Background: an optimization exercise with open tools, aiming at small area and few clock cycles. Do not read the settings as production practice. The RTL was checked by simulation tests, not by an equivalence proof against the original design.

===== config.mk =====
export PLATFORM = sky130hd
export DESIGN_NAME = rv32_core_imc
export DESIGN_NICKNAME = rv32_core_imc
export VERILOG_FILES = /design/flow/design.v
export SDC_FILE = /design/flow/constraint.sdc
export NUM_CORES = 4
export LEC_CHECK = 0
export CAP_MARGIN = 20
export CORE_MARGIN = 2
export CORE_UTILIZATION = 45
export PLACE_DENSITY = 0.6
export SLEW_MARGIN = 20

===== constraint.sdc =====
create_clock -name core_clock -period 11.0 [get_ports {clk}]
set_input_delay 2.2000 -clock core_clock [delete_from_list [all_inputs] [get_ports {clk}]]
set_output_delay 2.2000 -clock core_clock [all_outputs]
set_load 0.01 [all_outputs]

===== design.v =====
module rv32_core_imc (
  input      [31:0]   externalResetVector,
  output              iBus_cmd_valid,
  input               iBus_cmd_ready,
  output     [31:0]   iBus_cmd_payload_pc,
  input               iBus_rsp_valid,
  input               iBus_rsp_payload_error,
  input      [31:0]   iBus_rsp_payload_inst,
  output              dBus_cmd_valid,
  input               dBus_cmd_ready,
  output              dBus_cmd_payload_wr,
  output     [31:0]   dBus_cmd_payload_address,
  output     [31:0]   dBus_cmd_payload_data,
  output     [1:0]    dBus_cmd_payload_size,
  input               dBus_rsp_ready,
  input               dBus_rsp_error,
  input      [31:0]   dBus_rsp_data,
  input               clk,
  input               reset
);
  wire                _zz_136;
  wire                _zz_137;
  wire       [31:0]   _zz_138;
  wire       [31:0]   _zz_139;
  wire                IBusSimplePlugin_rspJoin_rspBuffer_c_io_push_ready;
  wire                IBusSimplePlugin_rspJoin_rspBuffer_c_io_pop_valid;
  wire                IBusSimplePlugin_rspJoin_rspBuffer_c_io_pop_payload_error;
  wire       [31:0]   IBusSimplePlugin_rspJoin_rspBuffer_c_io_pop_payload_inst;
  wire       [0:0]    IBusSimplePlugin_rspJoin_rspBuffer_c_io_occupancy;
  wire                _zz_140;
  wire                _zz_141;
  wire                _zz_142;
  wire                _zz_143;
  wire                _zz_144;
  wire                _zz_145;
  wire                _zz_146;
  wire                _zz_147;
  wire                _zz_148;
  wire                _zz_149;
  wire                _zz_150;
  wire                _zz_151;
  wire       [1:0]    _zz_152;
  wire                _zz_153;
  wire                _zz_154;
  wire                _zz_155;
  wire       [4:0]    _zz_156;
  wire       [1:0]    _zz_157;
  wire       [1:0]    _zz_158;
  wire       [1:0]    _zz_159;
  wire       [1:0]    _zz_160;
  wire       [51:0]   _zz_161;
  wire       [51:0]   _zz_162;
  wire       [51:0]   _zz_163;
  wire       [32:0]   _zz_164;
  wire       [51:0]   _zz_165;
  wire       [49:0]   _zz_166;
  wire       [51:0]   _zz_167;
  wire       [49:0]   _zz_168;
  wire       [51:0]   _zz_169;
  wire       [0:0]    _zz_170;
  wire       [0:0]    _zz_171;
  wire       [0:0]    _zz_172;
  wire       [0:0]    _zz_173;
  wire       [0:0]    _zz_174;
  wire       [0:0]    _zz_175;
  wire       [0:0]    _zz_176;
  wire       [0:0]    _zz_177;
  wire       [0:0]    _zz_178;
  wire       [2:0]    _zz_179;
  wire       [31:0]   _zz_180;
  wire       [0:0]    _zz_181;
  wire       [0:0]    _zz_182;
  wire       [32:0]   _zz_183;
  wire       [31:0]   _zz_184;
  wire       [32:0]   _zz_185;
  wire       [0:0]    _zz_186;
  wire       [0:0]    _zz_187;
  wire       [0:0]    _zz_188;
  wire       [1:0]    _zz_189;
  wire       [1:0]    _zz_190;
  wire       [2:0]    _zz_191;
  wire       [31:0]   _zz_192;
  wire       [2:0]    _zz_193;
  wire       [31:0]   _zz_194;
  wire       [31:0]   _zz_195;
  wire       [11:0]   _zz_196;
  wire       [11:0]   _zz_197;
  wire       [11:0]   _zz_198;
  wire       [31:0]   _zz_199;
  wire       [19:0]   _zz_200;
  wire       [11:0]   _zz_201;
  wire       [2:0]    _zz_202;
  wire       [0:0]    _zz_203;
  wire       [2:0]    _zz_204;
  wire       [0:0]    _zz_205;
  wire       [2:0]    _zz_206;
  wire       [0:0]    _zz_207;
  wire       [2:0]    _zz_208;
  wire       [0:0]    _zz_209;
  wire       [2:0]    _zz_210;
  wire       [0:0]    _zz_211;
  wire       [2:0]    _zz_212;
  wire       [4:0]    _zz_213;
  wire       [11:0]   _zz_214;
  wire       [11:0]   _zz_215;
  wire       [31:0]   _zz_216;
  wire       [31:0]   _zz_217;
  wire       [31:0]   _zz_218;
  wire       [31:0]   _zz_219;
  wire       [31:0]   _zz_220;
  wire       [31:0]   _zz_221;
  wire       [31:0]   _zz_222;
  wire       [65:0]   _zz_223;
  wire       [65:0]   _zz_224;
  wire       [31:0]   _zz_225;
  wire       [31:0]   _zz_226;
  wire       [0:0]    _zz_227;
  wire       [5:0]    _zz_228;
  wire       [32:0]   _zz_229;
  wire       [31:0]   _zz_230;
  wire       [31:0]   _zz_231;
  wire       [32:0]   _zz_232;
  wire       [32:0]   _zz_233;
  wire       [32:0]   _zz_234;
  wire       [32:0]   _zz_235;
  wire       [0:0]    _zz_236;
  wire       [32:0]   _zz_237;
  wire       [0:0]    _zz_238;
  wire       [32:0]   _zz_239;
  wire       [0:0]    _zz_240;
  wire       [31:0]   _zz_241;
  wire       [11:0]   _zz_242;
  wire       [19:0]   _zz_243;
  wire       [11:0]   _zz_244;
  wire       [2:0]    _zz_245;
  wire                _zz_246;
  wire                _zz_247;
  wire       [6:0]    _zz_248;
  wire       [4:0]    _zz_249;
  wire                _zz_250;
  wire       [4:0]    _zz_251;
  wire       [0:0]    _zz_252;
  wire       [7:0]    _zz_253;
  wire                _zz_254;
  wire       [0:0]    _zz_255;
  wire       [0:0]    _zz_256;
  wire       [31:0]   _zz_257;
  wire       [31:0]   _zz_258;
  wire       [31:0]   _zz_259;
  wire       [31:0]   _zz_260;
  wire                _zz_261;
  wire       [0:0]    _zz_262;
  wire       [0:0]    _zz_263;
  wire                _zz_264;
  wire       [0:0]    _zz_265;
  wire       [20:0]   _zz_266;
  wire       [31:0]   _zz_267;
  wire       [31:0]   _zz_268;
  wire       [31:0]   _zz_269;
  wire       [0:0]    _zz_270;
  wire       [0:0]    _zz_271;
  wire       [2:0]    _zz_272;
  wire       [2:0]    _zz_273;
  wire                _zz_274;
  wire       [0:0]    _zz_275;
  wire       [15:0]   _zz_276;
  wire       [31:0]   _zz_277;
  wire       [31:0]   _zz_278;
  wire       [31:0]   _zz_279;
  wire       [31:0]   _zz_280;
  wire                _zz_281;
  wire                _zz_282;
  wire       [31:0]   _zz_283;
  wire       [31:0]   _zz_284;
  wire                _zz_285;
  wire       [0:0]    _zz_286;
  wire       [0:0]    _zz_287;
  wire                _zz_288;
  wire       [0:0]    _zz_289;
  wire       [12:0]   _zz_290;
  wire       [31:0]   _zz_291;
  wire                _zz_292;
  wire                _zz_293;
  wire                _zz_294;
  wire       [0:0]    _zz_295;
  wire       [0:0]    _zz_296;
  wire                _zz_297;
  wire       [0:0]    _zz_298;
  wire       [9:0]    _zz_299;
  wire       [31:0]   _zz_300;
  wire       [31:0]   _zz_301;
  wire       [31:0]   _zz_302;
  wire                _zz_303;
  wire       [3:0]    _zz_304;
  wire       [3:0]    _zz_305;
  wire                _zz_306;
  wire       [0:0]    _zz_307;
  wire       [6:0]    _zz_308;
  wire       [31:0]   _zz_309;
  wire       [31:0]   _zz_310;
  wire       [0:0]    _zz_311;
  wire       [0:0]    _zz_312;
  wire       [0:0]    _zz_313;
  wire       [0:0]    _zz_314;
  wire       [0:0]    _zz_315;
  wire       [2:0]    _zz_316;
  wire       [1:0]    _zz_317;
  wire       [1:0]    _zz_318;
  wire                _zz_319;
  wire       [0:0]    _zz_320;
  wire       [3:0]    _zz_321;
  wire       [31:0]   _zz_322;
  wire       [31:0]   _zz_323;
  wire       [31:0]   _zz_324;
  wire       [31:0]   _zz_325;
  wire       [31:0]   _zz_326;
  wire       [31:0]   _zz_327;
  wire       [31:0]   _zz_328;
  wire       [31:0]   _zz_329;
  wire       [0:0]    _zz_330;
  wire       [0:0]    _zz_331;
  wire                _zz_332;
  wire       [0:0]    _zz_333;
  wire       [0:0]    _zz_334;
  wire       [1:0]    _zz_335;
  wire       [1:0]    _zz_336;
  wire                _zz_337;
  wire       [0:0]    _zz_338;
  wire       [1:0]    _zz_339;
  wire       [31:0]   _zz_340;
  wire       [31:0]   _zz_341;
  wire       [31:0]   _zz_342;
  wire       [31:0]   _zz_343;
  wire       [31:0]   _zz_344;
  wire       [31:0]   _zz_345;
  wire       [31:0]   _zz_346;
  wire       [31:0]   _zz_347;
  wire       [0:0]    _zz_348;
  wire       [1:0]    _zz_349;
  wire       [0:0]    _zz_350;
  wire       [0:0]    _zz_351;
  wire       [0:0]    _zz_352;
  wire       [0:0]    _zz_353;
  wire                _zz_354;
  wire                _zz_355;
  wire                _zz_356;
  wire       [51:0]   memory_MUL_LOW;
  wire       [33:0]   memory_MUL_HH;
  wire       [33:0]   execute_MUL_HH;
  wire       [33:0]   execute_MUL_HL;
  wire       [33:0]   execute_MUL_LH;
  wire       [31:0]   execute_MUL_LL;
  wire       [31:0]   writeBack_REGFILE_WRITE_DATA;
  wire       [31:0]   memory_REGFILE_WRITE_DATA;
  wire       [31:0]   execute_REGFILE_WRITE_DATA;
  wire       [1:0]    execute_MEMORY_ADDRESS_LOW;
  wire                decode_PREDICTION_HAD_BRANCHED2;
  wire                decode_SRC2_FORCE_ZERO;
  wire       [1:0] _zz_1;
  wire       [1:0] _zz_2;
  wire                decode_IS_RS2_SIGNED;
  wire                decode_IS_RS1_SIGNED;
  wire                decode_IS_DIV;
  wire                memory_IS_MUL;
  wire                execute_IS_MUL;
  wire                decode_IS_MUL;
  wire       [1:0] decode_SHIFT_CTRL;
  wire       [1:0] _zz_3;
  wire       [1:0] _zz_4;
  wire       [1:0] _zz_5;
  wire       [1:0] decode_ALU_BITWISE_CTRL;
  wire       [1:0] _zz_6;
  wire       [1:0] _zz_7;
  wire       [1:0] _zz_8;
  wire                decode_SRC_LESS_UNSIGNED;
  wire       [1:0] decode_ALU_CTRL;
  wire       [1:0] _zz_9;
  wire       [1:0] _zz_10;
  wire       [1:0] _zz_11;
  wire                decode_MEMORY_STORE;
  wire                execute_BYPASSABLE_MEMORY_STAGE;
  wire                decode_BYPASSABLE_MEMORY_STAGE;
  wire                decode_BYPASSABLE_EXECUTE_STAGE;
  wire       [1:0] decode_SRC2_CTRL;
  wire       [1:0] _zz_12;
  wire       [1:0] _zz_13;
  wire       [1:0] _zz_14;
  wire                decode_MEMORY_ENABLE;
  wire       [1:0] decode_SRC1_CTRL;
  wire       [1:0] _zz_15;
  wire       [1:0] _zz_16;
  wire       [1:0] _zz_17;
  wire       [31:0]   execute_FORMAL_PC_NEXT;
  wire       [31:0]   decode_FORMAL_PC_NEXT;
  wire       [31:0]   memory_PC;
  wire       [31:0]   execute_BRANCH_CALC;
  wire                execute_BRANCH_DO;
  wire       [31:0]   execute_PC;
  wire                execute_BRANCH_COND_RESULT;
  wire                execute_PREDICTION_HAD_BRANCHED2;
  wire       [1:0] execute_BRANCH_CTRL;
  wire       [1:0] _zz_18;
  wire                execute_IS_RS1_SIGNED;
  wire                execute_IS_DIV;
  wire                execute_IS_RS2_SIGNED;
  wire                memory_IS_DIV;
  wire                writeBack_IS_MUL;
  wire       [33:0]   writeBack_MUL_HH;
  wire       [51:0]   writeBack_MUL_LOW;
  wire       [33:0]   memory_MUL_HL;
  wire       [33:0]   memory_MUL_LH;
  wire       [31:0]   memory_MUL_LL;
  wire       [31:0]   execute_RS1;
  wire                decode_RS2_USE;
  wire                decode_RS1_USE;
  wire                execute_REGFILE_WRITE_VALID;
  wire                execute_BYPASSABLE_EXECUTE_STAGE;
  wire                memory_REGFILE_WRITE_VALID;
  wire                memory_BYPASSABLE_MEMORY_STAGE;
  wire                writeBack_REGFILE_WRITE_VALID;
  reg        [31:0]   decode_RS2;
  reg        [31:0]   decode_RS1;
  wire       [31:0]   execute_SHIFT_RIGHT;
  reg        [31:0]   _zz_19;
  wire       [1:0] execute_SHIFT_CTRL;
  wire       [1:0] _zz_20;
  wire                execute_SRC_LESS_UNSIGNED;
  wire                execute_SRC2_FORCE_ZERO;
  wire                execute_SRC_USE_SUB_LESS;
  wire       [31:0]   _zz_21;
  wire       [1:0] execute_SRC2_CTRL;
  wire       [1:0] _zz_22;
  wire                execute_IS_RVC;
  wire       [1:0] execute_SRC1_CTRL;
  wire       [1:0] _zz_23;
  wire                decode_SRC_USE_SUB_LESS;
  wire                decode_SRC_ADD_ZERO;
  wire       [31:0]   execute_SRC_ADD_SUB;
  wire                execute_SRC_LESS;
  wire       [1:0] execute_ALU_CTRL;
  wire       [1:0] _zz_24;
  wire       [31:0]   execute_SRC2;
  wire       [31:0]   execute_SRC1;
  wire       [1:0] execute_ALU_BITWISE_CTRL;
  wire       [1:0] _zz_25;
  reg        [31:0]   _zz_26;
  wire       [31:0]   _zz_27;
  wire                _zz_28;
  reg                 _zz_29;
  reg                 decode_REGFILE_WRITE_VALID;
  wire       [1:0] _zz_30;
  wire       [1:0] _zz_31;
  wire       [1:0] _zz_32;
  wire       [1:0] _zz_33;
  wire       [1:0] _zz_34;
  wire       [1:0] _zz_35;
  reg        [31:0]   _zz_36;
  wire       [31:0]   memory_INSTRUCTION;
  wire       [1:0]    memory_MEMORY_ADDRESS_LOW;
  wire       [31:0]   memory_MEMORY_READ_DATA;
  wire                memory_MEMORY_STORE;
  wire                memory_MEMORY_ENABLE;
  wire       [31:0]   execute_SRC_ADD;
  wire       [31:0]   execute_RS2;
  wire       [31:0]   execute_INSTRUCTION;
  wire                execute_MEMORY_STORE;
  wire                execute_MEMORY_ENABLE;
  wire                execute_ALIGNEMENT_FAULT;
  wire       [1:0] decode_BRANCH_CTRL;
  wire       [1:0] _zz_37;
  reg        [31:0]   _zz_38;
  wire       [31:0]   decode_PC;
  wire       [31:0]   decode_INSTRUCTION;
  wire                decode_IS_RVC;
  wire       [31:0]   writeBack_PC;
  wire       [31:0]   writeBack_INSTRUCTION;
  wire                decode_arbitration_haltItself;
  reg                 decode_arbitration_haltByOther;
  reg                 decode_arbitration_removeIt;
  wire                decode_arbitration_flushIt;
  reg                 decode_arbitration_flushNext;
  wire                decode_arbitration_isValid;
  wire                decode_arbitration_isStuck;
  wire                decode_arbitration_isStuckByOthers;
  wire                decode_arbitration_isFlushed;
  wire                decode_arbitration_isMoving;
  wire                decode_arbitration_isFiring;
  reg                 execute_arbitration_haltItself;
  wire                execute_arbitration_haltByOther;
  reg                 execute_arbitration_removeIt;
  wire                execute_arbitration_flushIt;
  reg                 execute_arbitration_flushNext;
  reg                 execute_arbitration_isValid;
  wire                execute_arbitration_isStuck;
  wire                execute_arbitration_isStuckByOthers;
  wire                execute_arbitration_isFlushed;
  wire                execute_arbitration_isMoving;
  wire                execute_arbitration_isFiring;
  reg                 memory_arbitration_haltItself;
  wire                memory_arbitration_haltByOther;
  reg                 memory_arbitration_removeIt;
  wire                memory_arbitration_flushIt;
  wire                memory_arbitration_flushNext;
  reg                 memory_arbitration_isValid;
  wire                memory_arbitration_isStuck;
  wire                memory_arbitration_isStuckByOthers;
  wire                memory_arbitration_isFlushed;
  wire                memory_arbitration_isMoving;
  wire                memory_arbitration_isFiring;
  wire                writeBack_arbitration_haltItself;
  wire                writeBack_arbitration_haltByOther;
  reg                 writeBack_arbitration_removeIt;
  wire                writeBack_arbitration_flushIt;
  wire                writeBack_arbitration_flushNext;
  reg                 writeBack_arbitration_isValid;
  wire                writeBack_arbitration_isStuck;
  wire                writeBack_arbitration_isStuckByOthers;
  wire                writeBack_arbitration_isFlushed;
  wire                writeBack_arbitration_isMoving;
  wire                writeBack_arbitration_isFiring;
  wire       [31:0]   lastStageInstruction;
  wire       [31:0]   lastStagePc;
  wire                lastStageIsValid;
  wire                lastStageIsFiring;
  wire                IBusSimplePlugin_fetcherHalt;
  reg                 IBusSimplePlugin_incomingInstruction;
  wire                IBusSimplePlugin_predictionJumpInterface_valid;
  wire       [31:0]   IBusSimplePlugin_predictionJumpInterface_payload;
  wire                IBusSimplePlugin_decodePrediction_cmd_hadBranch;
  wire                IBusSimplePlugin_decodePrediction_rsp_wasWrong;
  wire                IBusSimplePlugin_pcValids_0;
  wire                IBusSimplePlugin_pcValids_1;
  wire                IBusSimplePlugin_pcValids_2;
  wire                IBusSimplePlugin_pcValids_3;
  wire                BranchPlugin_jumpInterface_valid;
  wire       [31:0]   BranchPlugin_jumpInterface_payload;
  wire                IBusSimplePlugin_externalFlush;
  wire                IBusSimplePlugin_jump_pcLoad_valid;
  wire       [31:0]   IBusSimplePlugin_jump_pcLoad_payload;
  wire       [1:0]    _zz_39;
  wire                IBusSimplePlugin_fetchPc_output_valid;
  wire                IBusSimplePlugin_fetchPc_output_ready;
  wire       [31:0]   IBusSimplePlugin_fetchPc_output_payload;
  reg        [31:0]   IBusSimplePlugin_fetchPc_pcReg;
  reg                 IBusSimplePlugin_fetchPc_correction;
  reg                 IBusSimplePlugin_fetchPc_correctionReg;
  wire                IBusSimplePlugin_fetchPc_corrected;
  reg                 IBusSimplePlugin_fetchPc_pcRegPropagate;
  reg                 IBusSimplePlugin_fetchPc_booted;
  reg                 IBusSimplePlugin_fetchPc_inc;
  reg        [31:0]   IBusSimplePlugin_fetchPc_pc;
  reg                 IBusSimplePlugin_fetchPc_flushed;
  reg                 IBusSimplePlugin_decodePc_flushed;
  reg        [31:0]   IBusSimplePlugin_decodePc_pcReg;
  wire       [31:0]   IBusSimplePlugin_decodePc_pcPlus;
  wire                IBusSimplePlugin_decodePc_injectedDecode;
  wire                IBusSimplePlugin_iBusRsp_redoFetch;
  wire                IBusSimplePlugin_iBusRsp_stages_0_input_valid;
  wire                IBusSimplePlugin_iBusRsp_stages_0_input_ready;
  wire       [31:0]   IBusSimplePlugin_iBusRsp_stages_0_input_payload;
  wire                IBusSimplePlugin_iBusRsp_stages_0_output_valid;
  wire                IBusSimplePlugin_iBusRsp_stages_0_output_ready;
  wire       [31:0]   IBusSimplePlugin_iBusRsp_stages_0_output_payload;
  reg                 IBusSimplePlugin_iBusRsp_stages_0_halt;
  wire                IBusSimplePlugin_iBusRsp_stages_1_input_valid;
  wire                IBusSimplePlugin_iBusRsp_stages_1_input_ready;
  wire       [31:0]   IBusSimplePlugin_iBusRsp_stages_1_input_payload;
  wire                IBusSimplePlugin_iBusRsp_stages_1_output_valid;
  wire                IBusSimplePlugin_iBusRsp_stages_1_output_ready;
  wire       [31:0]   IBusSimplePlugin_iBusRsp_stages_1_output_payload;
  wire                IBusSimplePlugin_iBusRsp_stages_1_halt;
  wire                _zz_40;
  wire                _zz_41;
  wire                IBusSimplePlugin_iBusRsp_flush;
  wire                _zz_42;
  wire                _zz_43;
  reg                 _zz_44;
  reg                 IBusSimplePlugin_iBusRsp_readyForError;
  wire                IBusSimplePlugin_iBusRsp_output_valid;
  wire                IBusSimplePlugin_iBusRsp_output_ready;
  wire       [31:0]   IBusSimplePlugin_iBusRsp_output_payload_pc;
  wire                IBusSimplePlugin_iBusRsp_output_payload_rsp_error;
  wire       [31:0]   IBusSimplePlugin_iBusRsp_output_payload_rsp_inst;
  wire                IBusSimplePlugin_iBusRsp_output_payload_isRvc;
  wire                IBusSimplePlugin_decompressor_input_valid;
  wire                IBusSimplePlugin_decompressor_input_ready;
  wire       [31:0]   IBusSimplePlugin_decompressor_input_payload_pc;
  wire                IBusSimplePlugin_decompressor_input_payload_rsp_error;
  wire       [31:0]   IBusSimplePlugin_decompressor_input_payload_rsp_inst;
  wire                IBusSimplePlugin_decompressor_input_payload_isRvc;
  wire                IBusSimplePlugin_decompressor_output_valid;
  wire                IBusSimplePlugin_decompressor_output_ready;
  wire       [31:0]   IBusSimplePlugin_decompressor_output_payload_pc;
  wire                IBusSimplePlugin_decompressor_output_payload_rsp_error;
  wire       [31:0]   IBusSimplePlugin_decompressor_output_payload_rsp_inst;
  wire                IBusSimplePlugin_decompressor_output_payload_isRvc;
  wire                IBusSimplePlugin_decompressor_flushNext;
  wire                IBusSimplePlugin_decompressor_consumeCurrent;
  reg                 IBusSimplePlugin_decompressor_bufferValid;
  reg        [15:0]   IBusSimplePlugin_decompressor_bufferData;
  wire                IBusSimplePlugin_decompressor_isInputLowRvc;
  wire                IBusSimplePlugin_decompressor_isInputHighRvc;
  reg                 IBusSimplePlugin_decompressor_throw2BytesReg;
  wire                IBusSimplePlugin_decompressor_throw2Bytes;
  wire                IBusSimplePlugin_decompressor_unaligned;
  wire       [31:0]   IBusSimplePlugin_decompressor_raw;
  wire                IBusSimplePlugin_decompressor_isRvc;
  wire       [15:0]   _zz_45;
  reg        [31:0]   IBusSimplePlugin_decompressor_decompressed;
  wire       [4:0]    _zz_46;
  wire       [4:0]    _zz_47;
  wire       [11:0]   _zz_48;
  wire                _zz_49;
  reg        [11:0]   _zz_50;
  wire                _zz_51;
  reg        [9:0]    _zz_52;
  wire       [20:0]   _zz_53;
  wire                _zz_54;
  reg        [14:0]   _zz_55;
  wire                _zz_56;
  reg        [2:0]    _zz_57;
  wire                _zz_58;
  reg        [9:0]    _zz_59;
  wire       [20:0]   _zz_60;
  wire                _zz_61;
  reg        [4:0]    _zz_62;
  wire       [12:0]   _zz_63;
  wire       [4:0]    _zz_64;
  wire       [4:0]    _zz_65;
  wire       [4:0]    _zz_66;
  wire                _zz_67;
  reg        [2:0]    _zz_68;
  reg        [2:0]    _zz_69;
  wire                _zz_70;
  reg        [6:0]    _zz_71;
  wire                IBusSimplePlugin_decompressor_bufferFill;
  wire                IBusSimplePlugin_injector_decodeInput_valid;
  wire                IBusSimplePlugin_injector_decodeInput_ready;
  wire       [31:0]   IBusSimplePlugin_injector_decodeInput_payload_pc;
  wire                IBusSimplePlugin_injector_decodeInput_payload_rsp_error;
  wire       [31:0]   IBusSimplePlugin_injector_decodeInput_payload_rsp_inst;
  wire                IBusSimplePlugin_injector_decodeInput_payload_isRvc;
  reg                 _zz_72;
  reg        [31:0]   _zz_73;
  reg                 _zz_74;
  reg        [31:0]   _zz_75;
  reg                 _zz_76;
  reg                 IBusSimplePlugin_injector_nextPcCalc_valids_0;
  reg                 IBusSimplePlugin_injector_nextPcCalc_valids_1;
  reg                 IBusSimplePlugin_injector_nextPcCalc_valids_2;
  reg                 IBusSimplePlugin_injector_nextPcCalc_valids_3;
  reg        [31:0]   IBusSimplePlugin_injector_formal_rawInDecode;
  wire                _zz_77;
  reg        [18:0]   _zz_78;
  wire                _zz_79;
  reg        [10:0]   _zz_80;
  wire                _zz_81;
  reg        [18:0]   _zz_82;
  wire                IBusSimplePlugin_cmd_valid;
  wire                IBusSimplePlugin_cmd_ready;
  wire       [31:0]   IBusSimplePlugin_cmd_payload_pc;
  wire                IBusSimplePlugin_pending_inc;
  wire                IBusSimplePlugin_pending_dec;
  reg        [2:0]    IBusSimplePlugin_pending_value;
  wire       [2:0]    IBusSimplePlugin_pending_next;
  wire                IBusSimplePlugin_cmdFork_canEmit;
  wire                IBusSimplePlugin_rspJoin_rspBuffer_output_valid;
  wire                IBusSimplePlugin_rspJoin_rspBuffer_output_ready;
  wire                IBusSimplePlugin_rspJoin_rspBuffer_output_payload_error;
  wire       [31:0]   IBusSimplePlugin_rspJoin_rspBuffer_output_payload_inst;
  reg        [2:0]    IBusSimplePlugin_rspJoin_rspBuffer_discardCounter;
  wire                IBusSimplePlugin_rspJoin_rspBuffer_flush;
  wire       [31:0]   IBusSimplePlugin_rspJoin_fetchRsp_pc;
  reg                 IBusSimplePlugin_rspJoin_fetchRsp_rsp_error;
  wire       [31:0]   IBusSimplePlugin_rspJoin_fetchRsp_rsp_inst;
  wire                IBusSimplePlugin_rspJoin_fetchRsp_isRvc;
  wire                IBusSimplePlugin_rspJoin_join_valid;
  wire                IBusSimplePlugin_rspJoin_join_ready;
  wire       [31:0]   IBusSimplePlugin_rspJoin_join_payload_pc;
  wire                IBusSimplePlugin_rspJoin_join_payload_rsp_error;
  wire       [31:0]   IBusSimplePlugin_rspJoin_join_payload_rsp_inst;
  wire                IBusSimplePlugin_rspJoin_join_payload_isRvc;
  wire                IBusSimplePlugin_rspJoin_exceptionDetected;
  wire                _zz_83;
  wire                _zz_84;
  reg                 execute_DBusSimplePlugin_skipCmd;
  reg        [31:0]   _zz_85;
  reg        [3:0]    _zz_86;
  wire       [3:0]    execute_DBusSimplePlugin_formalMask;
  reg        [31:0]   memory_DBusSimplePlugin_rspShifted;
  wire                _zz_87;
  reg        [31:0]   _zz_88;
  wire                _zz_89;
  reg        [31:0]   _zz_90;
  reg        [31:0]   memory_DBusSimplePlugin_rspFormated;
  wire       [26:0]   _zz_91;
  wire                _zz_92;
  wire                _zz_93;
  wire                _zz_94;
  wire                _zz_95;
  wire       [1:0] _zz_96;
  wire       [1:0] _zz_97;
  wire       [1:0] _zz_98;
  wire       [1:0] _zz_99;
  wire       [1:0] _zz_100;
  wire       [1:0] _zz_101;
  wire       [4:0]    decode_RegFilePlugin_regFileReadAddress1;
  wire       [4:0]    decode_RegFilePlugin_regFileReadAddress2;
  wire       [31:0]   decode_RegFilePlugin_rs1Data;
  wire       [31:0]   decode_RegFilePlugin_rs2Data;
  wire                lastStageRegFileWrite_valid;
  wire       [4:0]    lastStageRegFileWrite_payload_address;
  wire       [31:0]   lastStageRegFileWrite_payload_data;
  reg        [31:0]   execute_IntAluPlugin_bitwise;
  reg        [31:0]   _zz_102;
  reg        [31:0]   _zz_103;
  wire                _zz_104;
  reg        [19:0]   _zz_105;
  wire                _zz_106;
  reg        [19:0]   _zz_107;
  reg        [31:0]   _zz_108;
  reg        [31:0]   execute_SrcPlugin_addSub;
  wire                execute_SrcPlugin_less;
  wire       [4:0]    execute_FullBarrelShifterPlugin_amplitude;
  reg        [31:0]   _zz_109;
  wire       [31:0]   execute_FullBarrelShifterPlugin_reversed;
  reg        [31:0]   _zz_110;
  reg                 _zz_111;
  reg                 _zz_112;
  reg                 _zz_113;
  reg        [4:0]    _zz_114;
  reg        [31:0]   _zz_115;
  wire                _zz_116;
  wire                _zz_117;
  wire                _zz_118;
  wire                _zz_119;
  wire                _zz_120;
  wire                _zz_121;
  reg                 execute_MulPlugin_aSigned;
  reg                 execute_MulPlugin_bSigned;
  wire       [31:0]   execute_MulPlugin_a;
  wire       [31:0]   execute_MulPlugin_b;
  wire       [15:0]   execute_MulPlugin_aULow;
  wire       [15:0]   execute_MulPlugin_bULow;
  wire       [16:0]   execute_MulPlugin_aSLow;
  wire       [16:0]   execute_MulPlugin_bSLow;
  wire       [16:0]   execute_MulPlugin_aHigh;
  wire       [16:0]   execute_MulPlugin_bHigh;
  wire       [65:0]   writeBack_MulPlugin_result;
  reg        [32:0]   memory_DivPlugin_rs1;
  reg        [31:0]   memory_DivPlugin_rs2;
  reg        [64:0]   memory_DivPlugin_accumulator;
  wire                memory_DivPlugin_frontendOk;
  reg                 memory_DivPlugin_div_needRevert;
  reg                 memory_DivPlugin_div_counter_willIncrement;
  reg                 memory_DivPlugin_div_counter_willClear;
  reg        [5:0]    memory_DivPlugin_div_counter_valueNext;
  reg        [5:0]    memory_DivPlugin_div_counter_value;
  wire                memory_DivPlugin_div_counter_willOverflowIfInc;
  wire                memory_DivPlugin_div_counter_willOverflow;
  reg                 memory_DivPlugin_div_done;
  reg        [31:0]   memory_DivPlugin_div_result;
  wire       [31:0]   _zz_122;
  wire       [32:0]   memory_DivPlugin_div_stage_0_remainderShifted;
  wire       [32:0]   memory_DivPlugin_div_stage_0_remainderMinusDenominator;
  wire       [31:0]   memory_DivPlugin_div_stage_0_outRemainder;
  wire       [31:0]   memory_DivPlugin_div_stage_0_outNumerator;
  wire       [31:0]   _zz_123;
  wire                _zz_124;
  wire                _zz_125;
  reg        [32:0]   _zz_126;
  wire                execute_BranchPlugin_eq;
  wire       [2:0]    _zz_127;
  reg                 _zz_128;
  reg                 _zz_129;
  wire                execute_BranchPlugin_missAlignedTarget;
  reg        [31:0]   execute_BranchPlugin_branch_src1;
  reg        [31:0]   execute_BranchPlugin_branch_src2;
  wire                _zz_130;
  reg        [19:0]   _zz_131;
  wire                _zz_132;
  reg        [10:0]   _zz_133;
  wire                _zz_134;
  reg        [18:0]   _zz_135;
  wire       [31:0]   execute_BranchPlugin_branchAdder;
  reg        [31:0]   decode_to_execute_PC;
  reg        [31:0]   execute_to_memory_PC;
  reg        [31:0]   memory_to_writeBack_PC;
  reg        [31:0]   decode_to_execute_INSTRUCTION;
  reg        [31:0]   execute_to_memory_INSTRUCTION;
  reg        [31:0]   memory_to_writeBack_INSTRUCTION;
  reg                 decode_to_execute_IS_RVC;
  reg        [31:0]   decode_to_execute_FORMAL_PC_NEXT;
  reg        [1:0] decode_to_execute_SRC1_CTRL;
  reg                 decode_to_execute_SRC_USE_SUB_LESS;
  reg                 decode_to_execute_MEMORY_ENABLE;
  reg                 execute_to_memory_MEMORY_ENABLE;
  reg        [1:0] decode_to_execute_SRC2_CTRL;
  reg                 decode_to_execute_REGFILE_WRITE_VALID;
  reg                 execute_to_memory_REGFILE_WRITE_VALID;
  reg                 memory_to_writeBack_REGFILE_WRITE_VALID;
  reg                 decode_to_execute_BYPASSABLE_EXECUTE_STAGE;
  reg                 decode_to_execute_BYPASSABLE_MEMORY_STAGE;
  reg                 execute_to_memory_BYPASSABLE_MEMORY_STAGE;
  reg                 decode_to_execute_MEMORY_STORE;
  reg                 execute_to_memory_MEMORY_STORE;
  reg        [1:0] decode_to_execute_ALU_CTRL;
  reg                 decode_to_execute_SRC_LESS_UNSIGNED;
  reg        [1:0] decode_to_execute_ALU_BITWISE_CTRL;
  reg        [1:0] decode_to_execute_SHIFT_CTRL;
  reg                 decode_to_execute_IS_MUL;
  reg                 execute_to_memory_IS_MUL;
  reg                 memory_to_writeBack_IS_MUL;
  reg                 decode_to_execute_IS_DIV;
  reg                 execute_to_memory_IS_DIV;
  reg                 decode_to_execute_IS_RS1_SIGNED;
  reg                 decode_to_execute_IS_RS2_SIGNED;
  reg        [1:0] decode_to_execute_BRANCH_CTRL;
  reg        [31:0]   decode_to_execute_RS1;
  reg        [31:0]   decode_to_execute_RS2;
  reg                 decode_to_execute_SRC2_FORCE_ZERO;
  reg                 decode_to_execute_PREDICTION_HAD_BRANCHED2;
  reg        [1:0]    execute_to_memory_MEMORY_ADDRESS_LOW;
  reg        [31:0]   execute_to_memory_REGFILE_WRITE_DATA;
  reg        [31:0]   memory_to_writeBack_REGFILE_WRITE_DATA;
  reg        [31:0]   execute_to_memory_MUL_LL;
  reg        [33:0]   execute_to_memory_MUL_LH;
  reg        [33:0]   execute_to_memory_MUL_HL;
  reg        [33:0]   execute_to_memory_MUL_HH;
  reg        [33:0]   memory_to_writeBack_MUL_HH;
  reg        [51:0]   memory_to_writeBack_MUL_LOW;
  reg [31:0] RegFilePlugin_regFile [0:31];
  assign _zz_140 = (writeBack_arbitration_isValid && writeBack_REGFILE_WRITE_VALID);
  assign _zz_141 = 1'b1;
  assign _zz_142 = (memory_arbitration_isValid && memory_REGFILE_WRITE_VALID);
  assign _zz_143 = (execute_arbitration_isValid && execute_REGFILE_WRITE_VALID);
  assign _zz_144 = (memory_arbitration_isValid && memory_IS_DIV);
  assign _zz_145 = (IBusSimplePlugin_jump_pcLoad_valid && ((! decode_arbitration_isStuck) || decode_arbitration_removeIt));
  assign _zz_146 = (writeBack_arbitration_isValid && writeBack_REGFILE_WRITE_VALID);
  assign _zz_147 = (1'b0 || (! 1'b1));
  assign _zz_148 = (memory_arbitration_isValid && memory_REGFILE_WRITE_VALID);
  assign _zz_149 = (1'b0 || (! memory_BYPASSABLE_MEMORY_STAGE));
  assign _zz_150 = (execute_arbitration_isValid && execute_REGFILE_WRITE_VALID);
  assign _zz_151 = (1'b0 || (! execute_BYPASSABLE_EXECUTE_STAGE));
  assign _zz_152 = execute_INSTRUCTION[13 : 12];
  assign _zz_153 = (memory_DivPlugin_frontendOk && (! memory_DivPlugin_div_done));
  assign _zz_154 = (! memory_arbitration_isStuck);
  assign _zz_155 = (IBusSimplePlugin_decompressor_output_ready && IBusSimplePlugin_decompressor_input_valid);
  assign _zz_156 = {_zz_45[1 : 0],_zz_45[15 : 13]};
  assign _zz_157 = _zz_45[6 : 5];
  assign _zz_158 = _zz_45[11 : 10];
  assign _zz_159 = memory_INSTRUCTION[13 : 12];
  assign _zz_160 = writeBack_INSTRUCTION[13 : 12];
  assign _zz_161 = ($signed(_zz_162) + $signed(_zz_167));
  assign _zz_162 = ($signed(_zz_163) + $signed(_zz_165));
  assign _zz_163 = 52'h0;
  assign _zz_164 = {1'b0,memory_MUL_LL};
  assign _zz_165 = {{19{_zz_164[32]}}, _zz_164};
  assign _zz_166 = ({16'd0,memory_MUL_LH} <<< 16);
  assign _zz_167 = {{2{_zz_166[49]}}, _zz_166};
  assign _zz_168 = ({16'd0,memory_MUL_HL} <<< 16);
  assign _zz_169 = {{2{_zz_168[49]}}, _zz_168};
  assign _zz_170 = _zz_91[23 : 23];
  assign _zz_171 = _zz_91[22 : 22];
  assign _zz_172 = _zz_91[21 : 21];
  assign _zz_173 = _zz_91[20 : 20];
  assign _zz_174 = _zz_91[14 : 14];
  assign _zz_175 = _zz_91[10 : 10];
  assign _zz_176 = _zz_91[9 : 9];
  assign _zz_177 = _zz_91[8 : 8];
  assign _zz_178 = _zz_91[3 : 3];
  assign _zz_179 = (decode_IS_RVC ? 3'b010 : 3'b100);
  assign _zz_180 = {29'd0, _zz_179};
  assign _zz_181 = _zz_91[11 : 11];
  assign _zz_182 = _zz_91[4 : 4];
  assign _zz_183 = ($signed(_zz_185) >>> execute_FullBarrelShifterPlugin_amplitude);
  assign _zz_184 = _zz_183[31 : 0];
  assign _zz_185 = {((execute_SHIFT_CTRL == 2'b11) && execute_FullBarrelShifterPlugin_reversed[31]),execute_FullBarrelShifterPlugin_reversed};
  assign _zz_186 = _zz_91[2 : 2];
  assign _zz_187 = _zz_91[17 : 17];
  assign _zz_188 = _zz_91[7 : 7];
  assign _zz_189 = (_zz_39 & (~ _zz_190));
  assign _zz_190 = (_zz_39 - 2'b01);
  assign _zz_191 = {IBusSimplePlugin_fetchPc_inc,2'b00};
  assign _zz_192 = {29'd0, _zz_191};
  assign _zz_193 = (decode_IS_RVC ? 3'b010 : 3'b100);
  assign _zz_194 = {29'd0, _zz_193};
  assign _zz_195 = {{_zz_55,_zz_45[6 : 2]},12'h0};
  assign _zz_196 = {{{4'b0000,_zz_45[8 : 7]},_zz_45[12 : 9]},2'b00};
  assign _zz_197 = {{{4'b0000,_zz_45[8 : 7]},_zz_45[12 : 9]},2'b00};
  assign _zz_198 = {{{decode_INSTRUCTION[31],decode_INSTRUCTION[7]},decode_INSTRUCTION[30 : 25]},decode_INSTRUCTION[11 : 8]};
  assign _zz_199 = {{_zz_78,{{{decode_INSTRUCTION[31],decode_INSTRUCTION[7]},decode_INSTRUCTION[30 : 25]},decode_INSTRUCTION[11 : 8]}},1'b0};
  assign _zz_200 = {{{decode_INSTRUCTION[31],decode_INSTRUCTION[19 : 12]},decode_INSTRUCTION[20]},decode_INSTRUCTION[30 : 21]};
  assign _zz_201 = {{{decode_INSTRUCTION[31],decode_INSTRUCTION[7]},decode_INSTRUCTION[30 : 25]},decode_INSTRUCTION[11 : 8]};
  assign _zz_202 = (IBusSimplePlugin_pending_value + _zz_204);
  assign _zz_203 = IBusSimplePlugin_pending_inc;
  assign _zz_204 = {2'd0, _zz_203};
  assign _zz_205 = IBusSimplePlugin_pending_dec;
  assign _zz_206 = {2'd0, _zz_205};
  assign _zz_207 = (IBusSimplePlugin_rspJoin_rspBuffer_c_io_pop_valid && (IBusSimplePlugin_rspJoin_rspBuffer_discardCounter != 3'b000));
  assign _zz_208 = {2'd0, _zz_207};
  assign _zz_209 = IBusSimplePlugin_pending_dec;
  assign _zz_210 = {2'd0, _zz_209};
  assign _zz_211 = execute_SRC_LESS;
  assign _zz_212 = (execute_IS_RVC ? 3'b010 : 3'b100);
  assign _zz_213 = execute_INSTRUCTION[19 : 15];
  assign _zz_214 = execute_INSTRUCTION[31 : 20];
  assign _zz_215 = {execute_INSTRUCTION[31 : 25],execute_INSTRUCTION[11 : 7]};
  assign _zz_216 = ($signed(_zz_217) + $signed(_zz_220));
  assign _zz_217 = ($signed(_zz_218) + $signed(_zz_219));
  assign _zz_218 = execute_SRC1;
  assign _zz_219 = (execute_SRC_USE_SUB_LESS ? (~ execute_SRC2) : execute_SRC2);
  assign _zz_220 = (execute_SRC_USE_SUB_LESS ? _zz_221 : _zz_222);
  assign _zz_221 = 32'h00000001;
  assign _zz_222 = 32'h0;
  assign _zz_223 = {{14{writeBack_MUL_LOW[51]}}, writeBack_MUL_LOW};
  assign _zz_224 = ({32'd0,writeBack_MUL_HH} <<< 32);
  assign _zz_225 = writeBack_MUL_LOW[31 : 0];
  assign _zz_226 = writeBack_MulPlugin_result[63 : 32];
  assign _zz_227 = memory_DivPlugin_div_counter_willIncrement;
  assign _zz_228 = {5'd0, _zz_227};
  assign _zz_229 = {1'd0, memory_DivPlugin_rs2};
  assign _zz_230 = memory_DivPlugin_div_stage_0_remainderMinusDenominator[31:0];
  assign _zz_231 = memory_DivPlugin_div_stage_0_remainderShifted[31:0];
  assign _zz_232 = {_zz_122,(! memory_DivPlugin_div_stage_0_remainderMinusDenominator[32])};
  assign _zz_233 = _zz_234;
  assign _zz_234 = _zz_235;
  assign _zz_235 = ({memory_DivPlugin_div_needRevert,(memory_DivPlugin_div_needRevert ? (~ _zz_123) : _zz_123)} + _zz_237);
  assign _zz_236 = memory_DivPlugin_div_needRevert;
  assign _zz_237 = {32'd0, _zz_236};
  assign _zz_238 = _zz_125;
  assign _zz_239 = {32'd0, _zz_238};
  assign _zz_240 = _zz_124;
  assign _zz_241 = {31'd0, _zz_240};
  assign _zz_242 = execute_INSTRUCTION[31 : 20];
  assign _zz_243 = {{{execute_INSTRUCTION[31],execute_INSTRUCTION[19 : 12]},execute_INSTRUCTION[20]},execute_INSTRUCTION[30 : 21]};
  assign _zz_244 = {{{execute_INSTRUCTION[31],execute_INSTRUCTION[7]},execute_INSTRUCTION[30 : 25]},execute_INSTRUCTION[11 : 8]};
  assign _zz_245 = (execute_IS_RVC ? 3'b010 : 3'b100);
  assign _zz_246 = (_zz_45[11 : 10] == 2'b01);
  assign _zz_247 = ((_zz_45[11 : 10] == 2'b11) && (_zz_45[6 : 5] == 2'b00));
  assign _zz_248 = 7'h0;
  assign _zz_249 = _zz_45[6 : 2];
  assign _zz_250 = _zz_45[12];
  assign _zz_251 = _zz_45[11 : 7];
  assign _zz_252 = decode_INSTRUCTION[31];
  assign _zz_253 = decode_INSTRUCTION[19 : 12];
  assign _zz_254 = decode_INSTRUCTION[20];
  assign _zz_255 = decode_INSTRUCTION[31];
  assign _zz_256 = decode_INSTRUCTION[7];
  assign _zz_257 = (decode_INSTRUCTION & 32'h0000001c);
  assign _zz_258 = 32'h00000004;
  assign _zz_259 = (decode_INSTRUCTION & 32'h00000048);
  assign _zz_260 = 32'h00000040;
  assign _zz_261 = ((decode_INSTRUCTION & 32'h00000040) == 32'h00000040);
  assign _zz_262 = _zz_95;
  assign _zz_263 = 1'b0;
  assign _zz_264 = (_zz_95 != 1'b0);
  assign _zz_265 = (((decode_INSTRUCTION & _zz_267) == 32'h02004020) != 1'b0);
  assign _zz_266 = {((_zz_268 == _zz_269) != 1'b0),{({_zz_270,_zz_271} != 2'b00),{(_zz_272 != _zz_273),{_zz_274,{_zz_275,_zz_276}}}}};
  assign _zz_267 = 32'h02004064;
  assign _zz_268 = (decode_INSTRUCTION & 32'h02004034);
  assign _zz_269 = 32'h02000030;
  assign _zz_270 = ((decode_INSTRUCTION & _zz_277) == 32'h00005010);
  assign _zz_271 = ((decode_INSTRUCTION & _zz_278) == 32'h00005020);
  assign _zz_272 = {(_zz_279 == _zz_280),{_zz_281,_zz_282}};
  assign _zz_273 = 3'b000;
  assign _zz_274 = ((_zz_283 == _zz_284) != 1'b0);
  assign _zz_275 = (_zz_285 != 1'b0);
  assign _zz_276 = {(_zz_286 != _zz_287),{_zz_288,{_zz_289,_zz_290}}};
  assign _zz_277 = 32'h00007034;
  assign _zz_278 = 32'h02007064;
  assign _zz_279 = (decode_INSTRUCTION & 32'h40003014);
  assign _zz_280 = 32'h40001010;
  assign _zz_281 = ((decode_INSTRUCTION & 32'h02007014) == 32'h00001010);
  assign _zz_282 = ((decode_INSTRUCTION & 32'h00007034) == 32'h00001010);
  assign _zz_283 = (decode_INSTRUCTION & 32'h00000064);
  assign _zz_284 = 32'h00000024;
  assign _zz_285 = ((decode_INSTRUCTION & 32'h00001000) == 32'h00001000);
  assign _zz_286 = ((decode_INSTRUCTION & _zz_291) == 32'h00002000);
  assign _zz_287 = 1'b0;
  assign _zz_288 = ({_zz_292,_zz_293} != 2'b00);
  assign _zz_289 = (_zz_294 != 1'b0);
  assign _zz_290 = {(_zz_295 != _zz_296),{_zz_297,{_zz_298,_zz_299}}};
  assign _zz_291 = 32'h00003000;
  assign _zz_292 = ((decode_INSTRUCTION & 32'h00002010) == 32'h00002000);
  assign _zz_293 = ((decode_INSTRUCTION & 32'h00005000) == 32'h00001000);
  assign _zz_294 = ((decode_INSTRUCTION & 32'h00004004) == 32'h00004000);
  assign _zz_295 = ((decode_INSTRUCTION & _zz_300) == 32'h00002000);
  assign _zz_296 = 1'b0;
  assign _zz_297 = ((_zz_301 == _zz_302) != 1'b0);
  assign _zz_298 = (_zz_303 != 1'b0);
  assign _zz_299 = {(_zz_304 != _zz_305),{_zz_306,{_zz_307,_zz_308}}};
  assign _zz_300 = 32'h00006004;
  assign _zz_301 = (decode_INSTRUCTION & 32'h00000024);
  assign _zz_302 = 32'h00000020;
  assign _zz_303 = ((decode_INSTRUCTION & 32'h00000020) == 32'h00000020);
  assign _zz_304 = {(_zz_309 == _zz_310),{_zz_93,{_zz_311,_zz_312}}};
  assign _zz_305 = 4'b0000;
  assign _zz_306 = ({_zz_93,{_zz_313,_zz_314}} != 3'b000);
  assign _zz_307 = ({_zz_315,_zz_316} != 4'b0000);
  assign _zz_308 = {(_zz_317 != _zz_318),{_zz_319,{_zz_320,_zz_321}}};
  assign _zz_309 = (decode_INSTRUCTION & 32'h00004000);
  assign _zz_310 = 32'h00004000;
  assign _zz_311 = (_zz_322 == _zz_323);
  assign _zz_312 = _zz_92;
  assign _zz_313 = (_zz_324 == _zz_325);
  assign _zz_314 = (_zz_326 == _zz_327);
  assign _zz_315 = (_zz_328 == _zz_329);
  assign _zz_316 = {_zz_94,{_zz_330,_zz_331}};
  assign _zz_317 = {_zz_93,_zz_332};
  assign _zz_318 = 2'b00;
  assign _zz_319 = ({_zz_333,_zz_334} != 2'b00);
  assign _zz_320 = (_zz_335 != _zz_336);
  assign _zz_321 = {_zz_337,{_zz_338,_zz_339}};
  assign _zz_322 = (decode_INSTRUCTION & 32'h02000000);
  assign _zz_323 = 32'h0;
  assign _zz_324 = (decode_INSTRUCTION & 32'h00000030);
  assign _zz_325 = 32'h00000010;
  assign _zz_326 = (decode_INSTRUCTION & 32'h02000020);
  assign _zz_327 = 32'h00000020;
  assign _zz_328 = (decode_INSTRUCTION & 32'h00000010);
  assign _zz_329 = 32'h00000010;
  assign _zz_330 = ((decode_INSTRUCTION & _zz_340) == 32'h00000004);
  assign _zz_331 = ((decode_INSTRUCTION & _zz_341) == 32'h0);
  assign _zz_332 = ((decode_INSTRUCTION & 32'h00000070) == 32'h00000020);
  assign _zz_333 = _zz_93;
  assign _zz_334 = _zz_92;
  assign _zz_335 = {(_zz_342 == _zz_343),(_zz_344 == _zz_345)};
  assign _zz_336 = 2'b00;
  assign _zz_337 = ((_zz_346 == _zz_347) != 1'b0);
  assign _zz_338 = ({_zz_348,_zz_349} != 3'b000);
  assign _zz_339 = {(_zz_350 != _zz_351),(_zz_352 != _zz_353)};
  assign _zz_340 = 32'h0000000c;
  assign _zz_341 = 32'h00000028;
  assign _zz_342 = (decode_INSTRUCTION & 32'h00000004);
  assign _zz_343 = 32'h0;
  assign _zz_344 = (decode_INSTRUCTION & 32'h00000018);
  assign _zz_345 = 32'h0;
  assign _zz_346 = (decode_INSTRUCTION & 32'h00000058);
  assign _zz_347 = 32'h0;
  assign _zz_348 = ((decode_INSTRUCTION & 32'h00000044) == 32'h00000040);
  assign _zz_349 = {((decode_INSTRUCTION & 32'h00002014) == 32'h00002010),((decode_INSTRUCTION & 32'h40000034) == 32'h40000030)};
  assign _zz_350 = ((decode_INSTRUCTION & 32'h00000014) == 32'h00000004);
  assign _zz_351 = 1'b0;
  assign _zz_352 = ((decode_INSTRUCTION & 32'h00000044) == 32'h00000004);
  assign _zz_353 = 1'b0;
  assign _zz_354 = execute_INSTRUCTION[31];
  assign _zz_355 = execute_INSTRUCTION[31];
  assign _zz_356 = execute_INSTRUCTION[7];
  assign _zz_138 = (decode_RegFilePlugin_regFileReadAddress1 == 5'h0) ? 32'h0 : RegFilePlugin_regFile[decode_RegFilePlugin_regFileReadAddress1];
  assign _zz_139 = (decode_RegFilePlugin_regFileReadAddress2 == 5'h0) ? 32'h0 : RegFilePlugin_regFile[decode_RegFilePlugin_regFileReadAddress2];
  always @ (posedge clk) begin
    if(_zz_29) begin
      RegFilePlugin_regFile[lastStageRegFileWrite_payload_address] <= lastStageRegFileWrite_payload_data;
    end
  end
  StreamFifoLowLatency IBusSimplePlugin_rspJoin_rspBuffer_c (
    .io_push_valid            (iBus_rsp_valid                                                  ),  
    .io_push_ready            (IBusSimplePlugin_rspJoin_rspBuffer_c_io_push_ready              ),  
    .io_push_payload_error    (iBus_rsp_payload_error                                          ),  
    .io_push_payload_inst     (iBus_rsp_payload_inst[31:0]                                     ),  
    .io_pop_valid             (IBusSimplePlugin_rspJoin_rspBuffer_c_io_pop_valid               ),  
    .io_pop_ready             (_zz_136                                                         ),  
    .io_pop_payload_error     (IBusSimplePlugin_rspJoin_rspBuffer_c_io_pop_payload_error       ),  
    .io_pop_payload_inst      (IBusSimplePlugin_rspJoin_rspBuffer_c_io_pop_payload_inst[31:0]  ),  
    .io_flush                 (_zz_137                                                         ),  
    .io_occupancy             (IBusSimplePlugin_rspJoin_rspBuffer_c_io_occupancy               ),  
    .clk                      (clk                                                             ),  
    .reset                    (reset                                                           )   
  );
  assign memory_MUL_LOW = ($signed(_zz_161) + $signed(_zz_169));
  assign memory_MUL_HH = execute_to_memory_MUL_HH;
  assign execute_MUL_HH = ($signed(execute_MulPlugin_aHigh) * $signed(execute_MulPlugin_bHigh));
  assign execute_MUL_HL = ($signed(execute_MulPlugin_aHigh) * $signed(execute_MulPlugin_bSLow));
  assign execute_MUL_LH = ($signed(execute_MulPlugin_aSLow) * $signed(execute_MulPlugin_bHigh));
  assign execute_MUL_LL = (execute_MulPlugin_aULow * execute_MulPlugin_bULow);
  assign writeBack_REGFILE_WRITE_DATA = memory_to_writeBack_REGFILE_WRITE_DATA;
  assign memory_REGFILE_WRITE_DATA = execute_to_memory_REGFILE_WRITE_DATA;
  assign execute_REGFILE_WRITE_DATA = _zz_102;
  assign execute_MEMORY_ADDRESS_LOW = dBus_cmd_payload_address[1 : 0];
  assign decode_PREDICTION_HAD_BRANCHED2 = IBusSimplePlugin_decodePrediction_cmd_hadBranch;
  assign decode_SRC2_FORCE_ZERO = (decode_SRC_ADD_ZERO && (! decode_SRC_USE_SUB_LESS));
  assign _zz_1 = _zz_2;
  assign decode_IS_RS2_SIGNED = _zz_170[0];
  assign decode_IS_RS1_SIGNED = _zz_171[0];
  assign decode_IS_DIV = _zz_172[0];
  assign memory_IS_MUL = execute_to_memory_IS_MUL;
  assign execute_IS_MUL = decode_to_execute_IS_MUL;
  assign decode_IS_MUL = _zz_173[0];
  assign decode_SHIFT_CTRL = _zz_3;
  assign _zz_4 = _zz_5;
  assign decode_ALU_BITWISE_CTRL = _zz_6;
  assign _zz_7 = _zz_8;
  assign decode_SRC_LESS_UNSIGNED = _zz_174[0];
  assign decode_ALU_CTRL = _zz_9;
  assign _zz_10 = _zz_11;
  assign decode_MEMORY_STORE = _zz_175[0];
  assign execute_BYPASSABLE_MEMORY_STAGE = decode_to_execute_BYPASSABLE_MEMORY_STAGE;
  assign decode_BYPASSABLE_MEMORY_STAGE = _zz_176[0];
  assign decode_BYPASSABLE_EXECUTE_STAGE = _zz_177[0];
  assign decode_SRC2_CTRL = _zz_12;
  assign _zz_13 = _zz_14;
  assign decode_MEMORY_ENABLE = _zz_178[0];
  assign decode_SRC1_CTRL = _zz_15;
  assign _zz_16 = _zz_17;
  assign execute_FORMAL_PC_NEXT = decode_to_execute_FORMAL_PC_NEXT;
  assign decode_FORMAL_PC_NEXT = (decode_PC + _zz_180);
  assign memory_PC = execute_to_memory_PC;
  assign execute_BRANCH_CALC = {execute_BranchPlugin_branchAdder[31 : 1],1'b0};
  assign execute_BRANCH_DO = ((execute_PREDICTION_HAD_BRANCHED2 != execute_BRANCH_COND_RESULT) || execute_BranchPlugin_missAlignedTarget);
  assign execute_PC = decode_to_execute_PC;
  assign execute_BRANCH_COND_RESULT = _zz_129;
  assign execute_PREDICTION_HAD_BRANCHED2 = decode_to_execute_PREDICTION_HAD_BRANCHED2;
  assign execute_BRANCH_CTRL = _zz_18;
  assign execute_IS_RS1_SIGNED = decode_to_execute_IS_RS1_SIGNED;
  assign execute_IS_DIV = decode_to_execute_IS_DIV;
  assign execute_IS_RS2_SIGNED = decode_to_execute_IS_RS2_SIGNED;
  assign memory_IS_DIV = execute_to_memory_IS_DIV;
  assign writeBack_IS_MUL = memory_to_writeBack_IS_MUL;
  assign writeBack_MUL_HH = memory_to_writeBack_MUL_HH;
  assign writeBack_MUL_LOW = memory_to_writeBack_MUL_LOW;
  assign memory_MUL_HL = execute_to_memory_MUL_HL;
  assign memory_MUL_LH = execute_to_memory_MUL_LH;
  assign memory_MUL_LL = execute_to_memory_MUL_LL;
  assign execute_RS1 = decode_to_execute_RS1;
  assign decode_RS2_USE = _zz_181[0];
  assign decode_RS1_USE = _zz_182[0];
  assign execute_REGFILE_WRITE_VALID = decode_to_execute_REGFILE_WRITE_VALID;
  assign execute_BYPASSABLE_EXECUTE_STAGE = decode_to_execute_BYPASSABLE_EXECUTE_STAGE;
  assign memory_REGFILE_WRITE_VALID = execute_to_memory_REGFILE_WRITE_VALID;
  assign memory_BYPASSABLE_MEMORY_STAGE = execute_to_memory_BYPASSABLE_MEMORY_STAGE;
  assign writeBack_REGFILE_WRITE_VALID = memory_to_writeBack_REGFILE_WRITE_VALID;
  always @ (*) begin
    decode_RS2 = decode_RegFilePlugin_rs2Data;
    if(_zz_113)begin
      if((_zz_114 == decode_INSTRUCTION[24 : 20]))begin
        decode_RS2 = _zz_115;
      end
    end
    if(_zz_140)begin
      if(_zz_141)begin
        if(_zz_117)begin
          decode_RS2 = _zz_26;
        end
      end
    end
    if(_zz_142)begin
      if(memory_BYPASSABLE_MEMORY_STAGE)begin
        if(_zz_119)begin
          decode_RS2 = _zz_36;
        end
      end
    end
    if(_zz_143)begin
      if(execute_BYPASSABLE_EXECUTE_STAGE)begin
        if(_zz_121)begin
          decode_RS2 = _zz_19;
        end
      end
    end
  end
  always @ (*) begin
    decode_RS1 = decode_RegFilePlugin_rs1Data;
    if(_zz_113)begin
      if((_zz_114 == decode_INSTRUCTION[19 : 15]))begin
        decode_RS1 = _zz_115;
      end
    end
    if(_zz_140)begin
      if(_zz_141)begin
        if(_zz_116)begin
          decode_RS1 = _zz_26;
        end
      end
    end
    if(_zz_142)begin
      if(memory_BYPASSABLE_MEMORY_STAGE)begin
        if(_zz_118)begin
          decode_RS1 = _zz_36;
        end
      end
    end
    if(_zz_143)begin
      if(execute_BYPASSABLE_EXECUTE_STAGE)begin
        if(_zz_120)begin
          decode_RS1 = _zz_19;
        end
      end
    end
  end
  assign execute_SHIFT_RIGHT = _zz_184;
  always @ (*) begin
    _zz_19 = execute_REGFILE_WRITE_DATA;
    if(execute_arbitration_isValid)begin
      case(execute_SHIFT_CTRL)
        2'b01 : begin
          _zz_19 = _zz_110;
        end
        2'b10, 2'b11 : begin
          _zz_19 = execute_SHIFT_RIGHT;
        end
        default : begin
        end
      endcase
    end
  end
  assign execute_SHIFT_CTRL = _zz_20;
  assign execute_SRC_LESS_UNSIGNED = decode_to_execute_SRC_LESS_UNSIGNED;
  assign execute_SRC2_FORCE_ZERO = decode_to_execute_SRC2_FORCE_ZERO;
  assign execute_SRC_USE_SUB_LESS = decode_to_execute_SRC_USE_SUB_LESS;
  assign _zz_21 = execute_PC;
  assign execute_SRC2_CTRL = _zz_22;
  assign execute_IS_RVC = decode_to_execute_IS_RVC;
  assign execute_SRC1_CTRL = _zz_23;
  assign decode_SRC_USE_SUB_LESS = _zz_186[0];
  assign decode_SRC_ADD_ZERO = _zz_187[0];
  assign execute_SRC_ADD_SUB = execute_SrcPlugin_addSub;
  assign execute_SRC_LESS = execute_SrcPlugin_less;
  assign execute_ALU_CTRL = _zz_24;
  assign execute_SRC2 = _zz_108;
  assign execute_SRC1 = _zz_103;
  assign execute_ALU_BITWISE_CTRL = _zz_25;
  always @ (*) begin
    _zz_26 = writeBack_REGFILE_WRITE_DATA;
    if((writeBack_arbitration_isValid && writeBack_IS_MUL))begin
      case(_zz_160)
        2'b00 : begin
          _zz_26 = _zz_225;
        end
        default : begin
          _zz_26 = _zz_226;
        end
      endcase
    end
  end
  assign _zz_27 = writeBack_INSTRUCTION;
  assign _zz_28 = writeBack_REGFILE_WRITE_VALID;
  always @ (*) begin
    _zz_29 = 1'b0;
    if(lastStageRegFileWrite_valid)begin
      _zz_29 = 1'b1;
    end
  end
  always @ (*) begin
    decode_REGFILE_WRITE_VALID = _zz_188[0];
    if((decode_INSTRUCTION[11 : 7] == 5'h0))begin
      decode_REGFILE_WRITE_VALID = 1'b0;
    end
  end
  always @ (*) begin
    _zz_36 = memory_REGFILE_WRITE_DATA;
    if((memory_arbitration_isValid && memory_MEMORY_ENABLE))begin
      _zz_36 = memory_DBusSimplePlugin_rspFormated;
    end
    if(_zz_144)begin
      _zz_36 = memory_DivPlugin_div_result;
    end
  end
  assign memory_INSTRUCTION = execute_to_memory_INSTRUCTION;
  assign memory_MEMORY_ADDRESS_LOW = execute_to_memory_MEMORY_ADDRESS_LOW;
  assign memory_MEMORY_READ_DATA = dBus_rsp_data;
  assign memory_MEMORY_STORE = execute_to_memory_MEMORY_STORE;
  assign memory_MEMORY_ENABLE = execute_to_memory_MEMORY_ENABLE;
  assign execute_SRC_ADD = execute_SrcPlugin_addSub;
  assign execute_RS2 = decode_to_execute_RS2;
  assign execute_INSTRUCTION = decode_to_execute_INSTRUCTION;
  assign execute_MEMORY_STORE = decode_to_execute_MEMORY_STORE;
  assign execute_MEMORY_ENABLE = decode_to_execute_MEMORY_ENABLE;
  assign execute_ALIGNEMENT_FAULT = 1'b0;
  assign decode_BRANCH_CTRL = _zz_37;
  always @ (*) begin
    _zz_38 = decode_FORMAL_PC_NEXT;
    if(IBusSimplePlugin_predictionJumpInterface_valid)begin
      _zz_38 = IBusSimplePlugin_predictionJumpInterface_payload;
    end
  end
  assign decode_PC = IBusSimplePlugin_decodePc_pcReg;
  assign decode_INSTRUCTION = IBusSimplePlugin_injector_decodeInput_payload_rsp_inst;
  assign decode_IS_RVC = IBusSimplePlugin_injector_decodeInput_payload_isRvc;
  assign writeBack_PC = memory_to_writeBack_PC;
  assign writeBack_INSTRUCTION = memory_to_writeBack_INSTRUCTION;
  assign decode_arbitration_haltItself = 1'b0;
  always @ (*) begin
    decode_arbitration_haltByOther = 1'b0;
    if((decode_arbitration_isValid && (_zz_111 || _zz_112)))begin
      decode_arbitration_haltByOther = 1'b1;
    end
  end
  always @ (*) begin
    decode_arbitration_removeIt = 1'b0;
    if(decode_arbitration_isFlushed)begin
      decode_arbitration_removeIt = 1'b1;
    end
  end
  assign decode_arbitration_flushIt = 1'b0;
  always @ (*) begin
    decode_arbitration_flushNext = 1'b0;
    if(IBusSimplePlugin_predictionJumpInterface_valid)begin
      decode_arbitration_flushNext = 1'b1;
    end
  end
  always @ (*) begin
    execute_arbitration_haltItself = 1'b0;
    if(((((execute_arbitration_isValid && execute_MEMORY_ENABLE) && (! dBus_cmd_ready)) && (! execute_DBusSimplePlugin_skipCmd)) && (! _zz_84)))begin
      execute_arbitration_haltItself = 1'b1;
    end
  end
  assign execute_arbitration_haltByOther = 1'b0;
  always @ (*) begin
    execute_arbitration_removeIt = 1'b0;
    if(execute_arbitration_isFlushed)begin
      execute_arbitration_removeIt = 1'b1;
    end
  end
  assign execute_arbitration_flushIt = 1'b0;
  always @ (*) begin
    execute_arbitration_flushNext = 1'b0;
    if(BranchPlugin_jumpInterface_valid)begin
      execute_arbitration_flushNext = 1'b1;
    end
  end
  always @ (*) begin
    memory_arbitration_haltItself = 1'b0;
    if((((memory_arbitration_isValid && memory_MEMORY_ENABLE) && (! memory_MEMORY_STORE)) && ((! dBus_rsp_ready) || 1'b0)))begin
      memory_arbitration_haltItself = 1'b1;
    end
    if(_zz_144)begin
      if(((! memory_DivPlugin_frontendOk) || (! memory_DivPlugin_div_done)))begin
        memory_arbitration_haltItself = 1'b1;
      end
    end
  end
  assign memory_arbitration_haltByOther = 1'b0;
  always @ (*) begin
    memory_arbitration_removeIt = 1'b0;
    if(memory_arbitration_isFlushed)begin
      memory_arbitration_removeIt = 1'b1;
    end
  end
  assign memory_arbitration_flushIt = 1'b0;
  assign memory_arbitration_flushNext = 1'b0;
  assign writeBack_arbitration_haltItself = 1'b0;
  assign writeBack_arbitration_haltByOther = 1'b0;
  always @ (*) begin
    writeBack_arbitration_removeIt = 1'b0;
    if(writeBack_arbitration_isFlushed)begin
      writeBack_arbitration_removeIt = 1'b1;
    end
  end
  assign writeBack_arbitration_flushIt = 1'b0;
  assign writeBack_arbitration_flushNext = 1'b0;
  assign lastStageInstruction = writeBack_INSTRUCTION;
  assign lastStagePc = writeBack_PC;
  assign lastStageIsValid = writeBack_arbitration_isValid;
  assign lastStageIsFiring = writeBack_arbitration_isFiring;
  assign IBusSimplePlugin_fetcherHalt = 1'b0;
  always @ (*) begin
    IBusSimplePlugin_incomingInstruction = 1'b0;
    if(IBusSimplePlugin_iBusRsp_stages_1_input_valid)begin
      IBusSimplePlugin_incomingInstruction = 1'b1;
    end
    if(IBusSimplePlugin_injector_decodeInput_valid)begin
      IBusSimplePlugin_incomingInstruction = 1'b1;
    end
  end
  assign IBusSimplePlugin_externalFlush = ({writeBack_arbitration_flushNext,{memory_arbitration_flushNext,{execute_arbitration_flushNext,decode_arbitration_flushNext}}} != 4'b0000);
  assign IBusSimplePlugin_jump_pcLoad_valid = ({BranchPlugin_jumpInterface_valid,IBusSimplePlugin_predictionJumpInterface_valid} != 2'b00);
  assign _zz_39 = {IBusSimplePlugin_predictionJumpInterface_valid,BranchPlugin_jumpInterface_valid};
  assign IBusSimplePlugin_jump_pcLoad_payload = (_zz_189[0] ? BranchPlugin_jumpInterface_payload : IBusSimplePlugin_predictionJumpInterface_payload);
  always @ (*) begin
    IBusSimplePlugin_fetchPc_correction = 1'b0;
    if(IBusSimplePlugin_jump_pcLoad_valid)begin
      IBusSimplePlugin_fetchPc_correction = 1'b1;
    end
  end
  assign IBusSimplePlugin_fetchPc_corrected = (IBusSimplePlugin_fetchPc_correction || IBusSimplePlugin_fetchPc_correctionReg);
  always @ (*) begin
    IBusSimplePlugin_fetchPc_pcRegPropagate = 1'b0;
    if(IBusSimplePlugin_iBusRsp_stages_1_input_ready)begin
      IBusSimplePlugin_fetchPc_pcRegPropagate = 1'b1;
    end
  end
  always @ (*) begin
    IBusSimplePlugin_fetchPc_pc = (IBusSimplePlugin_fetchPc_pcReg + _zz_192);
    if(IBusSimplePlugin_fetchPc_inc)begin
      IBusSimplePlugin_fetchPc_pc[1] = 1'b0;
    end
    if(IBusSimplePlugin_jump_pcLoad_valid)begin
      IBusSimplePlugin_fetchPc_pc = IBusSimplePlugin_jump_pcLoad_payload;
    end
    IBusSimplePlugin_fetchPc_pc[0] = 1'b0;
  end
  always @ (*) begin
    IBusSimplePlugin_fetchPc_flushed = 1'b0;
    if(IBusSimplePlugin_jump_pcLoad_valid)begin
      IBusSimplePlugin_fetchPc_flushed = 1'b1;
    end
  end
  assign IBusSimplePlugin_fetchPc_output_valid = ((! IBusSimplePlugin_fetcherHalt) && IBusSimplePlugin_fetchPc_booted);
  assign IBusSimplePlugin_fetchPc_output_payload = IBusSimplePlugin_fetchPc_pc;
  always @ (*) begin
    IBusSimplePlugin_decodePc_flushed = 1'b0;
    if(_zz_145)begin
      IBusSimplePlugin_decodePc_flushed = 1'b1;
    end
  end
  assign IBusSimplePlugin_decodePc_pcPlus = (IBusSimplePlugin_decodePc_pcReg + _zz_194);
  assign IBusSimplePlugin_decodePc_injectedDecode = 1'b0;
  assign IBusSimplePlugin_iBusRsp_redoFetch = 1'b0;
  assign IBusSimplePlugin_iBusRsp_stages_0_input_valid = IBusSimplePlugin_fetchPc_output_valid;
  assign IBusSimplePlugin_fetchPc_output_ready = IBusSimplePlugin_iBusRsp_stages_0_input_ready;
  assign IBusSimplePlugin_iBusRsp_stages_0_input_payload = IBusSimplePlugin_fetchPc_output_payload;
  always @ (*) begin
    IBusSimplePlugin_iBusRsp_stages_0_halt = 1'b0;
    if((IBusSimplePlugin_iBusRsp_stages_0_input_valid && ((! IBusSimplePlugin_cmdFork_canEmit) || (! IBusSimplePlugin_cmd_ready))))begin
      IBusSimplePlugin_iBusRsp_stages_0_halt = 1'b1;
    end
  end
  assign _zz_40 = (! IBusSimplePlugin_iBusRsp_stages_0_halt);
  assign IBusSimplePlugin_iBusRsp_stages_0_input_ready = (IBusSimplePlugin_iBusRsp_stages_0_output_ready && _zz_40);
  assign IBusSimplePlugin_iBusRsp_stages_0_output_valid = (IBusSimplePlugin_iBusRsp_stages_0_input_valid && _zz_40);
  assign IBusSimplePlugin_iBusRsp_stages_0_output_payload = IBusSimplePlugin_iBusRsp_stages_0_input_payload;
  assign IBusSimplePlugin_iBusRsp_stages_1_halt = 1'b0;
  assign _zz_41 = (! IBusSimplePlugin_iBusRsp_stages_1_halt);
  assign IBusSimplePlugin_iBusRsp_stages_1_input_ready = (IBusSimplePlugin_iBusRsp_stages_1_output_ready && _zz_41);
  assign IBusSimplePlugin_iBusRsp_stages_1_output_valid = (IBusSimplePlugin_iBusRsp_stages_1_input_valid && _zz_41);
  assign IBusSimplePlugin_iBusRsp_stages_1_output_payload = IBusSimplePlugin_iBusRsp_stages_1_input_payload;
  assign IBusSimplePlugin_iBusRsp_flush = (IBusSimplePlugin_externalFlush || IBusSimplePlugin_iBusRsp_redoFetch);
  assign IBusSimplePlugin_iBusRsp_stages_0_output_ready = _zz_42;
  assign _zz_42 = ((1'b0 && (! _zz_43)) || IBusSimplePlugin_iBusRsp_stages_1_input_ready);
  assign _zz_43 = _zz_44;
  assign IBusSimplePlugin_iBusRsp_stages_1_input_valid = _zz_43;
  assign IBusSimplePlugin_iBusRsp_stages_1_input_payload = IBusSimplePlugin_fetchPc_pcReg;
  always @ (*) begin
    IBusSimplePlugin_iBusRsp_readyForError = 1'b1;
    if(IBusSimplePlugin_injector_decodeInput_valid)begin
      IBusSimplePlugin_iBusRsp_readyForError = 1'b0;
    end
  end
  assign IBusSimplePlugin_decompressor_input_valid = (IBusSimplePlugin_iBusRsp_output_valid && (! IBusSimplePlugin_iBusRsp_redoFetch));
  assign IBusSimplePlugin_decompressor_input_payload_pc = IBusSimplePlugin_iBusRsp_output_payload_pc;
  assign IBusSimplePlugin_decompressor_input_payload_rsp_error = IBusSimplePlugin_iBusRsp_output_payload_rsp_error;
  assign IBusSimplePlugin_decompressor_input_payload_rsp_inst = IBusSimplePlugin_iBusRsp_output_payload_rsp_inst;
  assign IBusSimplePlugin_decompressor_input_payload_isRvc = IBusSimplePlugin_iBusRsp_output_payload_isRvc;
  assign IBusSimplePlugin_iBusRsp_output_ready = IBusSimplePlugin_decompressor_input_ready;
  assign IBusSimplePlugin_decompressor_flushNext = 1'b0;
  assign IBusSimplePlugin_decompressor_consumeCurrent = 1'b0;
  assign IBusSimplePlugin_decompressor_isInputLowRvc = (IBusSimplePlugin_decompressor_input_payload_rsp_inst[1 : 0] != 2'b11);
  assign IBusSimplePlugin_decompressor_isInputHighRvc = (IBusSimplePlugin_decompressor_input_payload_rsp_inst[17 : 16] != 2'b11);
  assign IBusSimplePlugin_decompressor_throw2Bytes = (IBusSimplePlugin_decompressor_throw2BytesReg || IBusSimplePlugin_decompressor_input_payload_pc[1]);
  assign IBusSimplePlugin_decompressor_unaligned = (IBusSimplePlugin_decompressor_throw2Bytes || IBusSimplePlugin_decompressor_bufferValid);
  assign IBusSimplePlugin_decompressor_raw = (IBusSimplePlugin_decompressor_bufferValid ? {IBusSimplePlugin_decompressor_input_payload_rsp_inst[15 : 0],IBusSimplePlugin_decompressor_bufferData} : {IBusSimplePlugin_decompressor_input_payload_rsp_inst[31 : 16],(IBusSimplePlugin_decompressor_throw2Bytes ? IBusSimplePlugin_decompressor_input_payload_rsp_inst[31 : 16] : IBusSimplePlugin_decompressor_input_payload_rsp_inst[15 : 0])});
  assign IBusSimplePlugin_decompressor_isRvc = (IBusSimplePlugin_decompressor_raw[1 : 0] != 2'b11);
  assign _zz_45 = IBusSimplePlugin_decompressor_raw[15 : 0];
  always @ (*) begin
    IBusSimplePlugin_decompressor_decompressed = 32'h0;
    case(_zz_156)
      5'h0 : begin
        IBusSimplePlugin_decompressor_decompressed = {{{{{{{{{2'b00,_zz_45[10 : 7]},_zz_45[12 : 11]},_zz_45[5]},_zz_45[6]},2'b00},5'h02},3'b000},_zz_47},7'h13};
      end
      5'h02 : begin
        IBusSimplePlugin_decompressor_decompressed = {{{{_zz_48,_zz_46},3'b010},_zz_47},7'h03};
      end
      5'h06 : begin
        IBusSimplePlugin_decompressor_decompressed = {{{{{_zz_48[11 : 5],_zz_47},_zz_46},3'b010},_zz_48[4 : 0]},7'h23};
      end
      5'h08 : begin
        IBusSimplePlugin_decompressor_decompressed = {{{{_zz_50,_zz_45[11 : 7]},3'b000},_zz_45[11 : 7]},7'h13};
      end
      5'h09 : begin
        IBusSimplePlugin_decompressor_decompressed = {{{{{_zz_53[20],_zz_53[10 : 1]},_zz_53[11]},_zz_53[19 : 12]},_zz_65},7'h6f};
      end
      5'h0a : begin
        IBusSimplePlugin_decompressor_decompressed = {{{{_zz_50,5'h0},3'b000},_zz_45[11 : 7]},7'h13};
      end
      5'h0b : begin
        IBusSimplePlugin_decompressor_decompressed = ((_zz_45[11 : 7] == 5'h02) ? {{{{{{{{{_zz_57,_zz_45[4 : 3]},_zz_45[5]},_zz_45[2]},_zz_45[6]},4'b0000},_zz_45[11 : 7]},3'b000},_zz_45[11 : 7]},7'h13} : {{_zz_195[31 : 12],_zz_45[11 : 7]},7'h37});
      end
      5'h0c : begin
        IBusSimplePlugin_decompressor_decompressed = {{{{{((_zz_45[11 : 10] == 2'b10) ? _zz_71 : {{1'b0,(_zz_246 || _zz_247)},5'h0}),(((! _zz_45[11]) || _zz_67) ? _zz_45[6 : 2] : _zz_47)},_zz_46},_zz_69},_zz_46},(_zz_67 ? 7'h13 : 7'h33)};
      end
      5'h0d : begin
        IBusSimplePlugin_decompressor_decompressed = {{{{{_zz_60[20],_zz_60[10 : 1]},_zz_60[11]},_zz_60[19 : 12]},_zz_64},7'h6f};
      end
      5'h0e : begin
        IBusSimplePlugin_decompressor_decompressed = {{{{{{{_zz_63[12],_zz_63[10 : 5]},_zz_64},_zz_46},3'b000},_zz_63[4 : 1]},_zz_63[11]},7'h63};
      end
      5'h0f : begin
        IBusSimplePlugin_decompressor_decompressed = {{{{{{{_zz_63[12],_zz_63[10 : 5]},_zz_64},_zz_46},3'b001},_zz_63[4 : 1]},_zz_63[11]},7'h63};
      end
      5'h10 : begin
        IBusSimplePlugin_decompressor_decompressed = {{{{{7'h0,_zz_45[6 : 2]},_zz_45[11 : 7]},3'b001},_zz_45[11 : 7]},7'h13};
      end
      5'h12 : begin
        IBusSimplePlugin_decompressor_decompressed = {{{{{{{{4'b0000,_zz_45[3 : 2]},_zz_45[12]},_zz_45[6 : 4]},2'b00},_zz_66},3'b010},_zz_45[11 : 7]},7'h03};
      end
      5'h14 : begin
        IBusSimplePlugin_decompressor_decompressed = ((_zz_45[12 : 2] == 11'h400) ? 32'h00100073 : ((_zz_45[6 : 2] == 5'h0) ? {{{{12'h0,_zz_45[11 : 7]},3'b000},(_zz_45[12] ? _zz_65 : _zz_64)},7'h67} : {{{{{_zz_248,_zz_249},(_zz_250 ? _zz_251 : _zz_64)},3'b000},_zz_45[11 : 7]},7'h33}));
      end
      5'h16 : begin
        IBusSimplePlugin_decompressor_decompressed = {{{{{_zz_196[11 : 5],_zz_45[6 : 2]},_zz_66},3'b010},_zz_197[4 : 0]},7'h23};
      end
      default : begin
      end
    endcase
  end
  assign _zz_46 = {2'b01,_zz_45[9 : 7]};
  assign _zz_47 = {2'b01,_zz_45[4 : 2]};
  assign _zz_48 = {{{{5'h0,_zz_45[5]},_zz_45[12 : 10]},_zz_45[6]},2'b00};
  assign _zz_49 = _zz_45[12];
  always @ (*) begin
    _zz_50[11] = _zz_49;
    _zz_50[10] = _zz_49;
    _zz_50[9] = _zz_49;
    _zz_50[8] = _zz_49;
    _zz_50[7] = _zz_49;
    _zz_50[6] = _zz_49;
    _zz_50[5] = _zz_49;
    _zz_50[4 : 0] = _zz_45[6 : 2];
  end
  assign _zz_51 = _zz_45[12];
  always @ (*) begin
    _zz_52[9] = _zz_51;
    _zz_52[8] = _zz_51;
    _zz_52[7] = _zz_51;
    _zz_52[6] = _zz_51;
    _zz_52[5] = _zz_51;
    _zz_52[4] = _zz_51;
    _zz_52[3] = _zz_51;
    _zz_52[2] = _zz_51;
    _zz_52[1] = _zz_51;
    _zz_52[0] = _zz_51;
  end
  assign _zz_53 = {{{{{{{{_zz_52,_zz_45[8]},_zz_45[10 : 9]},_zz_45[6]},_zz_45[7]},_zz_45[2]},_zz_45[11]},_zz_45[5 : 3]},1'b0};
  assign _zz_54 = _zz_45[12];
  always @ (*) begin
    _zz_55[14] = _zz_54;
    _zz_55[13] = _zz_54;
    _zz_55[12] = _zz_54;
    _zz_55[11] = _zz_54;
    _zz_55[10] = _zz_54;
    _zz_55[9] = _zz_54;
    _zz_55[8] = _zz_54;
    _zz_55[7] = _zz_54;
    _zz_55[6] = _zz_54;
    _zz_55[5] = _zz_54;
    _zz_55[4] = _zz_54;
    _zz_55[3] = _zz_54;
    _zz_55[2] = _zz_54;
    _zz_55[1] = _zz_54;
    _zz_55[0] = _zz_54;
  end
  assign _zz_56 = _zz_45[12];
  always @ (*) begin
    _zz_57[2] = _zz_56;
    _zz_57[1] = _zz_56;
    _zz_57[0] = _zz_56;
  end
  assign _zz_58 = _zz_45[12];
  always @ (*) begin
    _zz_59[9] = _zz_58;
    _zz_59[8] = _zz_58;
    _zz_59[7] = _zz_58;
    _zz_59[6] = _zz_58;
    _zz_59[5] = _zz_58;
    _zz_59[4] = _zz_58;
    _zz_59[3] = _zz_58;
    _zz_59[2] = _zz_58;
    _zz_59[1] = _zz_58;
    _zz_59[0] = _zz_58;
  end
  assign _zz_60 = {{{{{{{{_zz_59,_zz_45[8]},_zz_45[10 : 9]},_zz_45[6]},_zz_45[7]},_zz_45[2]},_zz_45[11]},_zz_45[5 : 3]},1'b0};
  assign _zz_61 = _zz_45[12];
  always @ (*) begin
    _zz_62[4] = _zz_61;
    _zz_62[3] = _zz_61;
    _zz_62[2] = _zz_61;
    _zz_62[1] = _zz_61;
    _zz_62[0] = _zz_61;
  end
  assign _zz_63 = {{{{{_zz_62,_zz_45[6 : 5]},_zz_45[2]},_zz_45[11 : 10]},_zz_45[4 : 3]},1'b0};
  assign _zz_64 = 5'h0;
  assign _zz_65 = 5'h01;
  assign _zz_66 = 5'h02;
  assign _zz_67 = (_zz_45[11 : 10] != 2'b11);
  always @ (*) begin
    case(_zz_157)
      2'b00 : begin
        _zz_68 = 3'b000;
      end
      2'b01 : begin
        _zz_68 = 3'b100;
      end
      2'b10 : begin
        _zz_68 = 3'b110;
      end
      default : begin
        _zz_68 = 3'b111;
      end
    endcase
  end
  always @ (*) begin
    case(_zz_158)
      2'b00 : begin
        _zz_69 = 3'b101;
      end
      2'b01 : begin
        _zz_69 = 3'b101;
      end
      2'b10 : begin
        _zz_69 = 3'b111;
      end
      default : begin
        _zz_69 = _zz_68;
      end
    endcase
  end
  assign _zz_70 = _zz_45[12];
  always @ (*) begin
    _zz_71[6] = _zz_70;
    _zz_71[5] = _zz_70;
    _zz_71[4] = _zz_70;
    _zz_71[3] = _zz_70;
    _zz_71[2] = _zz_70;
    _zz_71[1] = _zz_70;
    _zz_71[0] = _zz_70;
  end
  assign IBusSimplePlugin_decompressor_output_valid = (IBusSimplePlugin_decompressor_input_valid && (! ((IBusSimplePlugin_decompressor_throw2Bytes && (! IBusSimplePlugin_decompressor_bufferValid)) && (! IBusSimplePlugin_decompressor_isInputHighRvc))));
  assign IBusSimplePlugin_decompressor_output_payload_pc = IBusSimplePlugin_decompressor_input_payload_pc;
  assign IBusSimplePlugin_decompressor_output_payload_isRvc = IBusSimplePlugin_decompressor_isRvc;
  assign IBusSimplePlugin_decompressor_output_payload_rsp_inst = (IBusSimplePlugin_decompressor_isRvc ? IBusSimplePlugin_decompressor_decompressed : IBusSimplePlugin_decompressor_raw);
  assign IBusSimplePlugin_decompressor_input_ready = (IBusSimplePlugin_decompressor_output_ready && (((! IBusSimplePlugin_iBusRsp_stages_1_input_valid) || IBusSimplePlugin_decompressor_flushNext) || ((! (IBusSimplePlugin_decompressor_bufferValid && IBusSimplePlugin_decompressor_isInputHighRvc)) && (! (((! IBusSimplePlugin_decompressor_unaligned) && IBusSimplePlugin_decompressor_isInputLowRvc) && IBusSimplePlugin_decompressor_isInputHighRvc)))));
  assign IBusSimplePlugin_decompressor_bufferFill = (((((! IBusSimplePlugin_decompressor_unaligned) && IBusSimplePlugin_decompressor_isInputLowRvc) && (! IBusSimplePlugin_decompressor_isInputHighRvc)) || (IBusSimplePlugin_decompressor_bufferValid && (! IBusSimplePlugin_decompressor_isInputHighRvc))) || ((IBusSimplePlugin_decompressor_throw2Bytes && (! IBusSimplePlugin_decompressor_isRvc)) && (! IBusSimplePlugin_decompressor_isInputHighRvc)));
  assign IBusSimplePlugin_decompressor_output_ready = ((1'b0 && (! IBusSimplePlugin_injector_decodeInput_valid)) || IBusSimplePlugin_injector_decodeInput_ready);
  assign IBusSimplePlugin_injector_decodeInput_valid = _zz_72;
  assign IBusSimplePlugin_injector_decodeInput_payload_pc = _zz_73;
  assign IBusSimplePlugin_injector_decodeInput_payload_rsp_error = _zz_74;
  assign IBusSimplePlugin_injector_decodeInput_payload_rsp_inst = _zz_75;
  assign IBusSimplePlugin_injector_decodeInput_payload_isRvc = _zz_76;
  assign IBusSimplePlugin_pcValids_0 = IBusSimplePlugin_injector_nextPcCalc_valids_0;
  assign IBusSimplePlugin_pcValids_1 = IBusSimplePlugin_injector_nextPcCalc_valids_1;
  assign IBusSimplePlugin_pcValids_2 = IBusSimplePlugin_injector_nextPcCalc_valids_2;
  assign IBusSimplePlugin_pcValids_3 = IBusSimplePlugin_injector_nextPcCalc_valids_3;
  assign IBusSimplePlugin_injector_decodeInput_ready = (! decode_arbitration_isStuck);
  assign decode_arbitration_isValid = IBusSimplePlugin_injector_decodeInput_valid;
  assign _zz_77 = _zz_198[11];
  always @ (*) begin
    _zz_78[18] = _zz_77;
    _zz_78[17] = _zz_77;
    _zz_78[16] = _zz_77;
    _zz_78[15] = _zz_77;
    _zz_78[14] = _zz_77;
    _zz_78[13] = _zz_77;
    _zz_78[12] = _zz_77;
    _zz_78[11] = _zz_77;
    _zz_78[10] = _zz_77;
    _zz_78[9] = _zz_77;
    _zz_78[8] = _zz_77;
    _zz_78[7] = _zz_77;
    _zz_78[6] = _zz_77;
    _zz_78[5] = _zz_77;
    _zz_78[4] = _zz_77;
    _zz_78[3] = _zz_77;
    _zz_78[2] = _zz_77;
    _zz_78[1] = _zz_77;
    _zz_78[0] = _zz_77;
  end
  assign IBusSimplePlugin_decodePrediction_cmd_hadBranch = ((decode_BRANCH_CTRL == 2'b10) || ((decode_BRANCH_CTRL == 2'b01) && _zz_199[31]));
  assign IBusSimplePlugin_predictionJumpInterface_valid = (decode_arbitration_isValid && IBusSimplePlugin_decodePrediction_cmd_hadBranch);
  assign _zz_79 = _zz_200[19];
  always @ (*) begin
    _zz_80[10] = _zz_79;
    _zz_80[9] = _zz_79;
    _zz_80[8] = _zz_79;
    _zz_80[7] = _zz_79;
    _zz_80[6] = _zz_79;
    _zz_80[5] = _zz_79;
    _zz_80[4] = _zz_79;
    _zz_80[3] = _zz_79;
    _zz_80[2] = _zz_79;
    _zz_80[1] = _zz_79;
    _zz_80[0] = _zz_79;
  end
  assign _zz_81 = _zz_201[11];
  always @ (*) begin
    _zz_82[18] = _zz_81;
    _zz_82[17] = _zz_81;
    _zz_82[16] = _zz_81;
    _zz_82[15] = _zz_81;
    _zz_82[14] = _zz_81;
    _zz_82[13] = _zz_81;
    _zz_82[12] = _zz_81;
    _zz_82[11] = _zz_81;
    _zz_82[10] = _zz_81;
    _zz_82[9] = _zz_81;
    _zz_82[8] = _zz_81;
    _zz_82[7] = _zz_81;
    _zz_82[6] = _zz_81;
    _zz_82[5] = _zz_81;
    _zz_82[4] = _zz_81;
    _zz_82[3] = _zz_81;
    _zz_82[2] = _zz_81;
    _zz_82[1] = _zz_81;
    _zz_82[0] = _zz_81;
  end
  assign IBusSimplePlugin_predictionJumpInterface_payload = (decode_PC + ((decode_BRANCH_CTRL == 2'b10) ? {{_zz_80,{{{_zz_252,_zz_253},_zz_254},decode_INSTRUCTION[30 : 21]}},1'b0} : {{_zz_82,{{{_zz_255,_zz_256},decode_INSTRUCTION[30 : 25]},decode_INSTRUCTION[11 : 8]}},1'b0}));
  assign iBus_cmd_valid = IBusSimplePlugin_cmd_valid;
  assign IBusSimplePlugin_cmd_ready = iBus_cmd_ready;
  assign iBus_cmd_payload_pc = IBusSimplePlugin_cmd_payload_pc;
  assign IBusSimplePlugin_pending_next = (_zz_202 - _zz_206);
  assign IBusSimplePlugin_cmdFork_canEmit = (IBusSimplePlugin_iBusRsp_stages_0_output_ready && (IBusSimplePlugin_pending_value != 3'b111));
  assign IBusSimplePlugin_cmd_valid = (IBusSimplePlugin_iBusRsp_stages_0_input_valid && IBusSimplePlugin_cmdFork_canEmit);
  assign IBusSimplePlugin_pending_inc = (IBusSimplePlugin_cmd_valid && IBusSimplePlugin_cmd_ready);
  assign IBusSimplePlugin_cmd_payload_pc = {IBusSimplePlugin_iBusRsp_stages_0_input_payload[31 : 2],2'b00};
  assign IBusSimplePlugin_rspJoin_rspBuffer_flush = ((IBusSimplePlugin_rspJoin_rspBuffer_discardCounter != 3'b000) || IBusSimplePlugin_iBusRsp_flush);
  assign IBusSimplePlugin_rspJoin_rspBuffer_output_valid = (IBusSimplePlugin_rspJoin_rspBuffer_c_io_pop_valid && (IBusSimplePlugin_rspJoin_rspBuffer_discardCounter == 3'b000));
  assign IBusSimplePlugin_rspJoin_rspBuffer_output_payload_error = IBusSimplePlugin_rspJoin_rspBuffer_c_io_pop_payload_error;
  assign IBusSimplePlugin_rspJoin_rspBuffer_output_payload_inst = IBusSimplePlugin_rspJoin_rspBuffer_c_io_pop_payload_inst;
  assign _zz_136 = (IBusSimplePlugin_rspJoin_rspBuffer_output_ready || IBusSimplePlugin_rspJoin_rspBuffer_flush);
  assign IBusSimplePlugin_pending_dec = (IBusSimplePlugin_rspJoin_rspBuffer_c_io_pop_valid && _zz_136);
  assign IBusSimplePlugin_rspJoin_fetchRsp_pc = IBusSimplePlugin_iBusRsp_stages_1_output_payload;
  always @ (*) begin
    IBusSimplePlugin_rspJoin_fetchRsp_rsp_error = IBusSimplePlugin_rspJoin_rspBuffer_output_payload_error;
    if((! IBusSimplePlugin_rspJoin_rspBuffer_output_valid))begin
      IBusSimplePlugin_rspJoin_fetchRsp_rsp_error = 1'b0;
    end
  end
  assign IBusSimplePlugin_rspJoin_fetchRsp_rsp_inst = IBusSimplePlugin_rspJoin_rspBuffer_output_payload_inst;
  assign IBusSimplePlugin_rspJoin_exceptionDetected = 1'b0;
  assign IBusSimplePlugin_rspJoin_join_valid = (IBusSimplePlugin_iBusRsp_stages_1_output_valid && IBusSimplePlugin_rspJoin_rspBuffer_output_valid);
  assign IBusSimplePlugin_rspJoin_join_payload_pc = IBusSimplePlugin_rspJoin_fetchRsp_pc;
  assign IBusSimplePlugin_rspJoin_join_payload_rsp_error = IBusSimplePlugin_rspJoin_fetchRsp_rsp_error;
  assign IBusSimplePlugin_rspJoin_join_payload_rsp_inst = IBusSimplePlugin_rspJoin_fetchRsp_rsp_inst;
  assign IBusSimplePlugin_rspJoin_join_payload_isRvc = IBusSimplePlugin_rspJoin_fetchRsp_isRvc;
  assign IBusSimplePlugin_iBusRsp_stages_1_output_ready = (IBusSimplePlugin_iBusRsp_stages_1_output_valid ? (IBusSimplePlugin_rspJoin_join_valid && IBusSimplePlugin_rspJoin_join_ready) : IBusSimplePlugin_rspJoin_join_ready);
  assign IBusSimplePlugin_rspJoin_rspBuffer_output_ready = (IBusSimplePlugin_rspJoin_join_valid && IBusSimplePlugin_rspJoin_join_ready);
  assign _zz_83 = (! IBusSimplePlugin_rspJoin_exceptionDetected);
  assign IBusSimplePlugin_rspJoin_join_ready = (IBusSimplePlugin_iBusRsp_output_ready && _zz_83);
  assign IBusSimplePlugin_iBusRsp_output_valid = (IBusSimplePlugin_rspJoin_join_valid && _zz_83);
  assign IBusSimplePlugin_iBusRsp_output_payload_pc = IBusSimplePlugin_rspJoin_join_payload_pc;
  assign IBusSimplePlugin_iBusRsp_output_payload_rsp_error = IBusSimplePlugin_rspJoin_join_payload_rsp_error;
  assign IBusSimplePlugin_iBusRsp_output_payload_rsp_inst = IBusSimplePlugin_rspJoin_join_payload_rsp_inst;
  assign IBusSimplePlugin_iBusRsp_output_payload_isRvc = IBusSimplePlugin_rspJoin_join_payload_isRvc;
  assign _zz_84 = 1'b0;
  always @ (*) begin
    execute_DBusSimplePlugin_skipCmd = 1'b0;
    if(execute_ALIGNEMENT_FAULT)begin
      execute_DBusSimplePlugin_skipCmd = 1'b1;
    end
  end
  assign dBus_cmd_valid = (((((execute_arbitration_isValid && execute_MEMORY_ENABLE) && (! execute_arbitration_isStuckByOthers)) && (! execute_arbitration_isFlushed)) && (! execute_DBusSimplePlugin_skipCmd)) && (! _zz_84));
  assign dBus_cmd_payload_wr = execute_MEMORY_STORE;
  assign dBus_cmd_payload_size = execute_INSTRUCTION[13 : 12];
  always @ (*) begin
    case(dBus_cmd_payload_size)
      2'b00 : begin
        _zz_85 = {{{execute_RS2[7 : 0],execute_RS2[7 : 0]},execute_RS2[7 : 0]},execute_RS2[7 : 0]};
      end
      2'b01 : begin
        _zz_85 = {execute_RS2[15 : 0],execute_RS2[15 : 0]};
      end
      default : begin
        _zz_85 = execute_RS2[31 : 0];
      end
    endcase
  end
  assign dBus_cmd_payload_data = _zz_85;
  always @ (*) begin
    case(dBus_cmd_payload_size)
      2'b00 : begin
        _zz_86 = 4'b0001;
      end
      2'b01 : begin
        _zz_86 = 4'b0011;
      end
      default : begin
        _zz_86 = 4'b1111;
      end
    endcase
  end
  assign execute_DBusSimplePlugin_formalMask = (_zz_86 <<< dBus_cmd_payload_address[1 : 0]);
  assign dBus_cmd_payload_address = execute_SRC_ADD;
  always @ (*) begin
    memory_DBusSimplePlugin_rspShifted = memory_MEMORY_READ_DATA;
    case(memory_MEMORY_ADDRESS_LOW)
      2'b01 : begin
        memory_DBusSimplePlugin_rspShifted[7 : 0] = memory_MEMORY_READ_DATA[15 : 8];
      end
      2'b10 : begin
        memory_DBusSimplePlugin_rspShifted[15 : 0] = memory_MEMORY_READ_DATA[31 : 16];
      end
      2'b11 : begin
        memory_DBusSimplePlugin_rspShifted[7 : 0] = memory_MEMORY_READ_DATA[31 : 24];
      end
      default : begin
      end
    endcase
  end
  assign _zz_87 = (memory_DBusSimplePlugin_rspShifted[7] && (! memory_INSTRUCTION[14]));
  always @ (*) begin
    _zz_88[31] = _zz_87;
    _zz_88[30] = _zz_87;
    _zz_88[29] = _zz_87;
    _zz_88[28] = _zz_87;
    _zz_88[27] = _zz_87;
    _zz_88[26] = _zz_87;
    _zz_88[25] = _zz_87;
    _zz_88[24] = _zz_87;
    _zz_88[23] = _zz_87;
    _zz_88[22] = _zz_87;
    _zz_88[21] = _zz_87;
    _zz_88[20] = _zz_87;
    _zz_88[19] = _zz_87;
    _zz_88[18] = _zz_87;
    _zz_88[17] = _zz_87;
    _zz_88[16] = _zz_87;
    _zz_88[15] = _zz_87;
    _zz_88[14] = _zz_87;
    _zz_88[13] = _zz_87;
    _zz_88[12] = _zz_87;
    _zz_88[11] = _zz_87;
    _zz_88[10] = _zz_87;
    _zz_88[9] = _zz_87;
    _zz_88[8] = _zz_87;
    _zz_88[7 : 0] = memory_DBusSimplePlugin_rspShifted[7 : 0];
  end
  assign _zz_89 = (memory_DBusSimplePlugin_rspShifted[15] && (! memory_INSTRUCTION[14]));
  always @ (*) begin
    _zz_90[31] = _zz_89;
    _zz_90[30] = _zz_89;
    _zz_90[29] = _zz_89;
    _zz_90[28] = _zz_89;
    _zz_90[27] = _zz_89;
    _zz_90[26] = _zz_89;
    _zz_90[25] = _zz_89;
    _zz_90[24] = _zz_89;
    _zz_90[23] = _zz_89;
    _zz_90[22] = _zz_89;
    _zz_90[21] = _zz_89;
    _zz_90[20] = _zz_89;
    _zz_90[19] = _zz_89;
    _zz_90[18] = _zz_89;
    _zz_90[17] = _zz_89;
    _zz_90[16] = _zz_89;
    _zz_90[15 : 0] = memory_DBusSimplePlugin_rspShifted[15 : 0];
  end
  always @ (*) begin
    case(_zz_159)
      2'b00 : begin
        memory_DBusSimplePlugin_rspFormated = _zz_88;
      end
      2'b01 : begin
        memory_DBusSimplePlugin_rspFormated = _zz_90;
      end
      default : begin
        memory_DBusSimplePlugin_rspFormated = memory_DBusSimplePlugin_rspShifted;
      end
    endcase
  end
  assign _zz_92 = ((decode_INSTRUCTION & 32'h00000020) == 32'h0);
  assign _zz_93 = ((decode_INSTRUCTION & 32'h00000004) == 32'h00000004);
  assign _zz_94 = ((decode_INSTRUCTION & 32'h00000048) == 32'h00000048);
  assign _zz_95 = ((decode_INSTRUCTION & 32'h00001000) == 32'h0);
  assign _zz_91 = {({_zz_94,(_zz_257 == _zz_258)} != 2'b00),{((_zz_259 == _zz_260) != 1'b0),{(_zz_261 != 1'b0),{(_zz_262 != _zz_263),{_zz_264,{_zz_265,_zz_266}}}}}};
  assign _zz_96 = _zz_91[1 : 0];
  assign _zz_35 = _zz_96;
  assign _zz_97 = _zz_91[6 : 5];
  assign _zz_34 = _zz_97;
  assign _zz_98 = _zz_91[13 : 12];
  assign _zz_33 = _zz_98;
  assign _zz_99 = _zz_91[16 : 15];
  assign _zz_32 = _zz_99;
  assign _zz_100 = _zz_91[19 : 18];
  assign _zz_31 = _zz_100;
  assign _zz_101 = _zz_91[26 : 25];
  assign _zz_30 = _zz_101;
  assign decode_RegFilePlugin_regFileReadAddress1 = decode_INSTRUCTION[19 : 15];
  assign decode_RegFilePlugin_regFileReadAddress2 = decode_INSTRUCTION[24 : 20];
  assign decode_RegFilePlugin_rs1Data = _zz_138;
  assign decode_RegFilePlugin_rs2Data = _zz_139;
  assign lastStageRegFileWrite_valid = (_zz_28 && writeBack_arbitration_isFiring);
  assign lastStageRegFileWrite_payload_address = _zz_27[11 : 7];
  assign lastStageRegFileWrite_payload_data = _zz_26;
  always @ (*) begin
    case(execute_ALU_BITWISE_CTRL)
      2'b10 : begin
        execute_IntAluPlugin_bitwise = (execute_SRC1 & execute_SRC2);
      end
      2'b01 : begin
        execute_IntAluPlugin_bitwise = (execute_SRC1 | execute_SRC2);
      end
      default : begin
        execute_IntAluPlugin_bitwise = (execute_SRC1 ^ execute_SRC2);
      end
    endcase
  end
  always @ (*) begin
    case(execute_ALU_CTRL)
      2'b10 : begin
        _zz_102 = execute_IntAluPlugin_bitwise;
      end
      2'b01 : begin
        _zz_102 = {31'd0, _zz_211};
      end
      default : begin
        _zz_102 = execute_SRC_ADD_SUB;
      end
    endcase
  end
  always @ (*) begin
    case(execute_SRC1_CTRL)
      2'b00 : begin
        _zz_103 = execute_RS1;
      end
      2'b10 : begin
        _zz_103 = {29'd0, _zz_212};
      end
      2'b01 : begin
        _zz_103 = {execute_INSTRUCTION[31 : 12],12'h0};
      end
      default : begin
        _zz_103 = {27'd0, _zz_213};
      end
    endcase
  end
  assign _zz_104 = _zz_214[11];
  always @ (*) begin
    _zz_105[19] = _zz_104;
    _zz_105[18] = _zz_104;
    _zz_105[17] = _zz_104;
    _zz_105[16] = _zz_104;
    _zz_105[15] = _zz_104;
    _zz_105[14] = _zz_104;
    _zz_105[13] = _zz_104;
    _zz_105[12] = _zz_104;
    _zz_105[11] = _zz_104;
    _zz_105[10] = _zz_104;
    _zz_105[9] = _zz_104;
    _zz_105[8] = _zz_104;
    _zz_105[7] = _zz_104;
    _zz_105[6] = _zz_104;
    _zz_105[5] = _zz_104;
    _zz_105[4] = _zz_104;
    _zz_105[3] = _zz_104;
    _zz_105[2] = _zz_104;
    _zz_105[1] = _zz_104;
    _zz_105[0] = _zz_104;
  end
  assign _zz_106 = _zz_215[11];
  always @ (*) begin
    _zz_107[19] = _zz_106;
    _zz_107[18] = _zz_106;
    _zz_107[17] = _zz_106;
    _zz_107[16] = _zz_106;
    _zz_107[15] = _zz_106;
    _zz_107[14] = _zz_106;
    _zz_107[13] = _zz_106;
    _zz_107[12] = _zz_106;
    _zz_107[11] = _zz_106;
    _zz_107[10] = _zz_106;
    _zz_107[9] = _zz_106;
    _zz_107[8] = _zz_106;
    _zz_107[7] = _zz_106;
    _zz_107[6] = _zz_106;
    _zz_107[5] = _zz_106;
    _zz_107[4] = _zz_106;
    _zz_107[3] = _zz_106;
    _zz_107[2] = _zz_106;
    _zz_107[1] = _zz_106;
    _zz_107[0] = _zz_106;
  end
  always @ (*) begin
    case(execute_SRC2_CTRL)
      2'b00 : begin
        _zz_108 = execute_RS2;
      end
      2'b01 : begin
        _zz_108 = {_zz_105,execute_INSTRUCTION[31 : 20]};
      end
      2'b10 : begin
        _zz_108 = {_zz_107,{execute_INSTRUCTION[31 : 25],execute_INSTRUCTION[11 : 7]}};
      end
      default : begin
        _zz_108 = _zz_21;
      end
    endcase
  end
  always @ (*) begin
    execute_SrcPlugin_addSub = _zz_216;
    if(execute_SRC2_FORCE_ZERO)begin
      execute_SrcPlugin_addSub = execute_SRC1;
    end
  end
  assign execute_SrcPlugin_less = ((execute_SRC1[31] == execute_SRC2[31]) ? execute_SrcPlugin_addSub[31] : (execute_SRC_LESS_UNSIGNED ? execute_SRC2[31] : execute_SRC1[31]));
  assign execute_FullBarrelShifterPlugin_amplitude = execute_SRC2[4 : 0];
  always @ (*) begin
    _zz_109[0] = execute_SRC1[31];
    _zz_109[1] = execute_SRC1[30];
    _zz_109[2] = execute_SRC1[29];
    _zz_109[3] = execute_SRC1[28];
    _zz_109[4] = execute_SRC1[27];
    _zz_109[5] = execute_SRC1[26];
    _zz_109[6] = execute_SRC1[25];
    _zz_109[7] = execute_SRC1[24];
    _zz_109[8] = execute_SRC1[23];
    _zz_109[9] = execute_SRC1[22];
    _zz_109[10] = execute_SRC1[21];
    _zz_109[11] = execute_SRC1[20];
    _zz_109[12] = execute_SRC1[19];
    _zz_109[13] = execute_SRC1[18];
    _zz_109[14] = execute_SRC1[17];
    _zz_109[15] = execute_SRC1[16];
    _zz_109[16] = execute_SRC1[15];
    _zz_109[17] = execute_SRC1[14];
    _zz_109[18] = execute_SRC1[13];
    _zz_109[19] = execute_SRC1[12];
    _zz_109[20] = execute_SRC1[11];
    _zz_109[21] = execute_SRC1[10];
    _zz_109[22] = execute_SRC1[9];
    _zz_109[23] = execute_SRC1[8];
    _zz_109[24] = execute_SRC1[7];
    _zz_109[25] = execute_SRC1[6];
    _zz_109[26] = execute_SRC1[5];
    _zz_109[27] = execute_SRC1[4];
    _zz_109[28] = execute_SRC1[3];
    _zz_109[29] = execute_SRC1[2];
    _zz_109[30] = execute_SRC1[1];
    _zz_109[31] = execute_SRC1[0];
  end
  assign execute_FullBarrelShifterPlugin_reversed = ((execute_SHIFT_CTRL == 2'b01) ? _zz_109 : execute_SRC1);
  always @ (*) begin
    _zz_110[0] = execute_SHIFT_RIGHT[31];
    _zz_110[1] = execute_SHIFT_RIGHT[30];
    _zz_110[2] = execute_SHIFT_RIGHT[29];
    _zz_110[3] = execute_SHIFT_RIGHT[28];
    _zz_110[4] = execute_SHIFT_RIGHT[27];
    _zz_110[5] = execute_SHIFT_RIGHT[26];
    _zz_110[6] = execute_SHIFT_RIGHT[25];
    _zz_110[7] = execute_SHIFT_RIGHT[24];
    _zz_110[8] = execute_SHIFT_RIGHT[23];
    _zz_110[9] = execute_SHIFT_RIGHT[22];
    _zz_110[10] = execute_SHIFT_RIGHT[21];
    _zz_110[11] = execute_SHIFT_RIGHT[20];
    _zz_110[12] = execute_SHIFT_RIGHT[19];
    _zz_110[13] = execute_SHIFT_RIGHT[18];
    _zz_110[14] = execute_SHIFT_RIGHT[17];
    _zz_110[15] = execute_SHIFT_RIGHT[16];
    _zz_110[16] = execute_SHIFT_RIGHT[15];
    _zz_110[17] = execute_SHIFT_RIGHT[14];
    _zz_110[18] = execute_SHIFT_RIGHT[13];
    _zz_110[19] = execute_SHIFT_RIGHT[12];
    _zz_110[20] = execute_SHIFT_RIGHT[11];
    _zz_110[21] = execute_SHIFT_RIGHT[10];
    _zz_110[22] = execute_SHIFT_RIGHT[9];
    _zz_110[23] = execute_SHIFT_RIGHT[8];
    _zz_110[24] = execute_SHIFT_RIGHT[7];
    _zz_110[25] = execute_SHIFT_RIGHT[6];
    _zz_110[26] = execute_SHIFT_RIGHT[5];
    _zz_110[27] = execute_SHIFT_RIGHT[4];
    _zz_110[28] = execute_SHIFT_RIGHT[3];
    _zz_110[29] = execute_SHIFT_RIGHT[2];
    _zz_110[30] = execute_SHIFT_RIGHT[1];
    _zz_110[31] = execute_SHIFT_RIGHT[0];
  end
  always @ (*) begin
    _zz_111 = 1'b0;
    if(_zz_146)begin
      if(_zz_147)begin
        if(_zz_116)begin
          _zz_111 = 1'b1;
        end
      end
    end
    if(_zz_148)begin
      if(_zz_149)begin
        if(_zz_118)begin
          _zz_111 = 1'b1;
        end
      end
    end
    if(_zz_150)begin
      if(_zz_151)begin
        if(_zz_120)begin
          _zz_111 = 1'b1;
        end
      end
    end
    if((! decode_RS1_USE))begin
      _zz_111 = 1'b0;
    end
  end
  always @ (*) begin
    _zz_112 = 1'b0;
    if(_zz_146)begin
      if(_zz_147)begin
        if(_zz_117)begin
          _zz_112 = 1'b1;
        end
      end
    end
    if(_zz_148)begin
      if(_zz_149)begin
        if(_zz_119)begin
          _zz_112 = 1'b1;
        end
      end
    end
    if(_zz_150)begin
      if(_zz_151)begin
        if(_zz_121)begin
          _zz_112 = 1'b1;
        end
      end
    end
    if((! decode_RS2_USE))begin
      _zz_112 = 1'b0;
    end
  end
  assign _zz_116 = (writeBack_INSTRUCTION[11 : 7] == decode_INSTRUCTION[19 : 15]);
  assign _zz_117 = (writeBack_INSTRUCTION[11 : 7] == decode_INSTRUCTION[24 : 20]);
  assign _zz_118 = (memory_INSTRUCTION[11 : 7] == decode_INSTRUCTION[19 : 15]);
  assign _zz_119 = (memory_INSTRUCTION[11 : 7] == decode_INSTRUCTION[24 : 20]);
  assign _zz_120 = (execute_INSTRUCTION[11 : 7] == decode_INSTRUCTION[19 : 15]);
  assign _zz_121 = (execute_INSTRUCTION[11 : 7] == decode_INSTRUCTION[24 : 20]);
  assign execute_MulPlugin_a = execute_RS1;
  assign execute_MulPlugin_b = execute_RS2;
  always @ (*) begin
    case(_zz_152)
      2'b01 : begin
        execute_MulPlugin_aSigned = 1'b1;
      end
      2'b10 : begin
        execute_MulPlugin_aSigned = 1'b1;
      end
      default : begin
        execute_MulPlugin_aSigned = 1'b0;
      end
    endcase
  end
  always @ (*) begin
    case(_zz_152)
      2'b01 : begin
        execute_MulPlugin_bSigned = 1'b1;
      end
      2'b10 : begin
        execute_MulPlugin_bSigned = 1'b0;
      end
      default : begin
        execute_MulPlugin_bSigned = 1'b0;
      end
    endcase
  end
  assign execute_MulPlugin_aULow = execute_MulPlugin_a[15 : 0];
  assign execute_MulPlugin_bULow = execute_MulPlugin_b[15 : 0];
  assign execute_MulPlugin_aSLow = {1'b0,execute_MulPlugin_a[15 : 0]};
  assign execute_MulPlugin_bSLow = {1'b0,execute_MulPlugin_b[15 : 0]};
  assign execute_MulPlugin_aHigh = {(execute_MulPlugin_aSigned && execute_MulPlugin_a[31]),execute_MulPlugin_a[31 : 16]};
  assign execute_MulPlugin_bHigh = {(execute_MulPlugin_bSigned && execute_MulPlugin_b[31]),execute_MulPlugin_b[31 : 16]};
  assign writeBack_MulPlugin_result = ($signed(_zz_223) + $signed(_zz_224));
  assign memory_DivPlugin_frontendOk = 1'b1;
  always @ (*) begin
    memory_DivPlugin_div_counter_willIncrement = 1'b0;
    if(_zz_144)begin
      if(_zz_153)begin
        memory_DivPlugin_div_counter_willIncrement = 1'b1;
      end
    end
  end
  always @ (*) begin
    memory_DivPlugin_div_counter_willClear = 1'b0;
    if(_zz_154)begin
      memory_DivPlugin_div_counter_willClear = 1'b1;
    end
  end
  assign memory_DivPlugin_div_counter_willOverflowIfInc = (memory_DivPlugin_div_counter_value == 6'h21);
  assign memory_DivPlugin_div_counter_willOverflow = (memory_DivPlugin_div_counter_willOverflowIfInc && memory_DivPlugin_div_counter_willIncrement);
  always @ (*) begin
    if(memory_DivPlugin_div_counter_willOverflow)begin
      memory_DivPlugin_div_counter_valueNext = 6'h0;
    end else begin
      memory_DivPlugin_div_counter_valueNext = (memory_DivPlugin_div_counter_value + _zz_228);
    end
    if(memory_DivPlugin_div_counter_willClear)begin
      memory_DivPlugin_div_counter_valueNext = 6'h0;
    end
  end
  assign _zz_122 = memory_DivPlugin_rs1[31 : 0];
  assign memory_DivPlugin_div_stage_0_remainderShifted = {memory_DivPlugin_accumulator[31 : 0],_zz_122[31]};
  assign memory_DivPlugin_div_stage_0_remainderMinusDenominator = (memory_DivPlugin_div_stage_0_remainderShifted - _zz_229);
  assign memory_DivPlugin_div_stage_0_outRemainder = ((! memory_DivPlugin_div_stage_0_remainderMinusDenominator[32]) ? _zz_230 : _zz_231);
  assign memory_DivPlugin_div_stage_0_outNumerator = _zz_232[31:0];
  assign _zz_123 = (memory_INSTRUCTION[13] ? memory_DivPlugin_accumulator[31 : 0] : memory_DivPlugin_rs1[31 : 0]);
  assign _zz_124 = (execute_RS2[31] && execute_IS_RS2_SIGNED);
  assign _zz_125 = (1'b0 || ((execute_IS_DIV && execute_RS1[31]) && execute_IS_RS1_SIGNED));
  always @ (*) begin
    _zz_126[32] = (execute_IS_RS1_SIGNED && execute_RS1[31]);
    _zz_126[31 : 0] = execute_RS1;
  end
  assign execute_BranchPlugin_eq = (execute_SRC1 == execute_SRC2);
  assign _zz_127 = execute_INSTRUCTION[14 : 12];
  always @ (*) begin
    if((_zz_127 == 3'b000)) begin
        _zz_128 = execute_BranchPlugin_eq;
    end else if((_zz_127 == 3'b001)) begin
        _zz_128 = (! execute_BranchPlugin_eq);
    end else if((((_zz_127 & 3'b101) == 3'b101))) begin
        _zz_128 = (! execute_SRC_LESS);
    end else begin
        _zz_128 = execute_SRC_LESS;
    end
  end
  always @ (*) begin
    case(execute_BRANCH_CTRL)
      2'b00 : begin
        _zz_129 = 1'b0;
      end
      2'b10 : begin
        _zz_129 = 1'b1;
      end
      2'b11 : begin
        _zz_129 = 1'b1;
      end
      default : begin
        _zz_129 = _zz_128;
      end
    endcase
  end
  assign execute_BranchPlugin_missAlignedTarget = 1'b0;
  always @ (*) begin
    case(execute_BRANCH_CTRL)
      2'b11 : begin
        execute_BranchPlugin_branch_src1 = execute_RS1;
      end
      default : begin
        execute_BranchPlugin_branch_src1 = execute_PC;
      end
    endcase
  end
  assign _zz_130 = _zz_242[11];
  always @ (*) begin
    _zz_131[19] = _zz_130;
    _zz_131[18] = _zz_130;
    _zz_131[17] = _zz_130;
    _zz_131[16] = _zz_130;
    _zz_131[15] = _zz_130;
    _zz_131[14] = _zz_130;
    _zz_131[13] = _zz_130;
    _zz_131[12] = _zz_130;
    _zz_131[11] = _zz_130;
    _zz_131[10] = _zz_130;
    _zz_131[9] = _zz_130;
    _zz_131[8] = _zz_130;
    _zz_131[7] = _zz_130;
    _zz_131[6] = _zz_130;
    _zz_131[5] = _zz_130;
    _zz_131[4] = _zz_130;
    _zz_131[3] = _zz_130;
    _zz_131[2] = _zz_130;
    _zz_131[1] = _zz_130;
    _zz_131[0] = _zz_130;
  end
  always @ (*) begin
    case(execute_BRANCH_CTRL)
      2'b11 : begin
        execute_BranchPlugin_branch_src2 = {_zz_131,execute_INSTRUCTION[31 : 20]};
      end
      default : begin
        execute_BranchPlugin_branch_src2 = ((execute_BRANCH_CTRL == 2'b10) ? {{_zz_133,{{{_zz_354,execute_INSTRUCTION[19 : 12]},execute_INSTRUCTION[20]},execute_INSTRUCTION[30 : 21]}},1'b0} : {{_zz_135,{{{_zz_355,_zz_356},execute_INSTRUCTION[30 : 25]},execute_INSTRUCTION[11 : 8]}},1'b0});
        if(execute_PREDICTION_HAD_BRANCHED2)begin
          execute_BranchPlugin_branch_src2 = {29'd0, _zz_245};
        end
      end
    endcase
  end
  assign _zz_132 = _zz_243[19];
  always @ (*) begin
    _zz_133[10] = _zz_132;
    _zz_133[9] = _zz_132;
    _zz_133[8] = _zz_132;
    _zz_133[7] = _zz_132;
    _zz_133[6] = _zz_132;
    _zz_133[5] = _zz_132;
    _zz_133[4] = _zz_132;
    _zz_133[3] = _zz_132;
    _zz_133[2] = _zz_132;
    _zz_133[1] = _zz_132;
    _zz_133[0] = _zz_132;
  end
  assign _zz_134 = _zz_244[11];
  always @ (*) begin
    _zz_135[18] = _zz_134;
    _zz_135[17] = _zz_134;
    _zz_135[16] = _zz_134;
    _zz_135[15] = _zz_134;
    _zz_135[14] = _zz_134;
    _zz_135[13] = _zz_134;
    _zz_135[12] = _zz_134;
    _zz_135[11] = _zz_134;
    _zz_135[10] = _zz_134;
    _zz_135[9] = _zz_134;
    _zz_135[8] = _zz_134;
    _zz_135[7] = _zz_134;
    _zz_135[6] = _zz_134;
    _zz_135[5] = _zz_134;
    _zz_135[4] = _zz_134;
    _zz_135[3] = _zz_134;
    _zz_135[2] = _zz_134;
    _zz_135[1] = _zz_134;
    _zz_135[0] = _zz_134;
  end
  assign execute_BranchPlugin_branchAdder = (execute_BranchPlugin_branch_src1 + execute_BranchPlugin_branch_src2);
  assign BranchPlugin_jumpInterface_valid = ((execute_arbitration_isValid && execute_BRANCH_DO) && (! 1'b0));
  assign BranchPlugin_jumpInterface_payload = execute_BRANCH_CALC;
  assign IBusSimplePlugin_decodePrediction_rsp_wasWrong = BranchPlugin_jumpInterface_valid;
  assign _zz_17 = decode_SRC1_CTRL;
  assign _zz_15 = _zz_35;
  assign _zz_23 = decode_to_execute_SRC1_CTRL;
  assign _zz_14 = decode_SRC2_CTRL;
  assign _zz_12 = _zz_34;
  assign _zz_22 = decode_to_execute_SRC2_CTRL;
  assign _zz_11 = decode_ALU_CTRL;
  assign _zz_9 = _zz_33;
  assign _zz_24 = decode_to_execute_ALU_CTRL;
  assign _zz_8 = decode_ALU_BITWISE_CTRL;
  assign _zz_6 = _zz_32;
  assign _zz_25 = decode_to_execute_ALU_BITWISE_CTRL;
  assign _zz_5 = decode_SHIFT_CTRL;
  assign _zz_3 = _zz_31;
  assign _zz_20 = decode_to_execute_SHIFT_CTRL;
  assign _zz_2 = decode_BRANCH_CTRL;
  assign _zz_37 = _zz_30;
  assign _zz_18 = decode_to_execute_BRANCH_CTRL;
  assign decode_arbitration_isFlushed = (({writeBack_arbitration_flushNext,{memory_arbitration_flushNext,execute_arbitration_flushNext}} != 3'b000) || ({writeBack_arbitration_flushIt,{memory_arbitration_flushIt,{execute_arbitration_flushIt,decode_arbitration_flushIt}}} != 4'b0000));
  assign execute_arbitration_isFlushed = (({writeBack_arbitration_flushNext,memory_arbitration_flushNext} != 2'b00) || ({writeBack_arbitration_flushIt,{memory_arbitration_flushIt,execute_arbitration_flushIt}} != 3'b000));
  assign memory_arbitration_isFlushed = ((writeBack_arbitration_flushNext != 1'b0) || ({writeBack_arbitration_flushIt,memory_arbitration_flushIt} != 2'b00));
  assign writeBack_arbitration_isFlushed = (1'b0 || (writeBack_arbitration_flushIt != 1'b0));
  assign decode_arbitration_isStuckByOthers = (decode_arbitration_haltByOther || (((1'b0 || execute_arbitration_isStuck) || memory_arbitration_isStuck) || writeBack_arbitration_isStuck));
  assign decode_arbitration_isStuck = (decode_arbitration_haltItself || decode_arbitration_isStuckByOthers);
  assign decode_arbitration_isMoving = ((! decode_arbitration_isStuck) && (! decode_arbitration_removeIt));
  assign decode_arbitration_isFiring = ((decode_arbitration_isValid && (! decode_arbitration_isStuck)) && (! decode_arbitration_removeIt));
  assign execute_arbitration_isStuckByOthers = (execute_arbitration_haltByOther || ((1'b0 || memory_arbitration_isStuck) || writeBack_arbitration_isStuck));
  assign execute_arbitration_isStuck = (execute_arbitration_haltItself || execute_arbitration_isStuckByOthers);
  assign execute_arbitration_isMoving = ((! execute_arbitration_isStuck) && (! execute_arbitration_removeIt));
  assign execute_arbitration_isFiring = ((execute_arbitration_isValid && (! execute_arbitration_isStuck)) && (! execute_arbitration_removeIt));
  assign memory_arbitration_isStuckByOthers = (memory_arbitration_haltByOther || (1'b0 || writeBack_arbitration_isStuck));
  assign memory_arbitration_isStuck = (memory_arbitration_haltItself || memory_arbitration_isStuckByOthers);
  assign memory_arbitration_isMoving = ((! memory_arbitration_isStuck) && (! memory_arbitration_removeIt));
  assign memory_arbitration_isFiring = ((memory_arbitration_isValid && (! memory_arbitration_isStuck)) && (! memory_arbitration_removeIt));
  assign writeBack_arbitration_isStuckByOthers = (writeBack_arbitration_haltByOther || 1'b0);
  assign writeBack_arbitration_isStuck = (writeBack_arbitration_haltItself || writeBack_arbitration_isStuckByOthers);
  assign writeBack_arbitration_isMoving = ((! writeBack_arbitration_isStuck) && (! writeBack_arbitration_removeIt));
  assign writeBack_arbitration_isFiring = ((writeBack_arbitration_isValid && (! writeBack_arbitration_isStuck)) && (! writeBack_arbitration_removeIt));
  assign _zz_137 = 1'b0;
  always @ (posedge clk) begin
    if (reset) begin
      IBusSimplePlugin_fetchPc_pcReg <= externalResetVector;
      IBusSimplePlugin_fetchPc_correctionReg <= 1'b0;
      IBusSimplePlugin_fetchPc_booted <= 1'b0;
      IBusSimplePlugin_fetchPc_inc <= 1'b0;
      IBusSimplePlugin_decodePc_pcReg <= externalResetVector;
      _zz_44 <= 1'b0;
      IBusSimplePlugin_decompressor_bufferValid <= 1'b0;
      IBusSimplePlugin_decompressor_throw2BytesReg <= 1'b0;
      _zz_72 <= 1'b0;
      IBusSimplePlugin_injector_nextPcCalc_valids_0 <= 1'b0;
      IBusSimplePlugin_injector_nextPcCalc_valids_1 <= 1'b0;
      IBusSimplePlugin_injector_nextPcCalc_valids_2 <= 1'b0;
      IBusSimplePlugin_injector_nextPcCalc_valids_3 <= 1'b0;
      IBusSimplePlugin_pending_value <= 3'b000;
      IBusSimplePlugin_rspJoin_rspBuffer_discardCounter <= 3'b000;
      _zz_113 <= 1'b0;
      memory_DivPlugin_div_counter_value <= 6'h0;
      execute_arbitration_isValid <= 1'b0;
      memory_arbitration_isValid <= 1'b0;
      writeBack_arbitration_isValid <= 1'b0;
    end else begin
      if(IBusSimplePlugin_fetchPc_correction)begin
        IBusSimplePlugin_fetchPc_correctionReg <= 1'b1;
      end
      if((IBusSimplePlugin_fetchPc_output_valid && IBusSimplePlugin_fetchPc_output_ready))begin
        IBusSimplePlugin_fetchPc_correctionReg <= 1'b0;
      end
      IBusSimplePlugin_fetchPc_booted <= 1'b1;
      if((IBusSimplePlugin_fetchPc_correction || IBusSimplePlugin_fetchPc_pcRegPropagate))begin
        IBusSimplePlugin_fetchPc_inc <= 1'b0;
      end
      if((IBusSimplePlugin_fetchPc_output_valid && IBusSimplePlugin_fetchPc_output_ready))begin
        IBusSimplePlugin_fetchPc_inc <= 1'b1;
      end
      if(((! IBusSimplePlugin_fetchPc_output_valid) && IBusSimplePlugin_fetchPc_output_ready))begin
        IBusSimplePlugin_fetchPc_inc <= 1'b0;
      end
      if((IBusSimplePlugin_fetchPc_booted && ((IBusSimplePlugin_fetchPc_output_ready || IBusSimplePlugin_fetchPc_correction) || IBusSimplePlugin_fetchPc_pcRegPropagate)))begin
        IBusSimplePlugin_fetchPc_pcReg <= IBusSimplePlugin_fetchPc_pc;
      end
      if((decode_arbitration_isFiring && (! IBusSimplePlugin_decodePc_injectedDecode)))begin
        IBusSimplePlugin_decodePc_pcReg <= IBusSimplePlugin_decodePc_pcPlus;
      end
      if(_zz_145)begin
        IBusSimplePlugin_decodePc_pcReg <= IBusSimplePlugin_jump_pcLoad_payload;
      end
      if(IBusSimplePlugin_iBusRsp_flush)begin
        _zz_44 <= 1'b0;
      end
      if(_zz_42)begin
        _zz_44 <= (IBusSimplePlugin_iBusRsp_stages_0_output_valid && (! 1'b0));
      end
      if((IBusSimplePlugin_decompressor_output_valid && IBusSimplePlugin_decompressor_output_ready))begin
        IBusSimplePlugin_decompressor_throw2BytesReg <= ((((! IBusSimplePlugin_decompressor_unaligned) && IBusSimplePlugin_decompressor_isInputLowRvc) && IBusSimplePlugin_decompressor_isInputHighRvc) || (IBusSimplePlugin_decompressor_bufferValid && IBusSimplePlugin_decompressor_isInputHighRvc));
      end
      if((IBusSimplePlugin_decompressor_output_ready && IBusSimplePlugin_decompressor_input_valid))begin
        IBusSimplePlugin_decompressor_bufferValid <= 1'b0;
      end
      if(_zz_155)begin
        if(IBusSimplePlugin_decompressor_bufferFill)begin
          IBusSimplePlugin_decompressor_bufferValid <= 1'b1;
        end
      end
      if((IBusSimplePlugin_externalFlush || IBusSimplePlugin_decompressor_consumeCurrent))begin
        IBusSimplePlugin_decompressor_throw2BytesReg <= 1'b0;
        IBusSimplePlugin_decompressor_bufferValid <= 1'b0;
      end
      if(decode_arbitration_removeIt)begin
        _zz_72 <= 1'b0;
      end
      if(IBusSimplePlugin_decompressor_output_ready)begin
        _zz_72 <= (IBusSimplePlugin_decompressor_output_valid && (! IBusSimplePlugin_externalFlush));
      end
      if((! 1'b0))begin
        IBusSimplePlugin_injector_nextPcCalc_valids_0 <= 1'b1;
      end
      if(IBusSimplePlugin_decodePc_flushed)begin
        IBusSimplePlugin_injector_nextPcCalc_valids_0 <= 1'b0;
      end
      if((! execute_arbitration_isStuck))begin
        IBusSimplePlugin_injector_nextPcCalc_valids_1 <= IBusSimplePlugin_injector_nextPcCalc_valids_0;
      end
      if(IBusSimplePlugin_decodePc_flushed)begin
        IBusSimplePlugin_injector_nextPcCalc_valids_1 <= 1'b0;
      end
      if((! memory_arbitration_isStuck))begin
        IBusSimplePlugin_injector_nextPcCalc_valids_2 <= IBusSimplePlugin_injector_nextPcCalc_valids_1;
      end
      if(IBusSimplePlugin_decodePc_flushed)begin
        IBusSimplePlugin_injector_nextPcCalc_valids_2 <= 1'b0;
      end
      if((! writeBack_arbitration_isStuck))begin
        IBusSimplePlugin_injector_nextPcCalc_valids_3 <= IBusSimplePlugin_injector_nextPcCalc_valids_2;
      end
      if(IBusSimplePlugin_decodePc_flushed)begin
        IBusSimplePlugin_injector_nextPcCalc_valids_3 <= 1'b0;
      end
      IBusSimplePlugin_pending_value <= IBusSimplePlugin_pending_next;
      IBusSimplePlugin_rspJoin_rspBuffer_discardCounter <= (IBusSimplePlugin_rspJoin_rspBuffer_discardCounter - _zz_208);
      if(IBusSimplePlugin_iBusRsp_flush)begin
        IBusSimplePlugin_rspJoin_rspBuffer_discardCounter <= (IBusSimplePlugin_pending_value - _zz_210);
      end
      _zz_113 <= (_zz_28 && writeBack_arbitration_isFiring);
      memory_DivPlugin_div_counter_value <= memory_DivPlugin_div_counter_valueNext;
      if(((! execute_arbitration_isStuck) || execute_arbitration_removeIt))begin
        execute_arbitration_isValid <= 1'b0;
      end
      if(((! decode_arbitration_isStuck) && (! decode_arbitration_removeIt)))begin
        execute_arbitration_isValid <= decode_arbitration_isValid;
      end
      if(((! memory_arbitration_isStuck) || memory_arbitration_removeIt))begin
        memory_arbitration_isValid <= 1'b0;
      end
      if(((! execute_arbitration_isStuck) && (! execute_arbitration_removeIt)))begin
        memory_arbitration_isValid <= execute_arbitration_isValid;
      end
      if(((! writeBack_arbitration_isStuck) || writeBack_arbitration_removeIt))begin
        writeBack_arbitration_isValid <= 1'b0;
      end
      if(((! memory_arbitration_isStuck) && (! memory_arbitration_removeIt)))begin
        writeBack_arbitration_isValid <= memory_arbitration_isValid;
      end
    end
  end
  always @ (posedge clk) begin
    if(_zz_155)begin
      IBusSimplePlugin_decompressor_bufferData <= IBusSimplePlugin_decompressor_input_payload_rsp_inst[31 : 16];
    end
    if(IBusSimplePlugin_decompressor_output_ready)begin
      _zz_73 <= IBusSimplePlugin_decompressor_output_payload_pc;
      _zz_74 <= IBusSimplePlugin_decompressor_output_payload_rsp_error;
      _zz_75 <= IBusSimplePlugin_decompressor_output_payload_rsp_inst;
      _zz_76 <= IBusSimplePlugin_decompressor_output_payload_isRvc;
    end
    if(IBusSimplePlugin_injector_decodeInput_ready)begin
      IBusSimplePlugin_injector_formal_rawInDecode <= IBusSimplePlugin_decompressor_raw;
    end
    _zz_114 <= _zz_27[11 : 7];
    _zz_115 <= _zz_26;
    if((memory_DivPlugin_div_counter_value == 6'h20))begin
      memory_DivPlugin_div_done <= 1'b1;
    end
    if((! memory_arbitration_isStuck))begin
      memory_DivPlugin_div_done <= 1'b0;
    end
    if(_zz_144)begin
      if(_zz_153)begin
        memory_DivPlugin_rs1[31 : 0] <= memory_DivPlugin_div_stage_0_outNumerator;
        memory_DivPlugin_accumulator[31 : 0] <= memory_DivPlugin_div_stage_0_outRemainder;
        if((memory_DivPlugin_div_counter_value == 6'h20))begin
          memory_DivPlugin_div_result <= _zz_233[31:0];
        end
      end
    end
    if(_zz_154)begin
      memory_DivPlugin_accumulator <= 65'h0;
      memory_DivPlugin_rs1 <= ((_zz_125 ? (~ _zz_126) : _zz_126) + _zz_239);
      memory_DivPlugin_rs2 <= ((_zz_124 ? (~ execute_RS2) : execute_RS2) + _zz_241);
      memory_DivPlugin_div_needRevert <= ((_zz_125 ^ (_zz_124 && (! execute_INSTRUCTION[13]))) && (! (((execute_RS2 == 32'h0) && execute_IS_RS2_SIGNED) && (! execute_INSTRUCTION[13]))));
    end
    if((! execute_arbitration_isStuck))begin
      decode_to_execute_PC <= decode_PC;
    end
    if((! memory_arbitration_isStuck))begin
      execute_to_memory_PC <= _zz_21;
    end
    if((! writeBack_arbitration_isStuck))begin
      memory_to_writeBack_PC <= memory_PC;
    end
    if((! execute_arbitration_isStuck))begin
      decode_to_execute_INSTRUCTION <= decode_INSTRUCTION;
    end
    if((! memory_arbitration_isStuck))begin
      execute_to_memory_INSTRUCTION <= execute_INSTRUCTION;
    end
    if((! writeBack_arbitration_isStuck))begin
      memory_to_writeBack_INSTRUCTION <= memory_INSTRUCTION;
    end
    if((! execute_arbitration_isStuck))begin
      decode_to_execute_IS_RVC <= decode_IS_RVC;
    end
    if((! execute_arbitration_isStuck))begin
      decode_to_execute_FORMAL_PC_NEXT <= _zz_38;
    end
    if((! execute_arbitration_isStuck))begin
      decode_to_execute_SRC1_CTRL <= _zz_16;
    end
    if((! execute_arbitration_isStuck))begin
      decode_to_execute_SRC_USE_SUB_LESS <= decode_SRC_USE_SUB_LESS;
    end
    if((! execute_arbitration_isStuck))begin
      decode_to_execute_MEMORY_ENABLE <= decode_MEMORY_ENABLE;
    end
    if((! memory_arbitration_isStuck))begin
      execute_to_memory_MEMORY_ENABLE <= execute_MEMORY_ENABLE;
    end
    if((! execute_arbitration_isStuck))begin
      decode_to_execute_SRC2_CTRL <= _zz_13;
    end
    if((! execute_arbitration_isStuck))begin
      decode_to_execute_REGFILE_WRITE_VALID <= decode_REGFILE_WRITE_VALID;
    end
    if((! memory_arbitration_isStuck))begin
      execute_to_memory_REGFILE_WRITE_VALID <= execute_REGFILE_WRITE_VALID;
    end
    if((! writeBack_arbitration_isStuck))begin
      memory_to_writeBack_REGFILE_WRITE_VALID <= memory_REGFILE_WRITE_VALID;
    end
    if((! execute_arbitration_isStuck))begin
      decode_to_execute_BYPASSABLE_EXECUTE_STAGE <= decode_BYPASSABLE_EXECUTE_STAGE;
    end
    if((! execute_arbitration_isStuck))begin
      decode_to_execute_BYPASSABLE_MEMORY_STAGE <= decode_BYPASSABLE_MEMORY_STAGE;
    end
    if((! memory_arbitration_isStuck))begin
      execute_to_memory_BYPASSABLE_MEMORY_STAGE <= execute_BYPASSABLE_MEMORY_STAGE;
    end
    if((! execute_arbitration_isStuck))begin
      decode_to_execute_MEMORY_STORE <= decode_MEMORY_STORE;
    end
    if((! memory_arbitration_isStuck))begin
      execute_to_memory_MEMORY_STORE <= execute_MEMORY_STORE;
    end
    if((! execute_arbitration_isStuck))begin
      decode_to_execute_ALU_CTRL <= _zz_10;
    end
    if((! execute_arbitration_isStuck))begin
      decode_to_execute_SRC_LESS_UNSIGNED <= decode_SRC_LESS_UNSIGNED;
    end
    if((! execute_arbitration_isStuck))begin
      decode_to_execute_ALU_BITWISE_CTRL <= _zz_7;
    end
    if((! execute_arbitration_isStuck))begin
      decode_to_execute_SHIFT_CTRL <= _zz_4;
    end
    if((! execute_arbitration_isStuck))begin
      decode_to_execute_IS_MUL <= decode_IS_MUL;
    end
    if((! memory_arbitration_isStuck))begin
      execute_to_memory_IS_MUL <= execute_IS_MUL;
    end
    if((! writeBack_arbitration_isStuck))begin
      memory_to_writeBack_IS_MUL <= memory_IS_MUL;
    end
    if((! execute_arbitration_isStuck))begin
      decode_to_execute_IS_DIV <= decode_IS_DIV;
    end
    if((! memory_arbitration_isStuck))begin
      execute_to_memory_IS_DIV <= execute_IS_DIV;
    end
    if((! execute_arbitration_isStuck))begin
      decode_to_execute_IS_RS1_SIGNED <= decode_IS_RS1_SIGNED;
    end
    if((! execute_arbitration_isStuck))begin
      decode_to_execute_IS_RS2_SIGNED <= decode_IS_RS2_SIGNED;
    end
    if((! execute_arbitration_isStuck))begin
      decode_to_execute_BRANCH_CTRL <= _zz_1;
    end
    if((! execute_arbitration_isStuck))begin
      decode_to_execute_RS1 <= decode_RS1;
    end
    if((! execute_arbitration_isStuck))begin
      decode_to_execute_RS2 <= decode_RS2;
    end
    if((! execute_arbitration_isStuck))begin
      decode_to_execute_SRC2_FORCE_ZERO <= decode_SRC2_FORCE_ZERO;
    end
    if((! execute_arbitration_isStuck))begin
      decode_to_execute_PREDICTION_HAD_BRANCHED2 <= decode_PREDICTION_HAD_BRANCHED2;
    end
    if((! memory_arbitration_isStuck))begin
      execute_to_memory_MEMORY_ADDRESS_LOW <= execute_MEMORY_ADDRESS_LOW;
    end
    if((! memory_arbitration_isStuck))begin
      execute_to_memory_REGFILE_WRITE_DATA <= _zz_19;
    end
    if((! writeBack_arbitration_isStuck))begin
      memory_to_writeBack_REGFILE_WRITE_DATA <= _zz_36;
    end
    if((! memory_arbitration_isStuck))begin
      execute_to_memory_MUL_LL <= execute_MUL_LL;
    end
    if((! memory_arbitration_isStuck))begin
      execute_to_memory_MUL_LH <= execute_MUL_LH;
    end
    if((! memory_arbitration_isStuck))begin
      execute_to_memory_MUL_HL <= execute_MUL_HL;
    end
    if((! memory_arbitration_isStuck))begin
      execute_to_memory_MUL_HH <= execute_MUL_HH;
    end
    if((! writeBack_arbitration_isStuck))begin
      memory_to_writeBack_MUL_HH <= memory_MUL_HH;
    end
    if((! writeBack_arbitration_isStuck))begin
      memory_to_writeBack_MUL_LOW <= memory_MUL_LOW;
    end
  end
endmodule
module StreamFifoLowLatency (
  input               io_push_valid,
  output              io_push_ready,
  input               io_push_payload_error,
  input      [31:0]   io_push_payload_inst,
  output reg          io_pop_valid,
  input               io_pop_ready,
  output reg          io_pop_payload_error,
  output reg [31:0]   io_pop_payload_inst,
  input               io_flush,
  output     [0:0]    io_occupancy,
  input               clk,
  input               reset
);
  wire                _zz_4;
  wire       [0:0]    _zz_5;
  reg                 _zz_1;
  reg                 pushPtr_willIncrement;
  reg                 pushPtr_willClear;
  wire                pushPtr_willOverflowIfInc;
  wire                pushPtr_willOverflow;
  reg                 popPtr_willIncrement;
  reg                 popPtr_willClear;
  wire                popPtr_willOverflowIfInc;
  wire                popPtr_willOverflow;
  wire                ptrMatch;
  reg                 risingOccupancy;
  wire                empty;
  wire                full;
  wire                pushing;
  wire                popping;
  wire       [32:0]   _zz_2;
  reg        [32:0]   _zz_3;
  assign _zz_4 = (! empty);
  assign _zz_5 = _zz_2[0 : 0];
  always @ (*) begin
    _zz_1 = 1'b0;
    if(pushing)begin
      _zz_1 = 1'b1;
    end
  end
  always @ (*) begin
    pushPtr_willIncrement = 1'b0;
    if(pushing)begin
      pushPtr_willIncrement = 1'b1;
    end
  end
  always @ (*) begin
    pushPtr_willClear = 1'b0;
    if(io_flush)begin
      pushPtr_willClear = 1'b1;
    end
  end
  assign pushPtr_willOverflowIfInc = 1'b1;
  assign pushPtr_willOverflow = (pushPtr_willOverflowIfInc && pushPtr_willIncrement);
  always @ (*) begin
    popPtr_willIncrement = 1'b0;
    if(popping)begin
      popPtr_willIncrement = 1'b1;
    end
  end
  always @ (*) begin
    popPtr_willClear = 1'b0;
    if(io_flush)begin
      popPtr_willClear = 1'b1;
    end
  end
  assign popPtr_willOverflowIfInc = 1'b1;
  assign popPtr_willOverflow = (popPtr_willOverflowIfInc && popPtr_willIncrement);
  assign ptrMatch = 1'b1;
  assign empty = (ptrMatch && (! risingOccupancy));
  assign full = (ptrMatch && risingOccupancy);
  assign pushing = (io_push_valid && io_push_ready);
  assign popping = (io_pop_valid && io_pop_ready);
  assign io_push_ready = (! full);
  always @ (*) begin
    if(_zz_4)begin
      io_pop_valid = 1'b1;
    end else begin
      io_pop_valid = io_push_valid;
    end
  end
  assign _zz_2 = _zz_3;
  always @ (*) begin
    if(_zz_4)begin
      io_pop_payload_error = _zz_5[0];
    end else begin
      io_pop_payload_error = io_push_payload_error;
    end
  end
  always @ (*) begin
    if(_zz_4)begin
      io_pop_payload_inst = _zz_2[32 : 1];
    end else begin
      io_pop_payload_inst = io_push_payload_inst;
    end
  end
  assign io_occupancy = (risingOccupancy && ptrMatch);
  always @ (posedge clk) begin
    if (reset) begin
      risingOccupancy <= 1'b0;
    end else begin
      if((pushing != popping))begin
        risingOccupancy <= pushing;
      end
      if(io_flush)begin
        risingOccupancy <= 1'b0;
      end
    end
  end
  always @ (posedge clk) begin
    if(_zz_1)begin
      _zz_3 <= {io_push_payload_inst,io_push_payload_error};
    end
  end
endmodule

===== run.sh =====
#!/bin/bash
# synth_recipe.tcl (not shown) runs the flow's synth.tcl, then flattens the netlist and writes it again
# the make line also repeats each setting of config.mk as NAME=value (left out here)
make -C /OpenROAD-flow-scripts/flow DESIGN_CONFIG=/design/flow/config.mk WORK_HOME=/design/flow/orfs CLKGATE_MAP_FILE= SYNTH_SCRIPT=/design/flow/synth_recipe.tcl finish

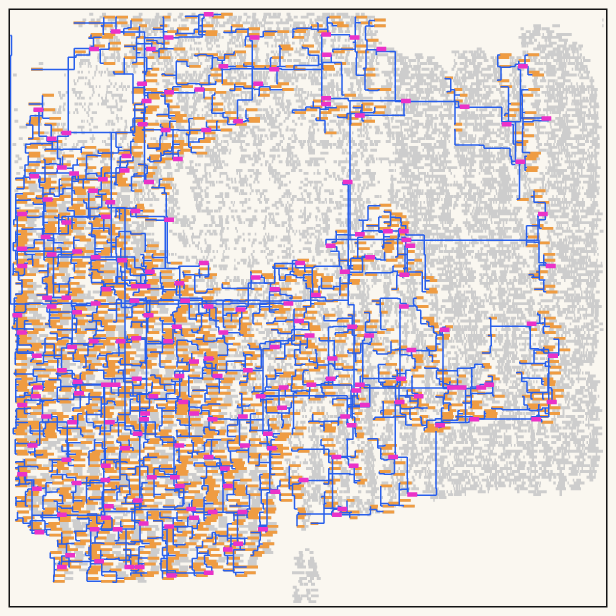
clock_map.png
flip-flops: in orange, count 1816. clock wires: in blue, length 25.3 mm. cells driving clock nets: in magenta, count 205.
There are 206 routed clock nets.

==> results by group <==
Outcome
  • Run status: complete, no violations

Routing
  • Routed WL per cell: 29.0 microns
  • Remaining design rule violation count: 0

Global routing
  • Global-route usage over all layers: 30.2%
  • Wire length of the first global-routing pass: 698 mm
  • Via count of the first global-routing pass: 104000
  • Grt ovf: 0

Synthesis
  • Cell taking the most area after synthesis: sky130_fd_sc_hd__edfxtp_1
  • Mapped cell area: 139000 sq um
  • Share of synthesized registers carrying an async set or reset: 0%
  • Most numerous cell in the Yosys netlist: sky130_fd_sc_hd__edfxtp_1
  • Leading post-synthesis cells by instance count: 1588 x sky130_fd_sc_hd__edfxtp_1, 1410 x sky130_fd_sc_hd__inv_1, 1163 x sky130_fd_sc_hd__nand2_1
  • Syn_area_per_cell: 11.4 sq um
  • Flop and latch count out of synthesis: 1816
  • Number of synthesized flops with an enable pin: 1588

Cells and area
  • Number of filler instances in the final layout: 27300
  • Fraction of final layout cells sized beyond drive strength 1: 12.8%

Setup path
  • Kind of start point of the critical path: flop
  • Required time at the worst-slack endpoint: 8.80 ns
  • Most Frequent Cell on Critical Path: sky130_fd_sc_hd__buf_4
  • Setup CP Type: flop to primary output
  • Worst setup startpoint: decode_to_execute_INSTRUCTION[31]$_DFFE_PN_
  • Cell-by-cell listing of the critical path: nor2b_1 -> buf_4 -> o31ai_1 -> xor2_1 -> ha_1 -> and2_1 -> or3b_2 -> nor3_1 -> a2111oi_0 -> nor4_1 -> o21ai_0 -> a221o_1 -> or2_2 -> buf_4 -> nand2_1 -> a21boi_0 -> clkdlybuf4s50_1
  • Dominant delay contributor by cell family on the critical path: simple AND/OR/NAND/NOR gates
  • Worst path buffer plus inverter count: 3
  • Data arrival at the endpoint of the critical path: 8.02 ns

Timing
  • Worst-case clock skew: 0.144 ns
  • Number of hold-slack violations in the final timing report: 0

Die
  • Overall die height: 560 microns
  • Area of the die: 314000 sq um

Clocking
  • Hold-fix buffer count after cts: 0
  • Post CTS Setup Buffer Count: 0
  • Root cell of the clock tree: sky130_fd_sc_hd__clkbuf_16
  • Worst-Skew Late Latency: 0.96 ns

Place
  • HPWL after DPL: 340 mm
Testbench counts, summed over its fixed seeds: cycles 222,917.
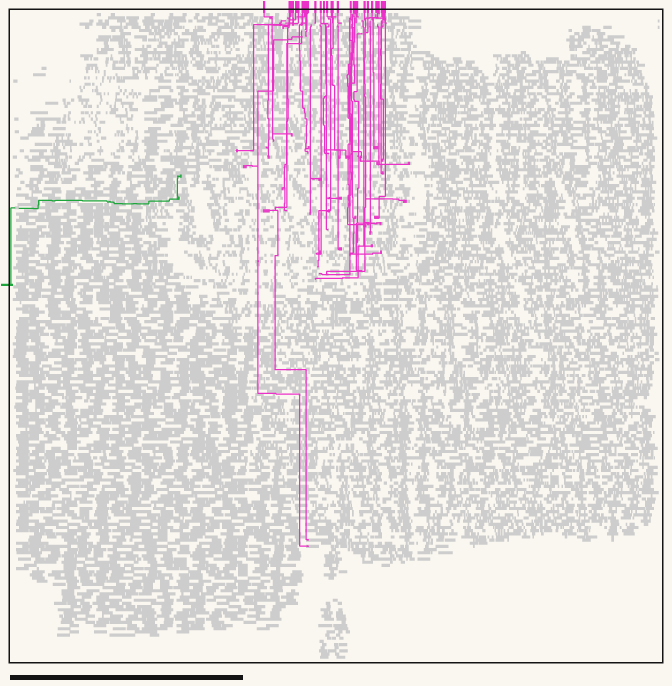
port_nets.png
Scale bar: 200 microns.
dBus_cmd_ready: in green, direction input, edge left, end cells 2, buffers 1, wire 249 microns. dBus_cmd_payload_address: in magenta, direction output, edge top, end cells 32, buffers 36, wire 6170 microns.
Top-Level Pins: 205
Port Buffers: 200

-- final timing paths --
path,to,slack (ns),depth (start not counted)
hold reg to reg,memory_to_writeBack_MUL_LOW[4]$_DFF_P_,0.32,0
hold / removal,memory_to_writeBack_MUL_LOW[4]$_DFF_P_,0.32,0
setup / recovery,iBus_cmd_payload_pc[2],0.78,17
setup reg to reg,execute_to_memory_MUL_LH[33]$_DFFE_PP_,2.18,24
-- per-stage QoR --
| step | cell area, sq um | hold WS, ns | setup WS, ns |
|---|---|---|---|
| floorplan | 139000 | 0.323 | 1.86 |
| global placement | 146000 | 0.326 | 1.76 |
| global route | 153000 | 0.321 | 0.557 |
| finish | 153000 | 0.320 | 0.780 |
| detailed placement | 146000 | 0.328 | 1.77 |
| CTS | 153000 | 0.319 | 0.863 |
-- flip-flops by register name (all words and copies together), names as in the netlist, 34 cells and up, named ones only --
register                     count
execute_to_memory_MUL_HL        34
RegFilePlugin_regFile         1024
execute_to_memory_MUL_LH        34
memory_to_writeBack_MUL_LOW     52
-- metal layers --
| metal | wire, microns | part of all wire (%) | vias to the layer above | track usage, % |
|---|---|---|---|---|
| li1 | - | - | 42900 | - |
| met1 | 179000 | 38 | 51300 | 37.6 |
| met2 | 227000 | 48 | 4801 | 49.6 |
| met3 | 39500 | 8.3 | 1140 | 5.09 |
| met4 | 31600 | 6.6 | 14 | 17.4 |
| met5 | 106 | 0.022 | - | 0 |
-- cell type report --
class                      count  area [sq um]  area share, %
antenna                       30          75.1         0.0490
clock buffer                 248          5430           3.55
clock inverter               126          1400          0.915
inverter                    1421          5350           3.49
multi-input combinational   8216         79200           51.7
sequential                  1816         52300           34.1
tap                         4120          5150           3.36
timing repair buffer         488          4320           2.82
-- logic make-up after synthesis --
group	after synthesis	synth area share (%)
simple gates	2947	10.0
buf+inv	2158	5.90
compound gates	1983	9.07
flops	1816	37.5
fa+ha+maj	1681	20.4
mux	1037	13.5
xor+xnor	566	3.59
other cells	1	0.00269
-- placed cells by master, fill, tap and decap left out, types with 199 or more instances in the layout --
master and n:
sky130_fd_sc_hd__mux2i_1 249, sky130_fd_sc_hd__clkdlybuf4s50_1 199, sky130_fd_sc_hd__and2_1 463, sky130_fd_sc_hd__buf_4 278, sky130_fd_sc_hd__dfxtp_1 216, sky130_fd_sc_hd__nor2_1 522, sky130_fd_sc_hd__ha_1 692, sky130_fd_sc_hd__xnor2_1 367
sky130_fd_sc_hd__fa_1 988, sky130_fd_sc_hd__clkbuf_16 207, sky130_fd_sc_hd__inv_1 1401, sky130_fd_sc_hd__o21ai_0 448, sky130_fd_sc_hd__edfxtp_1 1588, sky130_fd_sc_hd__nand2_1 1162, sky130_fd_sc_hd__mux4_2 656, sky130_fd_sc_hd__a21oi_1 566

==> port drivers added, routing unchanged <==
No port has a modelled driver above. Below, the same layout with a new extraction and two added sets of constraints.
Step 1 (the two cells are an assumption about what drives the block):
set clk [get_ports {clk}]
set_driving_cell -lib_cell sky130_fd_sc_hd__clkbuf_16 $clk
set_driving_cell -lib_cell sky130_fd_sc_hd__buf_2 [delete_from_list [all_inputs] $clk]
Step 2 adds t to the input delays and takes it off the output delays; t is the mean of the earliest and latest rising clock arrival at the registers after step 1. Input paths then give back, and output paths get back, about the clock's delay inside the block.
a / b / c = no drivers / after step 1 / after step 2; a / b = the first two.
t (ns): 0.984
setup WS [ns]: 0.780 / 0.681 / 1.665
hold WS [ns]: 0.320 / 0.320 / 0.320
worst setup path after step 2: register to output
After both steps setup and hold are still met in this run. The setup slack of this run moves by -0.099 ns with the drivers and by +0.885 ns with both steps.
